What follows belongs to an exercise in optimizing a design on an open flow for small area and a short achievable clock period; a production flow would make more cautious choices.
RTL that was checked went through simulation tests only; none was proved equivalent to the original.
Not every run is shown, and edits may drop behaviour that the tests do not exercise.
No functional check of the RTL was part of run 14.
No driver is modelled on the clock port, so clocking that relies on it looks cheaper here than on a real chip.
Power figures rest on the tool's default switching activity, not on a simulated workload.

File: flow/flow/run.sh
#!/bin/bash
# Own flow: the standard synthesis, then the combinational cells are
# re-mapped by ABC (flip-flops kept as they are, same names and cells); the standard flow's
# standard layout with small port buffers. After clock tree synthesis the
# output registers' clock pins get a short buffer chain of their own, so they
# are clocked a little later than the input registers (skew that helps the
# register-to-register paths; it only lengthens the paths to the outputs).
set -euo pipefail
HERE=$(pwd)
R=$HERE/orfs/results/$FLOW_PLATFORM/SMC_top/base
LIB=$FLOW_HOME/platforms/sky130hd/lib/sky130_fd_sc_hd__tt_025C_1v80.lib
source $HERE/flow/params.sh
bash standard.sh synth > synth_std.log 2>&1
cp $R/1_2_yosys.v $HERE/synth_std.v
DU=$(grep -A40 "DONT_USE_CELLS +=" $FLOW_HOME/platforms/sky130hd/config.mk | grep -o "sky130_fd_sc_hd__[a-z0-9_]*" | sed 's/^/-dont_use /' | tr '\n' ' ')
cat > resynth.ys <<EOT
read_liberty -ignore_miss_func $LIB
blackbox sky130_fd_sc_hd__dfxtp_1
read_verilog $HERE/synth_std.v
hierarchy -top $FLOW_TOP
flatten
opt_clean
abc -script $HERE/flow/resynth.abc -liberty $LIB $DU -D $ABC_D
opt_clean -purge
hilomap -singleton -hicell sky130_fd_sc_hd__conb_1 HI -locell sky130_fd_sc_hd__conb_1 LO
stat -liberty $LIB
write_verilog -noattr -nohex -nodec $HERE/synth_re.v
EOT
yosys -s resynth.ys > resynth.log 2>&1
cp $HERE/synth_re.v $R/1_2_yosys.v
rm -f $R/1_synth.odb $R/1_synth.sdc
bash standard.sh "BUFFER_PORTS_ARGS=$PORT_BUF_ARGS" $EXTRA_MAKE cts > layout_cts.log 2>&1
if [[ -n "$SKEW_CELLS" ]]; then
  cp $R/4_cts.odb $HERE/4_cts_noskew.odb
  R=$R LIB=$LIB SKEW_CELLS="$SKEW_CELLS" openroad -no_init -exit $HERE/flow/skew.tcl > skew.log 2>&1
fi
bash standard.sh "BUFFER_PORTS_ARGS=$PORT_BUF_ARGS" $EXTRA_MAKE finish > layout.log 2>&1
File: flow/flow/params.sh
ABC_D=6000
PORT_BUF_ARGS="-buffer_cell sky130_fd_sc_hd__buf_1"
EXTRA_MAKE=""
SKEW_CELLS="sky130_fd_sc_hd__clkdlybuf4s50_1 sky130_fd_sc_hd__clkbuf_4"
File: flow/flow/resynth.abc
strash; dch; map -D 6000; topo; buffer -p; upsize -D 6000; dnsize -D 6000
File: flow/flow/skew.tcl
# Give the output registers (out[*]) a clock branch of their own: a chain of
# the cells in SKEW_CELLS (first nearest the clock tree), the last one driving
# all of their clock pins. Edits 4_cts.odb in place.
read_db $::env(R)/4_cts.odb
read_liberty $::env(LIB)
read_sdc $::env(R)/4_cts.sdc
set_propagated_clock [all_clocks]
source $::env(FLOW_HOME)/platforms/sky130hd/setRC.tcl
estimate_parasitics -placement
set pins {}
set xs 0; set ys 0
foreach c [get_cells *] {
  if {[regexp {^out\[} [get_full_name $c]] && [string match "sky130_fd_sc_hd__dfxtp_*" [get_property $c ref_name]]} {
    lappend pins [get_pins -of_objects $c -filter "name == CLK"]
    set bb [[sta::sta_to_db_inst $c] getBBox]
    set xs [expr {$xs + [$bb xMin]}]; set ys [expr {$ys + [$bb yMin]}]
  }
}
set n [llength $pins]
puts "output registers: $n"
set loc [list [expr {$xs / $n / 1000.0}] [expr {$ys / $n / 1000.0}]]
puts "before:"
report_clock_skew
set tip $pins
set diff 1
foreach cell [lreverse $::env(SKEW_CELLS)] {
  if {$diff} {
    insert_buffer -buffer_cell $cell -load_pins $tip -load_pins_on_diff_nets -location $loc
  } else {
    insert_buffer -buffer_cell $cell -load_pins $tip -location $loc
  }
  set diff 0
  set drv [get_pins -of_objects [get_nets -of_objects [lindex $tip 0]] -filter "direction == output"]
  set buf [get_cells -of_objects $drv]
  puts "inserted [get_full_name $buf] ([get_property $buf ref_name])"
  set tip [list [get_pins -of_objects $buf -filter "direction == input"]]
}
detailed_placement
check_placement -verbose
estimate_parasitics -placement
puts "after:"
report_clock_skew
report_checks -path_delay max -digits 3
report_checks -path_delay min -digits 3
report_checks -to [all_outputs] -path_delay max -digits 3
write_db $::env(R)/4_cts.odb
File: flow/standard.sh
#!/bin/bash
# synth_recipe.tcl (not shown) runs the flow's synth.tcl, then flattens the netlist and writes it again
# the make line also repeats each setting of config.mk as NAME=value (left out here)
make -C /OpenROAD-flow-scripts/flow DESIGN_CONFIG=/design/flow/config.mk WORK_HOME=/design/flow/orfs CLKGATE_MAP_FILE= SYNTH_SCRIPT=/design/flow/synth_recipe.tcl "${@:-finish}"
File: flow/config.mk
export PLATFORM = sky130hd
export DESIGN_NAME = SMC_top
export DESIGN_NICKNAME = SMC_top
export VERILOG_FILES = /design/flow/design.v
export SDC_FILE = /design/flow/constraint.sdc
export NUM_CORES = 4
export LEC_CHECK = 0
export ABC_AREA = 1
export CAP_MARGIN = 20
export CORE_MARGIN = 2
export CORE_UTILIZATION = 40
export CTS_BUF_LIST = sky130_fd_sc_hd__clkbuf_8
export SLEW_MARGIN = 20
File: flow/constraint.sdc
create_clock -name core_clock -period 30.0 [get_ports {clk}]
set_input_delay 6.0000 -clock core_clock [delete_from_list [all_inputs] [get_ports {clk}]]
set_output_delay 6.0000 -clock core_clock [all_outputs]
set_load 0.01 [all_outputs]
File: flow/design.v
module SMC_top (
    input            clk,
    input      [1:0] mode,
    input      [2:0] Vgs0, Vgs1, Vgs2, Vgs3, Vgs4, Vgs5,
    input      [2:0] Vds0, Vds1, Vds2, Vds3, Vds4, Vds5,
    input      [2:0] W0, W1, W2, W3, W4, W5,
    output reg [9:0] out
);
    reg [1:0] r_mode;
    reg [2:0] r_Vgs0, r_Vgs1, r_Vgs2, r_Vgs3, r_Vgs4, r_Vgs5;
    reg [2:0] r_Vds0, r_Vds1, r_Vds2, r_Vds3, r_Vds4, r_Vds5;
    reg [2:0] r_W0, r_W1, r_W2, r_W3, r_W4, r_W5;
    wire [9:0] core_out;
    always @(posedge clk) begin
        r_mode <= mode;
        r_Vgs0 <= Vgs0; r_Vgs1 <= Vgs1; r_Vgs2 <= Vgs2;
        r_Vgs3 <= Vgs3; r_Vgs4 <= Vgs4; r_Vgs5 <= Vgs5;
        r_Vds0 <= Vds0; r_Vds1 <= Vds1; r_Vds2 <= Vds2;
        r_Vds3 <= Vds3; r_Vds4 <= Vds4; r_Vds5 <= Vds5;
        r_W0 <= W0; r_W1 <= W1; r_W2 <= W2;
        r_W3 <= W3; r_W4 <= W4; r_W5 <= W5;
        out <= core_out;
    end
    SMC core (
        .out(core_out), .mode(r_mode),
        .Vgs0(r_Vgs0), .Vgs1(r_Vgs1), .Vgs2(r_Vgs2), .Vgs3(r_Vgs3), .Vgs4(r_Vgs4), .Vgs5(r_Vgs5),
        .Vds0(r_Vds0), .Vds1(r_Vds1), .Vds2(r_Vds2), .Vds3(r_Vds3), .Vds4(r_Vds4), .Vds5(r_Vds5),
        .W0(r_W0), .W1(r_W1), .W2(r_W2), .W3(r_W3), .W4(r_W4), .W5(r_W5)
    );
endmodule

module Calc(val, m, Vgs, Vds, W);
  output [6:0] val;
  wire [6:0] val;
  input m;
  wire m;
  input [2:0] Vgs;
  wire [2:0] Vgs;
  input [2:0] Vds;
  wire [2:0] Vds;
  input [2:0] W;
  wire [2:0] W;
  wire _0_;
  wire _100_;
  wire _101_;
  wire _102_;
  wire _103_;
  wire _104_;
  wire _105_;
  wire _106_;
  wire _107_;
  wire _108_;
  wire _109_;
  wire _10_;
  wire _110_;
  wire _111_;
  wire _112_;
  wire _113_;
  wire _114_;
  wire _115_;
  wire _116_;
  wire _117_;
  wire _118_;
  wire _119_;
  wire _11_;
  wire _120_;
  wire _121_;
  wire _122_;
  wire _123_;
  wire _124_;
  wire _125_;
  wire _126_;
  wire _127_;
  wire _128_;
  wire _129_;
  wire _12_;
  wire _130_;
  wire _131_;
  wire _132_;
  wire _133_;
  wire _134_;
  wire _135_;
  wire _136_;
  wire _137_;
  wire _138_;
  wire _139_;
  wire _13_;
  wire _140_;
  wire _141_;
  wire _142_;
  wire _143_;
  wire _144_;
  wire _145_;
  wire _146_;
  wire _147_;
  wire _14_;
  wire _15_;
  wire _16_;
  wire _17_;
  wire _18_;
  wire _19_;
  wire _1_;
  wire _20_;
  wire _21_;
  wire _22_;
  wire _23_;
  wire _24_;
  wire _25_;
  wire _26_;
  wire _27_;
  wire _28_;
  wire _29_;
  wire _2_;
  wire _30_;
  wire _31_;
  wire _32_;
  wire _33_;
  wire _34_;
  wire _35_;
  wire _36_;
  wire _37_;
  wire _38_;
  wire _39_;
  wire _3_;
  wire _40_;
  wire _41_;
  wire _42_;
  wire _43_;
  wire _44_;
  wire _45_;
  wire _46_;
  wire _47_;
  wire _48_;
  wire _49_;
  wire _4_;
  wire _50_;
  wire _51_;
  wire _52_;
  wire _53_;
  wire _54_;
  wire _55_;
  wire _56_;
  wire _57_;
  wire _58_;
  wire _59_;
  wire _5_;
  wire _60_;
  wire _61_;
  wire _62_;
  wire _63_;
  wire _64_;
  wire _65_;
  wire _66_;
  wire _67_;
  wire _68_;
  wire _69_;
  wire _6_;
  wire _70_;
  wire _71_;
  wire _72_;
  wire _73_;
  wire _74_;
  wire _75_;
  wire _76_;
  wire _77_;
  wire _78_;
  wire _79_;
  wire _7_;
  wire _80_;
  wire _81_;
  wire _82_;
  wire _83_;
  wire _84_;
  wire _85_;
  wire _86_;
  wire _87_;
  wire _88_;
  wire _89_;
  wire _8_;
  wire _90_;
  wire _91_;
  wire _92_;
  wire _93_;
  wire _94_;
  wire _95_;
  wire _96_;
  wire _97_;
  wire _98_;
  wire _99_;
  wire _9_;
  assign _130_ = Vgs[1] & ~(Vds[1]);
  assign _129_ = Vds[2] & ~(_130_);
  assign _128_ = Vgs[2] & ~(_129_);
  assign _127_ = _128_ & ~(Vds[0]);
  assign _126_ = Vgs[0] & ~(_128_);
  assign _125_ = _126_ | _127_;
  assign _124_ = ~Vgs[1];
  assign _123_ = ~(Vds[1] | Vds[2]);
  assign _122_ = _123_ & ~(_124_);
  assign _121_ = _125_ & ~(_122_);
  assign _120_ = m & ~(_121_);
  assign _119_ = W[2] & ~(W[1]);
  assign _118_ = W[2] | ~(W[1]);
  assign _117_ = _118_ & ~(_119_);
  assign _116_ = W[0] & ~(_117_);
  assign _115_ = _116_ | _119_;
  assign _114_ = ~(_115_ & _120_);
  assign _113_ = ~W[0];
  assign _112_ = _113_ & ~(_119_);
  assign _111_ = ~(_112_ | _116_);
  assign _110_ = ~(Vds[0] | Vds[2]);
  assign _109_ = _110_ | _123_;
  assign _108_ = _109_ | ~(Vgs[2]);
  assign _107_ = Vgs[1] | m;
  assign _106_ = ~(_107_ & Vds[2]);
  assign _105_ = Vds[1] | Vgs[1];
  assign _104_ = ~(Vds[1] & Vgs[1]);
  assign _103_ = _104_ & _105_;
  assign _102_ = m & ~(_103_);
  assign _101_ = Vgs[2] & ~(_102_);
  assign _100_ = Vds[2] | ~(Vgs[1]);
  assign _99_ = _124_ & ~(_123_);
  assign _98_ = _100_ & ~(_99_);
  assign _97_ = m & ~(_98_);
  assign _96_ = ~(_97_ | _110_);
  assign _95_ = ~m;
  assign _94_ = _110_ & ~(_95_);
  assign _93_ = _94_ | _96_;
  assign _92_ = Vgs[2] & ~(_93_);
  assign _91_ = ~(Vgs[0] & Vds[2]);
  assign _90_ = _91_ | _104_;
  assign _89_ = Vgs[0] | ~(m);
  assign _88_ = ~_89_;
  assign _87_ = _88_ & ~(_99_);
  assign _86_ = _90_ & ~(_87_);
  assign _85_ = _86_ | _92_;
  assign _84_ = _108_ | ~(_93_);
  assign _83_ = _123_ | ~(Vds[0]);
  assign _82_ = ~(Vgs[2] & m);
  assign _81_ = _82_ | _99_;
  assign _80_ = _83_ & ~(_81_);
  assign _79_ = _80_ | _88_;
  assign _78_ = _84_ & ~(_79_);
  assign _77_ = _85_ & ~(_78_);
  assign _76_ = _121_ | m;
  assign _75_ = ~(Vgs[0] | Vgs[2]);
  assign _74_ = Vgs[2] & ~(Vds[1]);
  assign _73_ = _74_ | _75_;
  assign _72_ = _76_ & ~(_73_);
  assign _71_ = _72_ | _77_;
  assign _70_ = _78_ | ~(_85_);
  assign _69_ = _76_ & ~(_70_);
  assign _68_ = _71_ & ~(_69_);
  assign _67_ = _68_ ^ _101_;
  assign _66_ = _106_ & ~(_67_);
  assign _65_ = _66_ | _108_;
  assign _64_ = _88_ | _121_;
  assign _63_ = _64_ | _65_;
  assign _62_ = Vgs[2] & ~(_100_);
  assign _61_ = _105_ & ~(_62_);
  assign _60_ = _61_ | Vgs[0];
  assign _59_ = Vgs[1] & Vgs[0];
  assign _58_ = _59_ & ~(Vgs[2]);
  assign _57_ = _60_ & ~(_58_);
  assign _56_ = _76_ & ~(_57_);
  assign _55_ = _56_ | _92_;
  assign _54_ = _63_ & ~(_55_);
  assign _53_ = _54_ | ~(_111_);
  assign _52_ = ~(_119_ & W[0]);
  assign _51_ = _113_ & ~(_118_);
  assign _50_ = _52_ & ~(_51_);
  assign _49_ = Vgs[1] | Vgs[0];
  assign _48_ = _49_ | ~(_109_);
  assign _47_ = _59_ | _95_;
  assign _46_ = _48_ & ~(_47_);
  assign _45_ = ~(_46_ | _50_);
  assign _44_ = _45_ & ~(_68_);
  assign _43_ = _53_ & ~(_44_);
  assign val[0] = _43_ ^ _114_;
  assign _42_ = W[2] & W[1];
  assign _41_ = ~_42_;
  assign _40_ = _103_ & ~(_82_);
  assign _39_ = _65_ & ~(_40_);
  assign _38_ = ~(_82_ | _91_);
  assign _37_ = _38_ | _39_;
  assign _36_ = ~(_37_ | _41_);
  assign _35_ = _38_ & ~(_124_);
  assign _34_ = _123_ | _124_;
  assign _33_ = _34_ & _91_;
  assign _32_ = _33_ | _82_;
  assign _31_ = _32_ | _35_;
  assign _30_ = _115_ & ~(_31_);
  assign _29_ = ~(_30_ | _36_);
  assign _28_ = _65_ | _81_;
  assign _27_ = _28_ | _50_;
  assign _26_ = ~(_28_ & _37_);
  assign _25_ = _31_ & ~(_26_);
  assign _24_ = _34_ | ~(_126_);
  assign _23_ = ~(Vgs[2] | Vds[2]);
  assign _22_ = _66_ & ~(_23_);
  assign _21_ = _24_ & ~(_22_);
  assign _20_ = _21_ & _26_;
  assign _19_ = _20_ | _25_;
  assign _18_ = _19_ | _50_;
  assign _17_ = _111_ & ~(_28_);
  assign _16_ = _18_ & ~(_17_);
  assign _15_ = ~(_21_ | _41_);
  assign _14_ = _115_ & ~(_37_);
  assign _13_ = ~(_14_ | _15_);
  assign _12_ = ~(_13_ & _16_);
  assign _11_ = _13_ ^ _16_;
  assign _10_ = ~(_41_ | _64_);
  assign _9_ = _115_ & ~(_21_);
  assign _8_ = _9_ | _10_;
  assign _7_ = ~(_50_ | _54_);
  assign _6_ = _111_ & ~(_70_);
  assign _5_ = _6_ | _7_;
  assign _4_ = _64_ | ~(_115_);
  assign _3_ = _120_ & ~(_41_);
  assign _2_ = _4_ & ~(_3_);
  assign _1_ = _5_ | ~(_2_);
  assign _0_ = _43_ | _114_;
  assign _147_ = _2_ ^ _5_;
  assign _146_ = _0_ & ~(_147_);
  assign _145_ = _1_ & ~(_146_);
  assign _144_ = _145_ | _8_;
  assign _143_ = _77_ & ~(_50_);
  assign _142_ = _111_ & ~(_19_);
  assign _141_ = ~(_142_ | _143_);
  assign _140_ = ~(_145_ ^ _8_);
  assign _139_ = _141_ & ~(_140_);
  assign _138_ = _144_ & ~(_139_);
  assign _137_ = _11_ & ~(_138_);
  assign _136_ = _12_ & ~(_137_);
  assign _135_ = _27_ & ~(_136_);
  assign val[4] = _135_ ^ _29_;
  assign val[2] = _140_ ^ _141_;
  assign val[6] = _35_ & ~(_41_);
  assign val[1] = _147_ ^ _0_;
  assign _134_ = ~(_135_ | _29_);
  assign _133_ = _42_ & ~(_31_);
  assign _132_ = _35_ & _115_;
  assign _131_ = _132_ | _133_;
  assign val[5] = _131_ | _134_;
  assign val[3] = _138_ ^ _11_;
endmodule
module Cmp7(a, b, ge);
  input [6:0] a;
  wire [6:0] a;
  input [6:0] b;
  wire [6:0] b;
  output ge;
  wire ge;
  wire _0_;
  wire _10_;
  wire _11_;
  wire _12_;
  wire _13_;
  wire _14_;
  wire _15_;
  wire _16_;
  wire _17_;
  wire _18_;
  wire _19_;
  wire _1_;
  wire _20_;
  wire _21_;
  wire _22_;
  wire _23_;
  wire _2_;
  wire _3_;
  wire _4_;
  wire _5_;
  wire _6_;
  wire _7_;
  wire _8_;
  wire _9_;
  assign _8_ = a[6] | ~(b[6]);
  assign _7_ = b[6] | ~(a[6]);
  assign _6_ = a[5] | ~(b[5]);
  assign _5_ = b[5] | ~(a[5]);
  assign _4_ = a[4] | ~(b[4]);
  assign _3_ = b[4] | ~(a[4]);
  assign _2_ = a[3] | ~(b[3]);
  assign _1_ = b[1] | ~(a[1]);
  assign _0_ = a[0] | ~(b[0]);
  assign _23_ = _1_ & ~(_0_);
  assign _22_ = b[2] & ~(a[2]);
  assign _21_ = b[1] & ~(a[1]);
  assign _20_ = _21_ | _22_;
  assign _19_ = _20_ | _23_;
  assign _18_ = a[3] & ~(b[3]);
  assign _17_ = a[2] & ~(b[2]);
  assign _16_ = _17_ | _18_;
  assign _15_ = _19_ & ~(_16_);
  assign _9_ = _2_ & ~(_15_);
  assign _10_ = _3_ & ~(_9_);
  assign _11_ = _4_ & ~(_10_);
  assign _12_ = _5_ & ~(_11_);
  assign _13_ = _6_ & ~(_12_);
  assign _14_ = _7_ & ~(_13_);
  assign ge = _8_ & ~(_14_);
endmodule
module Dec5(b, top, sp, sq, sr);
  input [4:0] b;
  wire [4:0] b;
  input top;
  wire top;
  output sp;
  wire sp;
  output sq;
  wire sq;
  output sr;
  wire sr;
  wire _0_;
  wire _10_;
  wire _11_;
  wire _12_;
  wire _13_;
  wire _14_;
  wire _15_;
  wire _16_;
  wire _17_;
  wire _18_;
  wire _19_;
  wire _1_;
  wire _20_;
  wire _2_;
  wire _3_;
  wire _4_;
  wire _5_;
  wire _6_;
  wire _7_;
  wire _8_;
  wire _9_;
  assign _11_ = b[2] & b[4];
  assign _10_ = b[0] ^ b[1];
  assign _9_ = ~(_10_ ^ b[3]);
  assign _8_ = b[2] ^ b[4];
  assign _7_ = _8_ & ~(_9_);
  assign _6_ = _7_ | _11_;
  assign _5_ = b[0] | b[1];
  assign _4_ = _10_ & ~(b[3]);
  assign _3_ = _5_ & ~(_4_);
  assign _2_ = _3_ & _6_;
  assign _1_ = _2_ ^ top;
  assign _0_ = ~(_8_ ^ _9_);
  assign _20_ = ~(_0_ ^ top);
  assign _19_ = ~(_3_ ^ _6_);
  assign _12_ = ~(_19_ & _20_);
  assign sq = _1_ & ~(_12_);
  assign _13_ = ~(_0_ & top);
  assign _14_ = _19_ | ~(_0_);
  assign _15_ = _3_ | _6_;
  assign _16_ = top & ~(_15_);
  assign _17_ = _14_ & ~(_16_);
  assign sp = _13_ & ~(_17_);
  assign _18_ = _16_ | _20_;
  assign sr = _1_ & ~(_18_);
endmodule
module Sort(
    output [5:0] sp, sq, sr,
    input top,
    input [6:0] n0, n1, n2, n3, n4, n5);
    wire g01;   
    Cmp7 k01(.a(n0), .b(n1), .ge(g01));
    wire g02;   
    Cmp7 k02(.a(n0), .b(n2), .ge(g02));
    wire g03;   
    Cmp7 k03(.a(n0), .b(n3), .ge(g03));
    wire g04;   
    Cmp7 k04(.a(n0), .b(n4), .ge(g04));
    wire g05;   
    Cmp7 k05(.a(n0), .b(n5), .ge(g05));
    wire g12;   
    Cmp7 k12(.a(n1), .b(n2), .ge(g12));
    wire g13;   
    Cmp7 k13(.a(n1), .b(n3), .ge(g13));
    wire g14;   
    Cmp7 k14(.a(n1), .b(n4), .ge(g14));
    wire g15;   
    Cmp7 k15(.a(n1), .b(n5), .ge(g15));
    wire g23;   
    Cmp7 k23(.a(n2), .b(n3), .ge(g23));
    wire g24;   
    Cmp7 k24(.a(n2), .b(n4), .ge(g24));
    wire g25;   
    Cmp7 k25(.a(n2), .b(n5), .ge(g25));
    wire g34;   
    Cmp7 k34(.a(n3), .b(n4), .ge(g34));
    wire g35;   
    Cmp7 k35(.a(n3), .b(n5), .ge(g35));
    wire g45;   
    Cmp7 k45(.a(n4), .b(n5), .ge(g45));
    Dec5 d0(.b({~g05, ~g04, ~g03, ~g02, ~g01}), .top(top), .sp(sp[0]), .sq(sq[0]), .sr(sr[0]));
    Dec5 d1(.b({~g15, ~g14, ~g13, ~g12, g01}), .top(top), .sp(sp[1]), .sq(sq[1]), .sr(sr[1]));
    Dec5 d2(.b({~g25, ~g24, ~g23, g12, g02}), .top(top), .sp(sp[2]), .sq(sq[2]), .sr(sr[2]));
    Dec5 d3(.b({~g35, ~g34, g23, g13, g03}), .top(top), .sp(sp[3]), .sq(sq[3]), .sr(sr[3]));
    Dec5 d4(.b({~g45, g34, g24, g14, g04}), .top(top), .sp(sp[4]), .sq(sq[4]), .sr(sr[4]));
    Dec5 d5(.b({g45, g35, g25, g15, g05}), .top(top), .sp(sp[5]), .sq(sq[5]), .sr(sr[5]));
endmodule
module Choose(out, w, sp, sq, sr, n0, n1, n2, n3, n4, n5);
  output [9:0] out;
  wire [9:0] out;
  input w;
  wire w;
  input [5:0] sp;
  wire [5:0] sp;
  input [5:0] sq;
  wire [5:0] sq;
  input [5:0] sr;
  wire [5:0] sr;
  input [6:0] n0;
  wire [6:0] n0;
  input [6:0] n1;
  wire [6:0] n1;
  input [6:0] n2;
  wire [6:0] n2;
  input [6:0] n3;
  wire [6:0] n3;
  input [6:0] n4;
  wire [6:0] n4;
  input [6:0] n5;
  wire [6:0] n5;
  wire _0_;
  wire _100_;
  wire _101_;
  wire _102_;
  wire _103_;
  wire _104_;
  wire _105_;
  wire _106_;
  wire _107_;
  wire _108_;
  wire _109_;
  wire _10_;
  wire _110_;
  wire _111_;
  wire _112_;
  wire _113_;
  wire _114_;
  wire _115_;
  wire _116_;
  wire _117_;
  wire _118_;
  wire _119_;
  wire _11_;
  wire _120_;
  wire _121_;
  wire _122_;
  wire _123_;
  wire _124_;
  wire _125_;
  wire _126_;
  wire _127_;
  wire _128_;
  wire _129_;
  wire _12_;
  wire _130_;
  wire _131_;
  wire _132_;
  wire _133_;
  wire _134_;
  wire _135_;
  wire _136_;
  wire _137_;
  wire _138_;
  wire _139_;
  wire _13_;
  wire _140_;
  wire _141_;
  wire _142_;
  wire _143_;
  wire _144_;
  wire _145_;
  wire _146_;
  wire _147_;
  wire _148_;
  wire _149_;
  wire _14_;
  wire _150_;
  wire _151_;
  wire _152_;
  wire _153_;
  wire _154_;
  wire _155_;
  wire _156_;
  wire _157_;
  wire _158_;
  wire _159_;
  wire _15_;
  wire _160_;
  wire _161_;
  wire _162_;
  wire _163_;
  wire _164_;
  wire _165_;
  wire _166_;
  wire _167_;
  wire _168_;
  wire _169_;
  wire _16_;
  wire _170_;
  wire _171_;
  wire _172_;
  wire _173_;
  wire _174_;
  wire _175_;
  wire _176_;
  wire _177_;
  wire _178_;
  wire _179_;
  wire _17_;
  wire _180_;
  wire _181_;
  wire _182_;
  wire _183_;
  wire _184_;
  wire _185_;
  wire _186_;
  wire _187_;
  wire _188_;
  wire _189_;
  wire _18_;
  wire _190_;
  wire _191_;
  wire _192_;
  wire _193_;
  wire _194_;
  wire _195_;
  wire _196_;
  wire _197_;
  wire _198_;
  wire _199_;
  wire _19_;
  wire _1_;
  wire _200_;
  wire _201_;
  wire _202_;
  wire _203_;
  wire _204_;
  wire _205_;
  wire _206_;
  wire _207_;
  wire _208_;
  wire _209_;
  wire _20_;
  wire _210_;
  wire _211_;
  wire _212_;
  wire _213_;
  wire _214_;
  wire _215_;
  wire _216_;
  wire _217_;
  wire _218_;
  wire _219_;
  wire _21_;
  wire _220_;
  wire _221_;
  wire _222_;
  wire _223_;
  wire _224_;
  wire _225_;
  wire _226_;
  wire _227_;
  wire _228_;
  wire _229_;
  wire _22_;
  wire _230_;
  wire _231_;
  wire _232_;
  wire _233_;
  wire _234_;
  wire _235_;
  wire _236_;
  wire _237_;
  wire _238_;
  wire _239_;
  wire _23_;
  wire _240_;
  wire _241_;
  wire _242_;
  wire _243_;
  wire _244_;
  wire _245_;
  wire _246_;
  wire _247_;
  wire _248_;
  wire _249_;
  wire _24_;
  wire _250_;
  wire _251_;
  wire _252_;
  wire _253_;
  wire _254_;
  wire _255_;
  wire _256_;
  wire _257_;
  wire _258_;
  wire _259_;
  wire _25_;
  wire _260_;
  wire _261_;
  wire _262_;
  wire _263_;
  wire _264_;
  wire _265_;
  wire _266_;
  wire _267_;
  wire _268_;
  wire _269_;
  wire _26_;
  wire _270_;
  wire _271_;
  wire _272_;
  wire _273_;
  wire _274_;
  wire _275_;
  wire _276_;
  wire _277_;
  wire _278_;
  wire _279_;
  wire _27_;
  wire _280_;
  wire _281_;
  wire _282_;
  wire _283_;
  wire _284_;
  wire _285_;
  wire _286_;
  wire _287_;
  wire _288_;
  wire _289_;
  wire _28_;
  wire _290_;
  wire _291_;
  wire _292_;
  wire _293_;
  wire _294_;
  wire _295_;
  wire _296_;
  wire _297_;
  wire _298_;
  wire _299_;
  wire _29_;
  wire _2_;
  wire _300_;
  wire _301_;
  wire _302_;
  wire _303_;
  wire _304_;
  wire _305_;
  wire _306_;
  wire _307_;
  wire _308_;
  wire _309_;
  wire _30_;
  wire _310_;
  wire _311_;
  wire _312_;
  wire _313_;
  wire _314_;
  wire _315_;
  wire _316_;
  wire _317_;
  wire _318_;
  wire _319_;
  wire _31_;
  wire _320_;
  wire _321_;
  wire _322_;
  wire _323_;
  wire _324_;
  wire _325_;
  wire _326_;
  wire _327_;
  wire _328_;
  wire _329_;
  wire _32_;
  wire _330_;
  wire _331_;
  wire _332_;
  wire _333_;
  wire _334_;
  wire _335_;
  wire _336_;
  wire _337_;
  wire _338_;
  wire _339_;
  wire _33_;
  wire _340_;
  wire _341_;
  wire _342_;
  wire _343_;
  wire _344_;
  wire _345_;
  wire _346_;
  wire _347_;
  wire _348_;
  wire _349_;
  wire _34_;
  wire _350_;
  wire _351_;
  wire _352_;
  wire _353_;
  wire _354_;
  wire _355_;
  wire _356_;
  wire _357_;
  wire _358_;
  wire _359_;
  wire _35_;
  wire _360_;
  wire _361_;
  wire _362_;
  wire _363_;
  wire _364_;
  wire _365_;
  wire _366_;
  wire _367_;
  wire _368_;
  wire _369_;
  wire _36_;
  wire _370_;
  wire _371_;
  wire _372_;
  wire _373_;
  wire _374_;
  wire _375_;
  wire _376_;
  wire _377_;
  wire _378_;
  wire _379_;
  wire _37_;
  wire _380_;
  wire _381_;
  wire _382_;
  wire _383_;
  wire _384_;
  wire _38_;
  wire _39_;
  wire _3_;
  wire _40_;
  wire _41_;
  wire _42_;
  wire _43_;
  wire _44_;
  wire _45_;
  wire _46_;
  wire _47_;
  wire _48_;
  wire _49_;
  wire _4_;
  wire _50_;
  wire _51_;
  wire _52_;
  wire _53_;
  wire _54_;
  wire _55_;
  wire _56_;
  wire _57_;
  wire _58_;
  wire _59_;
  wire _5_;
  wire _60_;
  wire _61_;
  wire _62_;
  wire _63_;
  wire _64_;
  wire _65_;
  wire _66_;
  wire _67_;
  wire _68_;
  wire _69_;
  wire _6_;
  wire _70_;
  wire _71_;
  wire _72_;
  wire _73_;
  wire _74_;
  wire _75_;
  wire _76_;
  wire _77_;
  wire _78_;
  wire _79_;
  wire _7_;
  wire _80_;
  wire _81_;
  wire _82_;
  wire _83_;
  wire _84_;
  wire _85_;
  wire _86_;
  wire _87_;
  wire _88_;
  wire _89_;
  wire _8_;
  wire _90_;
  wire _91_;
  wire _92_;
  wire _93_;
  wire _94_;
  wire _95_;
  wire _96_;
  wire _97_;
  wire _98_;
  wire _99_;
  wire _9_;
  wire _c115;
  wire _c116;
  wire _c117;
  wire _c118;
  wire _c119;
  wire _c120;
  wire _c121;
  wire _c122;
  wire _c22;
  wire _c61;
  assign _313_ = ~(n5[0] & sr[5]);
  assign _312_ = n0[0] & sr[0];
  assign _311_ = _313_ & ~(_312_);
  assign _310_ = n3[0] & sr[3];
  assign _309_ = n4[0] & sr[4];
  assign _308_ = _309_ | _310_;
  assign _307_ = n1[0] & sr[1];
  assign _306_ = n2[0] & sr[2];
  assign _305_ = _306_ | _307_;
  assign _304_ = _305_ | _308_;
  assign _303_ = _311_ & ~(_304_);
  assign _302_ = w & ~(_303_);
  assign _301_ = ~(n4[1] & sp[4]);
  assign _300_ = n0[1] & sp[0];
  assign _299_ = _301_ & ~(_300_);
  assign _298_ = n2[1] & sp[2];
  assign _297_ = n5[1] & sp[5];
  assign _296_ = _297_ | _298_;
  assign _295_ = n3[1] & sp[3];
  assign _294_ = n1[1] & sp[1];
  assign _293_ = _294_ | _295_;
  assign _292_ = _293_ | _296_;
  assign _291_ = _299_ & ~(_292_);
  assign _290_ = ~(sr[4] & n4[1]);
  assign _289_ = sr[0] & n0[1];
  assign _288_ = _290_ & ~(_289_);
  assign _287_ = sr[5] & n5[1];
  assign _286_ = sr[3] & n3[1];
  assign _285_ = _286_ | _287_;
  assign _284_ = sr[2] & n2[1];
  assign _283_ = sr[1] & n1[1];
  assign _282_ = _283_ | _284_;
  assign _281_ = _282_ | _285_;
  assign _280_ = _288_ & ~(_281_);
  assign _279_ = _280_ ^ _291_;
  assign _278_ = ~(sq[5] & n5[1]);
  assign _277_ = sq[1] & n1[1];
  assign _276_ = _278_ & ~(_277_);
  assign _275_ = sq[2] & n2[1];
  assign _274_ = sq[3] & n3[1];
  assign _273_ = _274_ | _275_;
  assign _272_ = sq[4] & n4[1];
  assign _271_ = sq[0] & n0[1];
  assign _270_ = _271_ | _272_;
  assign _269_ = _270_ | _273_;
  assign _268_ = _276_ & ~(_269_);
  assign _267_ = _268_ | w;
  assign _266_ = ~(n3[0] & sp[3]);
  assign _265_ = n0[0] & sp[0];
  assign _264_ = _266_ & ~(_265_);
  assign _263_ = n4[0] & sp[4];
  assign _262_ = n5[0] & sp[5];
  assign _261_ = _262_ | _263_;
  assign _260_ = n2[0] & sp[2];
  assign _259_ = n1[0] & sp[1];
  assign _258_ = _259_ | _260_;
  assign _257_ = _258_ | _261_;
  assign _256_ = _264_ & ~(_257_);
  assign _255_ = w & ~(_256_);
  assign _254_ = _267_ & ~(_255_);
  assign _253_ = _254_ ^ _279_;
  assign _252_ = _256_ | _303_;
  assign _251_ = ~w;
  assign _250_ = ~(n4[0] & sq[4]);
  assign _249_ = n2[0] & sq[2];
  assign _248_ = _250_ & ~(_249_);
  assign _247_ = n3[0] & sq[3];
  assign _246_ = n5[0] & sq[5];
  assign _245_ = _246_ | _247_;
  assign _244_ = n1[0] & sq[1];
  assign _243_ = n0[0] & sq[0];
  assign _242_ = _243_ | _244_;
  assign _241_ = _242_ | _245_;
  assign _240_ = _248_ & ~(_241_);
  assign _239_ = _251_ & ~(_240_);
  assign _238_ = ~(_256_ ^ _303_);
  assign _237_ = _239_ & ~(_238_);
  assign _236_ = _252_ & ~(_237_);
  assign _235_ = _236_ | _253_;
  assign _234_ = ~(n2[2] & sp[2]);
  assign _233_ = n1[2] & sp[1];
  assign _232_ = _234_ & ~(_233_);
  assign _231_ = n5[2] & sp[5];
  assign _230_ = n4[2] & sp[4];
  assign _229_ = _230_ | _231_;
  assign _228_ = n0[2] & sp[0];
  assign _227_ = n3[2] & sp[3];
  assign _226_ = _227_ | _228_;
  assign _225_ = _226_ | _229_;
  assign _224_ = _232_ & ~(_225_);
  assign _223_ = ~(n2[2] & sr[2]);
  assign _222_ = n1[2] & sr[1];
  assign _221_ = _223_ & ~(_222_);
  assign _220_ = n5[2] & sr[5];
  assign _219_ = n3[2] & sr[3];
  assign _218_ = _219_ | _220_;
  assign _217_ = n0[2] & sr[0];
  assign _216_ = n4[2] & sr[4];
  assign _215_ = _216_ | _217_;
  assign _214_ = _215_ | _218_;
  assign _213_ = _221_ & ~(_214_);
  assign _212_ = _213_ ^ _224_;
  assign _211_ = ~(n5[2] & sq[5]);
  assign _210_ = n0[2] & sq[0];
  assign _209_ = _211_ & ~(_210_);
  assign _208_ = n3[2] & sq[3];
  assign _207_ = n4[2] & sq[4];
  assign _206_ = _207_ | _208_;
  assign _205_ = n2[2] & sq[2];
  assign _204_ = n1[2] & sq[1];
  assign _203_ = _204_ | _205_;
  assign _202_ = _203_ | _206_;
  assign _201_ = _209_ & ~(_202_);
  assign _200_ = _201_ | w;
  assign _199_ = w & ~(_291_);
  assign _198_ = _200_ & ~(_199_);
  assign _197_ = _198_ ^ _212_;
  assign _196_ = w & ~(_240_);
  assign _195_ = _280_ | _291_;
  assign _194_ = _279_ & ~(_254_);
  assign _193_ = _195_ & ~(_194_);
  assign _192_ = ~(_193_ ^ _196_);
  assign _191_ = _192_ ^ _197_;
  assign _190_ = ~(_191_ ^ _235_);
  assign _c115 = ~(_190_ ^ _302_);
  assign _189_ = w & ~(_280_);
  assign _188_ = _196_ | ~(_193_);
  assign _187_ = _192_ & _197_;
  assign _186_ = _188_ & ~(_187_);
  assign _185_ = _186_ ^ _189_;
  assign _184_ = ~(n3[3] & sr[3]);
  assign _183_ = n2[3] & sr[2];
  assign _182_ = _184_ & ~(_183_);
  assign _181_ = n5[3] & sr[5];
  assign _180_ = n4[3] & sr[4];
  assign _179_ = _180_ | _181_;
  assign _178_ = n0[3] & sr[0];
  assign _177_ = n1[3] & sr[1];
  assign _176_ = _177_ | _178_;
  assign _175_ = _176_ | _179_;
  assign _174_ = _182_ & ~(_175_);
  assign _173_ = ~(n4[3] & sp[4]);
  assign _172_ = n2[3] & sp[2];
  assign _171_ = _173_ & ~(_172_);
  assign _170_ = n5[3] & sp[5];
  assign _169_ = n3[3] & sp[3];
  assign _168_ = _169_ | _170_;
  assign _167_ = n0[3] & sp[0];
  assign _166_ = n1[3] & sp[1];
  assign _165_ = _166_ | _167_;
  assign _164_ = _165_ | _168_;
  assign _163_ = _171_ & ~(_164_);
  assign _162_ = _163_ ^ _174_;
  assign _161_ = ~(n1[3] & sq[1]);
  assign _160_ = n3[3] & sq[3];
  assign _159_ = _161_ & ~(_160_);
  assign _158_ = n5[3] & sq[5];
  assign _157_ = n4[3] & sq[4];
  assign _156_ = _157_ | _158_;
  assign _155_ = n0[3] & sq[0];
  assign _154_ = n2[3] & sq[2];
  assign _153_ = _154_ | _155_;
  assign _152_ = _153_ | _156_;
  assign _151_ = _159_ & ~(_152_);
  assign _150_ = _151_ | w;
  assign _149_ = w & ~(_224_);
  assign _148_ = _150_ & ~(_149_);
  assign _147_ = _148_ ^ _162_;
  assign _146_ = w & ~(_268_);
  assign _145_ = _213_ | _224_;
  assign _144_ = _212_ & ~(_198_);
  assign _143_ = _145_ & ~(_144_);
  assign _142_ = ~(_143_ ^ _146_);
  assign _141_ = _142_ ^ _147_;
  assign _140_ = _141_ ^ _185_;
  assign _139_ = _191_ | _235_;
  assign _138_ = _302_ & ~(_190_);
  assign _137_ = _139_ & ~(_138_);
  assign _c116 = _137_ ^ _140_;
  assign _136_ = _137_ | _140_;
  assign _135_ = _186_ | _189_;
  assign _134_ = _141_ & _185_;
  assign _133_ = _134_ | ~(_135_);
  assign _132_ = w & ~(_213_);
  assign _131_ = _146_ | ~(_143_);
  assign _130_ = _142_ & _147_;
  assign _129_ = _131_ & ~(_130_);
  assign _128_ = _129_ ^ _132_;
  assign _127_ = ~(n2[4] & sr[2]);
  assign _126_ = n3[4] & sr[3];
  assign _125_ = _127_ & ~(_126_);
  assign _124_ = n5[4] & sr[5];
  assign _123_ = n4[4] & sr[4];
  assign _122_ = _123_ | _124_;
  assign _121_ = n1[4] & sr[1];
  assign _120_ = n0[4] & sr[0];
  assign _119_ = _120_ | _121_;
  assign _118_ = _119_ | _122_;
  assign _117_ = _125_ & ~(_118_);
  assign _116_ = ~(n3[4] & sp[3]);
  assign _115_ = n2[4] & sp[2];
  assign _114_ = _116_ & ~(_115_);
  assign _113_ = n5[4] & sp[5];
  assign _112_ = n4[4] & sp[4];
  assign _111_ = _112_ | _113_;
  assign _110_ = n0[4] & sp[0];
  assign _109_ = n1[4] & sp[1];
  assign _108_ = _109_ | _110_;
  assign _107_ = _108_ | _111_;
  assign _106_ = _114_ & ~(_107_);
  assign _105_ = _106_ ^ _117_;
  assign _104_ = ~(n3[4] & sq[3]);
  assign _103_ = n2[4] & sq[2];
  assign _102_ = _104_ & ~(_103_);
  assign _101_ = n5[4] & sq[5];
  assign _100_ = n4[4] & sq[4];
  assign _99_ = _100_ | _101_;
  assign _98_ = n0[4] & sq[0];
  assign _97_ = n1[4] & sq[1];
  assign _96_ = _97_ | _98_;
  assign _95_ = _96_ | _99_;
  assign _94_ = _102_ & ~(_95_);
  assign _93_ = _94_ | w;
  assign _92_ = w & ~(_163_);
  assign _91_ = _93_ & ~(_92_);
  assign _90_ = _91_ ^ _105_;
  assign _89_ = w & ~(_201_);
  assign _88_ = _163_ | _174_;
  assign _87_ = _162_ & ~(_148_);
  assign _86_ = _88_ & ~(_87_);
  assign _85_ = ~(_86_ ^ _89_);
  assign _84_ = _85_ ^ _90_;
  assign _83_ = ~(_84_ ^ _128_);
  assign _82_ = _83_ ^ _133_;
  assign _c117 = _82_ ^ _136_;
  assign _81_ = ~(n1[5] & sr[1]);
  assign _80_ = n3[5] & sr[3];
  assign _79_ = _81_ & ~(_80_);
  assign _78_ = n4[5] & sr[4];
  assign _77_ = n5[5] & sr[5];
  assign _76_ = _77_ | _78_;
  assign _75_ = n0[5] & sr[0];
  assign _74_ = n2[5] & sr[2];
  assign _73_ = _74_ | _75_;
  assign _72_ = _73_ | _76_;
  assign _71_ = _79_ & ~(_72_);
  assign _70_ = ~(n1[5] & sp[1]);
  assign _69_ = n4[5] & sp[4];
  assign _68_ = _70_ & ~(_69_);
  assign _67_ = n3[5] & sp[3];
  assign _66_ = n5[5] & sp[5];
  assign _65_ = _66_ | _67_;
  assign _64_ = n0[5] & sp[0];
  assign _63_ = n2[5] & sp[2];
  assign _62_ = _63_ | _64_;
  assign _61_ = _62_ | _65_;
  assign _60_ = _68_ & ~(_61_);
  assign _59_ = _60_ ^ _71_;
  assign _58_ = ~(n1[5] & sq[1]);
  assign _57_ = n3[5] & sq[3];
  assign _56_ = _58_ & ~(_57_);
  assign _55_ = n4[5] & sq[4];
  assign _54_ = n5[5] & sq[5];
  assign _53_ = _54_ | _55_;
  assign _52_ = n0[5] & sq[0];
  assign _51_ = n2[5] & sq[2];
  assign _50_ = _51_ | _52_;
  assign _49_ = _50_ | _53_;
  assign _48_ = _56_ & ~(_49_);
  assign _47_ = _48_ | w;
  assign _46_ = w & ~(_106_);
  assign _45_ = _47_ & ~(_46_);
  assign _44_ = ~(_45_ ^ _59_);
  assign _43_ = w & ~(_151_);
  assign _42_ = _106_ | _117_;
  assign _41_ = _105_ & ~(_91_);
  assign _40_ = _42_ & ~(_41_);
  assign _39_ = ~(_40_ ^ _43_);
  assign _38_ = ~(_39_ ^ _44_);
  assign _37_ = w & ~(_174_);
  assign _36_ = _89_ | ~(_86_);
  assign _35_ = _85_ & _90_;
  assign _34_ = _36_ & ~(_35_);
  assign _33_ = _34_ ^ _37_;
  assign _32_ = ~(_33_ ^ _38_);
  assign _31_ = _129_ | _132_;
  assign _30_ = _84_ & _128_;
  assign _29_ = _31_ & ~(_30_);
  assign _28_ = _29_ ^ _32_;
  assign _27_ = _133_ & ~(_83_);
  assign _26_ = _136_ & ~(_82_);
  assign _25_ = _26_ | _27_;
  assign _c118 = ~(_25_ ^ _28_);
  assign _24_ = ~(n5[6] & sp[5]);
  assign _23_ = n2[6] & sp[2];
  assign _22_ = _24_ & ~(_23_);
  assign _21_ = n4[6] & sp[4];
  assign _20_ = n3[6] & sp[3];
  assign _19_ = _20_ | _21_;
  assign _18_ = n0[6] & sp[0];
  assign _17_ = n1[6] & sp[1];
  assign _16_ = _17_ | _18_;
  assign _15_ = _16_ | _19_;
  assign _14_ = _22_ & ~(_15_);
  assign _13_ = n1[6] & sr[1];
  assign _12_ = n3[6] & sr[3];
  assign _11_ = ~(_12_ | _13_);
  assign _10_ = n4[6] & sr[4];
  assign _9_ = n5[6] & sr[5];
  assign _8_ = _9_ | _10_;
  assign _7_ = n0[6] & sr[0];
  assign _6_ = n2[6] & sr[2];
  assign _5_ = _6_ | _7_;
  assign _4_ = _5_ | _8_;
  assign _3_ = _11_ & ~(_4_);
  assign _2_ = _3_ ^ _14_;
  assign _1_ = ~(n2[6] & sq[2]);
  assign _0_ = n3[6] & sq[3];
  assign _384_ = _1_ & ~(_0_);
  assign _383_ = n5[6] & sq[5];
  assign _382_ = n4[6] & sq[4];
  assign _381_ = _382_ | _383_;
  assign _380_ = n0[6] & sq[0];
  assign _379_ = n1[6] & sq[1];
  assign _378_ = _379_ | _380_;
  assign _377_ = _378_ | _381_;
  assign _376_ = _384_ & ~(_377_);
  assign _375_ = _376_ | w;
  assign _374_ = w & ~(_60_);
  assign _373_ = _375_ & ~(_374_);
  assign _372_ = ~(_373_ ^ _2_);
  assign _371_ = _94_ | _251_;
  assign _370_ = ~(_60_ & _71_);
  assign _369_ = _45_ & _59_;
  assign _368_ = _370_ & ~(_369_);
  assign _367_ = ~(_368_ ^ _371_);
  assign _366_ = ~(_367_ ^ _372_);
  assign _365_ = w & ~(_117_);
  assign _364_ = ~_365_;
  assign _363_ = _43_ & ~(_40_);
  assign _362_ = _39_ & _44_;
  assign _361_ = ~(_362_ | _363_);
  assign _360_ = _361_ ^ _364_;
  assign _359_ = _360_ ^ _366_;
  assign _358_ = _34_ | _37_;
  assign _357_ = _33_ & _38_;
  assign _356_ = _358_ & ~(_357_);
  assign _355_ = ~(_356_ ^ _359_);
  assign _354_ = ~(_29_ & _32_);
  assign _353_ = _28_ & ~(_25_);
  assign _352_ = _354_ & ~(_353_);
  assign _c119 = ~(_352_ ^ _355_);
  assign _351_ = _14_ ^ _48_;
  assign _350_ = _351_ ^ _71_;
  assign _349_ = w & ~(_350_);
  assign _348_ = _371_ | ~(_368_);
  assign _347_ = _367_ & _372_;
  assign _346_ = _348_ & ~(_347_);
  assign _345_ = ~(_346_ ^ _349_);
  assign _344_ = ~(_3_ & _14_);
  assign _343_ = _373_ & _2_;
  assign _342_ = _344_ & ~(_343_);
  assign _341_ = ~(_342_ ^ _345_);
  assign _314_ = ~(_361_ & _364_);
  assign _315_ = _360_ & _366_;
  assign _316_ = _314_ & ~(_315_);
  assign _317_ = ~(_316_ ^ _341_);
  assign _318_ = _359_ | ~(_356_);
  assign _319_ = _355_ & ~(_352_);
  assign _320_ = _318_ & ~(_319_);
  assign _c120 = ~(_320_ ^ _317_);
  assign _321_ = ~(_376_ ^ _3_);
  assign _322_ = ~(_14_ & _48_);
  assign _323_ = _351_ & _71_;
  assign _324_ = _322_ & ~(_323_);
  assign _325_ = _324_ ^ _321_;
  assign _326_ = w & ~(_325_);
  assign _327_ = _349_ & ~(_346_);
  assign _328_ = _342_ & _345_;
  assign _329_ = _328_ | _327_;
  assign _330_ = _341_ | ~(_316_);
  assign _331_ = _317_ & ~(_320_);
  assign _332_ = _330_ & ~(_331_);
  assign _333_ = ~(_332_ ^ _329_);
  assign _c121 = _333_ ^ _326_;
  assign _334_ = _329_ & ~(_332_);
  assign _335_ = _333_ & _326_;
  assign _336_ = _335_ | _334_;
  assign _337_ = _324_ | _321_;
  assign _338_ = _376_ & _3_;
  assign _339_ = _338_ | _251_;
  assign _340_ = _337_ & ~(_339_);
  assign _c122 = _340_ ^ _336_;
  assign _c61 = _236_ ^ _253_;
  assign _c22 = ~(_238_ ^ _239_);
  assign out = { _c122, _c121, _c120, _c119, _c118, _c117, _c116, _c115, _c61, _c22 };
endmodule
module SMC(output [9:0] out,
           input [1:0] mode,
           input [2:0] Vgs0, Vgs1, Vgs2, Vgs3, Vgs4, Vgs5,
           input [2:0] Vds0, Vds1, Vds2, Vds3, Vds4, Vds5,
           input [2:0] W0, W1, W2, W3, W4, W5
           );
    wire [6:0] n0, n1, n2, n3, n4, n5;
    Calc c0(.val(n0), .m(mode[0]), .Vgs(Vgs0), .Vds(Vds0), .W(W0));
    Calc c1(.val(n1), .m(mode[0]), .Vgs(Vgs1), .Vds(Vds1), .W(W1));
    Calc c2(.val(n2), .m(mode[0]), .Vgs(Vgs2), .Vds(Vds2), .W(W2));
    Calc c3(.val(n3), .m(mode[0]), .Vgs(Vgs3), .Vds(Vds3), .W(W3));
    Calc c4(.val(n4), .m(mode[0]), .Vgs(Vgs4), .Vds(Vds4), .W(W4));
    Calc c5(.val(n5), .m(mode[0]), .Vgs(Vgs5), .Vds(Vds5), .W(W5));
    wire [5:0] sp, sq, sr;
    Sort sort_val(.sp(sp), .sq(sq), .sr(sr), .top(mode[1]),
                  .n0(n0), .n1(n1), .n2(n2), .n3(n3), .n4(n4), .n5(n5));
    Choose choose_out(.out(out), .w(mode[0]), .sp(sp), .sq(sq), .sr(sr),
                      .n0(n0), .n1(n1), .n2(n2), .n3(n3), .n4(n4), .n5(n5));
endmodule
Fig. 1: run 1, port wiring
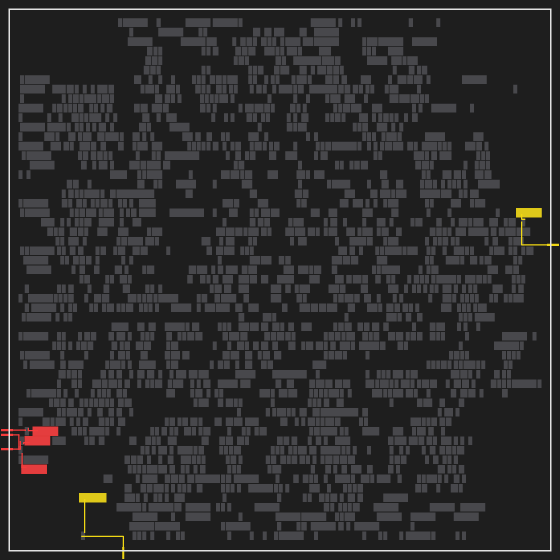
| colour | port | bits | direction | edge | end cells | buffers | wire |
|---|---|---|---|---|---|---|---|
| red | `Vds2` | 3 | input | left | 3 | 3 | 25.8 um |
| yellow | `mode` | 2 | input | 1 bottom, 1 right | 2 | 2 | 41.6 um |
# IOs: 67
port buffer count: 66

Fig. 2: run 1, the whole layout, all layers
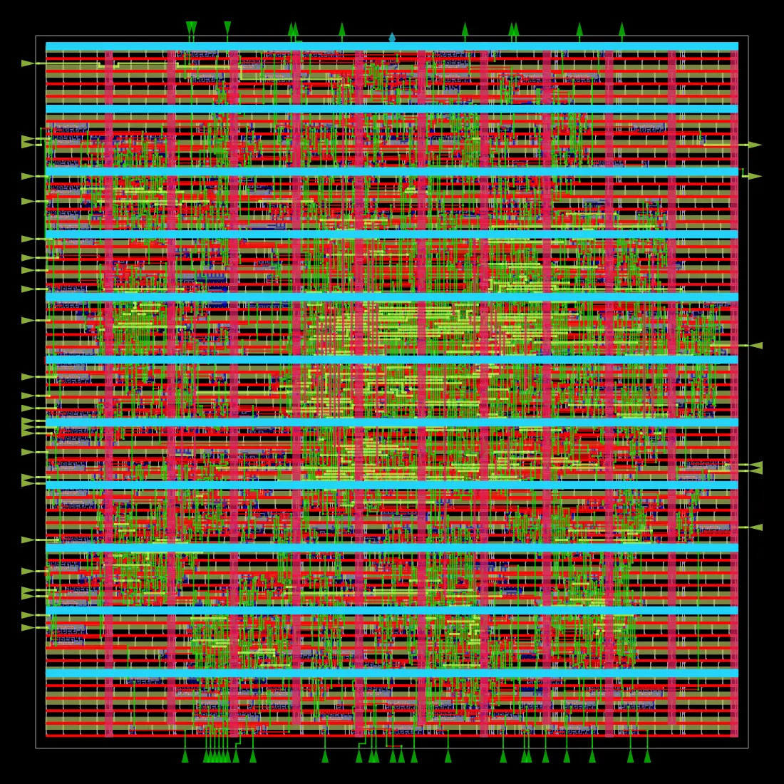
die area: 0.0239 sq mm
FP Rows: 55
final core utilization: 44.1%
Die W: 155 um
fin cells: 1880

==> results_dict.tcl, run 1 <==
set metrics [dict create \
    synth_nets 1574 \
    r2r_slack_ns 21.78 \
    via_per_inst 5.65 \
    final_max_slew_viol_count 0 \
    wl_mm 28.1 \
    place.detailed.hpwl_mm 22.2 \
    numCtsBuffers 9 \
    regToRegStartpoint "r_mode[0]" \
    path_max_fanout 57 \
    grt_pass1_vias 9742 \
    drtIter0Drc 961 \
    gp_congestion 1.09 \
    worstSetupStartpoint "r_mode[0]" \
    grt_usage_pct 23.5 \
    cts_setup_buffers 0 \
    drc 0 \
    crit_path_top_delay_cell "nor3b_1" \
    required_ns 30.95 \
    critPathMostFrequentCell "nand2_1" \
    cts.sinks 66 \
    antenna_cells 0 \
    wl_per_cell_um 15.0 \
    grt_pass1_wl_mm 46.9 \
    final_cell_mix "nand2_1 (341), nor2_1 (190), inv_1 (165)" \
    rr_worst_depth 49 \
    fin_ws_ns 21.78 \
    worstSetupPathType "register to register" \
    htree_levels 3 \
    first_pass_iters 7 \
    antenna_left 0 \
    ir_drop_mv 0.0955 \
    cpPeakStageDelay_ns 0.76 \
    clkTransAtPathRegs_ns 0.11 \
    core-area_sq_mm 0.0224 \
    dpl_worst_slack_ns 21.32 \
    cts_buffer_depth 2 \
    clock_skew_ns 0.690 \
    yosys_warnings 1 \
    cp.arrival_ns 9.18 \
    syn_area_sq_mm 0.00907 \
    period_needed_ns 8.22 \
    critPathCaptureType "register" \
    cap_violations 0 \
    rsz0062_at_grt "no" \
    start_kind "register" \
    root_buffer "clkbuf_8" \
    status "no timing/DRC/antenna violations" \
    start_util_pct 40.4 \
    tightest_slew_ns 1.02 \
    cts_tree "yes" \
    fin_setup_tns_ns 0 \
    drive_gt1_share_pct 11.2 \
    ctsHoldBuffers 0 \
    synth.avg_cell_area_sq_um 5.98 \
    gr-total-overflow 0 \
    p_leak_nw 4.38 \
    nNetsFinal 1647 \
    crit_end "out[9]" \
    ctsResizeCount 0 \
    final_common_cell "nand2_1" \
    fin_crit_sh_pct 27.4 \
    r2r_end "out[9]" \
    power_mw 1.26 \
    area_delta_synth_final_pct 9.06 \
    grt_max_degree 58 \
    setup_viol 0 \
    slew-limit-headroom_pct 31.8 \
    synthCells 1517 \
    timing.final.hold_violations 0 \
    antenna_found_initial 0 \
    insertion_delay_ns 1.05 \
    fmax_mhz 122 \
    p_per_area_mw_per_mm2 128 \
    min_path_type "register to register" \
]
Fig. 3: run 1, the metal 2 layer
Scale bar: 50 um.
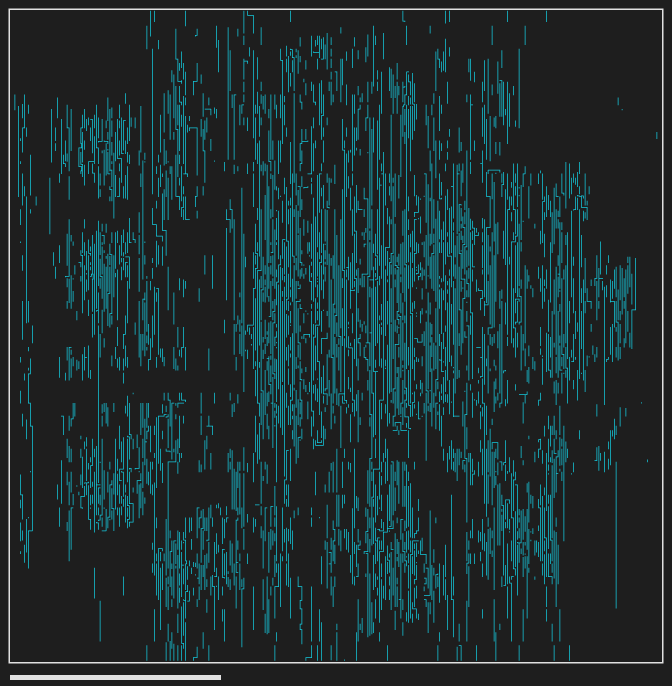
longest straight run: 58.8 um
wire length on this layer: 12700 um
share of all routed wire: 45%
GR Layer Usage met2: 39.3%
routed via count: 10615

run 1: routing by layer:
layer	track usage, %	vias to the layer above	part of all wire, %
met4	7.76	0	2.5
met2	39.3	473	45
met5	0	-	0
li1	-	5387	-
met1	31.2	4686	45
met3	3.19	69	7.6
run 1: where the power goes:
| group | internal (mW) | switching, mW |
|---|---|---|
| Clock | 0.0529 | 0.0423 |
| Sequential | 0.106 | 0.00702 |
| Combinational | 0.367 | 0.690 |
| Total | 0.525 | 0.739 |
run 1: worst min path at each step:
stage / from / endpoint / slack, ns / cells after the start
floorplan: r_mode[0] / out[2] / 1.11 / 2
global placement: r_mode[0] / out[2] / 0.96 / 3
detailed placement: r_mode[0] / out[2] / 0.96 / 3
CTS: r_mode[0] / out[2] / 0.96 / 3
global route: r_mode[0] / out[2] / 0.27 / 3
finish: r_mode[0] / out[2] / 0.29 / 3
run 1: per-stage QoR:
| stage | instance area, sq um | std cells | hold WS (ns) | utilization, % |
|---|---|---|---|---|
| 2_1_floorplan | 9070 | 1517 | 1.11 | - |
| 3_3_place_gp | 9650 | 1862 | 0.959 | 43.0 |
| 3_5_place_dp | 9650 | 1862 | 0.956 | 43.0 |
| 4_1_cts | 9880 | 1878 | 0.958 | 44.0 |
| 5_1_grt | 9890 | 1880 | 0.274 | 44.1 |
| 6_report | 9890 | 1880 | 0.289 | 44.1 |
run 1: cell type report:
| type | instances | area (sq um) |
|---|---|---|
| sequential | 66 | 1320 |
| multi-input combinational | 1220 | 6840 |
| fill | 2420 | 12500 |
| inverter | 224 | 875 |
| clock buffer | 12 | 155 |
| clock inverter | 6 | 87.6 |
| tap | 285 | 357 |
| timing repair buffer | 67 | 255 |
run 1: registers in the layout (all words and copies together) (netlist names):
signal	count
r_Vds3	3
r_Vgs2	3
r_Vds0	3
r_Vds2	3
r_Vgs0	3
r_W1	3
out	10
r_W2	3
r_mode	2
r_W0	3
r_Vgs1	3
r_W5	3
r_Vgs3	3
r_Vgs4	3
r_Vgs5	3
r_Vds4	3
r_Vds5	3
r_W4	3
r_Vds1	3
r_W3	3
run 1: worst max-delay path, delay by kind of cell, from the launching register on:
kind,cells,cell delay (ns)
XOR/XNOR,3,1.09
AND/OR/NAND/NOR,24,3.70
AO/OA/AOI/OAI,20,3.12
flip-flops,1,0.32
buffers and inverters,2,0.61
Fig. 4: run 1, metal layers overlaid
Scale bar: 50 um.
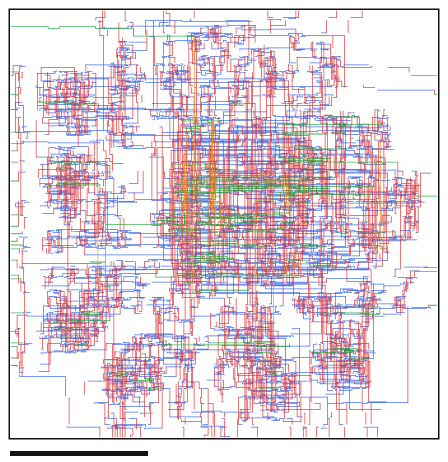

==> run 2, diff against run 1 <==
--- a/flow/flow/params.sh
+++ b/flow/flow/params.sh
@@ -1,2 +1,2 @@
-ABC_D=6000
+ABC_D=7000
 PORT_BUF_ARGS="-buffer_cell sky130_fd_sc_hd__buf_1"
==> flow/flow/resynth.abc (replaced) <==
strash; dch; map -D 7000; topo; buffer -p; upsize -D 7000; dnsize -D 7000
Fig. 5: run 2, metal layers overlaid
Scale bar: 50 um.
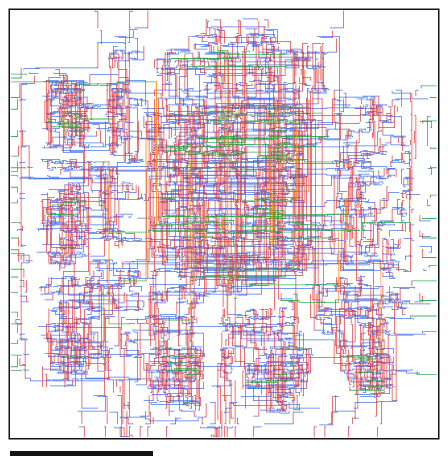
| colour | layer | wire length |
|---|---|---|
| green | met3 | 1950 um |
| blue | met1 | 11400 um |
| red | met2 | 12000 um |
| orange | met4 | 725 um |
WL final: 26.0 mm
routed via count: 10120
WL/cell: 14.2 um
GRT Total Usage: 23.4%

Fig. 6: run 2, port wiring
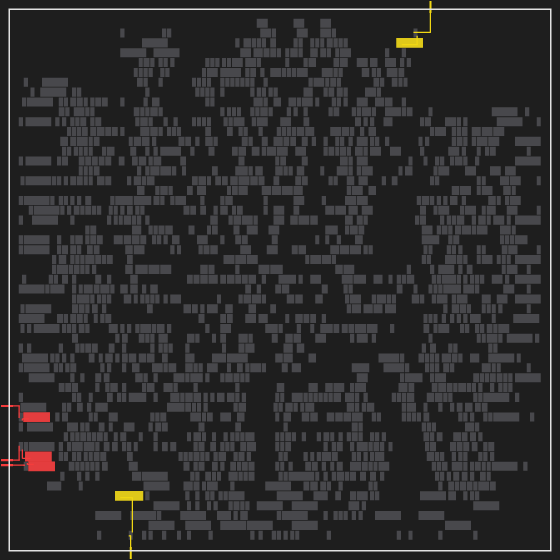
| colour | port | bits | direction | edge | end cells | buffers | wire |
|---|---|---|---|---|---|---|---|
| yellow | `mode` | 2 | input | 1 bottom, 1 top | 2 | 2 | 33.9 um |
| red | `Vds2` | 3 | input | left | 3 | 3 | 23.5 um |

Fig. 7: run 2, the metal 2 layer
Scale bar: 50 um.
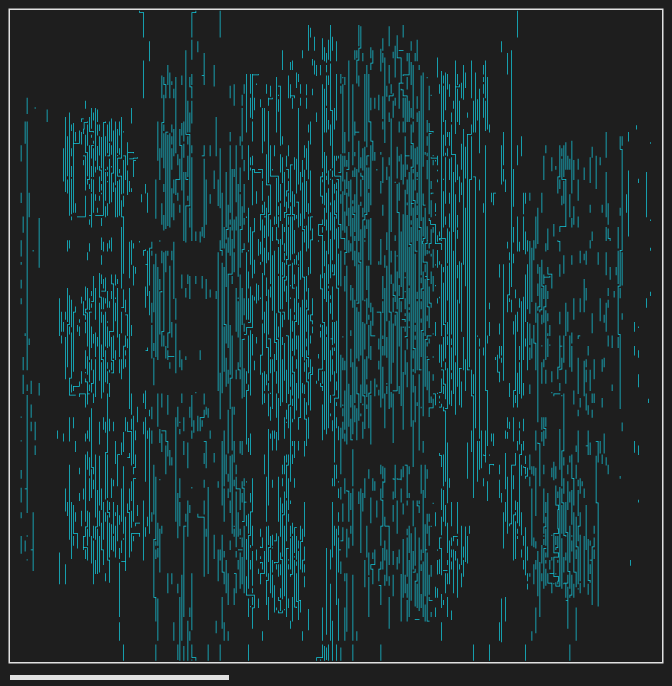
wire length on this layer: 12000 um
main direction: vertical
GR Layer Usage met2: 40.1%

==> results_dict.tcl, run 2 <==
set metrics [dict create \
    path_max_fanout 51 \
    cts_buffer_depth 2 \
    syn_area_sq_mm 0.00843 \
    antenna_cells 0 \
    critPathCaptureType "register" \
    p_per_area_mw_per_mm2 125 \
    critPathMostFrequentCell "nand2_1" \
    clkPwrFrac_pct 7.0 \
    drc 0 \
    worstHoldPathCells 3 \
    final_common_cell "nand2_1" \
    intPower_uw 488 \
    core-area_sq_mm 0.0208 \
    hold_end "out[9]" \
    grt_max_degree 52 \
    drtIter0Drc 948 \
    grt_pass1_vias 9268 \
    regToRegStartpoint "r_mode[0]" \
    fin_setup_tns_ns 0 \
    crit_path_top_delay_cell "xor2_1" \
    gr-total-overflow 0 \
    combPwrFrac_pct 83.2 \
    final_cell_area_sq_mm 0.00921 \
    r2r_slack_ns 20.48 \
    area_delta_synth_final_pct 9.28 \
    cts.sinks 66 \
    p_leak_nw 4.29 \
    timing.final.hold_violations 0 \
    antenna_found_initial 0 \
    status "no timing/DRC/antenna violations" \
    ir_drop_mv 0.0845 \
    min_path_type "register to register" \
    rr_worst_depth 52 \
    ctsResizeCount 0 \
    top_register "out" \
    synthCells 1483 \
    clock_skew_ns 0.656 \
    die_area_sq_mm 0.0223 \
    final_util_pct 44.2 \
    cp.arrival_ns 10.43 \
    start_kind "register" \
    worstSetupStartpoint "r_mode[0]" \
    io_pins 67 \
    cp_num_buf_inv 6 \
    dpl-instance-area_sq_mm 0.00901 \
    period_needed_ns 9.52 \
    fillerInstances 2240 \
    p_sw_share_pct 57.5 \
    required_ns 30.91 \
    place.detailed.hpwl_mm 20.5 \
    crit_family "compound AO/OA/AOI/OAI gates" \
    worstSetupPathType "register to register" \
    slew-limit-headroom_pct 28.6 \
    final_max_slew_viol_count 0 \
    cts_tree "yes" \
    root_buffer "clkbuf_8" \
    cts_setup_buffers 0 \
    setup_viol 0 \
    htree_levels 3 \
    worstHoldStart "r_mode[0]" \
    yosys_warnings 1 \
    die_x_um 149 \
    clkTransAtPathRegs_ns 0.10 \
    drive_gt1_share_pct 4.16 \
    rsz0062_at_grt "no" \
    synth.avg_cell_area_sq_um 5.68 \
    nNetsFinal 1614 \
    io_buffers 66 \
    antenna_left 0 \
    tightest_slew_ns 1.07 \
    power.share.sequential_pct 9.9 \
    cap_violations 0 \
    rows 53 \
    fin_crit_sh_pct 31.7 \
    first_pass_iters 8 \
    synth_nets 1540 \
    via_per_inst 5.51 \
    gp_congestion 0.986 \
    power.switching_uw 661 \
    numCtsBuffers 9 \
    ctsHoldBuffers 0 \
    largest_reg_flops 10 \
    cpPeakStageDelay_ns 0.66 \
    insertion_delay_ns 1.01 \
]
[run 2: layer usage]
metal / part of all wire [%] / global-route usage, %
met5: 0 / 0
met4: 2.8 / 8.33
met3: 7.5 / 3.61
met2: 46 / 40.1
met1: 44 / 29.8
[run 2: worst min-delay path, cell delays in order, from the launching register on]
cell,delay (ns)
dfxtp_2,0.32
buf_4,0.29
nand3_1,0.18
xor2_1,0.06
[run 2: layout make-up]
class / instances / area [sq um] / share of cell area (%)
Multi-Input combinational cell: 1184 / 6230 / 67.7
Sequential cell: 66 / 1320 / 14.4
Timing Repair Buffer: 68 / 263 / 2.85
Inverter: 226 / 848 / 9.21
Clock inverter: 7 / 60.1 / 0.652
Tap cell: 275 / 344 / 3.74
Clock buffer: 11 / 141 / 1.53
[run 2: how the worst max path moves through the flow]
stage | endpoint | slack [ns] | cells after the start
6_report | out[8] | 20.48 | 52
2_1_floorplan | out[9] | 21.65 | 49
5_1_grt | out[9] | 19.40 | 52
3_5_place_dp | out[8] | 20.06 | 52
4_1_cts | out[8] | 20.03 | 52
3_3_place_gp | out[8] | 20.05 | 53
[run 2: metrics by stage]
step	power, mW	hold WS, ns	setup slack (ns)	std cells
floorplan	0.883	1.02	21.65	1483
global placement	1.05	0.900	20.05	1819
detailed placement	1.06	0.891	20.06	1819
CTS	1.14	0.906	20.03	1835
global route	1.29	0.317	19.40	1837
finish	1.15	0.280	20.48	1837
[run 2: power groups by stage]
stage                     Combinational, mW  Clock [mW]  Sequential [mW]
final                                 0.956      0.0802            0.113
after floorplan                       0.765           0            0.118
after global routing                   1.09      0.0863            0.115
after CTS                             0.950      0.0786            0.114
after detailed placement              0.944           0            0.116
after global placement                0.936           0            0.116
Fig. 8: run 2, the whole layout, all layers
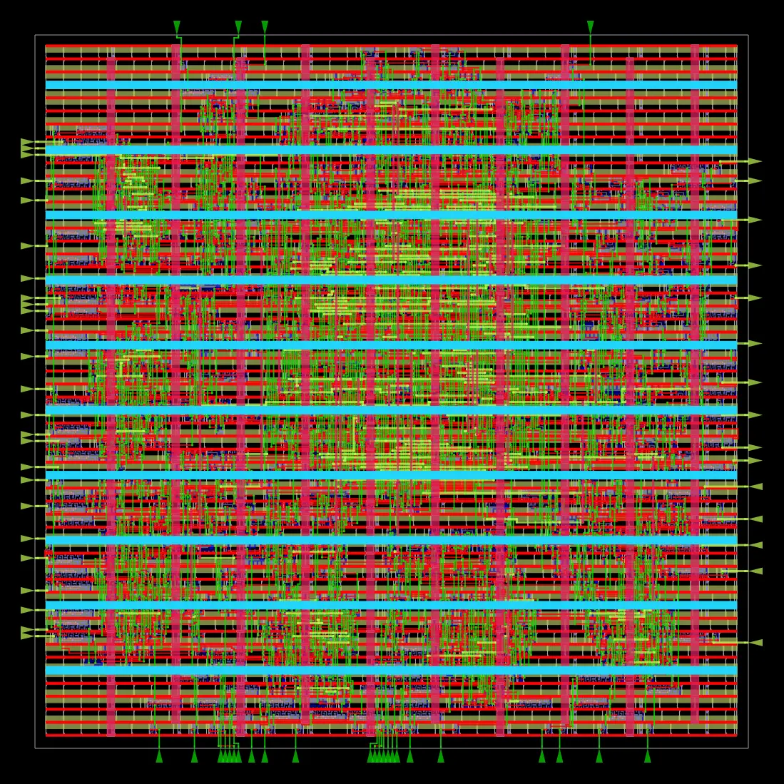

==> run 3, diff against run 2 <==
==> flow/flow/params.sh (replaced) <==
ABC_D=6000
PORT_BUF_ARGS="-buffer_cell sky130_fd_sc_hd__buf_1"
EXTRA_MAKE=""
SKEW_CELLS="sky130_fd_sc_hd__clkdlybuf4s50_1 sky130_fd_sc_hd__clkdlybuf4s50_1 sky130_fd_sc_hd__clkbuf_4"
==> flow/flow/resynth.abc (replaced) <==
strash; dch; map -D 6000; topo; buffer -p; upsize -D 6000; dnsize -D 6000
Fig. 9: run 3, the whole layout, all layers
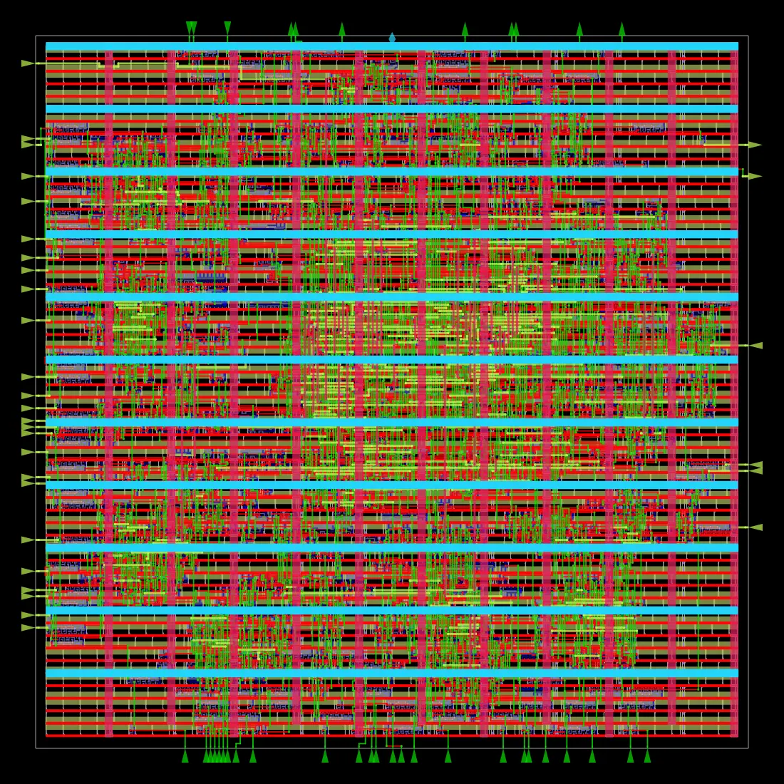
WL final: 28.1 mm
fin cells: 1882
final core utilization: 44.2%
Finished Cell Area: 0.00991 sq mm

Fig. 10: run 3, port wiring
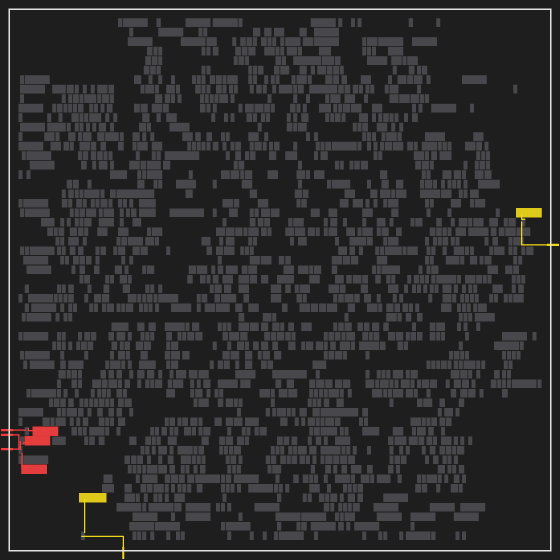
| colour | port | bits | direction | edge | end cells | buffers | wire |
|---|---|---|---|---|---|---|---|
| yellow | `mode` | 2 | input | 1 bottom, 1 right | 2 | 2 | 41.6 um |
| red | `Vds2` | 3 | input | left | 3 | 3 | 25.8 um |

==> results_dict.tcl, run 3 <==
set metrics [dict create \
    io_buffers 66 \
    gp_congestion 1.09 \
    antenna_found_initial 0 \
    drive_gt1_share_pct 11.2 \
    numCtsBuffers 9 \
    final_max_slew_viol_count 0 \
    cts_tree "yes" \
    status "no timing/DRC/antenna violations" \
    area_delta_synth_final_pct 9.28 \
    grt_pass1_wl_mm 46.9 \
    grt_usage_pct 23.5 \
    critPathMostFrequentCell "nand2_1" \
    cts_buffer_depth 2 \
    cts_setup_buffers 0 \
    synth.avg_cell_area_sq_um 5.98 \
    place.detailed.hpwl_mm 22.2 \
    fillerInstances 2418 \
    period_needed_ns 8.22 \
    cts.sinks 66 \
    required_ns 31.45 \
    clock_skew_ns 1.18 \
    clkTransAtPathRegs_ns 0.11 \
    top_register "out" \
    rows 55 \
    ir_drop_mv 0.0955 \
    ctsHoldBuffers 0 \
    dieHeight_um 155 \
    p_leak_nw 4.39 \
    start_util_pct 40.4 \
    final_cell_mix "nand2_1 (341), nor2_1 (190), inv_1 (165)" \
    fin_setup_tns_ns 0 \
    synth_nets 1574 \
    drtIter0Drc 991 \
    die_x_um 155 \
    dpl-instance-area_sq_mm 0.00965 \
    cpPeakStageDelay_ns 0.84 \
    drc 0 \
    slew-limit-headroom_pct 31.8 \
    min_path_type "register to register" \
    final_common_cell "nand2_1" \
    power_mw 1.27 \
    ctsResizeCount 0 \
    timing.final.hold_violations 0 \
    io_pins 67 \
    htree_levels 3 \
    rsz0062_at_grt "no" \
    antenna_left 0 \
    p_per_area_mw_per_mm2 128 \
    setup_viol 0 \
    num_vias 10650 \
    fin_crit_sh_pct 27.4 \
    nNetsFinal 1649 \
    fmax_mhz 122 \
    gr-total-overflow 0 \
    grt_pass1_vias 9750 \
    syn_area_sq_mm 0.00907 \
    synthCells 1517 \
    tightest_slew_ns 1.02 \
    crit_path_top_delay_cell "xor2_1" \
    die_area_sq_mm 0.0239 \
    via_per_inst 5.66 \
    path_max_fanout 57 \
    worstSetupPathType "register to register" \
    largest_reg_flops 10 \
    cp.arrival_ns 9.67 \
    insertion_delay_ns 1.55 \
    cap_violations 0 \
    whs_ns 0.328 \
    root_buffer "clkbuf_8" \
    start_kind "register" \
    first_pass_iters 9 \
    grt_max_degree 58 \
    antenna_cells 0 \
    wl_per_cell_um 15.0 \
    yosys_warnings 1 \
    critPathCaptureType "register" \
]
Fig. 11: run 3, cells coloured by class
Scale bar: 50 um. Fill, decap, tap and diode cells in grey.
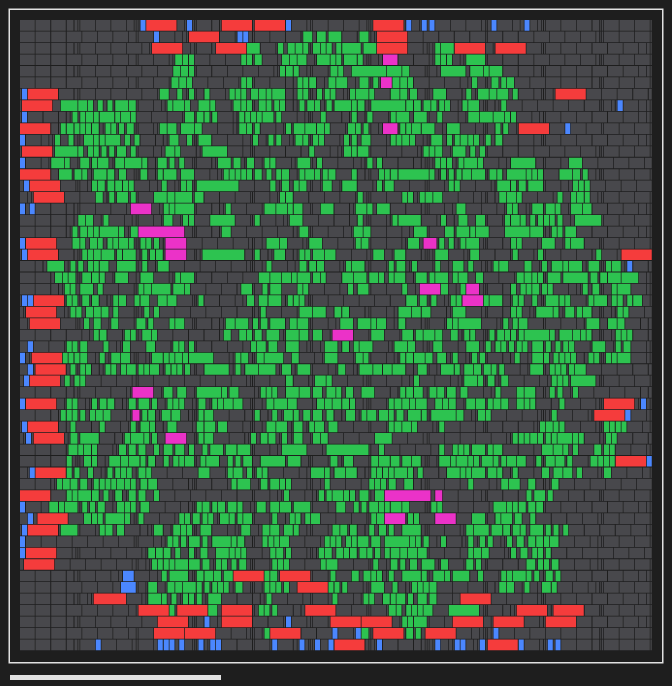
| colour | class | cells | share of their area |
|---|---|---|---|
| blue | other buffers and delay cells | 68 | 2.8% |
| red | flops | 66 | 14% |
| green | all other logic | 1444 | 81% |
| magenta | clock drivers and dummy loads | 19 | 2.6% |
CORE AREA: 0.0224 sq mm
Seq area share: 13.3%

## run 3: worst max-delay path: cells and delay by family, from the launching register on
family,cells,cell delay (ns)
XOR/XNOR,4,1.54
AND/OR/NAND/NOR,19,2.45
AO/OA/AOI/OAI,22,3.35
buffers and inverters,5,1.63
flip-flops,1,0.31
## run 3: cell type report
class                           count  area (sq um)  area share, %
Sequential cell                    66          1320           13.3
Multi-Input combinational cell   1220          6840           69.0
Clock inverter                      6          87.6          0.883
Inverter                          224           875           8.82
Clock buffer                       13           165           1.67
Tap cell                          285           357           3.60
Timing Repair Buffer               68           265           2.68
## run 3: per-layer routing
metal	wire length, um	vias up	share of wire (%)	global-route usage, %
met2	12600	484	45	39.3
met3	2270	86	8.1	3.22
li1	-	5406	-	-
met5	0	-	0	0
met4	826	0	2.9	7.85
met1	12500	4674	44	31.2
## run 3: final timing paths
path | start | end | slack [ns] | cells past startpoint
hold / removal | r_mode[1] | out[2] | 0.33 | 6
setup reg to reg | r_mode[0] | out[9] | 21.78 | 50
hold reg to reg | r_mode[1] | out[2] | 0.33 | 6
setup / recovery | r_mode[0] | out[9] | 21.78 | 50
## run 3: metrics by stage
step	worst slack, ns	utilization [%]	std cells
global route	20.96	44.2	1882
CTS	21.25	44.0	1878
global placement	21.32	43.0	1862
detailed placement	21.32	43.0	1862
finish	21.78	44.2	1882
floorplan	22.32	-	1517
## run 3: power breakdown
part	internal (mW)	total, mW	switching [mW]
Clock	0.0552	0.0985	0.0433
Combinational	0.367	1.06	0.688
Sequential	0.106	0.113	0.00703
Total	0.528	1.27	0.739
Fig. 12: run 3, metal layers overlaid
Scale bar: 50 um.
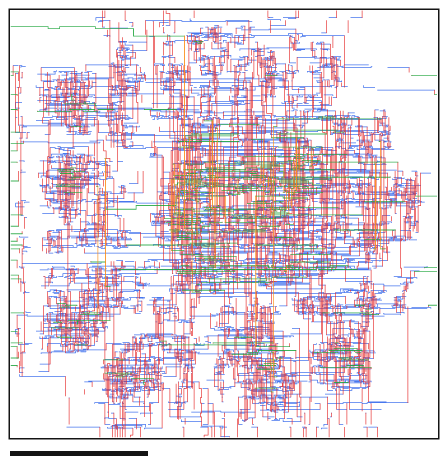

==> run 4, diff against run 3 <==
--- a/flow/flow/run.sh
+++ b/flow/flow/run.sh
@@ -33,4 +33,24 @@
 if [[ -n "$SKEW_CELLS" ]]; then
+  # SKEW_CELLS: candidate chains separated by ';'. Each is tried on the placed
+  # design; the one that leaves the largest worst setup slack (with no hold
+  # violation) is kept.
   cp $R/4_cts.odb $HERE/4_cts_noskew.odb
-  R=$R LIB=$LIB SKEW_CELLS="$SKEW_CELLS" openroad -no_init -exit $HERE/flow/skew.tcl > skew.log 2>&1
+  best=""; best_ws=-1000; i=0
+  IFS=';' read -ra CANDS <<< "$SKEW_CELLS"
+  for chain in "${CANDS[@]}"; do
+    i=$((i+1))
+    cp $HERE/4_cts_noskew.odb $R/4_cts.odb
+    R=$R LIB=$LIB SKEW_CELLS="$chain" HOLD_FIX="${HOLD_FIX:-}" SKEW_WRITE=0 openroad -no_init -exit $HERE/flow/skew.tcl > skew_try$i.log 2>&1 || true
+    res=$(grep '^RESULT' skew_try$i.log | tail -1 || true)
+    ws=$(echo "$res" | awk '{print $2}'); wh=$(echo "$res" | awk '{print $3}')
+    echo "candidate $i {$chain}: setup $ws hold $wh" >> skew_choice.log
+    if [[ -n "$ws" ]] && awk -v ws="$ws" -v wh="$wh" -v b="$best_ws" 'BEGIN { exit !(wh >= 0 && ws > b) }'; then
+      best="$chain"; best_ws=$ws
+    fi
+  done
+  echo "chosen {$best}" >> skew_choice.log
+  cp $HERE/4_cts_noskew.odb $R/4_cts.odb
+  if [[ -n "$best" ]]; then
+    R=$R LIB=$LIB SKEW_CELLS="$best" HOLD_FIX="${HOLD_FIX:-}" SKEW_WRITE=1 openroad -no_init -exit $HERE/flow/skew.tcl > skew.log 2>&1
+  fi
 fi
==> flow/flow/params.sh (replaced) <==
ABC_D=7000
PORT_BUF_ARGS="-buffer_cell sky130_fd_sc_hd__buf_1"
EXTRA_MAKE=""
SKEW_CELLS="sky130_fd_sc_hd__clkdlybuf4s50_1 sky130_fd_sc_hd__clkbuf_8;sky130_fd_sc_hd__clkdlybuf4s50_1 sky130_fd_sc_hd__clkdlybuf4s15_1 sky130_fd_sc_hd__clkbuf_8;sky130_fd_sc_hd__clkdlybuf4s50_1 sky130_fd_sc_hd__clkdlybuf4s25_1 sky130_fd_sc_hd__clkbuf_8;sky130_fd_sc_hd__clkdlybuf4s50_1 sky130_fd_sc_hd__clkdlybuf4s50_1 sky130_fd_sc_hd__clkbuf_8;sky130_fd_sc_hd__clkdlybuf4s50_1 sky130_fd_sc_hd__clkdlybuf4s50_1 sky130_fd_sc_hd__clkdlybuf4s25_1 sky130_fd_sc_hd__clkbuf_8"
HOLD_FIX="sky130_fd_sc_hd__dlygate4sd3_1 0.15 1.5"
==> flow/flow/resynth.abc (replaced) <==
strash; dch; map -D 7000; topo; buffer -p; upsize -D 7000; dnsize -D 7000
==> flow/flow/skew.tcl (replaced) <==
# Give the output registers (out[*]) a clock branch of their own: a chain of
# the cells in SKEW_CELLS (first nearest the clock tree), the last one driving
# all of their clock pins. Edits 4_cts.odb in place.
proc load {} {
  read_db $::env(R)/4_cts.odb
  read_liberty $::env(LIB)
  read_sdc $::env(R)/4_cts.sdc
  set_propagated_clock [all_clocks]
  source $::env(FLOW_HOME)/platforms/sky130hd/setRC.tcl
  estimate_parasitics -placement
}
proc apply_chain {chain} {
  set pins {}
  set xs 0; set ys 0
  foreach c [get_cells *] {
    if {[regexp {^out\[} [get_full_name $c]] && [string match "sky130_fd_sc_hd__dfxtp_*" [get_property $c ref_name]]} {
      lappend pins [get_pins -of_objects $c -filter "name == CLK"]
      set bb [[sta::sta_to_db_inst $c] getBBox]
      set xs [expr {$xs + [$bb xMin]}]; set ys [expr {$ys + [$bb yMin]}]
    }
  }
  set n [llength $pins]
  puts "output registers: $n"
  set loc [list [expr {$xs / $n / 1000.0}] [expr {$ys / $n / 1000.0}]]
  puts "before:"
  report_clock_skew
  set tip $pins
  set diff 1
  foreach cell [lreverse $chain] {
    if {$diff} {
      insert_buffer -buffer_cell $cell -load_pins $tip -load_pins_on_diff_nets -location $loc
    } else {
      insert_buffer -buffer_cell $cell -load_pins $tip -location $loc
    }
    set diff 0
    set drv [get_pins -of_objects [get_nets -of_objects [lindex $tip 0]] -filter "direction == output"]
    set buf [get_cells -of_objects $drv]
    puts "inserted [get_full_name $buf] ([get_property $buf ref_name])"
    set tip [list [get_pins -of_objects $buf -filter "direction == input"]]
  }
  detailed_placement
  estimate_parasitics -placement
  # Hold: the mode registers reach the outputs both through long paths and
  # through short ones. Delay only the short branches (loads whose paths have
  # setup slack to spare), so that the long paths keep the skew's gain.
  proc mode_loads {net} {
    set out {}
    foreach p [get_pins -of_objects $net -filter "direction == input"] {
      set c [get_cells -of_objects $p]
      if {[regexp {^sky130_fd_sc_hd__(buf|clkbuf|inv|clkinv)_} [get_property $c ref_name]]} {
        set o [get_pins -of_objects $c -filter "direction == output"]
        set out [concat $out [mode_loads [get_nets -of_objects $o]]]
      } else {
        lappend out $p
      }
    }
    return $out
  }
  if {[info exists ::env(HOLD_FIX)] && $::env(HOLD_FIX) ne ""} {
    lassign $::env(HOLD_FIX) hold_cell hold_target setup_guard
    set ws [worst_slack -max]; puts "worst setup slack $ws"
    foreach r [get_cells r_mode*] {
      set q [get_pins -of_objects $r -filter "direction == output"]
      set pick {}
      foreach p [mode_loads [get_nets -of_objects $q]] {
        set smin [get_property $p slack_min]
        set smax [get_property $p slack_max]
        if {$smin < $hold_target && $smax > $ws + $setup_guard} { lappend pick $p; puts "  pick [get_full_name $p] min $smin max $smax" }
      }
      puts "[get_full_name $r]: [llength $pick] short-path loads delayed"
      if {[llength $pick] > 0} {
        insert_buffer -buffer_cell $hold_cell -load_pins $pick -load_pins_on_diff_nets
      }
    }
    detailed_placement
    estimate_parasitics -placement
  }
}
load
apply_chain $::env(SKEW_CELLS)
puts "RESULT [worst_slack -max] [worst_slack -min]"
if {$::env(SKEW_WRITE) eq "0"} { exit 0 }
check_placement -verbose
puts "after:"
report_clock_skew
report_checks -path_delay max -digits 3
puts "reg2reg:"
report_checks -path_delay max -to [all_registers -data_pins] -digits 3 -format end
report_checks -path_delay min -digits 3
report_checks -to [all_outputs] -path_delay max -digits 3
write_db $::env(R)/4_cts.odb
Fig. 13: run 4, metal layers overlaid
Scale bar: 50 um.
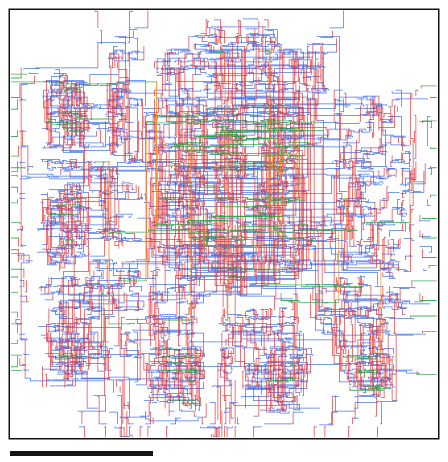
| colour | layer | wire length |
|---|---|---|
| red | met2 | 12100 um |
| blue | met1 | 11600 um |
| orange | met4 | 745 um |
| green | met3 | 1630 um |
routed via count: 10141
WL final: 26.1 mm
GRT Total Usage: 23.5%
WL/cell: 14.2 um

Fig. 14: run 4, port wiring
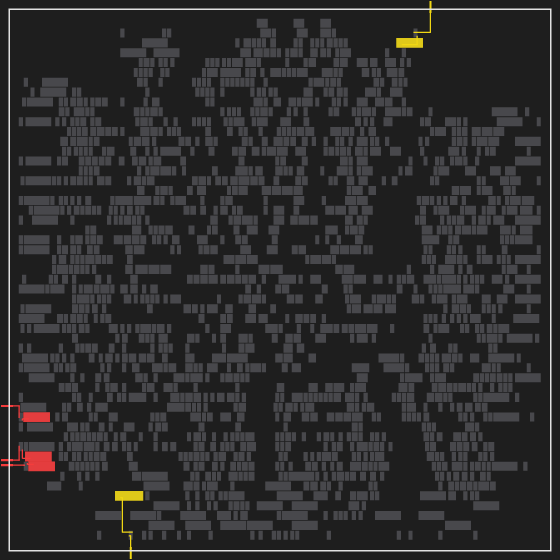
| colour | port | bits | direction | edge | end cells | buffers | wire |
|---|---|---|---|---|---|---|---|
| yellow | `mode` | 2 | input | 1 bottom, 1 top | 2 | 2 | 33.9 um |
| red | `Vds2` | 3 | input | left | 3 | 3 | 23.5 um |

==> results_dict.tcl, run 4 <==
set metrics [dict create \
    gp_congestion 0.986 \
    required_ns 31.63 \
    cts.sinks 66 \
    timing.final.hold_violations 0 \
    cpPeakStageDelay_ns 0.66 \
    fin_crit_sh_pct 28.8 \
    clkTransAtPathRegs_ns 0.09 \
    cap_violations 0 \
    largest_reg_flops 10 \
    placed_cells 1819 \
    via_per_inst 5.51 \
    antenna_found_initial 0 \
    dpl_worst_slack_ns 20.06 \
    top_register "out" \
    ctsResizeCount 0 \
    root_buffer "clkbuf_8" \
    critPathMostFrequentCell "nand2_1" \
    area_delta_synth_final_pct 9.83 \
    nNetsFinal 1618 \
    antenna_cells 0 \
    grt_max_degree 44 \
    power_mw 1.15 \
    cts_buffer_depth 2 \
    min_path_type "register to register" \
    crit_path_top_delay_cell "xor2_1" \
    htree_levels 3 \
    period_needed_ns 8.63 \
    fin_setup_tns_ns 0 \
    layoutNonFillerInstCount 1841 \
    tightest_slew_ns 1.03 \
    drtIter0Drc 927 \
    cts_tree "yes" \
    die_x_um 149 \
    io_pins 67 \
    cp.arrival_ns 10.26 \
    first_pass_iters 7 \
    numCtsBuffers 9 \
    dieHeight_um 149 \
    antenna_left 0 \
    grt_pass1_wl_mm 43.2 \
    setup_viol 0 \
    final_max_slew_viol_count 0 \
    fillerInstances 2241 \
    rsz0062_at_grt "no" \
    ir_drop_mv 0.0846 \
    drc 0 \
    start_util_pct 40.5 \
    grt_pass1_vias 9300 \
    drive_gt1_share_pct 4.15 \
    synth_nets 1540 \
    syn_area_sq_mm 0.00843 \
    insertion_delay_ns 1.74 \
    io_buffers 66 \
    cts_setup_buffers 0 \
    yosys_warnings 1 \
    final_common_cell "nand2_1" \
    fmax_mhz 116 \
    slew-limit-headroom_pct 31.0 \
    gr-total-overflow 0 \
    critPathCaptureType "register" \
    fin_ws_ns 21.37 \
    p_leak_nw 4.31 \
    start_kind "register" \
    final_cell_mix "nand2_1 (327), nor2_1 (228), inv_1 (207)" \
    p_per_area_mw_per_mm2 125 \
    status "no timing/DRC/antenna violations" \
    synth.avg_cell_area_sq_um 5.68 \
    worstSetupPathType "register to register" \
    path_max_fanout 43 \
    place.detailed.hpwl_mm 20.5 \
    clock_skew_ns 1.39 \
    final_util_pct 44.5 \
    synthCells 1483 \
    die_area_sq_mm 0.0223 \
    ctsHoldBuffers 0 \
]
Fig. 15: run 4, cells coloured by class
Scale bar: 50 um. Fill, decap, tap and diode cells in grey.
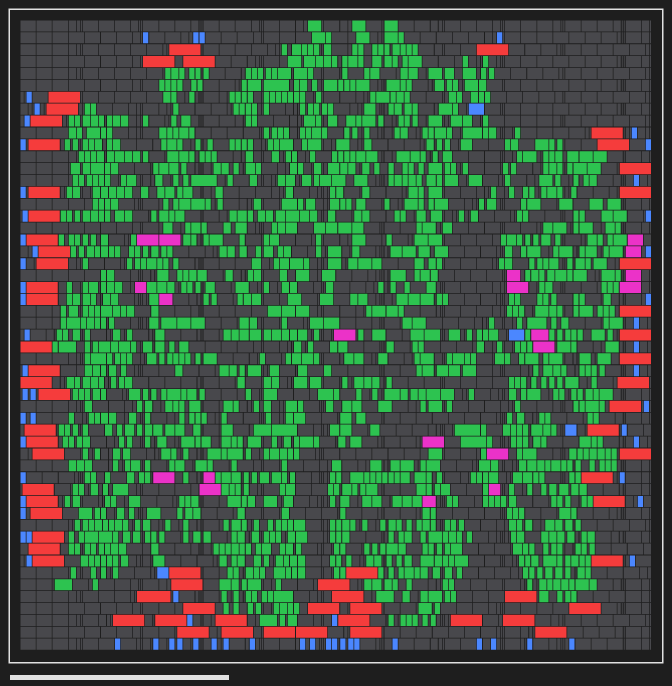
| colour | class | cells | share of their area |
|---|---|---|---|
| green | all other logic | 1410 | 79% |
| red | flops | 66 | 15% |
| blue | other buffers and delay cells | 70 | 3.2% |
| magenta | clock drivers and dummy loads | 20 | 2.6% |
CORE AREA: 0.0208 sq mm
Seq area share: 14.3%
FP Rows: 53

-- run 4: cell count changes in the layout (fill, tap and decap cells not counted), sizes merged, moves of 6 or more --
cell and change:
a21oi +11, a221oi +9, a22oi -7, a31oi -6, nand2 -32, nand3 -23, nand4 -6, nor2 +29
o211ai -9, o21ai -9, o221ai -9, or2 +14, xnor2 +6, xor2 +11
-- run 4: power by group --
part           internal (mW)  leakage [nW]  switching, mW
Sequential             0.108         0.556        0.00586
Combinational          0.346          3.65          0.609
Clock                 0.0405         0.104         0.0460
-- run 4: worst max-delay path: cells and delay by family (launching register included) --
kind                      cells  cell delay (ns)
buffers and inverters         6             1.55
xor gates and xnor gates      7             1.60
AOI/OAI and AO/OA            21             3.85
DFF                           1             0.32
and+or+nand+nor              19             2.52
-- run 4: through the flow --
| stage | hold WS (ns) | instance area (sq um) |
|---|---|---|
| after floorplan | 1.02 | 8430 |
| after global placement | 0.900 | 9010 |
| after detailed placement | 0.891 | 9010 |
| after CTS | 0.906 | 9190 |
| after global routing | 0.239 | 9260 |
| final | 0.107 | 9260 |
-- run 4: final timing paths --
path | start | depth (start not counted) | to | slack, ns
min reg2reg | r_W4[1] | 11 | out[9] | 0.11
min | r_W4[1] | 11 | out[9] | 0.11
max | r_mode[0] | 53 | out[8] | 21.37
max reg2reg | r_mode[0] | 53 | out[8] | 21.37
-- run 4: cell type report --
class	instances	area [sq um]	share of cell area [%]
multi-input combinational	1184	6230	67.3
inverter	226	848	9.16
sequential	66	1320	14.3
clock inverter	7	60.1	0.649
timing repair buffer	70	283	3.05
clock buffer	13	168	1.81
tap	275	344	3.72
-- run 4: layer usage --
layer  global-route usage, %  routed length, um
met5                       0                  0
met4                    8.62                745
met3                    3.55               1630
met2                    40.2              12100
met1                    29.9              11600
Fig. 16: run 4, the whole layout, all layers
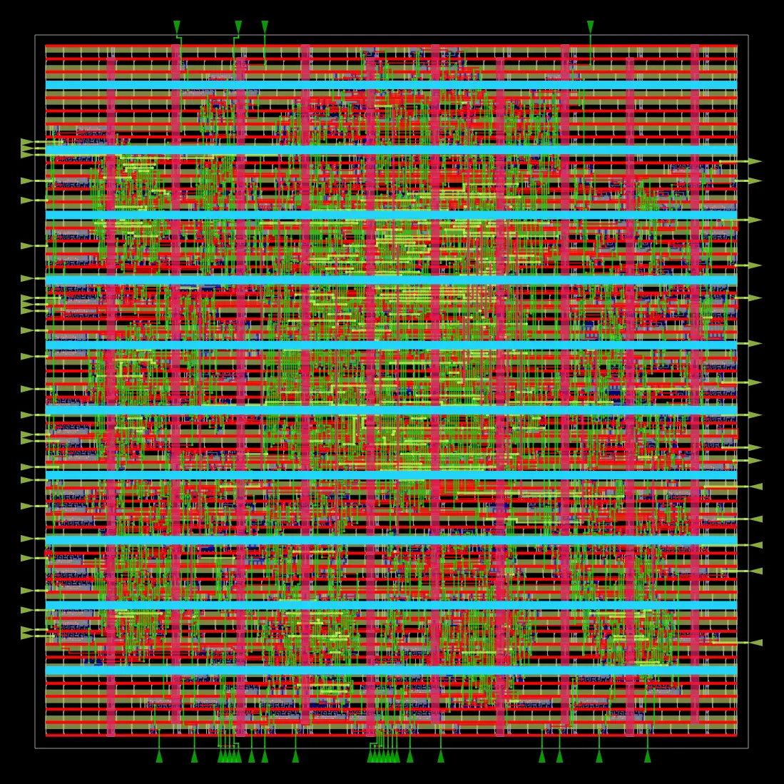

==> run 5, diff against run 4 <==
--- a/flow/flow/params.sh
+++ b/flow/flow/params.sh
@@ -1,2 +1,2 @@
-ABC_D=7000
+ABC_D=6000
 PORT_BUF_ARGS="-buffer_cell sky130_fd_sc_hd__buf_1"
==> flow/flow/resynth.abc (replaced) <==
strash; dch; map -D 6000; topo; buffer -p; upsize -D 6000; dnsize -D 6000
Fig. 17: run 5, the whole layout, all layers
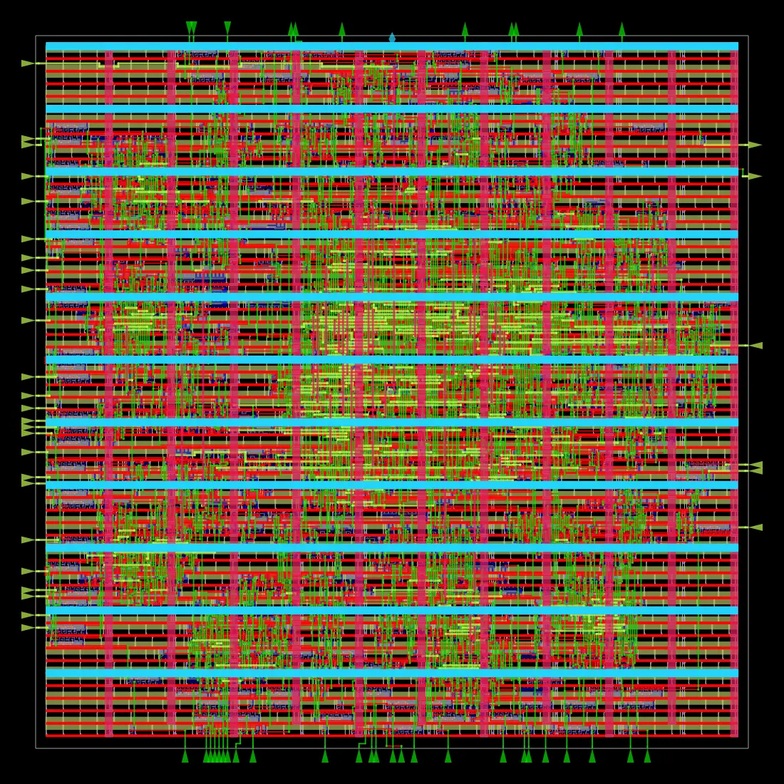
final core utilization: 44.2%
Die Height: 155 um
Finished Cell Area: 0.00992 sq mm

Fig. 18: run 5, cells coloured by class
Scale bar: 50 um. Fill, decap, tap and diode cells in grey.
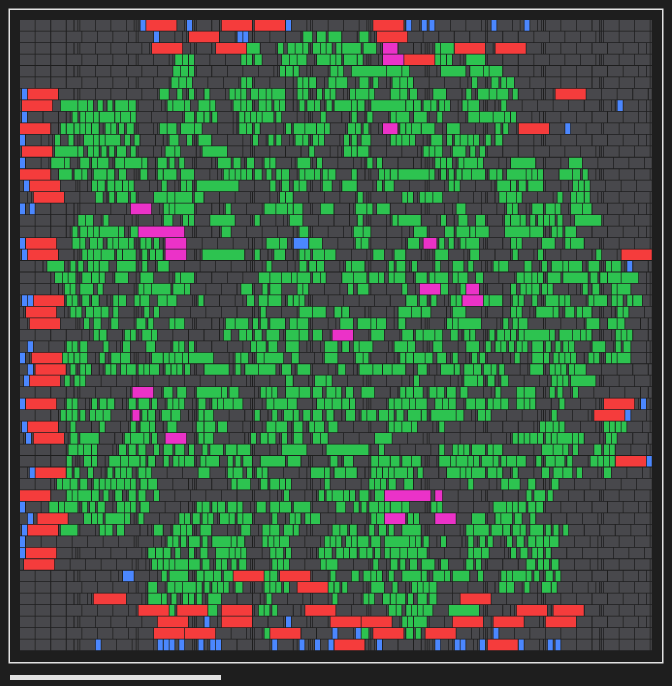
| colour | class | cells | share of their area |
|---|---|---|---|
| green | all other logic | 1444 | 81% |
| red | flops | 66 | 14% |
| magenta | clock drivers and dummy loads | 19 | 2.7% |
| blue | other buffers and delay cells | 68 | 2.8% |
CORE AREA: 0.0224 sq mm
Seq area share: 13.3%
FP Rows: 55

Fig. 19: run 5, metal layers overlaid
Scale bar: 50 um.
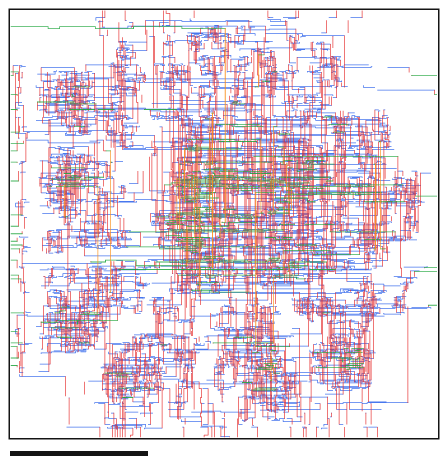
| colour | layer | wire length |
|---|---|---|
| blue | met1 | 12700 um |
| orange | met4 | 726 um |
| red | met2 | 12700 um |
| green | met3 | 2100 um |
WL/cell: 15.0 um
GRT Total Usage: 23.6%
WL final: 28.2 mm
routed via count: 10671

==> results_dict.tcl, run 5 <==
set metrics [dict create \
    cts_setup_buffers 0 \
    slew-limit-headroom_pct 32.8 \
    tightest_slew_ns 1.00 \
    area_delta_synth_final_pct 9.35 \
    htree_levels 3 \
    grt_use_met3_pct 3.22 \
    io_buffers 66 \
    first_pass_iters 6 \
    clock_skew_ns 0.893 \
    cts_buffer_depth 2 \
    final_cell_mix "nand2_1 (341), nor2_1 (190), inv_1 (165)" \
    required_ns 31.15 \
    via_per_inst 5.67 \
    grt_use_met2_pct 39.4 \
    syn_area_sq_mm 0.00907 \
    crit_path_top_delay_cell "xor2_1" \
    ctsResizeCount 0 \
    synth_nets 1574 \
    drive_gt1_share_pct 11.2 \
    status "no timing/DRC/antenna violations" \
    top_register "out" \
    p_leak_nw 4.39 \
    rsz0062_at_grt "no" \
    worstSetupPathType "register to register" \
    place.detailed.hpwl_mm 22.2 \
    fin_crit_sh_pct 26.6 \
    io_pins 67 \
    min_path_type "register to register" \
    insertion_delay_ns 1.26 \
    synthCells 1517 \
    grt_max_degree 57 \
    timing.final.hold_violations 0 \
    die_x_um 155 \
    ctsHoldBuffers 0 \
    dpl-instance-area_sq_mm 0.00965 \
    nNetsFinal 1649 \
    cpPeakStageDelay_ns 0.72 \
    p_per_area_mw_per_mm2 128 \
    yosys_warnings 1 \
    numCtsBuffers 9 \
    antenna_cells 0 \
    fin_setup_tns_ns 0 \
    antenna_left 0 \
    fmax_mhz 126 \
    setup_viol 0 \
    largest_reg_flops 10 \
    final_common_cell "nand2_1" \
    cap_violations 0 \
    grt_pass1_vias 9752 \
    antenna_found_initial 0 \
    path_max_fanout 56 \
    start_kind "register" \
    critPathMostFrequentCell "nand2_1" \
    cts.sinks 66 \
    ir_drop_mv 0.0967 \
    synth.avg_cell_area_sq_um 5.98 \
    period_needed_ns 7.97 \
    critPathCaptureType "register" \
    drtIter0Drc 1053 \
    grt.busiest_layer "met2" \
    clkTransAtPathRegs_ns 0.08 \
    gr-total-overflow 0 \
    r2r_slack_ns 22.03 \
    gp_congestion 1.09 \
    start_util_pct 40.4 \
    die_area_sq_mm 0.0239 \
    cts_tree "yes" \
    cp.arrival_ns 9.11 \
    final_max_slew_viol_count 0 \
    grt_pass1_wl_mm 47.0 \
    grtUsageMet1_pct 31.3 \
    root_buffer "clkbuf_8" \
    drc 0 \
]
## run 5: path summary, 6_finish.rpt
check,cells after the start,end,startpoint
worst max register to register,49,out[9],r_mode[0]
worst min-delay path,6,out[1],r_mode[0]
worst max-delay path,49,out[9],r_mode[0]
worst min register to register,6,out[1],r_mode[0]
## run 5: worst max-delay path, delay by kind of cell (launching register included)
family                 cells  cell delay (ns)
AO/OA/AOI/OAI             20             3.10
buffers and inverters      2             0.60
flip-flops                 1             0.32
AND/OR/NAND/NOR           24             3.64
XOR/XNOR                   3             1.10
## run 5: report_power, final
part           total (mW)  switching [mW]  leakage, nW  internal [mW]
Clock              0.0992          0.0433        0.132         0.0559
Sequential          0.113         0.00712        0.556          0.106
Combinational        1.06           0.689         3.70          0.367
## run 5: stage by stage
| stage | hold WS (ns) | std cells | setup WS [ns] | power, mW | util [%] |
|---|---|---|---|---|---|
| 4_1_cts | 0.958 | 1878 | 21.25 | 1.25 | 44.0 |
| 3_5_place_dp | 0.956 | 1862 | 21.32 | 1.15 | 43.0 |
| 6_report | 0.331 | 1882 | 22.03 | 1.27 | 44.2 |
| 5_1_grt | 0.401 | 1882 | 21.20 | 1.41 | 44.2 |
| 2_1_floorplan | 1.11 | 1517 | 22.32 | 0.944 | - |
| 3_3_place_gp | 0.959 | 1862 | 21.32 | 1.15 | 43.0 |
## run 5: layer usage
metal,vias up,share of wire (%)
met2,470,45
met3,79,7.4
met5,-,0
met1,4730,45
met4,0,2.6
li1,5392,-
## run 5: cell type report
type | count | area (sq um)
multi-input cells | 1220 | 6840
clock inverters | 6 | 87.6
repair buffers | 68 | 265
clock buffers | 13 | 171
well taps | 285 | 357
flip-flops and latches | 66 | 1320
fillers | 2420 | 12500
inverters | 224 | 875
Fig. 20: run 5, port wiring
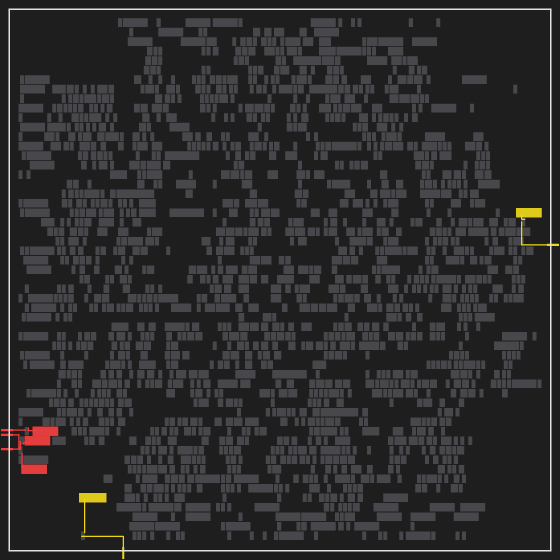

==> run 6, diff against run 5 <==
--- a/flow/flow/run.sh
+++ b/flow/flow/run.sh
@@ -42,6 +42,6 @@
     cp $HERE/4_cts_noskew.odb $R/4_cts.odb
-    R=$R LIB=$LIB SKEW_CELLS="$chain" HOLD_FIX="${HOLD_FIX:-}" SKEW_WRITE=0 openroad -no_init -exit $HERE/flow/skew.tcl > skew_try$i.log 2>&1 || true
+    R=$R LIB=$LIB SKEW_CELLS="$chain" HOLD_FIX="${HOLD_FIX:-}" RR_DERATE=${RR_DERATE:-0} ROOT_REGS="${ROOT_REGS:-}" SKEW_WRITE=0 openroad -no_init -exit $HERE/flow/skew.tcl > skew_try$i.log 2>&1 || true
     res=$(grep '^RESULT' skew_try$i.log | tail -1 || true)
     ws=$(echo "$res" | awk '{print $2}'); wh=$(echo "$res" | awk '{print $3}')
-    echo "candidate $i {$chain}: setup $ws hold $wh" >> skew_choice.log
+    echo "candidate $i {$chain}: $res" >> skew_choice.log
     if [[ -n "$ws" ]] && awk -v ws="$ws" -v wh="$wh" -v b="$best_ws" 'BEGIN { exit !(wh >= 0 && ws > b) }'; then
@@ -53,3 +53,3 @@
   if [[ -n "$best" ]]; then
-    R=$R LIB=$LIB SKEW_CELLS="$best" HOLD_FIX="${HOLD_FIX:-}" SKEW_WRITE=1 openroad -no_init -exit $HERE/flow/skew.tcl > skew.log 2>&1
+    R=$R LIB=$LIB SKEW_CELLS="$best" HOLD_FIX="${HOLD_FIX:-}" RR_DERATE=${RR_DERATE:-0} ROOT_REGS="${ROOT_REGS:-}" SKEW_WRITE=1 openroad -no_init -exit $HERE/flow/skew.tcl > skew.log 2>&1
   fi
--- a/flow/flow/params.sh
+++ b/flow/flow/params.sh
@@ -5 +5,2 @@
 HOLD_FIX="sky130_fd_sc_hd__dlygate4sd3_1 0.15 1.5"
+RR_DERATE=0.4
--- a/flow/flow/skew.tcl
+++ b/flow/flow/skew.tcl
@@ -12,2 +12,19 @@
 proc apply_chain {chain} {
+  # ROOT_REGS: registers whose clock pins move to the clock tree's root
+  # buffer output (earlier clock than the tree's leaves).
+  if {[info exists ::env(ROOT_REGS)] && $::env(ROOT_REGS) ne ""} {
+    set cp [get_pins -of_objects [get_nets clk] -filter "direction == input"]
+    set root [get_cells -of_objects $cp]
+    set rnet [get_nets -of_objects [get_pins -of_objects $root -filter "direction == output"]]
+    puts "root buffer [get_full_name $root] net [get_full_name $rnet]"
+    foreach rn $::env(ROOT_REGS) {
+      foreach c [get_cells $rn] {
+        set it [[sta::sta_to_db_inst $c] findITerm CLK]
+        $it disconnect
+        $it connect [sta::sta_to_db_net $rnet]
+        puts "moved [get_full_name $c] to the root clock net"
+      }
+    }
+    estimate_parasitics -placement
+  }
   set pins {}
@@ -80,3 +97,5 @@
 apply_chain $::env(SKEW_CELLS)
-puts "RESULT [worst_slack -max] [worst_slack -min]"
+set rr [get_property [lindex [find_timing_paths -to [all_registers -data_pins] -path_delay max] 0] slack]
+set ou [get_property [lindex [find_timing_paths -to [all_outputs] -path_delay max] 0] slack]
+puts "RESULT [expr {min($rr - $::env(RR_DERATE), $ou)}] [worst_slack -min] $rr $ou"
 if {$::env(SKEW_WRITE) eq "0"} { exit 0 }
Fig. 21: run 6, port wiring
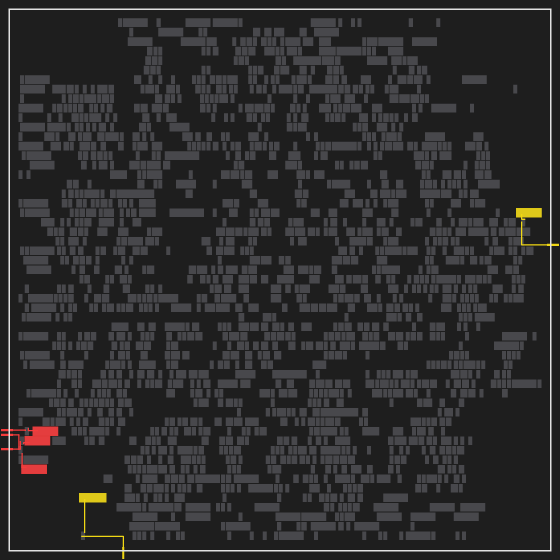
| colour | port | bits | direction | edge | end cells | buffers | wire |
|---|---|---|---|---|---|---|---|
| red | `Vds2` | 3 | input | left | 3 | 3 | 25.8 um |
| yellow | `mode` | 2 | input | 1 bottom, 1 right | 2 | 2 | 41.6 um |

Fig. 22: run 6, the metal 2 layer
Scale bar: 50 um.
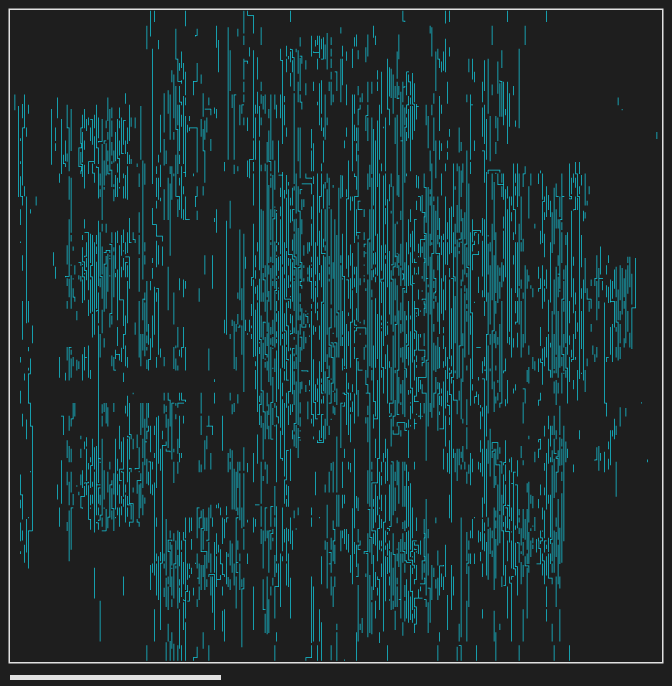
wire length on this layer: 12600 um
nets with wire on the layer: 1342
WL final: 28.2 mm
GR Layer Usage met2: 39.3%
routed via count: 10659

==> results_dict.tcl, run 6 <==
set metrics [dict create \
    status "no timing/DRC/antenna violations" \
    io_buffers 66 \
    fin_crit_sh_pct 26.7 \
    cts_tree "yes" \
    cap_violations 0 \
    period_needed_ns 8.02 \
    grt_pass1_wl_mm 47.0 \
    antenna_found_initial 0 \
    multi_input_area_sq_mm 0.00684 \
    hold_end "out[5]" \
    top_register "out" \
    synth.avg_cell_area_sq_um 5.98 \
    setup_viol 0 \
    root_buffer "clkbuf_8" \
    insertion_delay_ns 1.55 \
    antenna_cells 0 \
    regToRegStartpoint "r_mode[0]" \
    area_delta_synth_final_pct 9.35 \
    cts_buffer_depth 2 \
    htree_levels 3 \
    timing.final.hold_violations 0 \
    r2r_end "out[9]" \
    p_per_area_mw_per_mm2 128 \
    rows 55 \
    final_util_pct 44.2 \
    cp_num_buf_inv 1 \
    cts.sinks 66 \
    worstHoldStart "r_mode[0]" \
    gp_congestion 1.09 \
    via_per_inst 5.66 \
    slew-limit-headroom_pct 32.6 \
    core-area_sq_mm 0.0224 \
    drc 0 \
    gr-total-overflow 0 \
    die_x_um 155 \
    dieHeight_um 155 \
    largest_reg_flops 10 \
    final_common_cell "nand2_1" \
    worstHoldPathCells 6 \
    numCtsBuffers 9 \
    cts_setup_buffers 0 \
    antenna_left 0 \
    final_cell_mix "nand2_1 (341), nor2_1 (190), inv_1 (165)" \
    path_max_fanout 1 \
    worstSetupPathType "register to primary output" \
    grt_max_degree 54 \
    ctsResizeCount 0 \
    clock_skew_ns 1.19 \
    cpPeakStageDelay_ns 0.31 \
    tightest_slew_ns 1.01 \
    critPathCaptureType "primary output" \
    synth_nets 1574 \
    nNetsFinal 1649 \
    crit_path_top_delay_cell "dfxtp_1" \
    drtIter0Drc 1064 \
    syn_area_sq_mm 0.00907 \
    fmax_mhz 125 \
    fillerInstances 2420 \
    grt_pass1_vias 9761 \
    p_leak_nw 4.39 \
    rr_worst_depth 49 \
    final_max_slew_viol_count 0 \
    ir_drop_mv 0.0967 \
    io_pins 67 \
    drive_gt1_share_pct 11.2 \
    ctsHoldBuffers 0 \
    start_util_pct 40.4 \
    place.detailed.hpwl_mm 22.2 \
    cp.arrival_ns 2.02 \
    crit_family "flip-flops" \
    die_area_sq_mm 0.0239 \
    regArea_sq_mm 0.00132 \
    required_ns 24.00 \
    start_kind "register" \
    fin_setup_tns_ns 0 \
    yosys_warnings 1 \
    clkTransAtPathRegs_ns 0.08 \
    r2r_slack_ns 22.35 \
]
Fig. 23: run 6, metal layers overlaid
Scale bar: 50 um.
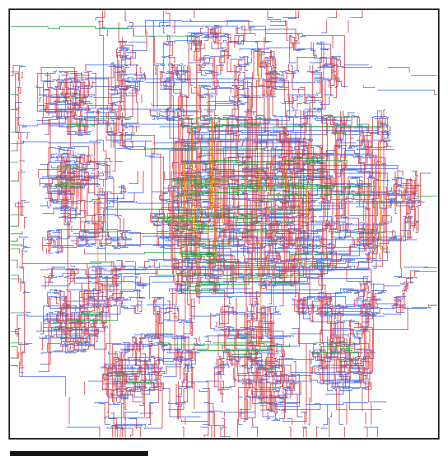
| colour | layer | wire length |
|---|---|---|
| orange | met4 | 773 um |
| red | met2 | 12600 um |
| blue | met1 | 12600 um |
| green | met3 | 2210 um |
WL/cell: 15.0 um
GRT Total Usage: 23.6%

==> run 6: per-stage QoR <==
stage | power, mW | area, sq um | hold WS (ns) | instances | setup WS, ns
after floorplan | 0.944 | 9070 | 1.11 | 1517 | 22.32
after global placement | 1.15 | 9650 | 0.959 | 1862 | 21.32
after detailed placement | 1.15 | 9650 | 0.956 | 1862 | 21.32
after CTS | 1.25 | 9880 | 0.958 | 1878 | 21.25
after global routing | 1.41 | 9920 | 0.284 | 1882 | 21.54
final | 1.27 | 9920 | 0.239 | 1882 | 21.98
==> run 6: how the worst max path moves through the flow <==
stage | startpoint | endpoint | slack [ns] | cells after the start
global placement | r_mode[0] | out[9] | 21.32 | 43
global route | r_mode[0] | out[9] | 21.54 | 49
finish | out[8] | out[8] | 21.98 | 1
floorplan | r_mode[0] | out[9] | 22.32 | 46
detailed placement | r_mode[0] | out[9] | 21.32 | 49
CTS | r_mode[0] | out[9] | 21.25 | 49
==> run 6: final cells by class <==
class / count / area share [%]
Multi-Input combinational cell: 1220 / 69.0
Sequential cell: 66 / 13.3
Inverter: 224 / 8.82
Tap cell: 285 / 3.59
Timing Repair Buffer: 68 / 2.67
Clock buffer: 13 / 1.73
Clock inverter: 6 / 0.883
==> run 6: layer usage <==
layer,routed length (um),vias up,share of wire [%],global-route usage [%]
li1,-,5402,-,-
met1,12600,4720,45,31.3
met2,12600,457,45,39.3
met3,2210,80,7.8,3.22
met4,773,0,2.7,7.89
met5,0,-,0,0
==> run 6: report_power, final <==
| group | switching [mW] | internal [mW] |
|---|---|---|
| sequential | 0.00710 | 0.106 |
| clock | 0.0435 | 0.0566 |
| combinational | 0.690 | 0.367 |
| total | 0.740 | 0.529 |
Fig. 24: run 6, cells coloured by class
Scale bar: 50 um. Fill, decap, tap and diode cells in grey.
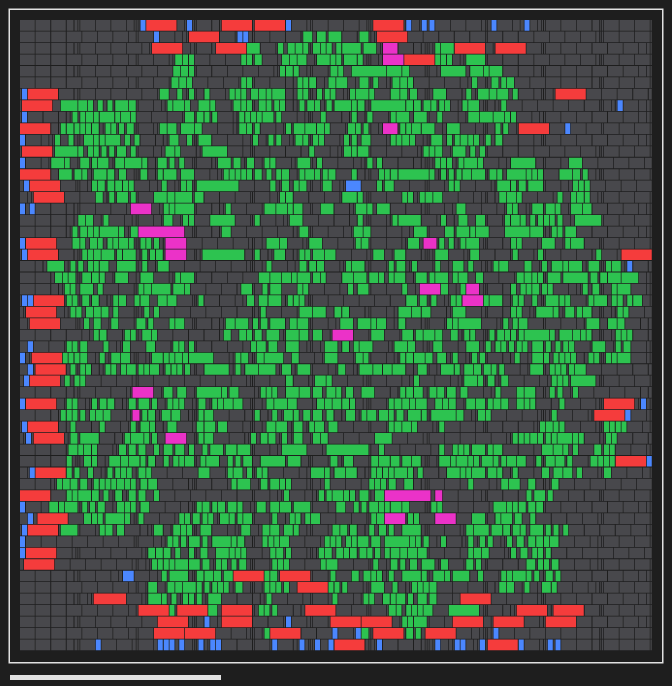

==> run 7, diff against run 6 <==
--- a/flow/flow/params.sh
+++ b/flow/flow/params.sh
@@ -1,2 +1,2 @@
-ABC_D=6000
+ABC_D=6500
 PORT_BUF_ARGS="-buffer_cell sky130_fd_sc_hd__buf_1"
==> flow/flow/resynth.abc (replaced) <==
strash; dch; map -D 6500; topo; buffer -p; upsize -D 6500; dnsize -D 6500
Fig. 25: run 7, cells coloured by class
Scale bar: 50 um. Fill, decap, tap and diode cells in grey.
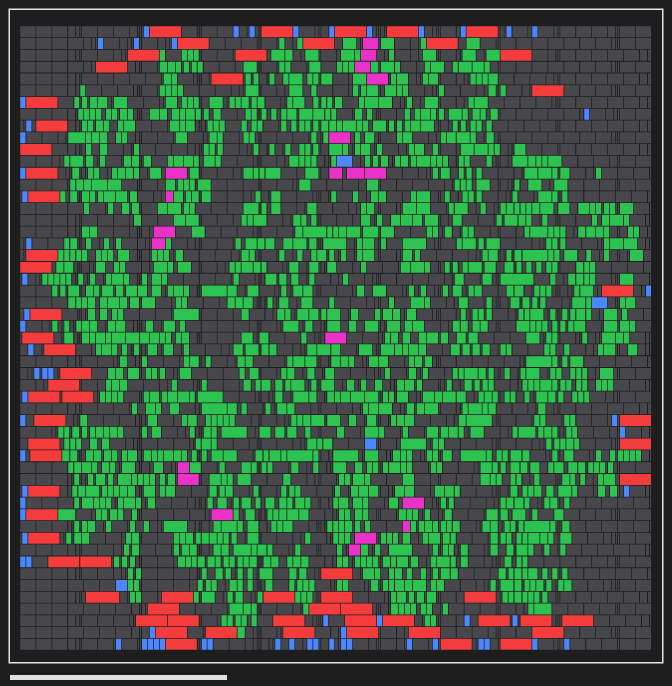
| colour | class | cells | share of their area |
|---|---|---|---|
| magenta | clock drivers and dummy loads | 20 | 2.4% |
| blue | other buffers and delay cells | 70 | 3.1% |
| red | flops | 66 | 15% |
| green | all other logic | 1413 | 80% |
CORE AREA: 0.0210 sq mm
FP Rows: 53
final core utilization: 44.8%
Seq area share: 14.0%

Fig. 26: run 7, metal layers overlaid
Scale bar: 50 um.
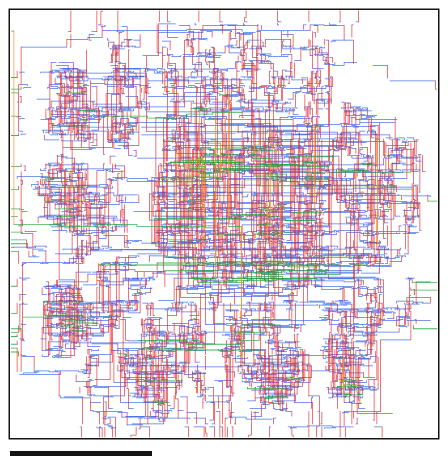
| colour | layer | wire length |
|---|---|---|
| orange | met4 | 475 um |
| green | met3 | 1920 um |
| red | met2 | 12100 um |
| blue | met1 | 12000 um |
GRT Total Usage: 23.3%
WL/cell: 14.3 um
WL final: 26.4 mm
routed via count: 10198

Fig. 27: run 7, the whole layout, all layers
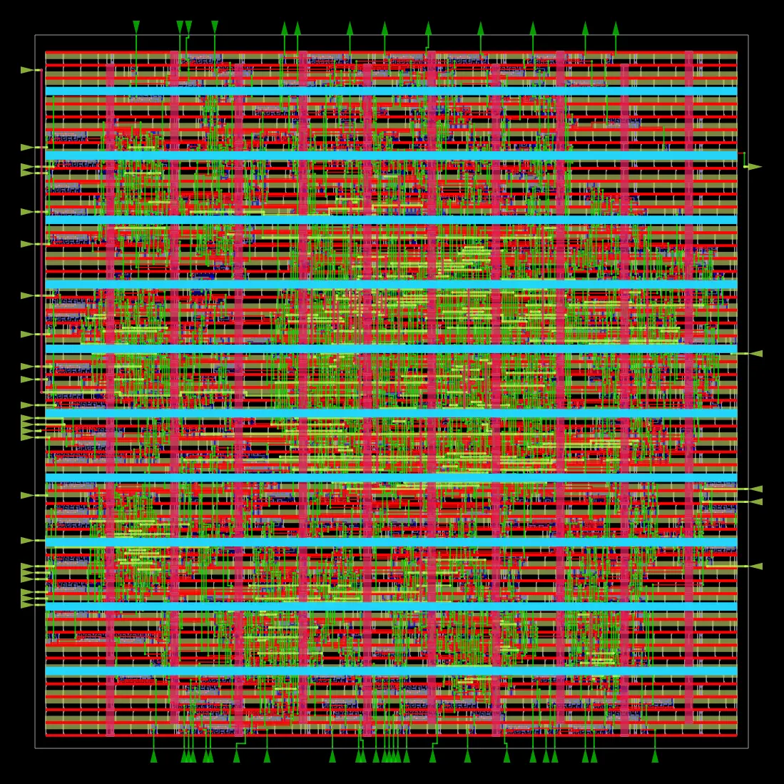
Die Height: 151 um
Die W: 151 um
die area: 0.0227 sq mm
fin cells: 1845

==> results_dict.tcl, run 7 <==
set metrics [dict create \
    fin_setup_tns_ns 0 \
    cts.sinks 66 \
    ctsResizeCount 0 \
    drc 0 \
    p_leak_nw 4.31 \
    synth.avg_cell_area_sq_um 5.79 \
    whs_ns 0.0660 \
    required_ns 24.00 \
    gr-total-overflow 0 \
    path_cells "buf_1" \
    io_buffers 66 \
    met3_length_mm 1.92 \
    min_path_type "register to register" \
    multi_input_area_sq_mm 0.00642 \
    power_mw 1.17 \
    wl_met1_mm 12.0 \
    io_pins 67 \
    area_delta_synth_final_pct 9.63 \
    tightest_slew_ns 1.10 \
    antenna_found_initial 1 \
    final_common_cell "nand2_1" \
    start_kind "register" \
    fmax_mhz 121 \
    synth_nets 1542 \
    syn_area_sq_mm 0.00859 \
    clkTransAtPathRegs_ns 0.08 \
    final_max_slew_viol_count 0 \
    p_per_area_mw_per_mm2 125 \
    setup_viol 0 \
    worstSetupPathType "register to primary output" \
    status "no timing/DRC/antenna violations" \
    fillerInstances 2263 \
    cp_num_buf_inv 1 \
    cts_setup_buffers 0 \
    start_util_pct 40.9 \
    synthCells 1485 \
    via_per_inst 5.53 \
    grt_max_degree 51 \
    final_cell_mix "nand2_1 (353), nor2_1 (197), inv_1 (188)" \
    clock_skew_ns 1.40 \
    cts_tree "yes" \
    slew-limit-headroom_pct 26.1 \
    drive_gt1_share_pct 6.31 \
    rsz0062_at_grt "no" \
    met2WireLength_mm 12.1 \
    nNetsFinal 1621 \
    cpPeakStageDelay_ns 0.32 \
    ctsHoldBuffers 0 \
    highest_layer "met4" \
    ir_drop_mv 0.111 \
    crit_path_top_delay_cell "dfxtp_1" \
    gp_congestion 1.01 \
    critPathCaptureType "primary output" \
    drtIter0Drc 962 \
    cts_buffer_depth 2 \
    insertion_delay_ns 1.77 \
    period_needed_ns 8.24 \
    antenna_left 0 \
    largest_reg_flops 10 \
    first_pass_iters 6 \
    grt_pass1_wl_mm 43.2 \
    place.detailed.hpwl_mm 20.8 \
    numCtsBuffers 9 \
    grt_pass1_vias 9176 \
    htree_levels 3 \
    cap_violations 0 \
    root_buffer "clkbuf_8" \
    yosys_warnings 1 \
    top_register "out" \
    fin_crit_sh_pct 27.5 \
    path_max_fanout 1 \
]
-- run 7: layout make-up --
type	instances	area share (%)
flip-flops and latches	66	14.0
diodes	1	0.0266
clock buffers	13	1.78
multi-input cells	1194	68.2
well taps	275	3.65
inverters	219	8.76
clock inverters	7	0.571
repair buffers	70	3.00
-- run 7: power breakdown --
part | total [mW] | internal [mW] | switching [mW]
combinational | 0.976 | 0.349 | 0.627
sequential | 0.114 | 0.108 | 0.00606
clock | 0.0846 | 0.0398 | 0.0448
total | 1.17 | 0.497 | 0.678
-- run 7: worst paths after layout --
kind                  start      to  slack, ns  cells past startpoint
setup / recovery     out[9]  out[9]      21.76                      1
hold / removal    r_Vds1[2]  out[9]       0.07                      9
setup reg to reg  r_mode[0]  out[9]      21.97                     48
hold reg to reg   r_Vds1[2]  out[9]       0.07                      9
-- run 7: per-layer routing --
layer	track usage, %	vias to the layer above
met5	0	-
met3	4.27	47
li1	-	5255
met1	30.2	4508
met4	7.88	0
met2	38.8	388
-- run 7: per-stage QoR --
step / cell area (sq um) / worst slack, ns / cells
final: 9420 / 21.76 / 1845
after detailed placement: 9170 / 20.71 / 1822
after floorplan: 8590 / 21.95 / 1485
after CTS: 9350 / 20.67 / 1838
after global routing: 9420 / 20.92 / 1844
after global placement: 9170 / 20.79 / 1822
Fig. 28: run 7, port wiring
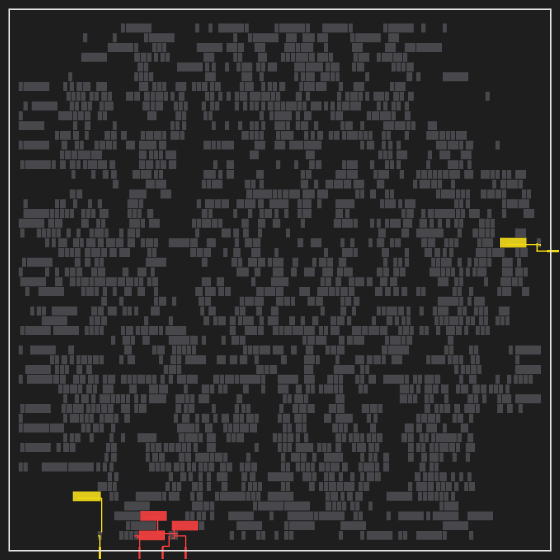

==> run 8, diff against run 7 <==
--- a/flow/flow/skew.tcl
+++ b/flow/flow/skew.tcl
@@ -87,4 +87,8 @@
       puts "[get_full_name $r]: [llength $pick] short-path loads delayed"
-      if {[llength $pick] > 0} {
-        insert_buffer -buffer_cell $hold_cell -load_pins $pick -load_pins_on_diff_nets
+      # one delay cell per net, so that every load keeps the signal (and the
+      # polarity) it had
+      set bynet [dict create]
+      foreach p $pick { dict lappend bynet [get_full_name [get_nets -of_objects $p]] $p }
+      dict for {nn ps} $bynet {
+        insert_buffer -buffer_cell $hold_cell -load_pins $ps
       }
Fig. 29: run 8, port wiring
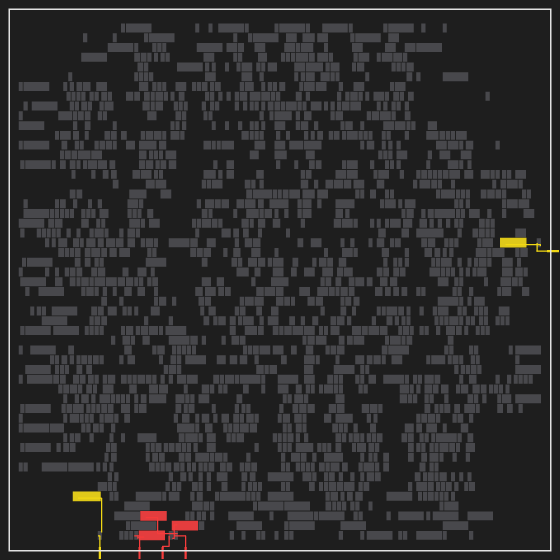
| colour | port | bits | direction | edge | end cells | buffers | wire |
|---|---|---|---|---|---|---|---|
| yellow | `mode` | 2 | input | 1 bottom, 1 right | 2 | 2 | 35.5 um |
| red | `Vds2` | 3 | input | bottom | 3 | 3 | 37.4 um |

Fig. 30: run 8, cells coloured by class
Scale bar: 50 um. Fill, decap, tap and diode cells in grey.
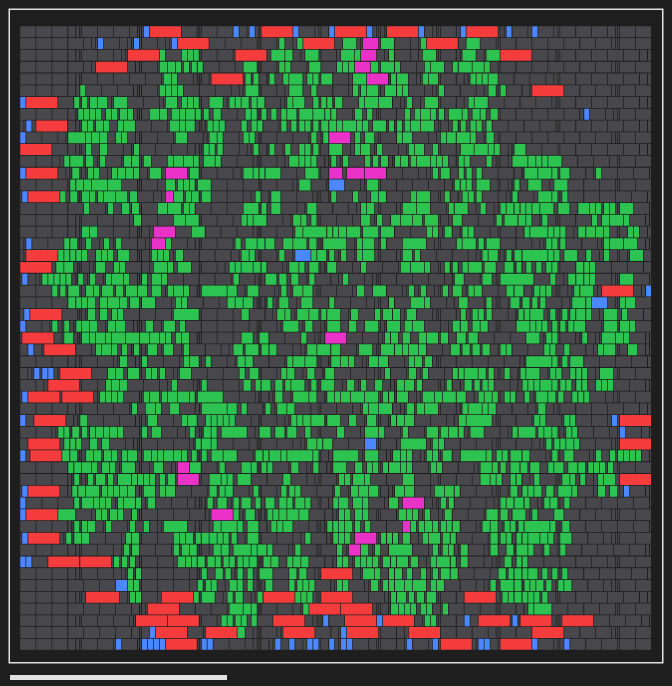
| colour | class | cells | share of their area |
|---|---|---|---|
| green | all other logic | 1413 | 80% |
| red | flops | 66 | 15% |
| magenta | clock drivers and dummy loads | 20 | 2.4% |
| blue | other buffers and delay cells | 71 | 3.2% |
Seq area share: 14.0%
Finished Cell Area: 0.00943 sq mm
final core utilization: 44.8%

Fig. 31: run 8, the whole layout, all layers
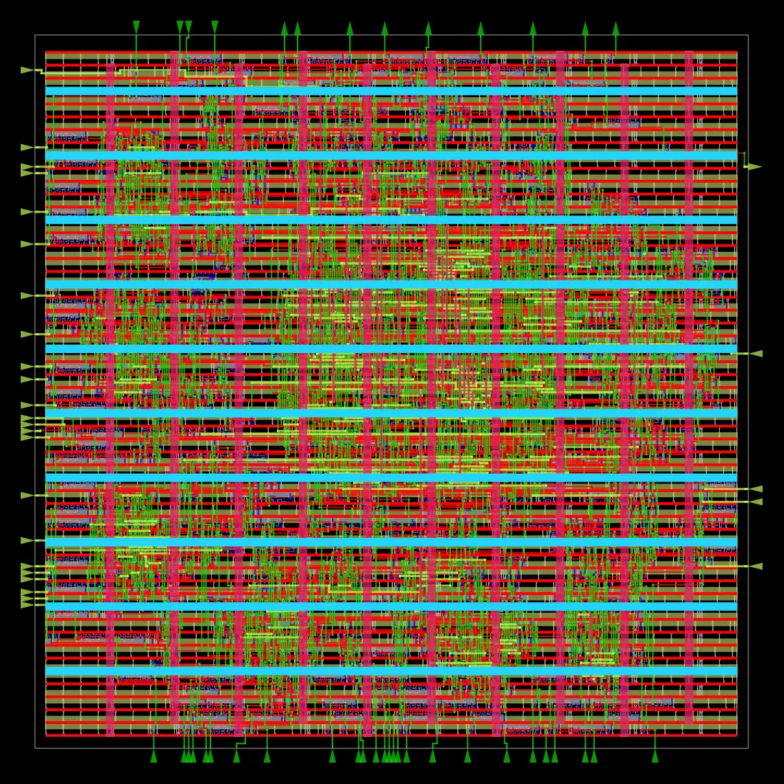
WL final: 26.6 mm
fin cells: 1846

==> results_dict.tcl, run 8 <==
set metrics [dict create \
    status "no timing/DRC/antenna violations" \
    final_cell_mix "nand2_1 (353), nor2_1 (197), inv_1 (188)" \
    cts_buffer_depth 2 \
    ir_drop_mv 0.111 \
    cap_violations 0 \
    ctsHoldBuffers 0 \
    top_register "out" \
    antenna_found_initial 1 \
    rr_worst_depth 48 \
    drive_gt1_share_pct 6.31 \
    cts.sinks 66 \
    synthCells 1485 \
    syn_area_sq_mm 0.00859 \
    placed_cells 1822 \
    intPower_uw 497 \
    nNetsFinal 1622 \
    rows 53 \
    clock_skew_ns 1.40 \
    grt_max_degree 51 \
    area_delta_synth_final_pct 9.74 \
    p_per_area_mw_per_mm2 125 \
    antenna_left 0 \
    root_buffer "clkbuf_8" \
    ctsResizeCount 0 \
    rsz0062_at_grt "no" \
    cp.arrival_ns 2.24 \
    cts_tree "yes" \
    num_vias 10309 \
    crit_path_top_delay_cell "dfxtp_1" \
    cpPeakStageDelay_ns 0.32 \
    drc 0 \
    p_sw_share_pct 57.7 \
    io_buffers 66 \
    grt_pass1_vias 9180 \
    via_per_inst 5.58 \
    largest_reg_flops 10 \
    final_common_cell "nand2_1" \
    worstHoldPathCells 9 \
    fin_crit_sh_pct 27.5 \
    critPathCaptureType "primary output" \
    power.share.sequential_pct 9.7 \
    fillerInstances 2263 \
    clkPwrFrac_pct 7.2 \
    cp_num_buf_inv 1 \
    grt_pass1_wl_mm 43.4 \
    fin_setup_tns_ns 0 \
    place.detailed.hpwl_mm 20.8 \
    combPwrFrac_pct 83.1 \
    cts_setup_buffers 0 \
    synth.avg_cell_area_sq_um 5.79 \
    required_ns 24.00 \
    wl_per_cell_um 14.4 \
    fin_ws_ns 21.76 \
    gr-total-overflow 0 \
    io_pins 67 \
    fmax_mhz 121 \
    p_leak_nw 4.31 \
    gp_congestion 1.01 \
    drtIter0Drc 921 \
    dpl_worst_slack_ns 20.71 \
    first_pass_iters 6 \
    clkTransAtPathRegs_ns 0.08 \
    synth_nets 1542 \
    path_cells "buf_1" \
    start_util_pct 40.9 \
    die_x_um 151 \
    setup_viol 0 \
    core-area_sq_mm 0.0210 \
    die_area_sq_mm 0.0227 \
    insertion_delay_ns 1.77 \
    tightest_slew_ns 1.10 \
    numCtsBuffers 9 \
    path_max_fanout 1 \
    worstSetupPathType "register to primary output" \
    cp.depth 1 \
    yosys_warnings 1 \
    htree_levels 3 \
    start_kind "register" \
    period_needed_ns 8.24 \
    final_max_slew_viol_count 0 \
    min_path_type "register to register" \
    crit_family "flip-flops" \
    grt_usage_pct 23.4 \
    dieHeight_um 151 \
    power.switching_uw 677 \
    slew-limit-headroom_pct 26.2 \
    timing.final.hold_violations 0 \
]
run 8: cell type report:
class	instances	area [sq um]	area share, %
multi-input cells	1194	6420	68.1
clock inverters	7	53.8	0.571
clock buffers	13	168	1.78
flip-flops and latches	66	1320	14.0
repair buffers	71	293	3.11
well taps	275	344	3.65
inverters	219	825	8.75
diodes	1	2.50	0.0265
run 8: power groups by stage:
stage / Sequential (mW) / Combinational [mW] / Clock (mW)
after floorplan: 0.119 / 0.781 / 0
after global placement: 0.116 / 0.952 / 0
after detailed placement: 0.116 / 0.958 / 0
after CTS: 0.114 / 0.966 / 0.0776
after global routing: 0.115 / 1.11 / 0.0925
final: 0.114 / 0.976 / 0.0847
run 8: final timing paths:
| kind | start | to | slack (ns) |
|---|---|---|---|
| hold / removal | r_Vds1[2] | out[9] | 0.06 |
| setup / recovery | out[9] | out[9] | 21.76 |
| hold reg to reg | r_Vds1[2] | out[9] | 0.06 |
| setup reg to reg | r_mode[0] | out[9] | 21.91 |
run 8: worst reg2reg max path, delay by kind of cell, from the launching register on:
kind            cells  cell delay [ns]
compound gates     19             4.28
simple gates       21             2.24
flops               1             0.32
buf+inv             3             0.97
xor+xnor            5             1.57
run 8: stage by stage:
stage | total power, mW | hold slack, ns | instance area, sq um
after detailed placement | 1.07 | 0.980 | 9170
after global routing | 1.31 | 0.141 | 9430
after floorplan | 0.899 | 1.11 | 8590
after CTS | 1.16 | 0.998 | 9350
after global placement | 1.07 | 0.977 | 9170
final | 1.17 | 0.0570 | 9430
run 8: metal layers:
layer  track usage [%]  up-vias  share of wire, %
met1              30.5     4590                45
li1                  -     5259                 -
met3              4.27       70               7.3
met5                 0        -                 0
met2              38.9      390                45
met4              7.88        0               2.5
Fig. 32: run 8, metal layers overlaid
Scale bar: 50 um.
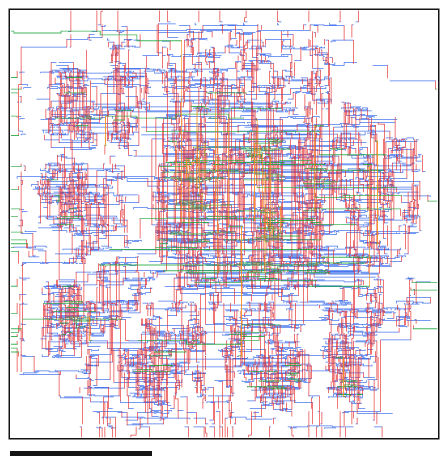

==> run 9, diff against run 8 <==
--- a/flow/flow/params.sh
+++ b/flow/flow/params.sh
@@ -1,2 +1,2 @@
-ABC_D=6500
+ABC_D=6000
 PORT_BUF_ARGS="-buffer_cell sky130_fd_sc_hd__buf_1"
==> flow/flow/resynth.abc (replaced) <==
strash; dch; map -D 6000; topo; buffer -p; upsize -D 6000; dnsize -D 6000
Fig. 33: run 9, metal layers overlaid
Scale bar: 50 um.
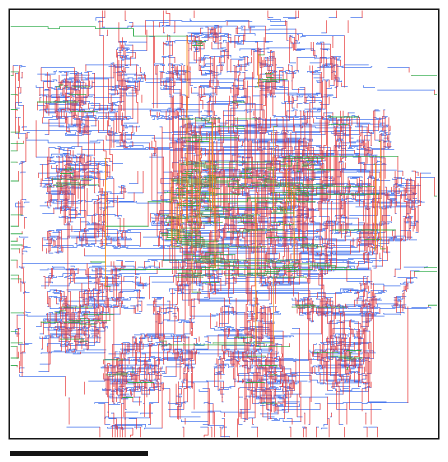
| colour | layer | wire length |
|---|---|---|
| red | met2 | 12800 um |
| blue | met1 | 12800 um |
| orange | met4 | 645 um |
| green | met3 | 2000 um |
WL final: 28.3 mm
GRT Total Usage: 23.6%
WL/cell: 15.0 um
routed via count: 10647

Fig. 34: run 9, the metal 2 layer
Scale bar: 50 um.
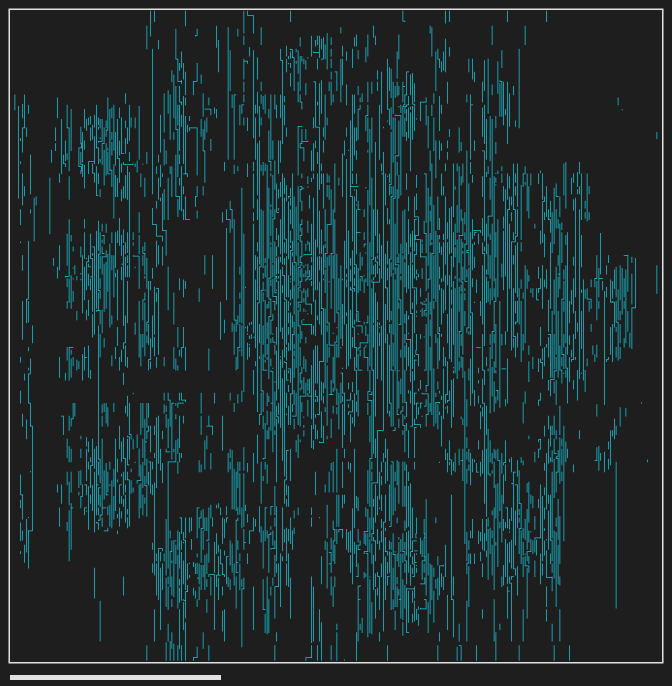
longest straight run: 66.0 um
main direction: vertical
GR Layer Usage met2: 39.4%

Fig. 35: run 9, port wiring
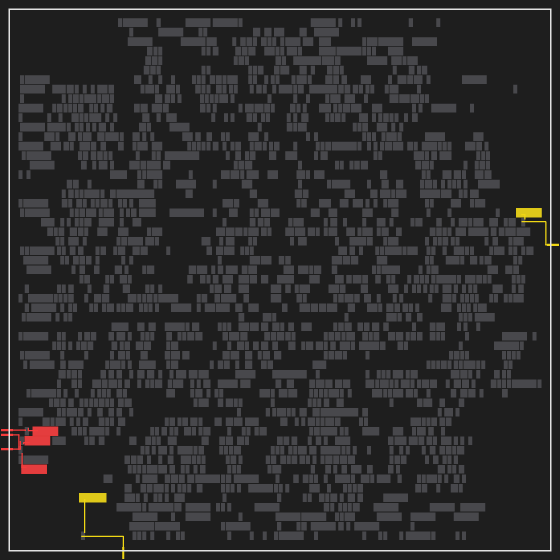
| colour | port | bits | direction | edge | end cells | buffers | wire |
|---|---|---|---|---|---|---|---|
| red | `Vds2` | 3 | input | left | 3 | 3 | 25.8 um |
| yellow | `mode` | 2 | input | 1 bottom, 1 right | 2 | 2 | 41.6 um |

==> results_dict.tcl, run 9 <==
set metrics [dict create \
    p_leak_nw 4.39 \
    period_needed_ns 8.03 \
    worstSetupPathType "register to primary output" \
    cp.arrival_ns 2.03 \
    cts_setup_buffers 0 \
    grt_use_met3_pct 3.22 \
    critPathCaptureType "primary output" \
    rows 55 \
    area_delta_synth_final_pct 9.46 \
    core-area_sq_mm 0.0224 \
    yosys_warnings 1 \
    drive_gt1_share_pct 11.2 \
    gr-total-overflow 0 \
    fmax_mhz 125 \
    drc 0 \
    rsz0062_at_grt "no" \
    fin_crit_sh_pct 26.8 \
    crit_family "flip-flops" \
    crit_path_top_delay_cell "dfxtp_1" \
    dpl_worst_slack_ns 21.32 \
    root_buffer "clkbuf_8" \
    die_area_sq_mm 0.0239 \
    io_pins 67 \
    clkTransAtPathRegs_ns 0.08 \
    grt_pass1_wl_mm 47.1 \
    clkPwrFrac_pct 7.9 \
    fin_setup_tns_ns 0 \
    htree_levels 3 \
    final_common_cell "nand2_1" \
    largest_reg_flops 10 \
    path_cells "buf_1" \
    antenna_cells 0 \
    antenna_left 0 \
    ir_drop_mv 0.0967 \
    slew-limit-headroom_pct 31.4 \
    top_register "out" \
    cts_buffer_depth 2 \
    power.switching_uw 740 \
    status "no timing/DRC/antenna violations" \
    whs_ns 0.235 \
    place.detailed.hpwl_mm 22.2 \
    required_ns 24.00 \
    cpPeakStageDelay_ns 0.31 \
    start_kind "register" \
    grtUsageMet1_pct 31.5 \
    timing.final.hold_violations 0 \
    cp_num_buf_inv 1 \
    antenna_found_initial 0 \
    intPower_uw 529 \
    grt_max_degree 54 \
    numCtsBuffers 9 \
    min_path_type "register to register" \
    io_buffers 66 \
    ctsHoldBuffers 0 \
    synth_nets 1574 \
    final_max_slew_viol_count 0 \
    p_sw_share_pct 58.3 \
    start_util_pct 40.4 \
    ctsResizeCount 0 \
    tightest_slew_ns 1.03 \
    first_pass_iters 6 \
    final_cell_mix "nand2_1 (341), nor2_1 (190), inv_1 (165)" \
    combPwrFrac_pct 83.2 \
    grt.busiest_layer "met2" \
    grt_pass1_vias 9760 \
    synthCells 1517 \
    gp_congestion 1.09 \
    setup_viol 0 \
    synth.avg_cell_area_sq_um 5.98 \
    syn_area_sq_mm 0.00907 \
    power.share.sequential_pct 8.9 \
    die_x_um 155 \
]
-- run 9: power by group through the flow --
| stage | sequential [mW] | combinational (mW) | clock (mW) |
|---|---|---|---|
| 4_1_cts | 0.113 | 1.04 | 0.0946 |
| 5_1_grt | 0.114 | 1.19 | 0.106 |
| 2_1_floorplan | 0.117 | 0.826 | 0 |
| 6_report | 0.113 | 1.06 | 0.100 |
| 3_5_place_dp | 0.115 | 1.04 | 0 |
| 3_3_place_gp | 0.115 | 1.03 | 0 |
-- run 9: cell type report --
type,count,area (sq um)
multi-input cells,1220,6840
flip-flops and latches,66,1320
inverters,224,875
well taps,285,357
fillers,2420,12500
repair buffers,69,275
clock buffers,13,171
clock inverters,6,87.6
-- run 9: final timing paths --
path	start	endpoint	slack, ns	cells past startpoint
setup reg to reg	r_mode[0]	out[9]	22.35	49
hold reg to reg	r_mode[0]	out[5]	0.23	6
hold / removal	r_mode[0]	out[5]	0.23	6
setup / recovery	out[8]	out[8]	21.97	1
-- run 9: metrics by stage --
step	instance area [sq um]	power (mW)	cells	utilization [%]
4_1_cts	9880	1.25	1878	44.0
2_1_floorplan	9070	0.944	1517	-
6_report	9930	1.27	1883	44.3
3_5_place_dp	9650	1.15	1862	43.0
3_3_place_gp	9650	1.15	1862	43.0
5_1_grt	9930	1.41	1883	44.3
-- run 9: routing by layer --
metal,share of wire [%],routed length (um),vias up
li1,-,-,5407
met1,45,12800,4744
met2,45,12800,434
met3,7.1,2000,62
met4,2.3,645,0
met5,0,0,-
Fig. 36: run 9, the whole layout, all layers
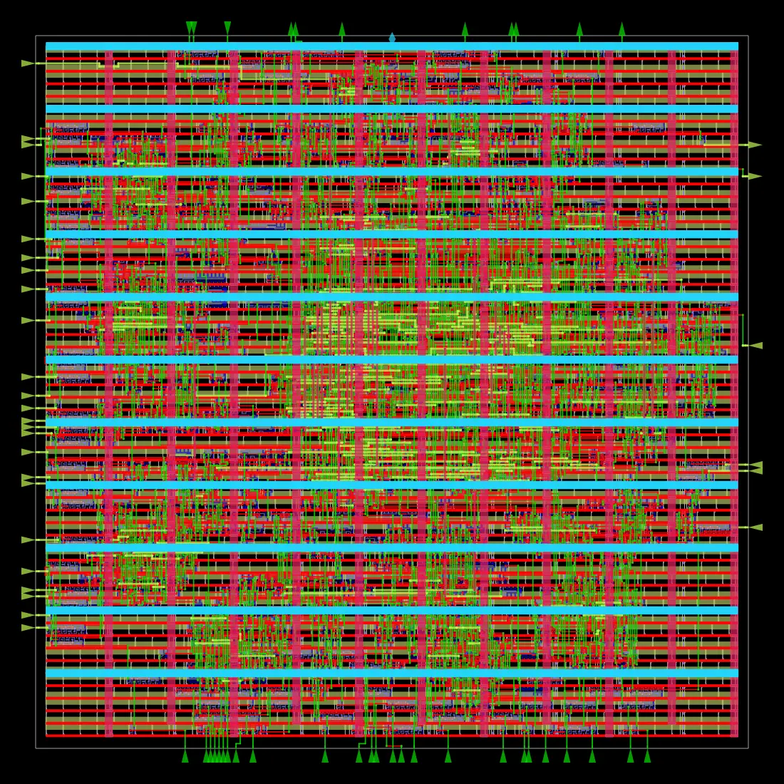

==> run 10, diff against run 9 <==
--- a/flow/flow/run.sh
+++ b/flow/flow/run.sh
@@ -31,3 +31,3 @@
 rm -f $R/1_synth.odb $R/1_synth.sdc
-bash standard.sh "BUFFER_PORTS_ARGS=$PORT_BUF_ARGS" $EXTRA_MAKE cts > layout_cts.log 2>&1
+bash standard.sh "BUFFER_PORTS_ARGS=$PORT_BUF_ARGS" ${CTS_ARGS:+"CTS_ARGS=$CTS_ARGS"} $EXTRA_MAKE cts > layout_cts.log 2>&1
 if [[ -n "$SKEW_CELLS" ]]; then
@@ -56,2 +56,2 @@
 fi
-bash standard.sh "BUFFER_PORTS_ARGS=$PORT_BUF_ARGS" $EXTRA_MAKE finish > layout.log 2>&1
+bash standard.sh "BUFFER_PORTS_ARGS=$PORT_BUF_ARGS" ${CTS_ARGS:+"CTS_ARGS=$CTS_ARGS"} $EXTRA_MAKE finish > layout.log 2>&1
--- a/flow/flow/params.sh
+++ b/flow/flow/params.sh
@@ -1,2 +1,2 @@
-ABC_D=6000
+ABC_D=6500
 PORT_BUF_ARGS="-buffer_cell sky130_fd_sc_hd__buf_1"
@@ -6 +6,2 @@
 RR_DERATE=0.4
+CTS_ARGS="-sink_clustering_enable -repair_clock_nets -dont_use_dummy_load -buf_list sky130_fd_sc_hd__clkbuf_8"
==> flow/flow/resynth.abc (replaced) <==
strash; dch; map -D 6500; topo; buffer -p; upsize -D 6500; dnsize -D 6500
Fig. 37: run 10, the whole layout, all layers
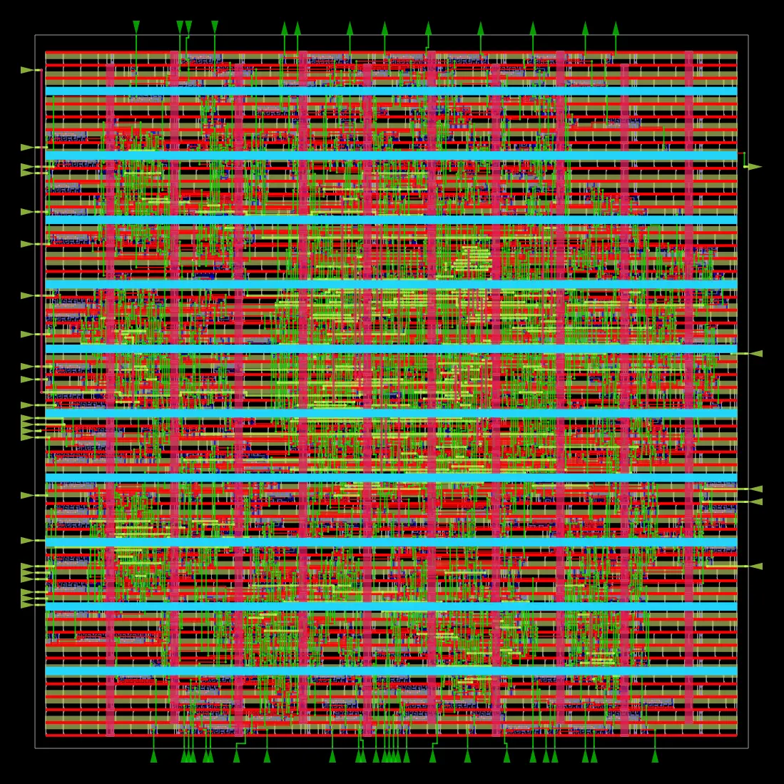
WL final: 26.5 mm
fin cells: 1839

Fig. 38: run 10, cells coloured by class
Scale bar: 50 um. Fill, decap, tap and diode cells in grey.
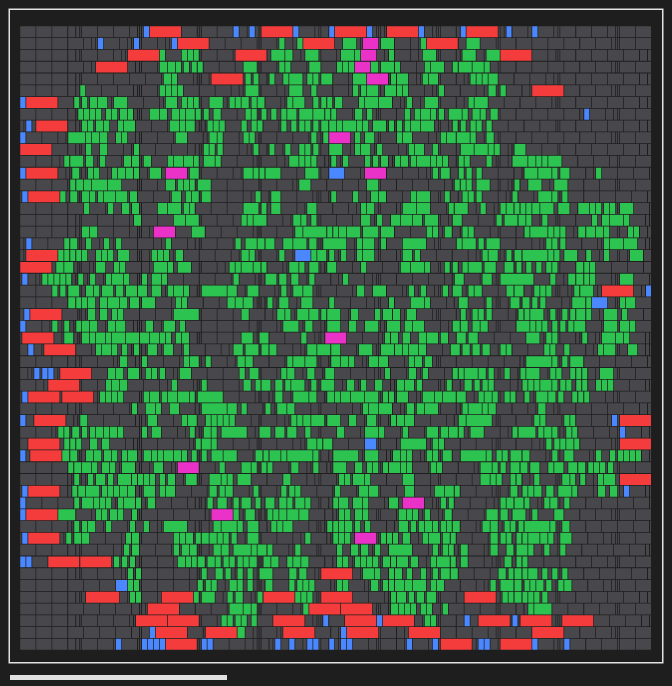
| colour | class | cells | share of their area |
|---|---|---|---|
| red | flops | 66 | 15% |
| magenta | cells driving clock nets | 13 | 1.9% |
| green | all other logic | 1413 | 80% |
| blue | other buffers and delay cells | 71 | 3.2% |
Finished Cell Area: 0.00937 sq mm
Seq area share: 14.1%
final core utilization: 44.6%

==> results_dict.tcl, run 10 <==
set metrics [dict create \
    num_vias 10250 \
    final_cell_mix "nand2_1 (353), nor2_1 (197), inv_1 (188)" \
    cp_num_buf_inv 1 \
    wl_per_cell_um 14.4 \
    start_util_pct 40.9 \
    cap_violations 0 \
    synth_nets 1542 \
    fin_crit_sh_pct 27.4 \
    path_max_fanout 1 \
    rows 53 \
    gr-total-overflow 0 \
    cts_buffer_depth 2 \
    drtIter0Drc 893 \
    place.detailed.hpwl_mm 20.8 \
    cts_setup_buffers 0 \
    crit_family "flip-flops" \
    fmax_mhz 121 \
    fin_ws_ns 21.77 \
    timing.final.hold_violations 0 \
    hold_end "out[9]" \
    insertion_delay_ns 1.75 \
    final_common_cell "nand2_1" \
    grt_max_degree 51 \
    required_ns 24.00 \
    drc 0 \
    die_x_um 151 \
    root_buffer "clkbuf_8" \
    fin_setup_tns_ns 0 \
    numCtsBuffers 9 \
    crit_path_top_delay_cell "dfxtp_1" \
    cts.sinks 66 \
    final_max_slew_viol_count 0 \
    clock_skew_ns 1.41 \
    p_per_area_mw_per_mm2 124 \
    power_mw 1.16 \
    ctsResizeCount 0 \
    path_cells "buf_1" \
    htree_levels 3 \
    period_needed_ns 8.23 \
    yosys_warnings 1 \
    synthCells 1485 \
    r2r_slack_ns 21.96 \
    grt_pass1_vias 9143 \
    start_kind "register" \
    regToRegStartpoint "r_mode[0]" \
    via_per_inst 5.57 \
    nNetsFinal 1622 \
    rr_worst_depth 48 \
    status "no timing/DRC/antenna violations" \
    tightest_slew_ns 1.09 \
    critPathCaptureType "primary output" \
    area_delta_synth_final_pct 9.12 \
    io_buffers 66 \
    largest_reg_flops 10 \
    p_leak_nw 4.29 \
    setup_viol 0 \
    r2r_end "out[9]" \
    grt_pass1_wl_mm 43.3 \
    die_area_sq_mm 0.0227 \
    ctsHoldBuffers 0 \
    worstHoldStart "r_Vds1[2]" \
    slew-limit-headroom_pct 27.2 \
    min_path_type "register to register" \
    first_pass_iters 6 \
    worstSetupPathType "register to primary output" \
    core-area_sq_mm 0.0210 \
    ir_drop_mv 0.111 \
    grt_usage_pct 23.4 \
    worstHoldPathCells 9 \
    dpl_worst_slack_ns 20.71 \
    rsz0062_at_grt "no" \
    cts_tree "yes" \
    cp.arrival_ns 2.23 \
    synth.avg_cell_area_sq_um 5.79 \
    clkTransAtPathRegs_ns 0.07 \
    dpl-instance-area_sq_mm 0.00917 \
    io_pins 67 \
    antenna_found_initial 1 \
    top_register "out" \
    dieHeight_um 151 \
    cpPeakStageDelay_ns 0.32 \
    antenna_left 0 \
    drive_gt1_share_pct 5.89 \
    gp_congestion 1.01 \
    syn_area_sq_mm 0.00859 \
]
Fig. 39: run 10, port wiring
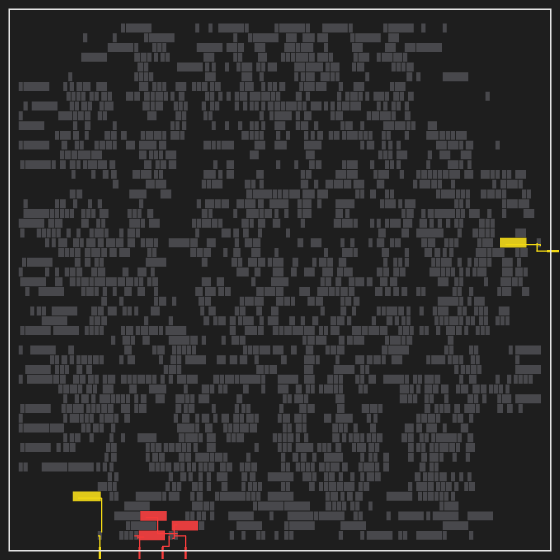
| colour | port | bits | direction | edge | end cells | buffers | wire |
|---|---|---|---|---|---|---|---|
| red | `Vds2` | 3 | input | bottom | 3 | 3 | 37.4 um |
| yellow | `mode` | 2 | input | 1 bottom, 1 right | 2 | 2 | 35.5 um |

run 10: per-stage QoR:
| step | instances | util [%] | hold WS [ns] |
|---|---|---|---|
| 2_1_floorplan | 1485 | - | 1.11 |
| 3_3_place_gp | 1822 | 43.6 | 0.977 |
| 3_5_place_dp | 1822 | 43.6 | 0.980 |
| 4_1_cts | 1831 | 44.2 | 1.03 |
| 5_1_grt | 1838 | 44.6 | 0.138 |
| 6_report | 1839 | 44.6 | 0.0729 |
run 10: routing by layer:
| layer | global-route usage (%) | share of wire (%) | vias up |
|---|---|---|---|
| met5 | 0 | 0 | - |
| met4 | 7.83 | 2.3 | 0 |
| met3 | 4.24 | 7.5 | 61 |
| met2 | 38.9 | 45 | 403 |
| met1 | 30.5 | 45 | 4540 |
| li1 | - | - | 5246 |
run 10: where the power goes:
| part | internal, mW | leakage, nW | total [mW] | switching (mW) |
|---|---|---|---|---|
| Sequential | 0.108 | 0.556 | 0.114 | 0.00606 |
| Clock | 0.0357 | 0.0835 | 0.0723 | 0.0365 |
| Combinational | 0.350 | 3.65 | 0.976 | 0.626 |
run 10: worst max-delay path by stage:
stage,to,from,depth (start not counted)
floorplan,out[9],r_mode[0],55
global placement,out[9],r_mode[0],49
detailed placement,out[9],r_mode[0],50
CTS,out[9],r_mode[0],50
global route,out[9],r_mode[0],52
finish,out[9],out[9],1
run 10: area by class of cell:
class,instances,area [sq um]
Fill cell,2266,11600
Multi-Input combinational cell,1194,6420
Sequential cell,66,1320
Inverter,219,825
Tap cell,275,344
Timing Repair Buffer,71,293
Clock buffer,13,168
Antenna cell,1,2.50
Fig. 40: run 10, metal layers overlaid
Scale bar: 50 um.
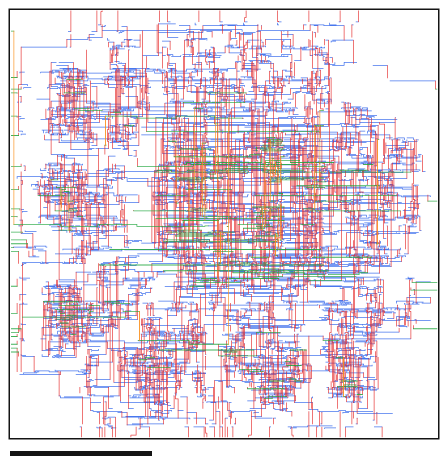

==> run 11, diff against run 10 <==
--- a/flow/flow/run.sh
+++ b/flow/flow/run.sh
@@ -56,2 +56,2 @@
 fi
-bash standard.sh "BUFFER_PORTS_ARGS=$PORT_BUF_ARGS" ${CTS_ARGS:+"CTS_ARGS=$CTS_ARGS"} $EXTRA_MAKE finish > layout.log 2>&1
+bash standard.sh "BUFFER_PORTS_ARGS=$PORT_BUF_ARGS" ${CTS_ARGS:+"CTS_ARGS=$CTS_ARGS"} $EXTRA_MAKE ${FINISH_MAKE:-} finish > layout.log 2>&1
--- a/flow/flow/params.sh
+++ b/flow/flow/params.sh
@@ -7 +7,2 @@
 CTS_ARGS="-sink_clustering_enable -repair_clock_nets -dont_use_dummy_load -buf_list sky130_fd_sc_hd__clkbuf_8"
+FINISH_MAKE="SETUP_SLACK_MARGIN=22.0"
Fig. 41: run 11, metal layers overlaid
Scale bar: 50 um.
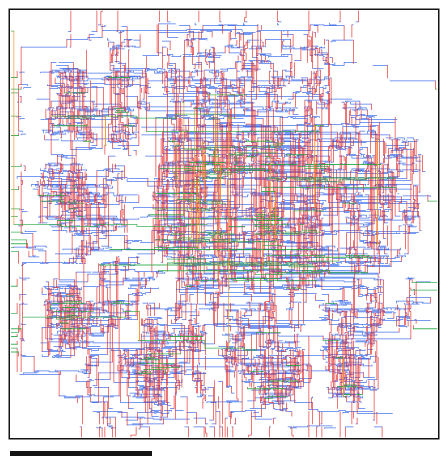
| colour | layer | wire length |
|---|---|---|
| blue | met1 | 12000 um |
| red | met2 | 12200 um |
| orange | met4 | 593 um |
| green | met3 | 1890 um |
WL final: 26.7 mm
WL/cell: 14.5 um
GRT Total Usage: 23.4%
routed via count: 10265

Fig. 42: run 11, cells coloured by class
Scale bar: 50 um. Fill, decap, tap and diode cells in grey.
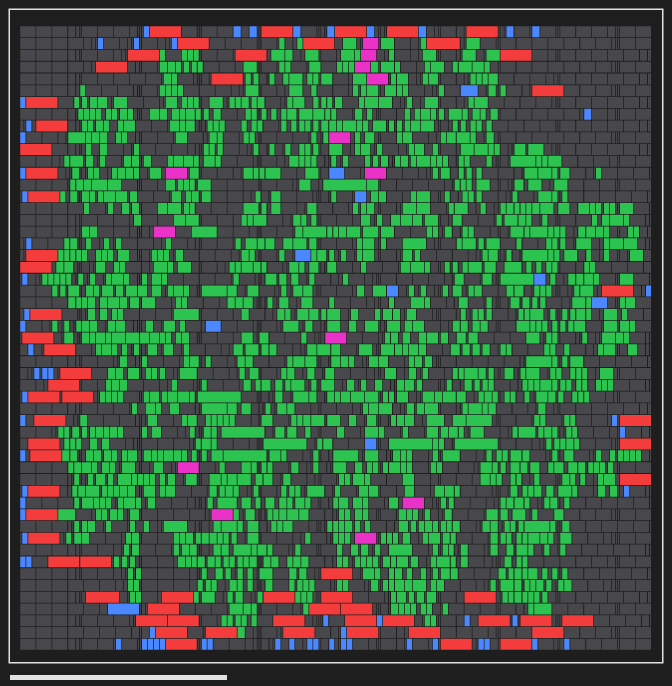
| colour | class | cells | share of their area |
|---|---|---|---|
| red | flops | 66 | 14% |
| green | all other logic | 1413 | 80% |
| blue | other buffers and delay cells | 75 | 3.8% |
| magenta | cells driving clock nets | 13 | 1.8% |
Seq area share: 13.8%
final core utilization: 45.7%
Finished Cell Area: 0.00961 sq mm

Fig. 43: run 11, the metal 2 layer
Scale bar: 50 um.
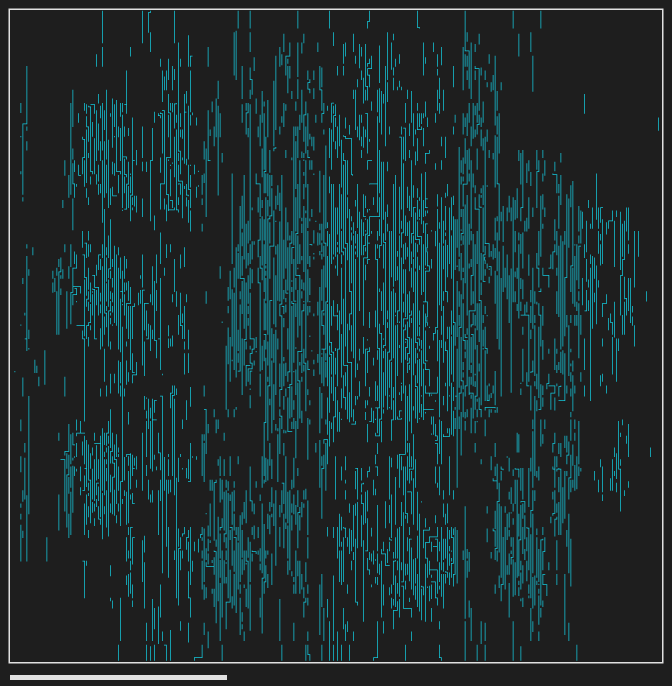
longest straight run: 40.8 um
nets with wire on the layer: 1309
main direction: vertical
GR Layer Usage met2: 38.9%

==> results_dict.tcl, run 11 <==
set metrics [dict create \
    worstSetupPathType "register to primary output" \
    fin_crit_sh_pct 27.3 \
    final_cell_mix "nand2_1 (349), nor2_1 (194), inv_1 (187)" \
    cts_tree "yes" \
    final_max_slew_viol_count 0 \
    die_x_um 151 \
    yosys_warnings 1 \
    fin_setup_tns_ns 0 \
    dieHeight_um 151 \
    cap_violations 0 \
    crit_path_top_delay_cell "dfxtp_1" \
    dpl-instance-area_sq_mm 0.00917 \
    top_register "out" \
    cp.arrival_ns 2.20 \
    synth.avg_cell_area_sq_um 5.79 \
    p_leak_nw 4.38 \
    gp_congestion 1.01 \
    nNetsFinal 1626 \
    start_kind "register" \
    root_buffer "clkbuf_8" \
    die_area_sq_mm 0.0227 \
    rsz0062_at_grt "yes" \
    required_ns 24.00 \
    io_pins 67 \
    synthCells 1485 \
    syn_area_sq_mm 0.00859 \
    status "no timing/DRC/antenna violations" \
    whs_ns 0.0515 \
    drive_gt1_share_pct 7.85 \
    ir_drop_mv 0.111 \
    power_mw 1.19 \
    drc 0 \
    drtIter0Drc 868 \
    first_pass_iters 8 \
    fmax_mhz 122 \
    critPathCaptureType "primary output" \
    area_delta_synth_final_pct 11.9 \
    core-area_sq_mm 0.0210 \
    numCtsBuffers 9 \
    largest_reg_flops 10 \
    path_cells "buf_2" \
    synth_nets 1542 \
    grt_pass1_vias 9143 \
    p_per_area_mw_per_mm2 124 \
    cp_num_buf_inv 1 \
    grt_pass1_wl_mm 43.3 \
    gr-total-overflow 0 \
    place.detailed.hpwl_mm 20.8 \
    min_path_type "register to register" \
    crit_family "flip-flops" \
    path_max_fanout 1 \
    io_buffers 66 \
    timing.final.hold_violations 0 \
    cts.sinks 66 \
    tightest_slew_ns 0.847 \
    clock_skew_ns 1.41 \
    antenna_left 0 \
    grt_max_degree 51 \
    clkTransAtPathRegs_ns 0.07 \
    htree_levels 3 \
    period_needed_ns 8.20 \
    layoutNonFillerInstCount 1843 \
    insertion_delay_ns 1.76 \
    antenna_found_initial 1 \
    start_util_pct 40.9 \
    placed_cells 1822 \
    cts_buffer_depth 2 \
    final_common_cell "nand2_1" \
    rows 53 \
    via_per_inst 5.57 \
    setup_viol 0 \
    slew-limit-headroom_pct 43.3 \
    cpPeakStageDelay_ns 0.31 \
]
run 11: power breakdown:
part,total (mW),switching (mW),internal (mW)
sequential,0.114,0.00614,0.108
combinational,1.01,0.640,0.365
clock,0.0723,0.0366,0.0357
total,1.19,0.683,0.509
run 11: final timing paths:
kind	end	cells past startpoint	slack, ns	startpoint
hold reg to reg	out[9]	9	0.05	r_Vds1[2]
setup / recovery	out[9]	1	21.80	out[9]
hold / removal	out[9]	9	0.05	r_Vds1[2]
setup reg to reg	out[9]	54	22.71	r_mode[0]
run 11: per-layer routing:
| layer | vias to the layer above | wire length [um] | GRT usage [%] |
|---|---|---|---|
| met1 | 4564 | 12000 | 30.5 |
| met2 | 400 | 12200 | 38.9 |
| li1 | 5257 | - | - |
| met3 | 44 | 1890 | 4.24 |
| met5 | - | 0 | 0 |
| met4 | 0 | 592 | 7.83 |
run 11: final cells by class:
cell class	instances	area [sq um]
clock buffer	13	168
fill	2253	11400
antenna	1	2.50
inverter	219	831
tap	275	344
timing repair buffer	75	357
sequential	66	1320
multi-input combinational	1194	6590
run 11: what timing repair did:
item	in CTS	in global routing
hold buffers	0	1
setup buffers	0	3
endpoints found under the setup margin	0	16
endpoints found under the hold margin	0	2
gates resized for setup	0	59
run 11: metrics by stage:
| step | setup WS (ns) | util, % |
|---|---|---|
| after floorplan | 21.95 | - |
| after global placement | 20.79 | 43.6 |
| after detailed placement | 20.71 | 43.6 |
| after CTS | 20.64 | 44.2 |
| after global routing | 21.69 | 45.7 |
| final | 21.80 | 45.7 |
Fig. 44: run 11, the whole layout, all layers
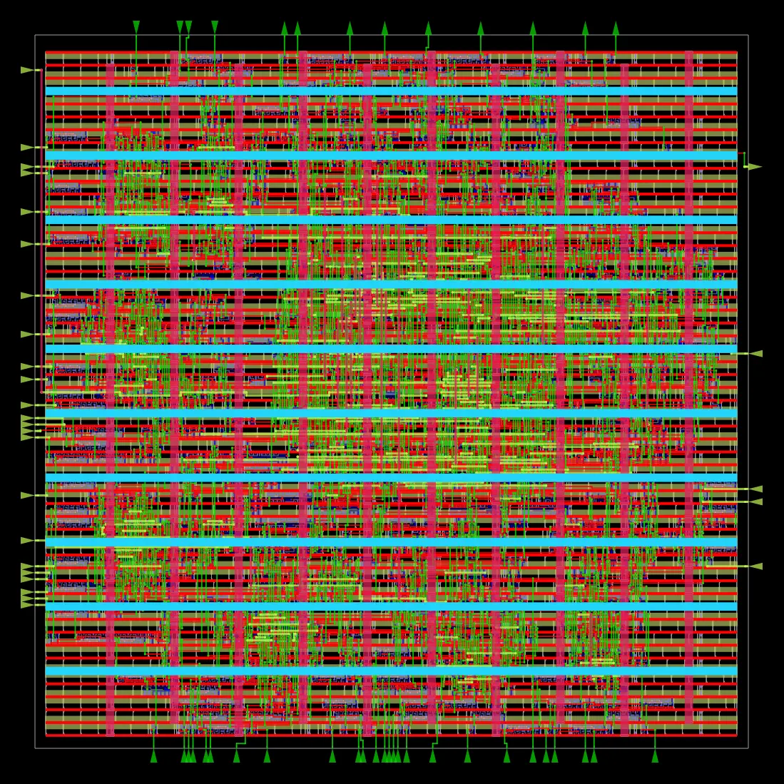

==> run 12, diff against run 11 <==
--- a/flow/design.v
+++ b/flow/design.v
@@ -31,7 +31,3 @@
 
-module Calc(val, m, Vgs, Vds, W);
-  output [6:0] val;
-  wire [6:0] val;
-  input m;
-  wire m;
+module CalcLut(Vgs, Vds, yI, yG, y3I, y3G, y23I, y23G);
   input [2:0] Vgs;
@@ -40,57 +36,19 @@
   wire [2:0] Vds;
-  input [2:0] W;
-  wire [2:0] W;
+  output [5:0] yI;
+  wire [5:0] yI;
+  output [5:0] yG;
+  wire [5:0] yG;
+  output [3:0] y3I;
+  wire [3:0] y3I;
+  output [3:0] y3G;
+  wire [3:0] y3G;
+  output [4:0] y23I;
+  wire [4:0] y23I;
+  output [4:0] y23G;
+  wire [4:0] y23G;
   wire _0_;
-  wire _100_;
-  wire _101_;
-  wire _102_;
-  wire _103_;
-  wire _104_;
-  wire _105_;
-  wire _106_;
-  wire _107_;
-  wire _108_;
-  wire _109_;
   wire _10_;
-  wire _110_;
-  wire _111_;
-  wire _112_;
-  wire _113_;
-  wire _114_;
-  wire _115_;
-  wire _116_;
-  wire _117_;
-  wire _118_;
-  wire _119_;
   wire _11_;
-  wire _120_;
-  wire _121_;
-  wire _122_;
-  wire _123_;
-  wire _124_;
-  wire _125_;
-  wire _126_;
-  wire _127_;
-  wire _128_;
-  wire _129_;
   wire _12_;
-  wire _130_;
-  wire _131_;
-  wire _132_;
-  wire _133_;
-  wire _134_;
-  wire _135_;
-  wire _136_;
-  wire _137_;
-  wire _138_;
-  wire _139_;
   wire _13_;
-  wire _140_;
-  wire _141_;
-  wire _142_;
-  wire _143_;
-  wire _144_;
-  wire _145_;
-  wire _146_;
-  wire _147_;
   wire _14_;
@@ -149,198 +107,103 @@
   wire _62_;
-  wire _63_;
-  wire _64_;
-  wire _65_;
-  wire _66_;
-  wire _67_;
-  wire _68_;
-  wire _69_;
   wire _6_;
-  wire _70_;
-  wire _71_;
-  wire _72_;
-  wire _73_;
-  wire _74_;
-  wire _75_;
-  wire _76_;
-  wire _77_;
-  wire _78_;
-  wire _79_;
   wire _7_;
-  wire _80_;
-  wire _81_;
-  wire _82_;
-  wire _83_;
-  wire _84_;
-  wire _85_;
-  wire _86_;
-  wire _87_;
-  wire _88_;
-  wire _89_;
   wire _8_;
-  wire _90_;
-  wire _91_;
-  wire _92_;
-  wire _93_;
-  wire _94_;
-  wire _95_;
-  wire _96_;
-  wire _97_;
-  wire _98_;
-  wire _99_;
   wire _9_;
-  assign _130_ = Vgs[1] & ~(Vds[1]);
-  assign _129_ = Vds[2] & ~(_130_);
-  assign _128_ = Vgs[2] & ~(_129_);
-  assign _127_ = _128_ & ~(Vds[0]);
-  assign _126_ = Vgs[0] & ~(_128_);
-  assign _125_ = _126_ | _127_;
-  assign _124_ = ~Vgs[1];
-  assign _123_ = ~(Vds[1] | Vds[2]);
-  assign _122_ = _123_ & ~(_124_);
-  assign _121_ = _125_ & ~(_122_);
-  assign _120_ = m & ~(_121_);
-  assign _119_ = W[2] & ~(W[1]);
-  assign _118_ = W[2] | ~(W[1]);
-  assign _117_ = _118_ & ~(_119_);
-  assign _116_ = W[0] & ~(_117_);
-  assign _115_ = _116_ | _119_;
-  assign _114_ = ~(_115_ & _120_);
-  assign _113_ = ~W[0];
-  assign _112_ = _113_ & ~(_119_);
-  assign _111_ = ~(_112_ | _116_);
-  assign _110_ = ~(Vds[0] | Vds[2]);
-  assign _109_ = _110_ | _123_;
-  assign _108_ = _109_ | ~(Vgs[2]);
-  assign _107_ = Vgs[1] | m;
-  assign _106_ = ~(_107_ & Vds[2]);
-  assign _105_ = Vds[1] | Vgs[1];
-  assign _104_ = ~(Vds[1] & Vgs[1]);
-  assign _103_ = _104_ & _105_;
-  assign _102_ = m & ~(_103_);
-  assign _101_ = Vgs[2] & ~(_102_);
-  assign _100_ = Vds[2] | ~(Vgs[1]);
-  assign _99_ = _124_ & ~(_123_);
-  assign _98_ = _100_ & ~(_99_);
-  assign _97_ = m & ~(_98_);
-  assign _96_ = ~(_97_ | _110_);
-  assign _95_ = ~m;
-  assign _94_ = _110_ & ~(_95_);
-  assign _93_ = _94_ | _96_;
-  assign _92_ = Vgs[2] & ~(_93_);
-  assign _91_ = ~(Vgs[0] & Vds[2]);
-  assign _90_ = _91_ | _104_;
-  assign _89_ = Vgs[0] | ~(m);
-  assign _88_ = ~_89_;
-  assign _87_ = _88_ & ~(_99_);
-  assign _86_ = _90_ & ~(_87_);
-  assign _85_ = _86_ | _92_;
-  assign _84_ = _108_ | ~(_93_);
-  assign _83_ = _123_ | ~(Vds[0]);
-  assign _82_ = ~(Vgs[2] & m);
-  assign _81_ = _82_ | _99_;
-  assign _80_ = _83_ & ~(_81_);
-  assign _79_ = _80_ | _88_;
-  assign _78_ = _84_ & ~(_79_);
-  assign _77_ = _85_ & ~(_78_);
-  assign _76_ = _121_ | m;
-  assign _75_ = ~(Vgs[0] | Vgs[2]);
-  assign _74_ = Vgs[2] & ~(Vds[1]);
-  assign _73_ = _74_ | _75_;
-  assign _72_ = _76_ & ~(_73_);
-  assign _71_ = _72_ | _77_;
-  assign _70_ = _78_ | ~(_85_);
-  assign _69_ = _76_ & ~(_70_);
-  assign _68_ = _71_ & ~(_69_);
-  assign _67_ = _68_ ^ _101_;
-  assign _66_ = _106_ & ~(_67_);
-  assign _65_ = _66_ | _108_;
-  assign _64_ = _88_ | _121_;
-  assign _63_ = _64_ | _65_;
-  assign _62_ = Vgs[2] & ~(_100_);
-  assign _61_ = _105_ & ~(_62_);
-  assign _60_ = _61_ | Vgs[0];
-  assign _59_ = Vgs[1] & Vgs[0];
-  assign _58_ = _59_ & ~(Vgs[2]);
-  assign _57_ = _60_ & ~(_58_);
-  assign _56_ = _76_ & ~(_57_);
-  assign _55_ = _56_ | _92_;
-  assign _54_ = _63_ & ~(_55_);
-  assign _53_ = _54_ | ~(_111_);
-  assign _52_ = ~(_119_ & W[0]);
-  assign _51_ = _113_ & ~(_118_);
-  assign _50_ = _52_ & ~(_51_);
-  assign _49_ = Vgs[1] | Vgs[0];
-  assign _48_ = _49_ | ~(_109_);
-  assign _47_ = _59_ | _95_;
+  assign _5_ = ~(_6_ | _34_);
+  assign _4_ = ~(Vds[0] & Vds[1]);
+  assign _3_ = _4_ & ~(Vds[2]);
+  assign _2_ = _3_ | _31_;
+  assign _1_ = Vgs[1] & ~(_2_);
+  assign y23I[4] = _1_ & ~(_5_);
+  assign _0_ = Vgs[0] | ~(Vds[2]);
+  assign _62_ = _21_ & ~(_39_);
+  assign _61_ = _0_ & ~(_62_);
+  assign _60_ = Vgs[2] & ~(_61_);
+  assign yI[3] = _60_ | _33_;
+  assign _59_ = ~(_28_ | Vds[0]);
+  assign _58_ = _28_ & ~(_32_);
+  assign _57_ = ~(_58_ | _59_);
+  assign _56_ = ~(_57_ | _62_);
+  assign yG[1] = ~_56_;
+  assign y23G[3] = yI[5] & ~(_36_);
+  assign y23G[2] = ~(y23G[3] | _2_);
+  assign _55_ = y23G[2] & _37_;
+  assign _54_ = _25_ & ~(_7_);
+  assign _53_ = _36_ & ~(_22_);
+  assign _52_ = _53_ | _15_;
+  assign _51_ = _52_ | _54_;
+  assign y23I[1] = _51_ | _55_;
+  assign _50_ = _3_ & ~(_22_);
+  assign _49_ = Vgs[1] & ~(_26_);
+  assign y23I[0] = _49_ | _50_;
+  assign _48_ = _10_ | _20_;
+  assign yI[2] = _5_ | ~(_48_);
+  assign _47_ = _8_ & ~(yI[3]);
   assign _46_ = _48_ & ~(_47_);
-  assign _45_ = ~(_46_ | _50_);
-  assign _44_ = _45_ & ~(_68_);
-  assign _43_ = _53_ & ~(_44_);
-  assign val[0] = _43_ ^ _114_;
-  assign _42_ = W[2] & W[1];
-  assign _41_ = ~_42_;
-  assign _40_ = _103_ & ~(_82_);
-  assign _39_ = _65_ & ~(_40_);
-  assign _38_ = ~(_82_ | _91_);
+  assign y23I[3] = _18_ & ~(_46_);
+  assign yI[1] = Vgs[0] & ~(_56_);
+  assign yG[2] = _12_ | ~(_34_);
+  assign yG[3] = _22_ & ~(_9_);
+  assign _45_ = _59_ & ~(yG[3]);
+  assign _44_ = _56_ | _18_;
+  assign _43_ = yG[2] | _31_;
+  assign _42_ = ~(_43_ | _57_);
+  assign y23G[0] = _42_ | ~(_44_);
+  assign _41_ = _15_ | ~(_43_);
+  assign _40_ = _41_ & ~(y23G[0]);
+  assign y23G[1] = _40_ | _45_;
+  assign _39_ = ~Vgs[1];
+  assign _38_ = Vds[0] & Vgs[0];
   assign _37_ = _38_ | _39_;
-  assign _36_ = ~(_37_ | _41_);
-  assign _35_ = _38_ & ~(_124_);
-  assign _34_ = _123_ | _124_;
-  assign _33_ = _34_ & _91_;
-  assign _32_ = _33_ | _82_;
-  assign _31_ = _32_ | _35_;
-  assign _30_ = _115_ & ~(_31_);
-  assign _29_ = ~(_30_ | _36_);
-  assign _28_ = _65_ | _81_;
-  assign _27_ = _28_ | _50_;
-  assign _26_ = ~(_28_ & _37_);
-  assign _25_ = _31_ & ~(_26_);
-  assign _24_ = _34_ | ~(_126_);
-  assign _23_ = ~(Vgs[2] | Vds[2]);
-  assign _22_ = _66_ & ~(_23_);
-  assign _21_ = _24_ & ~(_22_);
-  assign _20_ = _21_ & _26_;
-  assign _19_ = _20_ | _25_;
-  assign _18_ = _19_ | _50_;
-  assign _17_ = _111_ & ~(_28_);
-  assign _16_ = _18_ & ~(_17_);
-  assign _15_ = ~(_21_ | _41_);
-  assign _14_ = _115_ & ~(_37_);
-  assign _13_ = ~(_14_ | _15_);
-  assign _12_ = ~(_13_ & _16_);
-  assign _11_ = _13_ ^ _16_;
-  assign _10_ = ~(_41_ | _64_);
-  assign _9_ = _115_ & ~(_21_);
-  assign _8_ = _9_ | _10_;
-  assign _7_ = ~(_50_ | _54_);
-  assign _6_ = _111_ & ~(_70_);
-  assign _5_ = _6_ | _7_;
-  assign _4_ = _64_ | ~(_115_);
-  assign _3_ = _120_ & ~(_41_);
-  assign _2_ = _4_ & ~(_3_);
-  assign _1_ = _5_ | ~(_2_);
-  assign _0_ = _43_ | _114_;
-  assign _147_ = _2_ ^ _5_;
-  assign _146_ = _0_ & ~(_147_);
-  assign _145_ = _1_ & ~(_146_);
-  assign _144_ = _145_ | _8_;
-  assign _143_ = _77_ & ~(_50_);
-  assign _142_ = _111_ & ~(_19_);
-  assign _141_ = ~(_142_ | _143_);
-  assign _140_ = ~(_145_ ^ _8_);
-  assign _139_ = _141_ & ~(_140_);
-  assign _138_ = _144_ & ~(_139_);
-  assign _137_ = _11_ & ~(_138_);
-  assign _136_ = _12_ & ~(_137_);
-  assign _135_ = _27_ & ~(_136_);
-  assign val[4] = _135_ ^ _29_;
-  assign val[2] = _140_ ^ _141_;
-  assign val[6] = _35_ & ~(_41_);
-  assign val[1] = _147_ ^ _0_;
-  assign _134_ = ~(_135_ | _29_);
-  assign _133_ = _42_ & ~(_31_);
-  assign _132_ = _35_ & _115_;
-  assign _131_ = _132_ | _133_;
-  assign val[5] = _131_ | _134_;
-  assign val[3] = _138_ ^ _11_;
+  assign _36_ = ~Vds[1];
+  assign _35_ = Vds[2] | ~(Vgs[2]);
+  assign _34_ = _35_ | _36_;
+  assign _33_ = _37_ & ~(_34_);
+  assign _32_ = ~Vgs[0];
+  assign _31_ = ~Vgs[2];
+  assign _30_ = Vgs[1] & ~(Vds[1]);
+  assign _29_ = Vds[2] & ~(_30_);
+  assign _28_ = _29_ | _31_;
+  assign _27_ = _28_ | _32_;
+  assign _26_ = _27_ | _33_;
+  assign _25_ = Vgs[1] & ~(_35_);
+  assign _24_ = Vgs[0] | ~(Vds[0]);
+  assign _23_ = _25_ & ~(_24_);
+  assign _22_ = Vgs[1] | Vgs[0];
+  assign _21_ = ~(Vds[1] | Vds[2]);
+  assign _20_ = ~(_21_ | _22_);
+  assign _19_ = ~(_20_ | _23_);
+  assign y23I[2] = ~(_19_ & _26_);
+  assign _18_ = Vgs[2] & ~(_21_);
+  assign _17_ = ~(Vgs[1] & Vgs[0]);
+  assign _16_ = Vds[1] & ~(_17_);
+  assign _15_ = _31_ & ~(_17_);
+  assign _14_ = _22_ & ~(_15_);
+  assign _13_ = Vds[2] & ~(_14_);
+  assign _12_ = _13_ | _16_;
+  assign _11_ = _35_ & ~(_12_);
+  assign _10_ = _11_ | _25_;
+  assign _9_ = ~(Vgs[2] & Vds[2]);
+  assign yI[5] = ~(_9_ | _17_);
+  assign _8_ = _10_ & ~(yI[5]);
+  assign yI[4] = _8_ & _18_;
+  assign _7_ = Vgs[0] & ~(Vds[0]);
+  assign _6_ = ~(_7_ | _23_);
+  assign y23G[4] = 1'h0;
+  assign y3G = { 1'h0, y23G[3:1] };
+  assign y3I = y23I[4:1];
+  assign { yG[5:4], yG[0] } = 3'h0;
+  assign yI[0] = yG[1];
+endmodule
+module Calc(output [6:0] val, input m, input [2:0] Vgs, Vds, W);
+    wire [5:0] yI, yG; wire [3:0] y3I, y3G; wire [4:0] y23I, y23G;
+    CalcLut t(.Vgs(Vgs), .Vds(Vds), .yI(yI), .yG(yG), .y3I(y3I), .y3G(y3G), .y23I(y23I), .y23G(y23G));
+    wire [5:0] y = m ? yI : yG; wire [3:0] y3 = m ? y3I : y3G; wire [4:0] y23 = m ? y23I : y23G;
+    wire q2 = W[2] & W[1];
+    wire q1 = ~q2 & (W[2] | (W[1] & W[0]));
+    wire r1 = (W == 3'd1) | (W == 3'd4) | (W == 3'd7);
+    wire r2 = (W == 3'd2) | (W == 3'd5);
+    wire [6:0] A = ({7{q2}} & {y, 1'b0}) | ({7{q1}} & {1'b0, y});
+    wire [4:0] B = ({5{r1}} & {1'b0, y3}) | ({5{r2}} & y23);
+    assign val = A + B;
 endmodule
--- a/flow/flow/params.sh
+++ b/flow/flow/params.sh
@@ -7,2 +7 @@
 CTS_ARGS="-sink_clustering_enable -repair_clock_nets -dont_use_dummy_load -buf_list sky130_fd_sc_hd__clkbuf_8"
-FINISH_MAKE="SETUP_SLACK_MARGIN=22.0"
Fig. 45: run 12, the whole layout, all layers
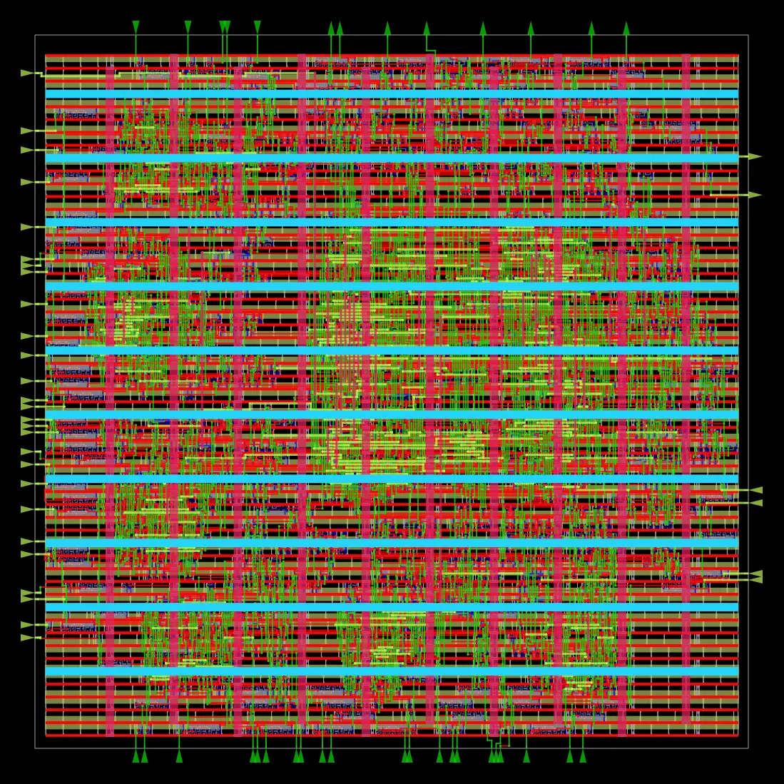
Finished Cell Area: 0.00942 sq mm
fin cells: 1898
final core utilization: 44.5%
WL final: 27.5 mm
Die Height: 151 um

Fig. 46: run 12, the metal 2 layer
Scale bar: 50 um.
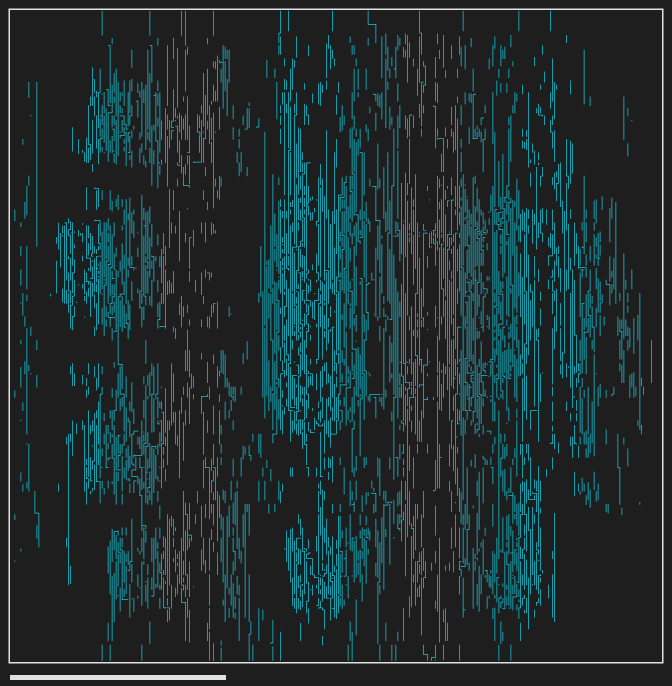
nets with wire on the layer: 1355
longest straight run: 44.9 um
share of all routed wire: 45%
wire length on this layer: 12300 um
main direction: vertical
GR Layer Usage met2: 40.1%
routed via count: 10697

Fig. 47: run 12, metal layers overlaid
Scale bar: 50 um.
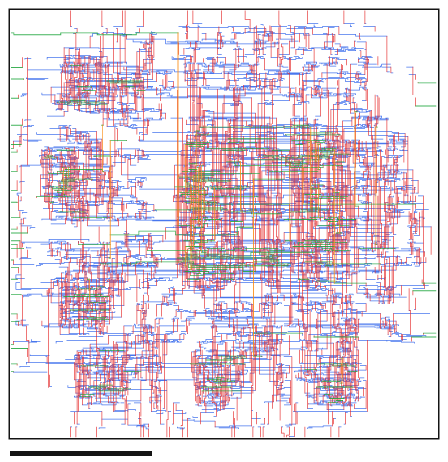
| colour | layer | wire length |
|---|---|---|
| orange | met4 | 662 um |
| blue | met1 | 12500 um |
| red | met2 | 12300 um |
| green | met3 | 2020 um |
WL/cell: 14.5 um
GRT Total Usage: 24.1%

==> results_dict.tcl, run 12 <==
set metrics [dict create \
    fin_crit_sh_pct 26.6 \
    placed_cells 1884 \
    synthCells 1550 \
    regArea_sq_mm 0.00132 \
    min_path_type "register to register" \
    timing.final.hold_violations 0 \
    p_per_area_mw_per_mm2 123 \
    drc 0 \
    fin_ws_ns 22.01 \
    synth_nets 1607 \
    place.detailed.hpwl_mm 21.9 \
    cpPeakStageDelay_ns 0.51 \
    core-area_sq_mm 0.0212 \
    ctsHoldBuffers 0 \
    tightest_slew_ns 1.02 \
    insertion_delay_ns 1.49 \
    drive_gt1_share_pct 3.88 \
    start_kind "register" \
    p_leak_nw 4.45 \
    path_max_fanout 45 \
    numCtsBuffers 9 \
    syn_area_sq_mm 0.00867 \
    yosys_warnings 1 \
    gr-total-overflow 0 \
    slew-limit-headroom_pct 31.3 \
    nNetsFinal 1682 \
    worstSetupPathType "register to register" \
    dpl-instance-area_sq_mm 0.00924 \
    area_delta_synth_final_pct 8.66 \
    setup_viol 0 \
    grt_max_degree 46 \
    largest_reg_flops 10 \
    rows 53 \
    cts_tree "yes" \
    fmax_mhz 125 \
    rsz0062_at_grt "no" \
    via_per_inst 5.64 \
    antenna_left 0 \
    io_pins 67 \
    final_common_cell "nand2_1" \
    required_ns 31.42 \
    fillerInstances 2288 \
    crit_family "simple AND/OR/NAND/NOR gates" \
    drtIter0Drc 882 \
    top_register "out" \
    htree_levels 3 \
    die_area_sq_mm 0.0229 \
    antenna_found_initial 0 \
    gp_congestion 0.990 \
    critPathMostFrequentCell "nand2_1" \
    cts_setup_buffers 0 \
    cts.sinks 66 \
    antenna_cells 0 \
    multi_input_area_sq_mm 0.00630 \
    fin_setup_tns_ns 0 \
    cts_buffer_depth 2 \
    ir_drop_mv 0.107 \
    grt_pass1_vias 9668 \
    start_util_pct 41.0 \
    synth.avg_cell_area_sq_um 5.59 \
    die_x_um 151 \
    period_needed_ns 7.99 \
    dpl_worst_slack_ns 21.14 \
    final_cell_mix "nand2_1 (315), inv_1 (251), nor2_1 (245)" \
    cp.arrival_ns 9.41 \
    clkTransAtPathRegs_ns 0.09 \
    crit_path_top_delay_cell "nor4_1" \
    cap_violations 0 \
    final_max_slew_viol_count 0 \
    critPathCaptureType "register" \
    io_buffers 66 \
    status "no timing/DRC/antenna violations" \
    cp_num_buf_inv 7 \
    first_pass_iters 6 \
    ctsResizeCount 0 \
    root_buffer "clkbuf_8" \
    grt_pass1_wl_mm 45.3 \
    clock_skew_ns 1.14 \
]
run 12: cell types whose count changed in the layout (fill, tap and decap cells not counted), sizes merged, moves of 12 or more:
cell | before | now
nor3 | 18 | 36
xor2 | 56 | 38
nand2 | 354 | 315
o211ai | 20 | 8
nor2 | 208 | 248
inv | 216 | 268
o221ai | 31 | 53
o22ai | 95 | 48
a22oi | 16 | 37
o21ai | 115 | 135
run 12: cell type report:
type / instances / area share (%)
Sequential cell: 66 / 14.0
Timing Repair Buffer: 71 / 3.06
Tap cell: 275 / 3.65
Multi-Input combinational cell: 1205 / 66.9
Inverter: 269 / 10.7
Clock buffer: 12 / 1.67
run 12: through the flow:
step                      power [mW]  hold slack [ns]
after floorplan                0.893             1.03
after global placement          1.07            0.947
after detailed placement        1.08            0.944
after CTS                       1.15            0.996
after global routing            1.30            0.272
final                           1.16            0.196
run 12: final timing paths:
kind                            startpoint  endpoint  slack, ns  cells past startpoint
worst min register to register   r_mode[0]    out[5]       0.20                      8
worst min-delay path             r_mode[0]    out[5]       0.20                      8
worst max register to register   r_mode[0]    out[9]      22.01                     47
worst max-delay path             r_mode[0]    out[9]      22.01                     47
run 12: routing by layer:
metal | global-route usage, % | wire, um
met2 | 40.1 | 12300
met4 | 8.32 | 661
met1 | 31.8 | 12500
met3 | 3.61 | 2020
met5 | 0 | 0
run 12: where the power goes:
group | internal [mW] | total (mW) | switching (mW)
clock | 0.0341 | 0.0724 | 0.0383
combinational | 0.352 | 0.974 | 0.622
sequential | 0.109 | 0.114 | 0.00597
total | 0.495 | 1.16 | 0.666
run 12: worst reg2reg max path, delay by kind of cell, from the launching register on:
family / cells / cell delay, ns
XOR/XNOR: 5 / 1.03
flip-flops: 1 / 0.32
AND/OR/NAND/NOR: 19 / 2.92
AO/OA/AOI/OAI: 16 / 2.90
buffers and inverters: 7 / 1.85
Fig. 48: run 12, cells coloured by class
Scale bar: 50 um. Fill, decap, tap and diode cells in grey.
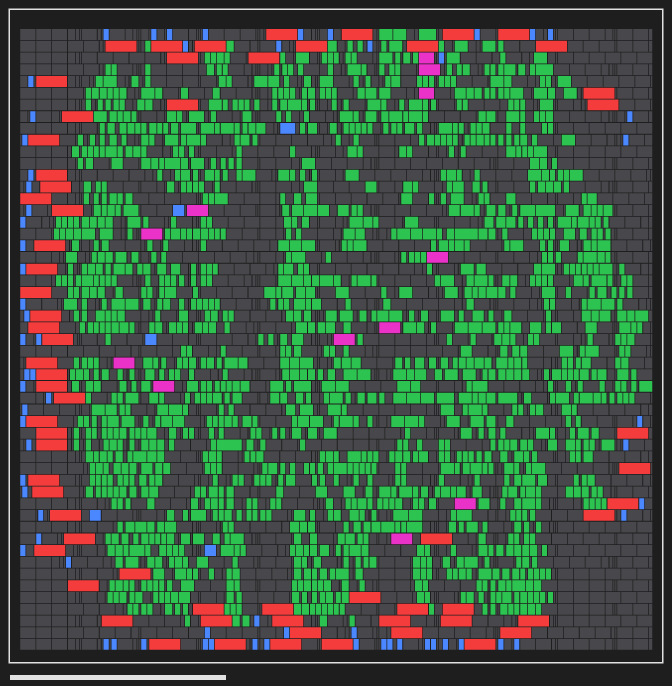

==> run 13, diff against run 12 <==
==> flow/flow/params.sh (replaced) <==
ABC_D=6500
PORT_BUF_ARGS="-buffer_cell sky130_fd_sc_hd__buf_1"
EXTRA_MAKE=""
SKEW_CELLS="sky130_fd_sc_hd__clkdlybuf4s50_1 sky130_fd_sc_hd__clkbuf_8;sky130_fd_sc_hd__clkdlybuf4s50_1 sky130_fd_sc_hd__clkdlybuf4s25_1 sky130_fd_sc_hd__clkbuf_8;sky130_fd_sc_hd__clkdlybuf4s50_1 sky130_fd_sc_hd__clkdlybuf4s50_1 sky130_fd_sc_hd__clkbuf_8;sky130_fd_sc_hd__clkdlybuf4s50_1 sky130_fd_sc_hd__clkdlybuf4s50_1 sky130_fd_sc_hd__clkdlybuf4s15_1 sky130_fd_sc_hd__clkbuf_8;sky130_fd_sc_hd__clkdlybuf4s50_1 sky130_fd_sc_hd__clkdlybuf4s50_1 sky130_fd_sc_hd__clkdlybuf4s25_1 sky130_fd_sc_hd__clkbuf_8;sky130_fd_sc_hd__clkdlybuf4s50_1 sky130_fd_sc_hd__clkdlybuf4s50_1 sky130_fd_sc_hd__clkdlybuf4s50_1 sky130_fd_sc_hd__clkbuf_8"
HOLD_FIX="sky130_fd_sc_hd__dlygate4sd3_1 0.15 1.0"
RR_DERATE=0.5
CTS_ARGS="-sink_clustering_enable -repair_clock_nets -dont_use_dummy_load -buf_list sky130_fd_sc_hd__clkbuf_8"
--- a/flow/flow/skew.tcl
+++ b/flow/flow/skew.tcl
@@ -78,18 +78,24 @@
     set ws [worst_slack -max]; puts "worst setup slack $ws"
-    foreach r [get_cells r_mode*] {
-      set q [get_pins -of_objects $r -filter "direction == output"]
-      set pick {}
-      foreach p [mode_loads [get_nets -of_objects $q]] {
-        set smin [get_property $p slack_min]
-        set smax [get_property $p slack_max]
-        if {$smin < $hold_target && $smax > $ws + $setup_guard} { lappend pick $p; puts "  pick [get_full_name $p] min $smin max $smax" }
+    for {set round 0} {$round < 3} {incr round} {
+      set ws [worst_slack -max]
+      foreach r [get_cells r_mode*] {
+        set q [get_pins -of_objects $r -filter "direction == output"]
+        set pick {}
+        foreach p [mode_loads [get_nets -of_objects $q]] {
+          set smin [get_property $p slack_min]
+          set smax [get_property $p slack_max]
+          if {$smin < $hold_target && $smax > $ws + $setup_guard} { lappend pick $p; puts "  pick [get_full_name $p] min $smin max $smax" }
+        }
+        puts "[get_full_name $r]: [llength $pick] short-path loads delayed"
+        # one delay cell per net, so that every load keeps the signal (and the
+        # polarity) it had
+        set bynet [dict create]
+        foreach p $pick { dict lappend bynet [get_full_name [get_nets -of_objects $p]] $p }
+        dict for {nn ps} $bynet {
+          insert_buffer -buffer_cell $hold_cell -load_pins $ps
+        }
       }
-      puts "[get_full_name $r]: [llength $pick] short-path loads delayed"
-      # one delay cell per net, so that every load keeps the signal (and the
-      # polarity) it had
-      set bynet [dict create]
-      foreach p $pick { dict lappend bynet [get_full_name [get_nets -of_objects $p]] $p }
-      dict for {nn ps} $bynet {
-        insert_buffer -buffer_cell $hold_cell -load_pins $ps
-      }
+      detailed_placement
+      estimate_parasitics -placement
+      if {[worst_slack -min] >= $hold_target} { break }
     }
Fig. 49: run 13, cells coloured by class
Scale bar: 50 um. Fill, decap, tap and diode cells in grey.
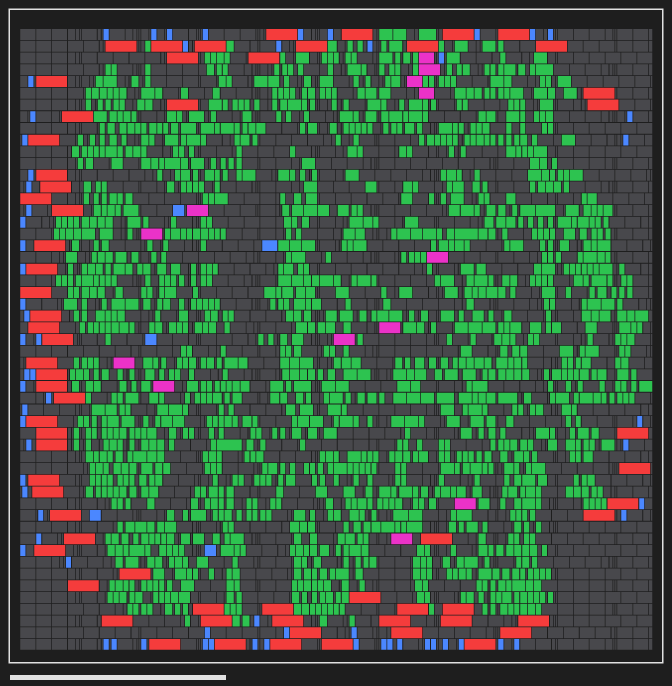
| colour | class | cells | share of their area |
|---|---|---|---|
| magenta | cells driving clock nets | 13 | 1.8% |
| red | flops | 66 | 15% |
| blue | other buffers and delay cells | 71 | 3.2% |
| green | all other logic | 1474 | 80% |
CORE AREA: 0.0212 sq mm
final core utilization: 44.6%
Seq area share: 14.0%
Finished Cell Area: 0.00943 sq mm

Fig. 50: run 13, port wiring
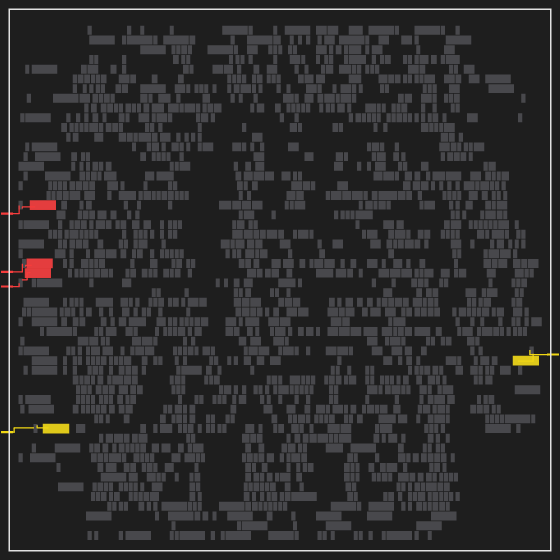
| colour | port | bits | direction | edge | end cells | buffers | wire |
|---|---|---|---|---|---|---|---|
| red | `Vds2` | 3 | input | left | 3 | 3 | 22.5 um |
| yellow | `mode` | 2 | input | 1 left, 1 right | 2 | 2 | 23.4 um |

==> results_dict.tcl, run 13 <==
set metrics [dict create \
    whs_ns 0.0490 \
    synth.avg_cell_area_sq_um 5.59 \
    p_per_area_mw_per_mm2 123 \
    start_util_pct 41.0 \
    fillerInstances 2287 \
    worstSetupStartpoint "out[9]" \
    timing.final.hold_violations 0 \
    required_ns 24.00 \
    slew-limit-headroom_pct 33.4 \
    antenna_left 0 \
    regArea_sq_mm 0.00132 \
    fmax_mhz 123 \
    syn_area_sq_mm 0.00867 \
    cts_buffer_depth 2 \
    cp.arrival_ns 2.12 \
    first_pass_iters 6 \
    cts_setup_buffers 0 \
    drc 0 \
    combPwrFrac_pct 83.8 \
    p_leak_nw 4.46 \
    clock_skew_ns 1.31 \
    rsz0062_at_grt "no" \
    final_max_slew_viol_count 0 \
    fin_setup_tns_ns 0 \
    wl_per_cell_um 14.5 \
    rows 53 \
    nNetsFinal 1683 \
    htree_levels 3 \
    cp.depth 1 \
    power.switching_uw 666 \
    synth_nets 1607 \
    place.detailed.hpwl_mm 21.9 \
    crit_family "flip-flops" \
    r2r_slack_ns 22.16 \
    start_kind "register" \
    setup_viol 0 \
    cpPeakStageDelay_ns 0.32 \
    power.share.sequential_pct 9.9 \
    ir_drop_mv 0.107 \
    ctsResizeCount 0 \
    gr-total-overflow 0 \
    crit_path_top_delay_cell "dfxtp_1" \
    tightest_slew_ns 0.992 \
    grt_max_degree 46 \
    root_buffer "clkbuf_8" \
    grt_pass1_wl_mm 45.4 \
    path_cells "buf_1" \
    grt_usage_pct 24.2 \
    cap_violations 0 \
    io_buffers 66 \
    intPower_uw 496 \
    gp_congestion 0.990 \
    antenna_found_initial 0 \
    regToRegStartpoint "r_mode[0]" \
    worstHoldStart "r_W0[1]" \
    yosys_warnings 1 \
    largest_reg_flops 10 \
    synthCells 1550 \
    min_path_type "register to register" \
    status "no timing/DRC/antenna violations" \
    p_sw_share_pct 57.3 \
    rr_worst_depth 47 \
    cp_num_buf_inv 1 \
    final_cell_mix "nand2_1 (315), inv_1 (251), nor2_1 (245)" \
    drive_gt1_share_pct 3.88 \
    path_max_fanout 1 \
    power_mw 1.16 \
    fin_crit_sh_pct 27.1 \
    io_pins 67 \
    r2r_end "out[9]" \
    clkPwrFrac_pct 6.4 \
    dieHeight_um 151 \
    multi_input_area_sq_mm 0.00630 \
    drtIter0Drc 882 \
    area_delta_synth_final_pct 8.78 \
    period_needed_ns 8.12 \
    top_register "out" \
    ctsHoldBuffers 0 \
    insertion_delay_ns 1.66 \
    via_per_inst 5.63 \
    crit_end "out[9]" \
    worstSetupPathType "register to primary output" \
    cts_tree "yes" \
    cts.sinks 66 \
    numCtsBuffers 9 \
    die_x_um 151 \
    die_area_sq_mm 0.0229 \
    antenna_cells 0 \
    critPathCaptureType "primary output" \
    clkTransAtPathRegs_ns 0.07 \
    final_common_cell "nand2_1" \
    grt_pass1_vias 9669 \
]
Fig. 51: run 13, the metal 2 layer
Scale bar: 50 um.
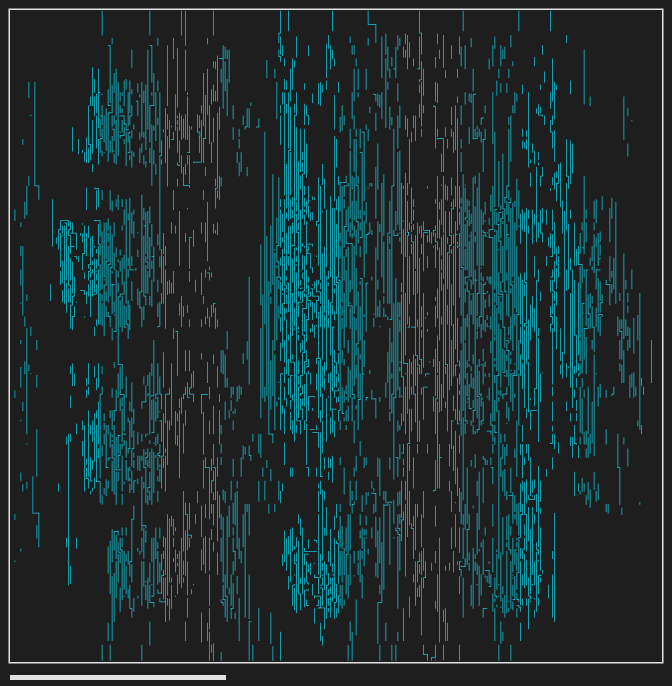
nets with wire on the layer: 1356
main direction: vertical
longest straight run: 44.5 um
wire length on this layer: 12300 um
routed via count: 10692
WL final: 27.5 mm
GR Layer Usage met2: 40.1%

-- run 13: changes by cell type in the layout (fill, tap and decap cells not counted), sizes merged --
cell           delta
clkdlybuf4s15     +1
-- run 13: layer usage --
metal	GRT usage, %	up-vias	share of wire [%]
met5	0	-	0
met4	8.41	0	2.4
met3	3.64	76	6.9
met2	40.1	491	45
met1	32.0	4689	46
li1	-	5436	-
-- run 13: metrics by stage --
stage                     utilization (%)  setup WS, ns  area [sq um]  std cells
after floorplan                         -         22.38          8670       1550
after global placement               43.7         21.30          9240       1884
after detailed placement             43.7         21.14          9240       1884
after CTS                            44.3         21.05          9370       1893
after global routing                 44.6         21.05          9430       1899
final                                44.6         21.88          9430       1899
-- run 13: power groups by stage --
stage	Clock [mW]	Sequential [mW]	Combinational (mW)
floorplan	0	0.119	0.774
global placement	0	0.117	0.953
detailed placement	0	0.116	0.959
CTS	0.0672	0.114	0.964
global route	0.0795	0.116	1.11
finish	0.0739	0.115	0.974
-- run 13: area by class of cell --
class                      count  share of cell area [%]
timing repair buffer          71                    3.05
multi-input combinational   1205                    66.8
clock buffer                  13                    1.78
sequential                    66                    14.0
tap                          275                    3.65
inverter                     269                    10.7
-- run 13: how the worst min path moves through the flow --
| stage | to | slack [ns] | depth (start not counted) |
|---|---|---|---|
| after global placement | out[0] | 0.95 | 3 |
| after CTS | out[0] | 1.0 | 3 |
| after global routing | out[9] | 0.14 | 8 |
| final | out[9] | 0.05 | 8 |
| after floorplan | out[0] | 1.03 | 2 |
| after detailed placement | out[0] | 0.94 | 3 |
Fig. 52: run 13, metal layers overlaid
Scale bar: 50 um.
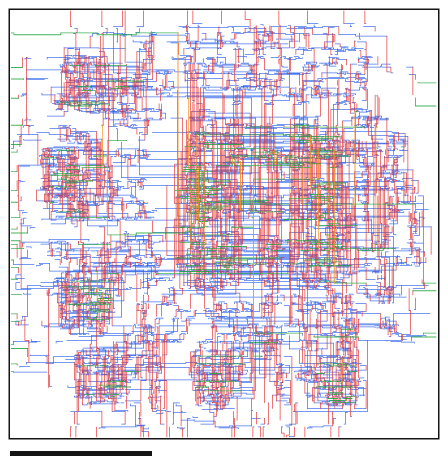

==> run 14, diff against run 13 <==
--- a/flow/design.v
+++ b/flow/design.v
@@ -200,3 +200,2 @@
     CalcLut t(.Vgs(Vgs), .Vds(Vds), .yI(yI), .yG(yG), .y3I(y3I), .y3G(y3G), .y23I(y23I), .y23G(y23G));
-    wire [5:0] y = m ? yI : yG; wire [3:0] y3 = m ? y3I : y3G; wire [4:0] y23 = m ? y23I : y23G;
     wire q2 = W[2] & W[1];
@@ -205,4 +204,8 @@
     wire r2 = (W == 3'd2) | (W == 3'd5);
-    wire [6:0] A = ({7{q2}} & {y, 1'b0}) | ({7{q1}} & {1'b0, y});
-    wire [4:0] B = ({5{r1}} & {1'b0, y3}) | ({5{r2}} & y23);
+    wire q2I = q2 & m, q1I = q1 & m, r1I = r1 & m, r2I = r2 & m;
+    wire q2G = q2 & ~m, q1G = q1 & ~m, r1G = r1 & ~m, r2G = r2 & ~m;
+    wire [6:0] A = ({7{q2I}} & {yI, 1'b0}) | ({7{q1I}} & {1'b0, yI})
+                 | ({7{q2G}} & {yG, 1'b0}) | ({7{q1G}} & {1'b0, yG});
+    wire [4:0] B = ({5{r1I}} & {1'b0, y3I}) | ({5{r2I}} & y23I)
+                 | ({5{r1G}} & {1'b0, y3G}) | ({5{r2G}} & y23G);
     assign val = A + B;
Fig. 53: run 14, metal layers overlaid
Scale bar: 50 um.
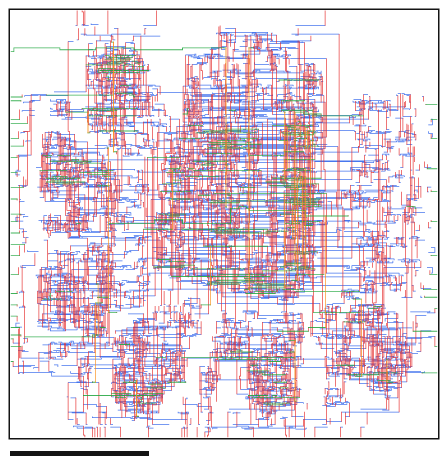
| colour | layer | wire length |
|---|---|---|
| orange | met4 | 751 um |
| blue | met1 | 12900 um |
| red | met2 | 13000 um |
| green | met3 | 2080 um |
WL final: 28.8 mm
WL/cell: 14.4 um

Fig. 54: run 14, port wiring
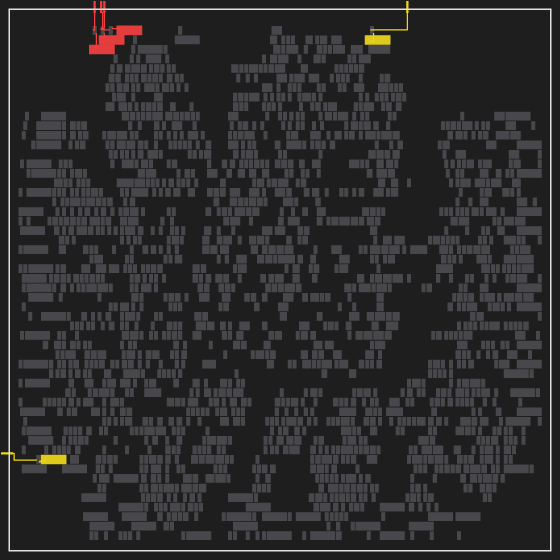
| colour | port | bits | direction | edge | end cells | buffers | wire |
|---|---|---|---|---|---|---|---|
| yellow | `mode` | 2 | input | 1 left, 1 top | 2 | 2 | 30.3 um |
| red | `Vds2` | 3 | input | top | 3 | 3 | 29.8 um |

==> results_dict.tcl, run 14 <==
set metrics [dict create \
    crit_family "flip-flops" \
    grt_use_met2_pct 39.9 \
    r2r_slack_ns 22.21 \
    cpPeakStageDelay_ns 0.31 \
    drive_gt1_share_pct 3.38 \
    synthCells 1643 \
    gp_congestion 1.02 \
    cp_num_buf_inv 1 \
    crit_path_top_delay_cell "dfxtp_1" \
    p_per_area_mw_per_mm2 97.3 \
    grt_use_met3_pct 3.55 \
    grt_max_degree 61 \
    yosys_warnings 1 \
    io_pins 67 \
    setup_viol 0 \
    final_cell_mix "nand2_1 (330), nor2_1 (306), inv_1 (271)" \
    ctsHoldBuffers 0 \
    tightest_slew_ns 0.983 \
    clkTransAtPathRegs_ns 0.07 \
    place.detailed.hpwl_mm 22.7 \
    min_path_type "register to register" \
    period_needed_ns 8.14 \
    critPathCaptureType "primary output" \
    cap_violations 0 \
    cts_buffer_depth 2 \
    multi_input_area_sq_mm 0.00652 \
    syn_area_sq_mm 0.00901 \
    die_area_sq_mm 0.0237 \
    antenna_cells 0 \
    regArea_sq_mm 0.00132 \
    status "no timing/DRC/antenna violations" \
    via_per_inst 5.65 \
    synth_nets 1700 \
    drc 0 \
    antenna_found_initial 0 \
    path_cells "buf_1" \
    numCtsBuffers 9 \
    path_max_fanout 1 \
    antenna_left 0 \
    fillerInstances 2401 \
    cp.arrival_ns 2.14 \
    grt.busiest_layer "met2" \
    timing.final.hold_violations 0 \
    dpl-instance-area_sq_mm 0.00953 \
    grt_usage_pct 23.6 \
    synth.avg_cell_area_sq_um 5.48 \
    grt_pass1_wl_mm 46.9 \
    cts_setup_buffers 0 \
    fin_setup_tns_ns 0 \
    first_pass_iters 7 \
    start_kind "register" \
    fmax_mhz 123 \
    p_leak_nw 4.68 \
    top_register "out" \
    required_ns 24.00 \
    cts_tree "yes" \
    io_buffers 66 \
    area_delta_synth_final_pct 7.96 \
    cts.sinks 66 \
    root_buffer "clkbuf_8" \
    num_vias 11281 \
    fin_crit_sh_pct 27.1 \
    grt_pass1_vias 10077 \
    insertion_delay_ns 1.69 \
    slew-limit-headroom_pct 34.4 \
    core-area_sq_mm 0.0220 \
    clock_skew_ns 1.35 \
    ctsResizeCount 0 \
    dpl_worst_slack_ns 21.10 \
    rsz0062_at_grt "no" \
    rows 54 \
    final_common_cell "nand2_1" \
    gr-total-overflow 0 \
    final_max_slew_viol_count 0 \
    power_uw 946 \
    drtIter0Drc 1176 \
    fin_ws_ns 21.86 \
    worstSetupPathType "register to primary output" \
    nNetsFinal 1774 \
    largest_reg_flops 10 \
    grtUsageMet1_pct 30.5 \
    start_util_pct 41.0 \
    ir_drop_mv 0.0941 \
    htree_levels 3 \
]
Fig. 55: run 14, the whole layout, all layers
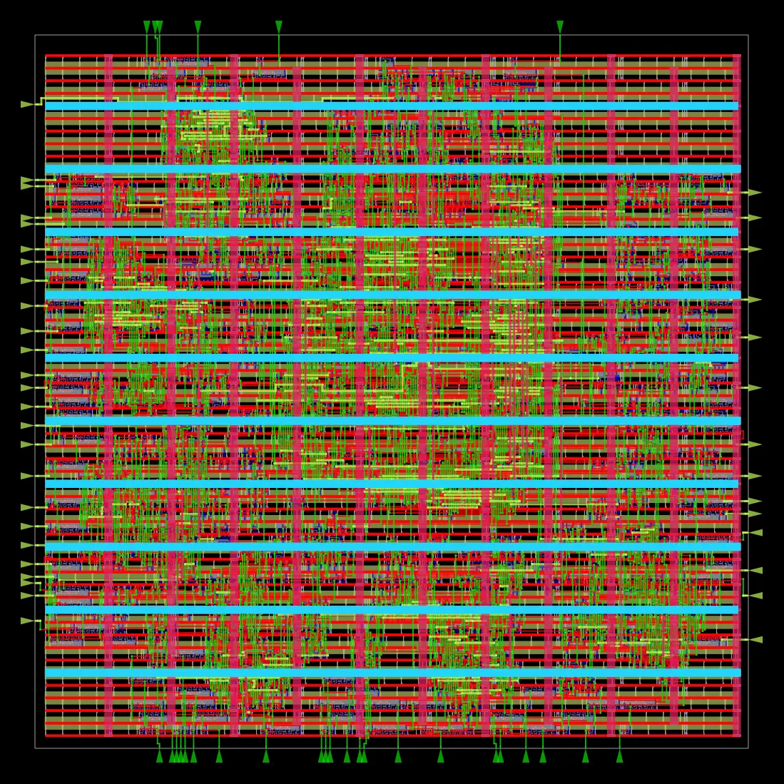
final core utilization: 44.3%
Die W: 154 um
Die Height: 154 um
Finished Cell Area: 0.00972 sq mm

[run 14: where the power goes]
group          switching (mW)  internal [mW]
combinational           0.497          0.265
sequential            0.00544          0.105
clock                  0.0379         0.0355
[run 14: final timing paths]
check | startpoint | to | cells past startpoint
min reg2reg | r_mode[1] | out[0] | 10
max reg2reg | r_mode[0] | out[9] | 51
max | out[1] | out[1] | 1
min | r_mode[1] | out[0] | 10
[run 14: area by class of cell]
class | instances | area share, %
repair buffers | 70 | 2.93
well taps | 280 | 3.60
multi-input cells | 1282 | 67.0
flip-flops and latches | 66 | 13.6
clock buffers | 13 | 1.72
inverters | 284 | 11.1
[run 14: per-layer routing]
layer / up-vias / share of wire (%)
met3: 69 / 7.2
met4: 0 / 2.6
li1: 5689 / -
met1: 4999 / 45
met5: - / 0
met2: 524 / 45
[run 14: through the flow]
stage | instances | util, % | hold WS, ns
floorplan | 1643 | - | 0.878
global placement | 1979 | 43.4 | 0.898
detailed placement | 1979 | 43.4 | 0.880
CTS | 1988 | 43.9 | 0.907
global route | 1995 | 44.3 | 0.221
finish | 1995 | 44.3 | 0.196
Fig. 56: run 14, cells coloured by class
Scale bar: 50 um. Fill, decap, tap and diode cells in grey.
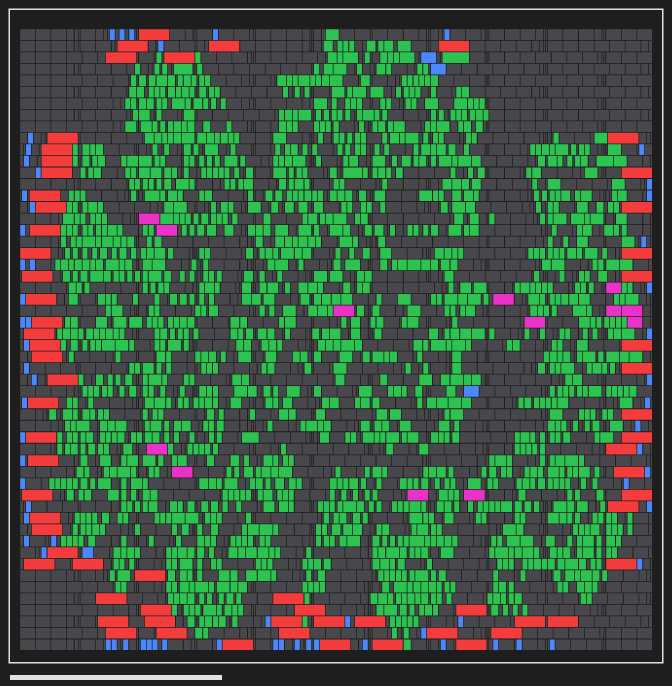

==> run 15, diff against run 14 <==
--- a/flow/design.v
+++ b/flow/design.v
@@ -200,2 +200,3 @@
     CalcLut t(.Vgs(Vgs), .Vds(Vds), .yI(yI), .yG(yG), .y3I(y3I), .y3G(y3G), .y23I(y23I), .y23G(y23G));
+    wire [5:0] y = m ? yI : yG; wire [3:0] y3 = m ? y3I : y3G; wire [4:0] y23 = m ? y23I : y23G;
     wire q2 = W[2] & W[1];
@@ -204,8 +205,4 @@
     wire r2 = (W == 3'd2) | (W == 3'd5);
-    wire q2I = q2 & m, q1I = q1 & m, r1I = r1 & m, r2I = r2 & m;
-    wire q2G = q2 & ~m, q1G = q1 & ~m, r1G = r1 & ~m, r2G = r2 & ~m;
-    wire [6:0] A = ({7{q2I}} & {yI, 1'b0}) | ({7{q1I}} & {1'b0, yI})
-                 | ({7{q2G}} & {yG, 1'b0}) | ({7{q1G}} & {1'b0, yG});
-    wire [4:0] B = ({5{r1I}} & {1'b0, y3I}) | ({5{r2I}} & y23I)
-                 | ({5{r1G}} & {1'b0, y3G}) | ({5{r2G}} & y23G);
+    wire [6:0] A = ({7{q2}} & {y, 1'b0}) | ({7{q1}} & {1'b0, y});
+    wire [4:0] B = ({5{r1}} & {1'b0, y3}) | ({5{r2}} & y23);
     assign val = A + B;
--- a/flow/flow/run.sh
+++ b/flow/flow/run.sh
@@ -42,3 +42,3 @@
     cp $HERE/4_cts_noskew.odb $R/4_cts.odb
-    R=$R LIB=$LIB SKEW_CELLS="$chain" HOLD_FIX="${HOLD_FIX:-}" RR_DERATE=${RR_DERATE:-0} ROOT_REGS="${ROOT_REGS:-}" SKEW_WRITE=0 openroad -no_init -exit $HERE/flow/skew.tcl > skew_try$i.log 2>&1 || true
+    R=$R LIB=$LIB SKEW_CELLS="$chain" HOLD_FIX="${HOLD_FIX:-}" RR_DERATE=${RR_DERATE:-0} ROOT_REGS="${ROOT_REGS:-}" PRE_REPAIR="${PRE_REPAIR:-}" SKEW_WRITE=0 openroad -no_init -exit $HERE/flow/skew.tcl > skew_try$i.log 2>&1 || true
     res=$(grep '^RESULT' skew_try$i.log | tail -1 || true)
@@ -53,3 +53,3 @@
   if [[ -n "$best" ]]; then
-    R=$R LIB=$LIB SKEW_CELLS="$best" HOLD_FIX="${HOLD_FIX:-}" RR_DERATE=${RR_DERATE:-0} ROOT_REGS="${ROOT_REGS:-}" SKEW_WRITE=1 openroad -no_init -exit $HERE/flow/skew.tcl > skew.log 2>&1
+    R=$R LIB=$LIB SKEW_CELLS="$best" HOLD_FIX="${HOLD_FIX:-}" RR_DERATE=${RR_DERATE:-0} ROOT_REGS="${ROOT_REGS:-}" PRE_REPAIR="${PRE_REPAIR:-}" SKEW_WRITE=1 openroad -no_init -exit $HERE/flow/skew.tcl > skew.log 2>&1
   fi
--- a/flow/flow/params.sh
+++ b/flow/flow/params.sh
@@ -1,2 +1,2 @@
-ABC_D=6500
+ABC_D=6000
 PORT_BUF_ARGS="-buffer_cell sky130_fd_sc_hd__buf_1"
@@ -7 +7,2 @@
 CTS_ARGS="-sink_clustering_enable -repair_clock_nets -dont_use_dummy_load -buf_list sky130_fd_sc_hd__clkbuf_8"
+PRE_REPAIR=0.6
==> flow/flow/resynth.abc (replaced) <==
strash; dch; map -D 6000; topo; buffer -p; upsize -D 6000; dnsize -D 6000
--- a/flow/flow/skew.tcl
+++ b/flow/flow/skew.tcl
@@ -12,2 +12,14 @@
 proc apply_chain {chain} {
+  # PRE_REPAIR d: first speed up the register-to-register paths (before the
+  # skew is added) until their worst slack has improved by d ns, or as far as
+  # the resizer gets.
+  if {[info exists ::env(PRE_REPAIR)] && $::env(PRE_REPAIR) ne ""} {
+    set rr0 [get_property [lindex [find_timing_paths -to [all_registers -data_pins] -path_delay max] 0] slack]
+    set_dont_use [get_lib_cells {sky130_fd_sc_hd__probe_p_8 sky130_fd_sc_hd__probec_p_8 sky130_fd_sc_hd__lpflow_*}]
+    repair_timing -setup -setup_margin [expr {$rr0 + $::env(PRE_REPAIR)}] -repair_tns 100 -sequence "unbuffer,sizeup,swap,buffer"
+    detailed_placement
+    estimate_parasitics -placement
+    set rr1 [get_property [lindex [find_timing_paths -to [all_registers -data_pins] -path_delay max] 0] slack]
+    puts "pre-repair: reg-to-reg worst slack $rr0 -> $rr1"
+  }
   # ROOT_REGS: registers whose clock pins move to the clock tree's root
Fig. 57: run 15, cells coloured by class
Scale bar: 50 um. Fill, decap, tap and diode cells in grey.
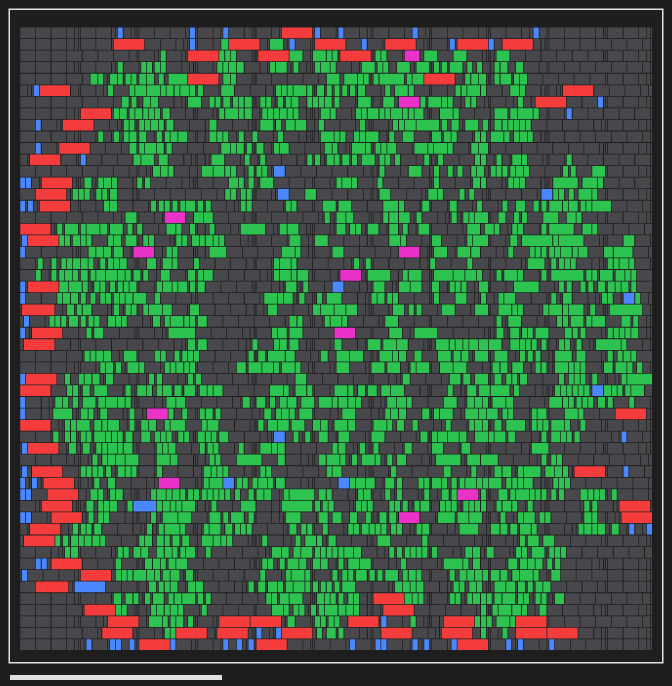
| colour | class | cells | share of their area |
|---|---|---|---|
| green | all other logic | 1507 | 81% |
| red | flops | 66 | 14% |
| blue | other buffers and delay cells | 77 | 3.7% |
| magenta | cells driving clock nets | 11 | 1.5% |
FP Rows: 54
CORE AREA: 0.0219 sq mm

Fig. 58: run 15, the metal 2 layer
Scale bar: 50 um.
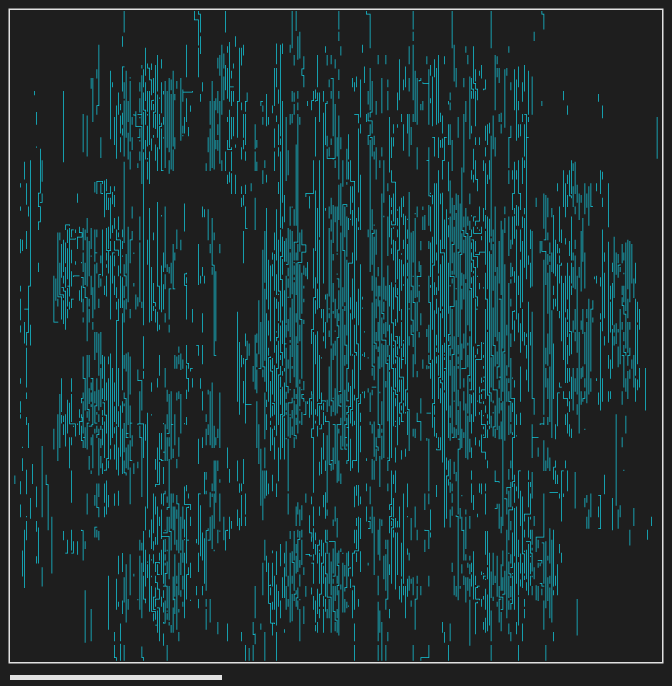
share of all routed wire: 45%
wire length on this layer: 13000 um
main direction: vertical
longest straight run: 47.3 um
routed via count: 10912
WL final: 28.7 mm
GR Layer Usage met2: 40.5%

Fig. 59: run 15, port wiring
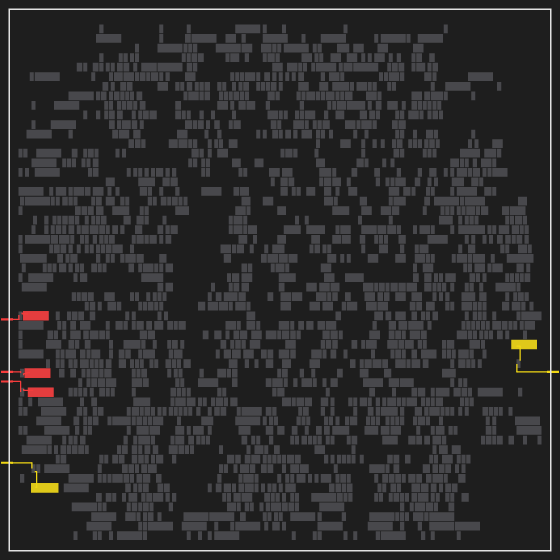
| colour | port | bits | direction | edge | end cells | buffers | wire |
|---|---|---|---|---|---|---|---|
| yellow | `mode` | 2 | input | 1 left, 1 right | 2 | 2 | 28.4 um |
| red | `Vds2` | 3 | input | left | 3 | 3 | 18.8 um |

==> results_dict.tcl, run 15 <==
set metrics [dict create \
    status "no timing/DRC/antenna violations" \
    r2r_slack_ns 22.86 \
    cts_tree "yes" \
    worstHoldStart "r_mode[0]" \
    place.detailed.hpwl_mm 22.8 \
    io_buffers 66 \
    path_max_fanout 1 \
    gr-total-overflow 0 \
    timing.final.hold_violations 0 \
    worstSetupPathType "register to primary output" \
    cap_violations 0 \
    grt_usage_pct 24.3 \
    insertion_delay_ns 1.05 \
    io_pins 67 \
    power.switching_uw 710 \
    cp_num_buf_inv 1 \
    intPower_uw 541 \
    antenna_found_initial 0 \
    final_max_slew_viol_count 0 \
    start_util_pct 40.9 \
    p_sw_share_pct 56.7 \
    antenna_cells 0 \
    syn_area_sq_mm 0.00895 \
    power.share.sequential_pct 9.2 \
    cts_setup_buffers 0 \
    final_cell_mix "nand2_1 (335), inv_1 (248), nor2_1 (237)" \
    cp.arrival_ns 1.53 \
    synthCells 1587 \
    grt_max_degree 78 \
    path_cells "buf_1" \
    ctsHoldBuffers 0 \
    hold_end "out[0]" \
    regToRegStartpoint "r_Vgs3[0]" \
    final_common_cell "nand2_1" \
    top_register "out" \
    ir_drop_mv 0.124 \
    setup_viol 0 \
    whs_ns 0.213 \
    required_ns 24.00 \
    ctsResizeCount 0 \
    p_per_area_mw_per_mm2 126 \
    wl_per_cell_um 14.8 \
    grt_pass1_wl_mm 48.5 \
    rsz0062_at_grt "no" \
    tightest_slew_ns 0.907 \
    final_util_pct 45.4 \
    grt_pass1_vias 10095 \
    critPathCaptureType "primary output" \
    drtIter0Drc 837 \
    nNetsFinal 1720 \
    layoutNonFillerInstCount 1941 \
    rr_worst_depth 50 \
    drc 0 \
    largest_reg_flops 10 \
    crit_path_top_delay_cell "dfxtp_1" \
    fin_crit_sh_pct 25.1 \
    fin_setup_tns_ns 0 \
    synth_nets 1644 \
    cts_buffer_depth 2 \
    clkPwrFrac_pct 5.5 \
    numCtsBuffers 9 \
    cts.sinks 66 \
    drive_gt1_share_pct 8.19 \
    htree_levels 3 \
    cpPeakStageDelay_ns 0.31 \
    dieHeight_um 154 \
    die_area_sq_mm 0.0236 \
    gp_congestion 1.01 \
    combPwrFrac_pct 85.3 \
    fmax_mhz 133 \
    synth.avg_cell_area_sq_um 5.64 \
    placed_cells 1924 \
    via_per_inst 5.62 \
    yosys_warnings 1 \
    clkTransAtPathRegs_ns 0.08 \
    slew-limit-headroom_pct 39.4 \
    start_kind "register" \
    period_needed_ns 7.53 \
    r2r_end "out[9]" \
    p_leak_nw 4.71 \
    min_path_type "register to register" \
    crit_family "flip-flops" \
    clock_skew_ns 0.704 \
    area_delta_synth_final_pct 11.1 \
    root_buffer "clkbuf_8" \
    antenna_left 0 \
    first_pass_iters 6 \
    die_x_um 154 \
    worstHoldPathCells 3 \
]
==> run 15: cell types whose count changed in the layout (fill, tap and decap cells not counted), moves of 15 or more <==
cell | before | now
nor2_1 | 306 | 237
o22ai_1 | 79 | 43
inv_1 | 271 | 248
o221ai_1 | 30 | 51
nand3_1 | 53 | 37
a221oi_1 | 23 | 8
nor3_1 | 41 | 26
==> run 15: layer usage <==
layer  global-route usage [%]  vias up  part of all wire [%]  wire length, um
met5                        0        -                     0                0
met4                     8.08        0                   2.8              809
met3                     3.04       73                   7.0             2000
met2                     40.5      473                    45            13000
met1                     32.7     4826                    45            12900
li1                         -     5540                     -                -
==> run 15: power by group through the flow <==
stage,Clock [mW],Sequential (mW),Combinational [mW]
after floorplan,0,0.119,0.828
after global routing,0.0764,0.116,1.21
after detailed placement,0,0.116,1.01
after CTS,0.0674,0.114,1.02
final,0.0691,0.115,1.07
after global placement,0,0.116,1.01
==> run 15: worst register-to-register path, delay by kind of cell (launching register included) <==
kind                      cells  cell delay, ns
and+or+nand+nor              26            3.57
AOI/OAI and AO/OA            17            2.76
DFF                           1            0.49
buffers and inverters         5            0.51
xor gates and xnor gates      2            0.39
==> run 15: through the flow <==
step	power (mW)	worst slack, ns	cell area (sq um)
3_5_place_dp	1.13	21.80	9530
4_1_cts	1.20	21.73	9650
3_3_place_gp	1.13	21.72	9530
5_1_grt	1.40	21.87	9950
2_1_floorplan	0.947	22.83	8950
6_report	1.25	22.47	9950
==> run 15: final cells by class <==
| class | count | area [sq um] |
|---|---|---|
| clock buffers | 11 | 148 |
| fillers | 2368 | 11900 |
| inverters | 277 | 1050 |
| multi-input cells | 1230 | 6730 |
| flip-flops and latches | 66 | 1320 |
| well taps | 280 | 350 |
| repair buffers | 77 | 350 |
==> run 15: how the worst max path moves through the flow <==
stage | startpoint | to | slack (ns) | depth (start not counted)
finish | out[9] | out[9] | 22.47 | 1
global placement | r_mode[0] | out[9] | 21.72 | 51
floorplan | r_mode[0] | out[9] | 22.83 | 45
detailed placement | r_mode[0] | out[9] | 21.80 | 49
CTS | r_mode[0] | out[9] | 21.73 | 49
global route | r_Vds0[2] | out[9] | 21.87 | 50
Fig. 60: run 15, the whole layout, all layers
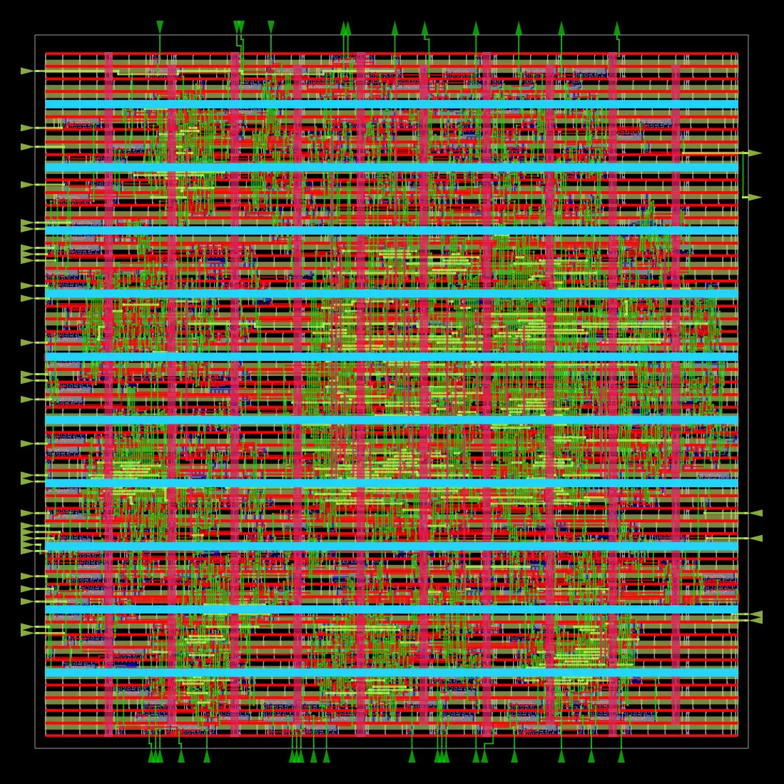

==> run 16, diff against run 15 <==
--- a/flow/flow/params.sh
+++ b/flow/flow/params.sh
@@ -1,2 +1,2 @@
-ABC_D=6000
+ABC_D=6500
 PORT_BUF_ARGS="-buffer_cell sky130_fd_sc_hd__buf_1"
@@ -7,2 +7,2 @@
 CTS_ARGS="-sink_clustering_enable -repair_clock_nets -dont_use_dummy_load -buf_list sky130_fd_sc_hd__clkbuf_8"
-PRE_REPAIR=0.6
+PRE_REPAIR=0.4
==> flow/flow/resynth.abc (replaced) <==
strash; dch; map -D 6500; topo; buffer -p; upsize -D 6500; dnsize -D 6500
Fig. 61: run 16, the whole layout, all layers
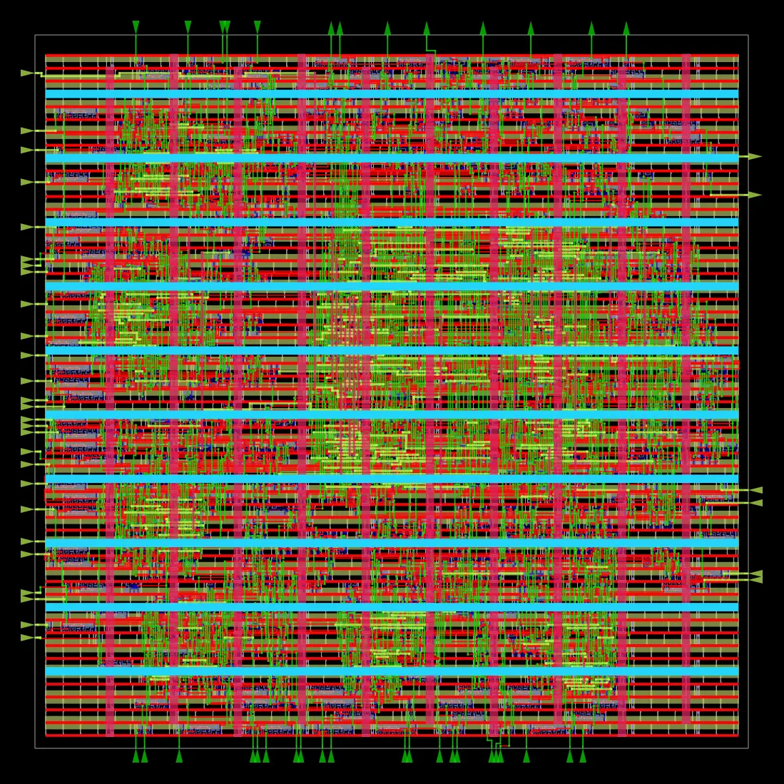
WL final: 27.6 mm
Die W: 151 um
FP Rows: 53
Finished Cell Area: 0.00944 sq mm
die area: 0.0229 sq mm

Fig. 62: run 16, cells coloured by class
Scale bar: 50 um. Fill, decap, tap and diode cells in grey.
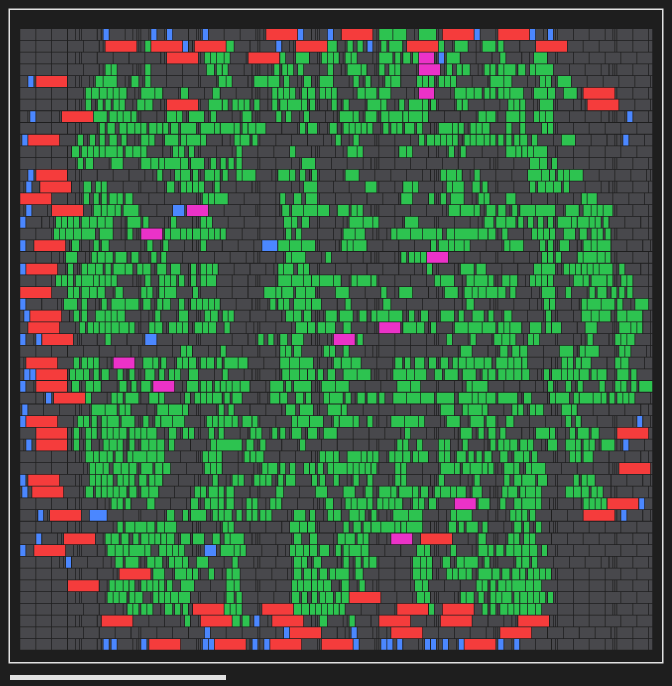
| colour | class | cells | share of their area |
|---|---|---|---|
| blue | other buffers and delay cells | 71 | 3.2% |
| green | all other logic | 1474 | 81% |
| red | flops | 66 | 15% |
| magenta | cells driving clock nets | 12 | 1.7% |
CORE AREA: 0.0212 sq mm
Seq area share: 14.0%
final core utilization: 44.6%

==> results_dict.tcl, run 16 <==
set metrics [dict create \
    status "no timing/DRC/antenna violations" \
    ir_drop_mv 0.107 \
    crit_end "out[9]" \
    r2r_slack_ns 22.44 \
    power.switching_uw 667 \
    synth.avg_cell_area_sq_um 5.59 \
    required_ns 24.00 \
    cts_setup_buffers 0 \
    cp.arrival_ns 1.96 \
    synthCells 1550 \
    p_per_area_mw_per_mm2 123 \
    tightest_slew_ns 0.965 \
    dpl-instance-area_sq_mm 0.00924 \
    clkTransAtPathRegs_ns 0.07 \
    largest_reg_flops 10 \
    r2r_end "out[9]" \
    clkPwrFrac_pct 6.2 \
    setup_viol 0 \
    cp_num_buf_inv 1 \
    io_buffers 66 \
    ctsHoldBuffers 0 \
    combPwrFrac_pct 83.9 \
    syn_area_sq_mm 0.00867 \
    grt_pass1_wl_mm 45.5 \
    drc 0 \
    antenna_found_initial 0 \
    antenna_left 0 \
    path_max_fanout 1 \
    path_cells "buf_1" \
    grt_usage_pct 24.2 \
    clock_skew_ns 1.14 \
    antenna_cells 0 \
    rsz0062_at_grt "no" \
    period_needed_ns 7.96 \
    fmax_mhz 126 \
    final_cell_mix "nand2_1 (315), inv_1 (251), nor2_1 (243)" \
    cts_tree "yes" \
    top_register "out" \
    regToRegStartpoint "r_Vgs0[0]" \
    nNetsFinal 1682 \
    intPower_uw 495 \
    start_util_pct 41.0 \
    root_buffer "clkbuf_8" \
    io_pins 67 \
    p_leak_nw 4.46 \
    rr_worst_depth 45 \
    area_delta_synth_final_pct 8.85 \
    cts_buffer_depth 2 \
    p_sw_share_pct 57.4 \
    gp_congestion 0.990 \
    numCtsBuffers 9 \
    power_mw 1.16 \
    crit_family "flip-flops" \
    whs_ns 0.214 \
    via_per_inst 5.64 \
    cpPeakStageDelay_ns 0.32 \
    cp.depth 1 \
    gr-total-overflow 0 \
    power.share.sequential_pct 9.9 \
    grt_max_degree 46 \
    start_kind "register" \
    synth_nets 1607 \
    fin_setup_tns_ns 0 \
    cap_violations 0 \
    insertion_delay_ns 1.49 \
    fillerInstances 2285 \
    fin_crit_sh_pct 26.5 \
    cts.sinks 66 \
    critPathCaptureType "primary output" \
    drtIter0Drc 894 \
    crit_path_top_delay_cell "dfxtp_1" \
    ctsResizeCount 0 \
    yosys_warnings 1 \
    min_path_type "register to register" \
    final_common_cell "nand2_1" \
    worstSetupPathType "register to primary output" \
    htree_levels 3 \
]
Fig. 63: run 16, metal layers overlaid
Scale bar: 50 um.
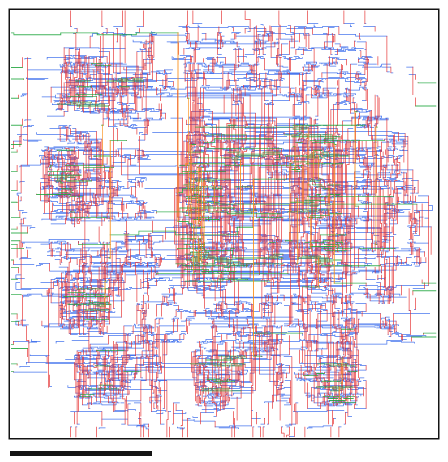
| colour | layer | wire length |
|---|---|---|
| blue | met1 | 12500 um |
| red | met2 | 12300 um |
| orange | met4 | 708 um |
| green | met3 | 2020 um |
routed via count: 10712
WL/cell: 14.5 um

-- run 16: tightest hold or removal path: stages (launching register included) --
cell	delay, ns
dfxtp_1	0.33
inv_1	0.08
nor2_1	0.08
inv_1	0.10
nor3_1	0.15
nand2_1	0.11
o211ai_1	0.13
o22ai_1	0.24
xor2_1	0.10
-- run 16: final cells by class --
| type | instances | area (sq um) | share of cell area (%) |
|---|---|---|---|
| inverters | 269 | 1010 | 10.7 |
| repair buffers | 71 | 292 | 3.09 |
| flip-flops and latches | 66 | 1320 | 14.0 |
| well taps | 275 | 344 | 3.65 |
| clock buffers | 12 | 158 | 1.67 |
| multi-input cells | 1205 | 6310 | 66.9 |
-- run 16: worst min path at each step --
stage	end	cells after the start	startpoint
floorplan	out[0]	2	r_mode[0]
global placement	out[0]	3	r_mode[0]
detailed placement	out[0]	3	r_mode[0]
CTS	out[0]	3	r_mode[0]
global route	out[9]	8	r_W0[1]
finish	out[9]	8	r_W0[1]
-- run 16: metrics by stage --
step	setup WS [ns]	cells
final	22.04	1898
after global routing	21.38	1898
after CTS	21.05	1893
after detailed placement	21.14	1884
after global placement	21.30	1884
after floorplan	22.38	1550
-- run 16: routing by layer --
layer | routed length (um) | part of all wire (%) | GRT usage [%]
met3 | 2020 | 7.3 | 3.64
met4 | 708 | 2.6 | 8.41
met1 | 12500 | 45 | 32.0
met2 | 12300 | 45 | 40.2
met5 | 0 | 0 | 0
-- run 16: power groups by stage --
stage | sequential [mW] | combinational, mW | clock, mW
floorplan | 0.119 | 0.774 | 0
global placement | 0.117 | 0.953 | 0
detailed placement | 0.116 | 0.959 | 0
CTS | 0.114 | 0.964 | 0.0672
global route | 0.116 | 1.11 | 0.0777
finish | 0.114 | 0.975 | 0.0724
Fig. 64: run 16, port wiring
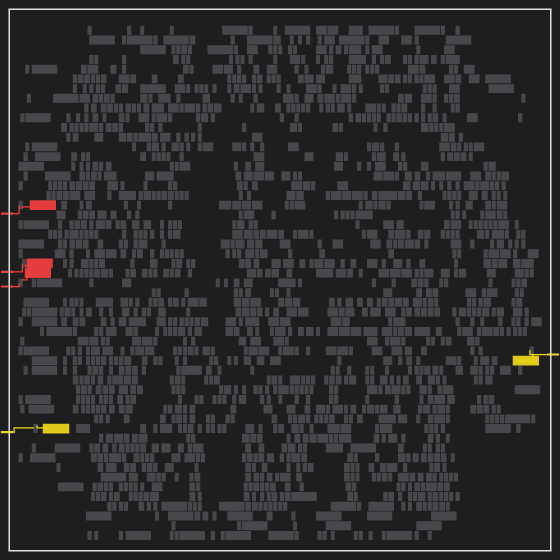

==> run 17, diff against run 16 <==
--- a/flow/flow/params.sh
+++ b/flow/flow/params.sh
@@ -7,2 +7,2 @@
 CTS_ARGS="-sink_clustering_enable -repair_clock_nets -dont_use_dummy_load -buf_list sky130_fd_sc_hd__clkbuf_8"
-PRE_REPAIR=0.4
+PRE_REPAIR=0.6
Fig. 65: run 17, port wiring
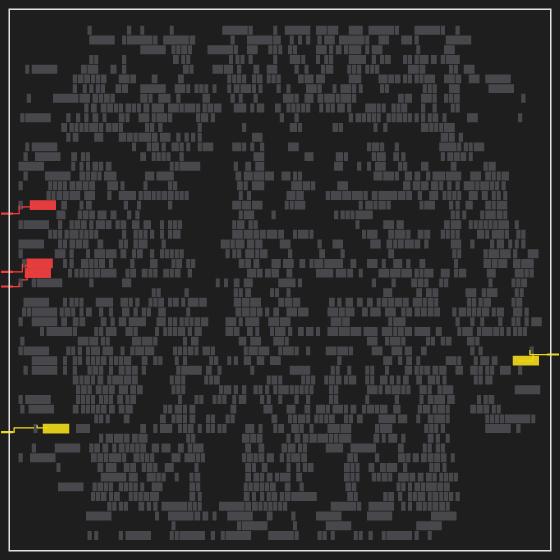
| colour | port | bits | direction | edge | end cells | buffers | wire |
|---|---|---|---|---|---|---|---|
| red | `Vds2` | 3 | input | left | 3 | 3 | 22.5 um |
| yellow | `mode` | 2 | input | 1 left, 1 right | 2 | 2 | 23.4 um |

Fig. 66: run 17, the metal 2 layer
Scale bar: 50 um.
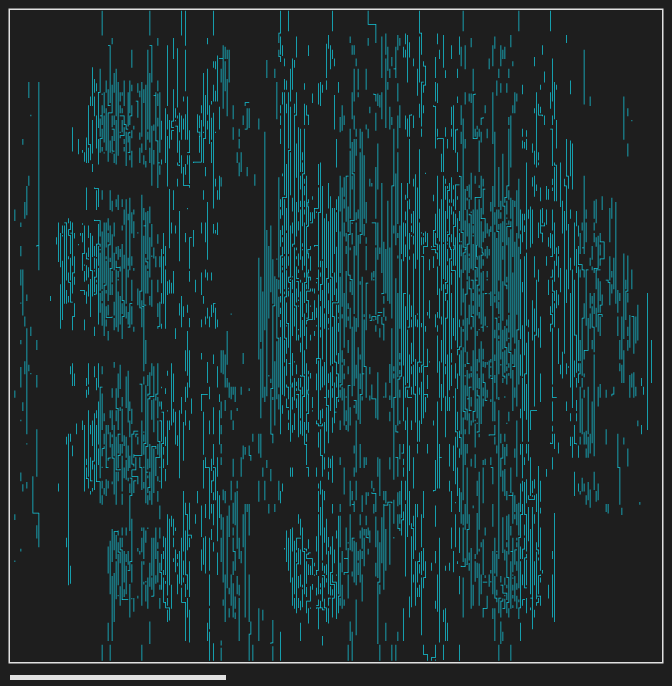
longest straight run: 54.4 um
share of all routed wire: 45%
main direction: vertical
GR Layer Usage met2: 40.2%
routed via count: 10719
WL final: 27.5 mm

==> results_dict.tcl, run 17 <==
set metrics [dict create \
    drc 0 \
    antenna_cells 0 \
    min_path_type "register to register" \
    root_buffer "clkbuf_8" \
    crit_family "flip-flops" \
    synth_nets 1607 \
    drive_gt1_share_pct 4.68 \
    rr_worst_depth 50 \
    drtIter0Drc 897 \
    cts_buffer_depth 2 \
    power_mw 1.17 \
    cap_violations 0 \
    fin_crit_sh_pct 25.8 \
    cts.sinks 66 \
    worstSetupPathType "register to primary output" \
    grt_pass1_wl_mm 45.4 \
    yosys_warnings 1 \
    cp.arrival_ns 1.73 \
    numCtsBuffers 9 \
    r2r_end "out[9]" \
    clkTransAtPathRegs_ns 0.09 \
    ctsHoldBuffers 0 \
    worstHoldPathCells 8 \
    antenna_found_initial 0 \
    core-area_sq_mm 0.0212 \
    rsz0062_at_grt "no" \
    timing.final.hold_violations 0 \
    die_area_sq_mm 0.0229 \
    htree_levels 3 \
    setup_viol 0 \
    antenna_left 0 \
    top_register "out" \
    crit_path_top_delay_cell "dfxtp_1" \
    wl_per_cell_um 14.5 \
    start_kind "register" \
    area_delta_synth_final_pct 9.48 \
    io_buffers 66 \
    cpPeakStageDelay_ns 0.32 \
    rows 53 \
    tightest_slew_ns 0.948 \
    path_cells "buf_1" \
    gp_congestion 0.990 \
    ir_drop_mv 0.107 \
    layoutNonFillerInstCount 1899 \
    final_common_cell "nand2_1" \
    nNetsFinal 1683 \
    gr-total-overflow 0 \
    cp.depth 1 \
    r2r_slack_ns 22.40 \
    dieHeight_um 151 \
    insertion_delay_ns 1.26 \
    dpl-instance-area_sq_mm 0.00924 \
    critPathCaptureType "primary output" \
    p_per_area_mw_per_mm2 123 \
    slew-limit-headroom_pct 36.3 \
    required_ns 24.00 \
    final_max_slew_viol_count 0 \
    cts_tree "yes" \
    grt_pass1_vias 9703 \
    worstHoldStart "r_mode[0]" \
    p_leak_nw 4.48 \
    final_cell_mix "nand2_1 (313), inv_1 (251), nor2_1 (241)" \
    fin_setup_tns_ns 0 \
    clock_skew_ns 0.914 \
    io_pins 67 \
    status "no timing/DRC/antenna violations" \
    crit_end "out[9]" \
    period_needed_ns 7.73 \
    regToRegStartpoint "r_Vgs2[1]" \
    syn_area_sq_mm 0.00867 \
    die_x_um 151 \
    first_pass_iters 7 \
    largest_reg_flops 10 \
    worstSetupStartpoint "out[9]" \
    placed_cells 1884 \
    ctsResizeCount 0 \
    fmax_mhz 129 \
    whs_ns 0.339 \
    grt_usage_pct 24.2 \
    grt_max_degree 46 \
    place.detailed.hpwl_mm 21.9 \
    start_util_pct 41.0 \
    path_max_fanout 1 \
    synth.avg_cell_area_sq_um 5.59 \
    via_per_inst 5.64 \
    cts_setup_buffers 0 \
    cp_num_buf_inv 1 \
    synthCells 1550 \
]
Fig. 67: run 17, cells coloured by class
Scale bar: 50 um. Fill, decap, tap and diode cells in grey.
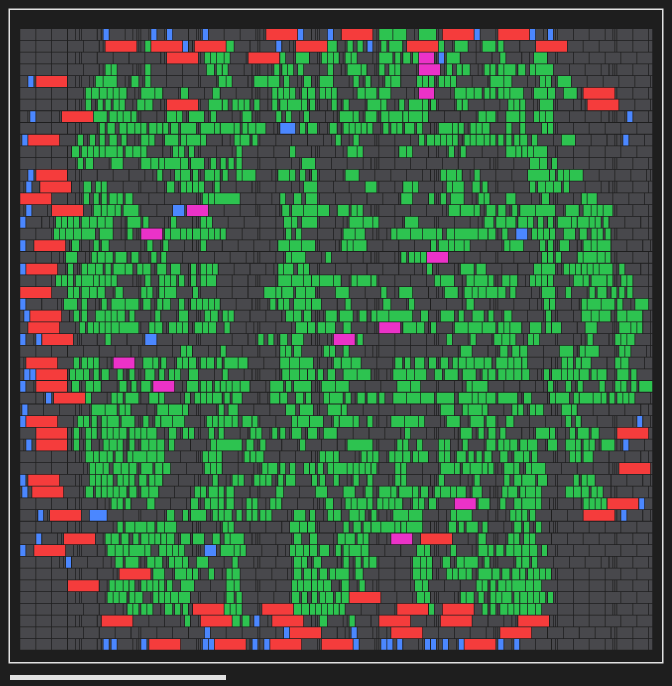
| colour | class | cells | share of their area |
|---|---|---|---|
| red | flops | 66 | 14% |
| blue | other buffers and delay cells | 72 | 3.3% |
| magenta | cells driving clock nets | 12 | 1.7% |
| green | all other logic | 1474 | 81% |
Seq area share: 13.9%
final core utilization: 44.9%
Finished Cell Area: 0.00949 sq mm

[run 17: worst min-delay path by stage]
stage,to,slack (ns)
6_report,out[5],0.34
2_1_floorplan,out[0],1.03
5_1_grt,out[5],0.41
4_1_cts,out[0],1.0
3_5_place_dp,out[0],0.94
3_3_place_gp,out[0],0.95
[run 17: cell type report]
cell class              instances  area (sq um)
inverters                     269          1010
well taps                     275           344
multi-input cells            1205          6360
repair buffers                 72           299
clock buffers                  12           158
flip-flops and latches         66          1320
fillers                      2280         11700
[run 17: report_power, final]
part	internal (mW)	leakage, nW	switching, mW	total [mW]
registers	0.109	0.556	0.00603	0.115
clock network	0.0336	0.0796	0.0378	0.0714
logic	0.357	3.84	0.627	0.985
total	0.499	4.48	0.671	1.17
[run 17: per-layer routing]
layer / vias to the layer above / wire (um) / global-route usage, %
met5: - / 0 / 0
met4: 0 / 626 / 8.27
met3: 70 / 1970 / 3.46
met2: 465 / 12400 / 40.2
met1: 4758 / 12500 / 31.9
li1: 5426 / - / -
[run 17: metrics by stage]
step / setup slack [ns] / utilization [%]
5_1_grt: 21.22 / 44.9
4_1_cts: 21.05 / 44.3
6_report: 22.27 / 44.9
2_1_floorplan: 22.38 / -
3_3_place_gp: 21.30 / 43.7
3_5_place_dp: 21.14 / 43.7
Fig. 68: run 17, the whole layout, all layers
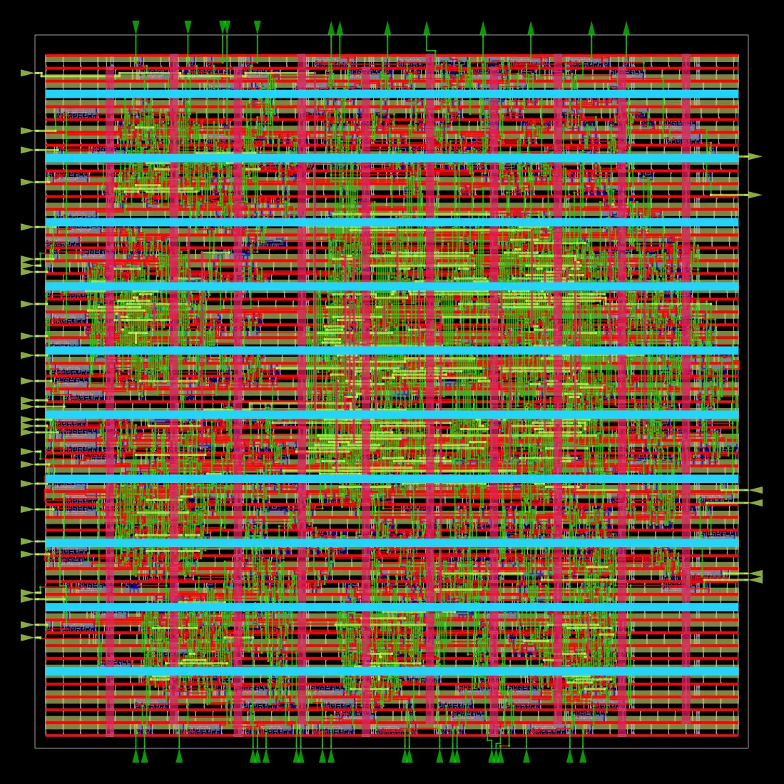

==> run 18, diff against run 17 <==
==> flow/flow/params.sh (replaced) <==
ABC_D=6500
PORT_BUF_ARGS="-buffer_cell sky130_fd_sc_hd__buf_1"
EXTRA_MAKE=""
SKEW_CELLS="none"
HOLD_FIX=""
RR_DERATE=0.5
CTS_ARGS="-sink_clustering_enable -repair_clock_nets -dont_use_dummy_load -buf_list sky130_fd_sc_hd__clkbuf_8"
PRE_REPAIR=0.6
--- a/flow/flow/skew.tcl
+++ b/flow/flow/skew.tcl
@@ -57,2 +57,3 @@
   set diff 1
+  if {$chain eq "none"} { set chain {} }
   foreach cell [lreverse $chain] {
Fig. 69: run 18, the whole layout, all layers
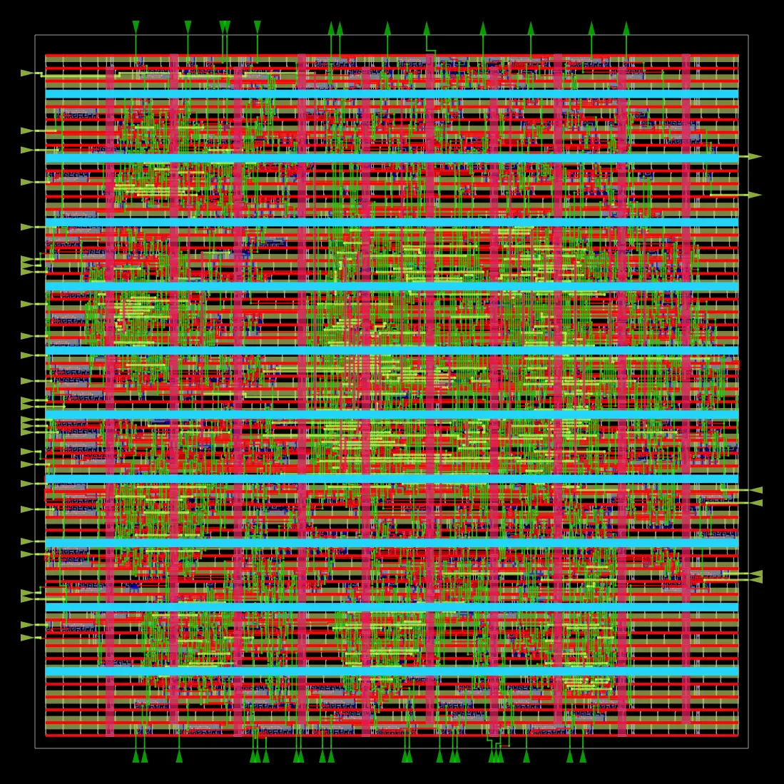
WL final: 27.5 mm
final core utilization: 44.7%
fin cells: 1895

Fig. 70: run 18, metal layers overlaid
Scale bar: 50 um.
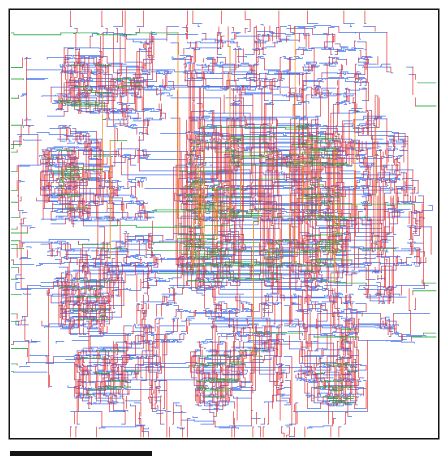
| colour | layer | wire length |
|---|---|---|
| orange | met4 | 774 um |
| red | met2 | 12300 um |
| green | met3 | 2010 um |
| blue | met1 | 12500 um |
routed via count: 10673
GRT Total Usage: 24.2%
WL/cell: 14.5 um

==> results_dict.tcl, run 18 <==
set metrics [dict create \
    path_max_fanout 8 \
    ctsHoldBuffers 0 \
    fin_setup_tns_ns 0 \
    clock_skew_ns 0.0258 \
    fmax_mhz 118 \
    critPathCaptureType "register" \
    io_pins 67 \
    die_x_um 151 \
    synth_nets 1607 \
    antenna_cells 0 \
    htree_levels 3 \
    power.share.sequential_pct 9.9 \
    cap_violations 0 \
    dpl-instance-area_sq_mm 0.00924 \
    drtIter0Drc 914 \
    period_needed_ns 8.51 \
    placed_cells 1884 \
    dpl_worst_slack_ns 21.14 \
    core-area_sq_mm 0.0212 \
    via_per_inst 5.63 \
    final_common_cell "nand2_1" \
    power_mw 1.16 \
    final_cell_area_sq_mm 0.00945 \
    gp_congestion 0.990 \
    fillerInstances 2282 \
    drc 0 \
    start_util_pct 41.0 \
    dieHeight_um 151 \
    cts_setup_buffers 0 \
    start_kind "register" \
    area_delta_synth_final_pct 8.98 \
    p_leak_nw 4.46 \
    hold_end "out[0]" \
    numCtsBuffers 9 \
    cp.arrival_ns 8.79 \
    worstSetupPathType "register to register" \
    crit_family "compound AO/OA/AOI/OAI gates" \
    slew-limit-headroom_pct 36.0 \
    largest_reg_flops 10 \
    crit_path_top_delay_cell "dfxtp_1" \
    min_path_type "register to register" \
    power.switching_uw 668 \
    syn_area_sq_mm 0.00867 \
    ctsResizeCount 0 \
    p_sw_share_pct 57.6 \
    r2r_slack_ns 21.49 \
    intPower_uw 493 \
    root_buffer "clkbuf_8" \
    worstHoldPathCells 3 \
    grt_max_degree 46 \
    clkPwrFrac_pct 5.5 \
    cts.sinks 66 \
    worstHoldStart "r_mode[0]" \
    nNetsFinal 1679 \
    cp_num_buf_inv 2 \
    required_ns 30.28 \
    synth.avg_cell_area_sq_um 5.59 \
    grt_pass1_wl_mm 45.3 \
    final_cell_mix "nand2_1 (313), inv_1 (251), nor2_1 (241)" \
    whs_ns 0.922 \
    tightest_slew_ns 0.952 \
    rows 53 \
    rr_worst_depth 50 \
    place.detailed.hpwl_mm 21.9 \
    fin_crit_sh_pct 28.4 \
    cts_tree "yes" \
    insertion_delay_ns 0.38 \
    antenna_found_initial 0 \
    antenna_left 0 \
    regToRegStartpoint "r_Vgs2[1]" \
    cts_buffer_depth 2 \
    ir_drop_mv 0.112 \
    gr-total-overflow 0 \
    critPathMostFrequentCell "nand2_1" \
    combPwrFrac_pct 84.6 \
    cpPeakStageDelay_ns 0.41 \
    rsz0062_at_grt "no" \
    timing.final.hold_violations 0 \
    top_register "out" \
    die_area_sq_mm 0.0229 \
    synthCells 1550 \
    r2r_end "out[9]" \
    status "no timing/DRC/antenna violations" \
]
Fig. 71: run 18, port wiring
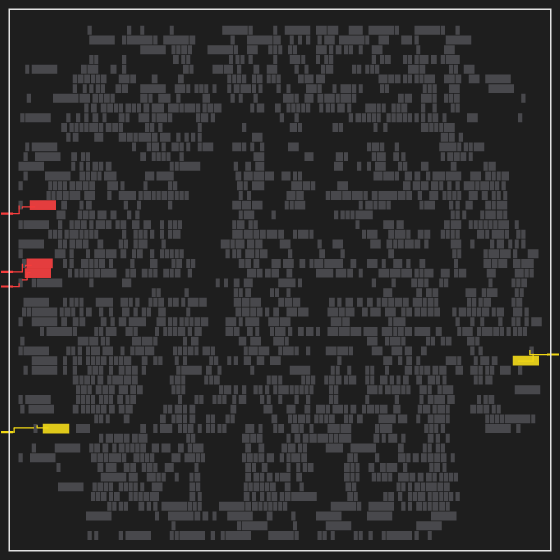
| colour | port | bits | direction | edge | end cells | buffers | wire |
|---|---|---|---|---|---|---|---|
| red | `Vds2` | 3 | input | left | 3 | 3 | 22.5 um |
| yellow | `mode` | 2 | input | 1 left, 1 right | 2 | 2 | 23.4 um |

run 18: area by class of cell:
type	instances	area, sq um	area share, %
Clock buffer	9	124	1.31
Inverter	269	1010	10.7
Multi-Input combinational cell	1205	6360	67.3
Sequential cell	66	1320	14.0
Tap cell	275	344	3.64
Timing Repair Buffer	71	289	3.06
run 18: worst max-delay path by stage:
stage | startpoint | depth (start not counted) | slack (ns) | endpoint
after floorplan | r_mode[0] | 44 | 22.38 | out[9]
after global placement | r_mode[0] | 47 | 21.30 | out[9]
after detailed placement | r_mode[0] | 47 | 21.14 | out[9]
after CTS | r_mode[0] | 47 | 21.05 | out[9]
after global routing | r_Vgs1[1] | 52 | 20.25 | out[9]
final | r_Vgs2[1] | 50 | 21.49 | out[9]
run 18: per-layer routing:
metal  global-route usage, %  part of all wire [%]  up-vias  routed length, um
met2                    40.1                    45      483              12300
met3                    3.43                   7.3       75               2010
li1                        -                     -     5428                  -
met1                    31.8                    45     4687              12500
met5                       0                     0        -                  0
met4                    8.93                   2.8        0                773
run 18: worst min-delay path, cell delays in order, from the launching register on:
cell,delay [ns]
dfxtp_1,0.32
buf_6,0.22
nor2_1,0.21
xor2_1,0.09
run 18: power by group through the flow:
stage               Sequential (mW)  Clock, mW  Combinational, mW
global route                  0.116     0.0692               1.12
floorplan                     0.119          0              0.774
CTS                           0.114     0.0672              0.964
finish                        0.115     0.0641              0.982
global placement              0.117          0              0.953
detailed placement            0.116          0              0.959
Fig. 72: run 18, the metal 2 layer
Scale bar: 50 um.
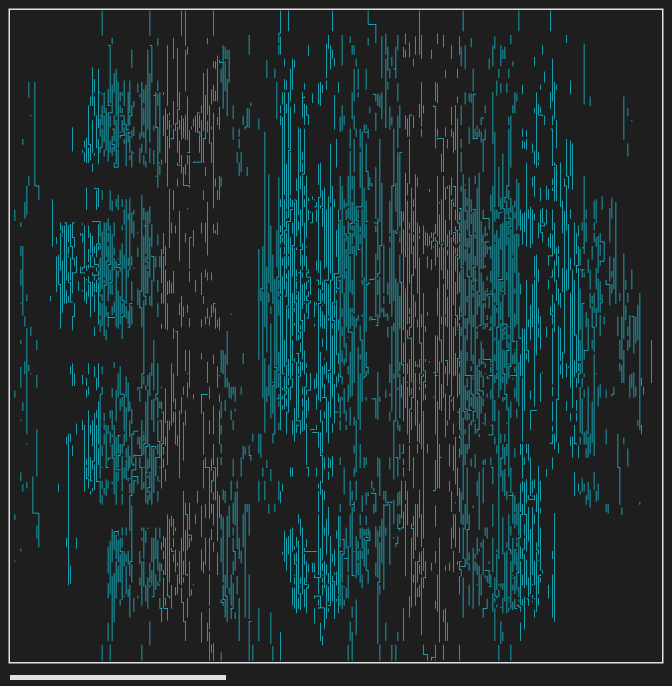

==> run 19, diff against run 18 <==
==> flow/flow/params.sh (replaced) <==
ABC_D=6500
PORT_BUF_ARGS="-buffer_cell sky130_fd_sc_hd__buf_1"
EXTRA_MAKE=""
SKEW_CELLS="sky130_fd_sc_hd__clkdlybuf4s50_1 sky130_fd_sc_hd__clkbuf_8;sky130_fd_sc_hd__clkdlybuf4s50_1 sky130_fd_sc_hd__clkdlybuf4s25_1 sky130_fd_sc_hd__clkbuf_8;sky130_fd_sc_hd__clkdlybuf4s50_1 sky130_fd_sc_hd__clkdlybuf4s50_1 sky130_fd_sc_hd__clkbuf_8;sky130_fd_sc_hd__clkdlybuf4s50_1 sky130_fd_sc_hd__clkdlybuf4s50_1 sky130_fd_sc_hd__clkdlybuf4s15_1 sky130_fd_sc_hd__clkbuf_8;sky130_fd_sc_hd__clkdlybuf4s50_1 sky130_fd_sc_hd__clkdlybuf4s50_1 sky130_fd_sc_hd__clkdlybuf4s25_1 sky130_fd_sc_hd__clkbuf_8;sky130_fd_sc_hd__clkdlybuf4s50_1 sky130_fd_sc_hd__clkdlybuf4s50_1 sky130_fd_sc_hd__clkdlybuf4s50_1 sky130_fd_sc_hd__clkbuf_8;sky130_fd_sc_hd__clkdlybuf4s50_1 sky130_fd_sc_hd__clkdlybuf4s50_1 sky130_fd_sc_hd__clkdlybuf4s50_1 sky130_fd_sc_hd__clkdlybuf4s15_1 sky130_fd_sc_hd__clkbuf_8"
HOLD_FIX="sky130_fd_sc_hd__dlygate4sd3_1 0.15 1.0"
RR_DERATE=0.5
CTS_ARGS="-sink_clustering_enable -repair_clock_nets -dont_use_dummy_load -buf_list sky130_fd_sc_hd__clkbuf_8"
PRE_REPAIR=0.9
--- a/flow/flow/skew.tcl
+++ b/flow/flow/skew.tcl
@@ -57,3 +57,2 @@
   set diff 1
-  if {$chain eq "none"} { set chain {} }
   foreach cell [lreverse $chain] {
Fig. 73: run 19, the metal 2 layer
Scale bar: 50 um.
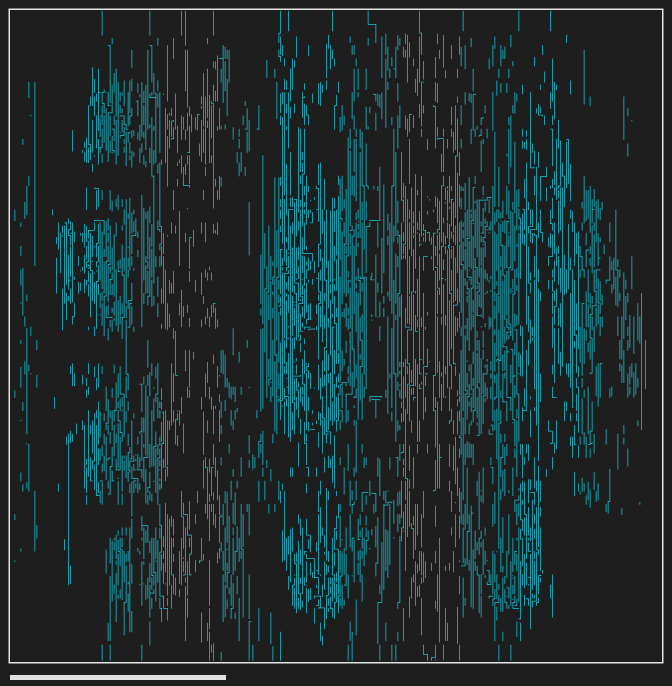
share of all routed wire: 45%
wire length on this layer: 12600 um
main direction: vertical
longest straight run: 54.4 um
routed via count: 10752
GR Layer Usage met2: 41.0%
WL final: 27.8 mm

Fig. 74: run 19, port wiring
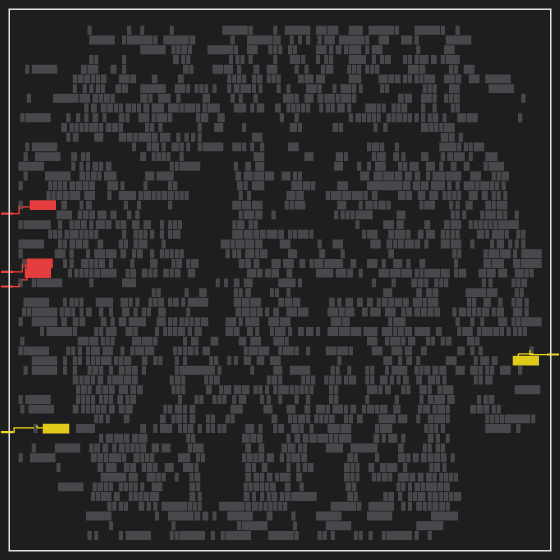
| colour | port | bits | direction | edge | end cells | buffers | wire |
|---|---|---|---|---|---|---|---|
| yellow | `mode` | 2 | input | 1 left, 1 right | 2 | 2 | 23.4 um |
| red | `Vds2` | 3 | input | left | 3 | 3 | 22.5 um |

==> results_dict.tcl, run 19 <==
set metrics [dict create \
    status "no timing/DRC/antenna violations" \
    layoutNonFillerInstCount 1910 \
    gr-total-overflow 0 \
    cap_violations 0 \
    die_area_sq_mm 0.0229 \
    htree_levels 3 \
    first_pass_iters 6 \
    rsz0062_at_grt "no" \
    tightest_slew_ns 0.988 \
    timing.final.hold_violations 0 \
    core-area_sq_mm 0.0212 \
    fmax_mhz 129 \
    cp_num_buf_inv 1 \
    cts_buffer_depth 2 \
    ctsResizeCount 0 \
    insertion_delay_ns 1.27 \
    required_ns 24.00 \
    worstSetupStartpoint "out[9]" \
    p_leak_nw 4.57 \
    placed_cells 1884 \
    synthCells 1550 \
    grt_max_degree 46 \
    min_path_type "register to register" \
    drc 0 \
    crit_path_top_delay_cell "dfxtp_1" \
    worstHoldStart "r_mode[0]" \
    crit_family "flip-flops" \
    numCtsBuffers 9 \
    clock_skew_ns 0.918 \
    regToRegStartpoint "r_Vgs2[1]" \
    gp_congestion 0.990 \
    drive_gt1_share_pct 7.77 \
    fin_setup_tns_ns 0 \
    rows 53 \
    antenna_cells 0 \
    slew-limit-headroom_pct 33.6 \
    setup_viol 0 \
    path_cells "buf_1" \
    grt_pass1_wl_mm 45.9 \
    top_register "out" \
    place.detailed.hpwl_mm 21.9 \
    final_common_cell "nand2_1" \
    ir_drop_mv 0.107 \
    ctsHoldBuffers 0 \
    area_delta_synth_final_pct 12.6 \
    nNetsFinal 1694 \
    final_cell_mix "nand2_1 (306), inv_1 (246), nor2_1 (237)" \
    critPathCaptureType "primary output" \
    cts_setup_buffers 0 \
    final_cell_area_sq_mm 0.00976 \
    largest_reg_flops 10 \
    period_needed_ns 7.73 \
    grt_pass1_vias 9816 \
    path_max_fanout 1 \
    yosys_warnings 1 \
    p_per_area_mw_per_mm2 125 \
    antenna_found_initial 0 \
    worstSetupPathType "register to primary output" \
    fillerInstances 2279 \
    die_x_um 151 \
    cp.arrival_ns 1.73 \
    start_kind "register" \
    via_per_inst 5.63 \
    root_buffer "clkbuf_8" \
    power_mw 1.22 \
    synth_nets 1607 \
    io_pins 67 \
    cts.sinks 66 \
    final_max_slew_viol_count 0 \
    io_buffers 66 \
    antenna_left 0 \
    drtIter0Drc 941 \
    cts_tree "yes" \
    start_util_pct 41.0 \
    syn_area_sq_mm 0.00867 \
    clkTransAtPathRegs_ns 0.09 \
    cpPeakStageDelay_ns 0.32 \
    fin_crit_sh_pct 25.8 \
    synth.avg_cell_area_sq_um 5.59 \
    dieHeight_um 151 \
    dpl-instance-area_sq_mm 0.00924 \
]
Fig. 75: run 19, metal layers overlaid
Scale bar: 50 um.
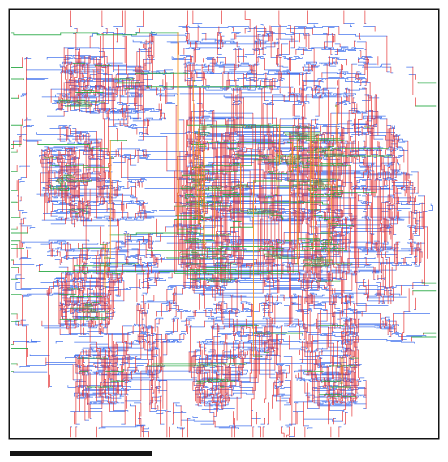
| colour | layer | wire length |
|---|---|---|
| orange | met4 | 642 um |
| red | met2 | 12600 um |
| blue | met1 | 12500 um |
| green | met3 | 2030 um |
WL/cell: 14.6 um
GRT Total Usage: 24.5%

[run 19: final timing paths]
| kind | end | slack (ns) | cells after the start |
|---|---|---|---|
| setup / recovery | out[9] | 22.27 | 1 |
| hold / removal | out[5] | 0.31 | 8 |
| setup reg to reg | out[9] | 22.60 | 54 |
| hold reg to reg | out[5] | 0.31 | 8 |
[run 19: where the power goes]
group	total [mW]	internal, mW	switching, mW	leakage, nW
Combinational	1.04	0.387	0.651	3.94
Clock	0.0713	0.0336	0.0377	0.0796
Sequential	0.115	0.109	0.00610	0.556
[run 19: stage by stage]
step | util [%] | setup slack [ns] | hold WS, ns
finish | 46.1 | 22.27 | 0.313
global route | 46.1 | 21.55 | 0.390
CTS | 44.3 | 21.05 | 0.996
detailed placement | 43.7 | 21.14 | 0.944
global placement | 43.7 | 21.30 | 0.947
floorplan | - | 22.38 | 1.03
[run 19: cell type report]
class | instances | area [sq um] | share of cell area, %
Sequential cell | 66 | 1330 | 13.6
Timing Repair Buffer | 83 | 389 | 3.99
Inverter | 269 | 1010 | 10.4
Multi-Input combinational cell | 1205 | 6530 | 66.9
Clock buffer | 12 | 158 | 1.62
Tap cell | 275 | 344 | 3.53
[run 19: routing by layer]
| layer | routed length [um] | vias up | GRT usage (%) |
|---|---|---|---|
| met5 | 0 | - | 0 |
| met4 | 642 | 0 | 7.99 |
| met3 | 2030 | 65 | 3.37 |
| met2 | 12600 | 492 | 41.0 |
| met1 | 12500 | 4744 | 32.3 |
| li1 | - | 5451 | - |
[run 19: worst min-delay path, delay by kind of cell, from the launching register on]
family / cells / cell delay (ns)
flip-flops: 1 / 0.32
buffers and inverters: 2 / 0.26
AND/OR/NAND/NOR: 4 / 0.34
XOR/XNOR: 2 / 0.23

Re-timed with assumed drivers on the ports (clkbuf_16 on the clock, buf_2 on other inputs), run 19 has 22.226 ns of setup slack against 22.269 ns with ideal ports, and 22.603 ns once port delays also move by the mid clock arrival of 0.852 ns. Its clock arrivals span 0.393 to 1.311 ns, so the last figure is rough.
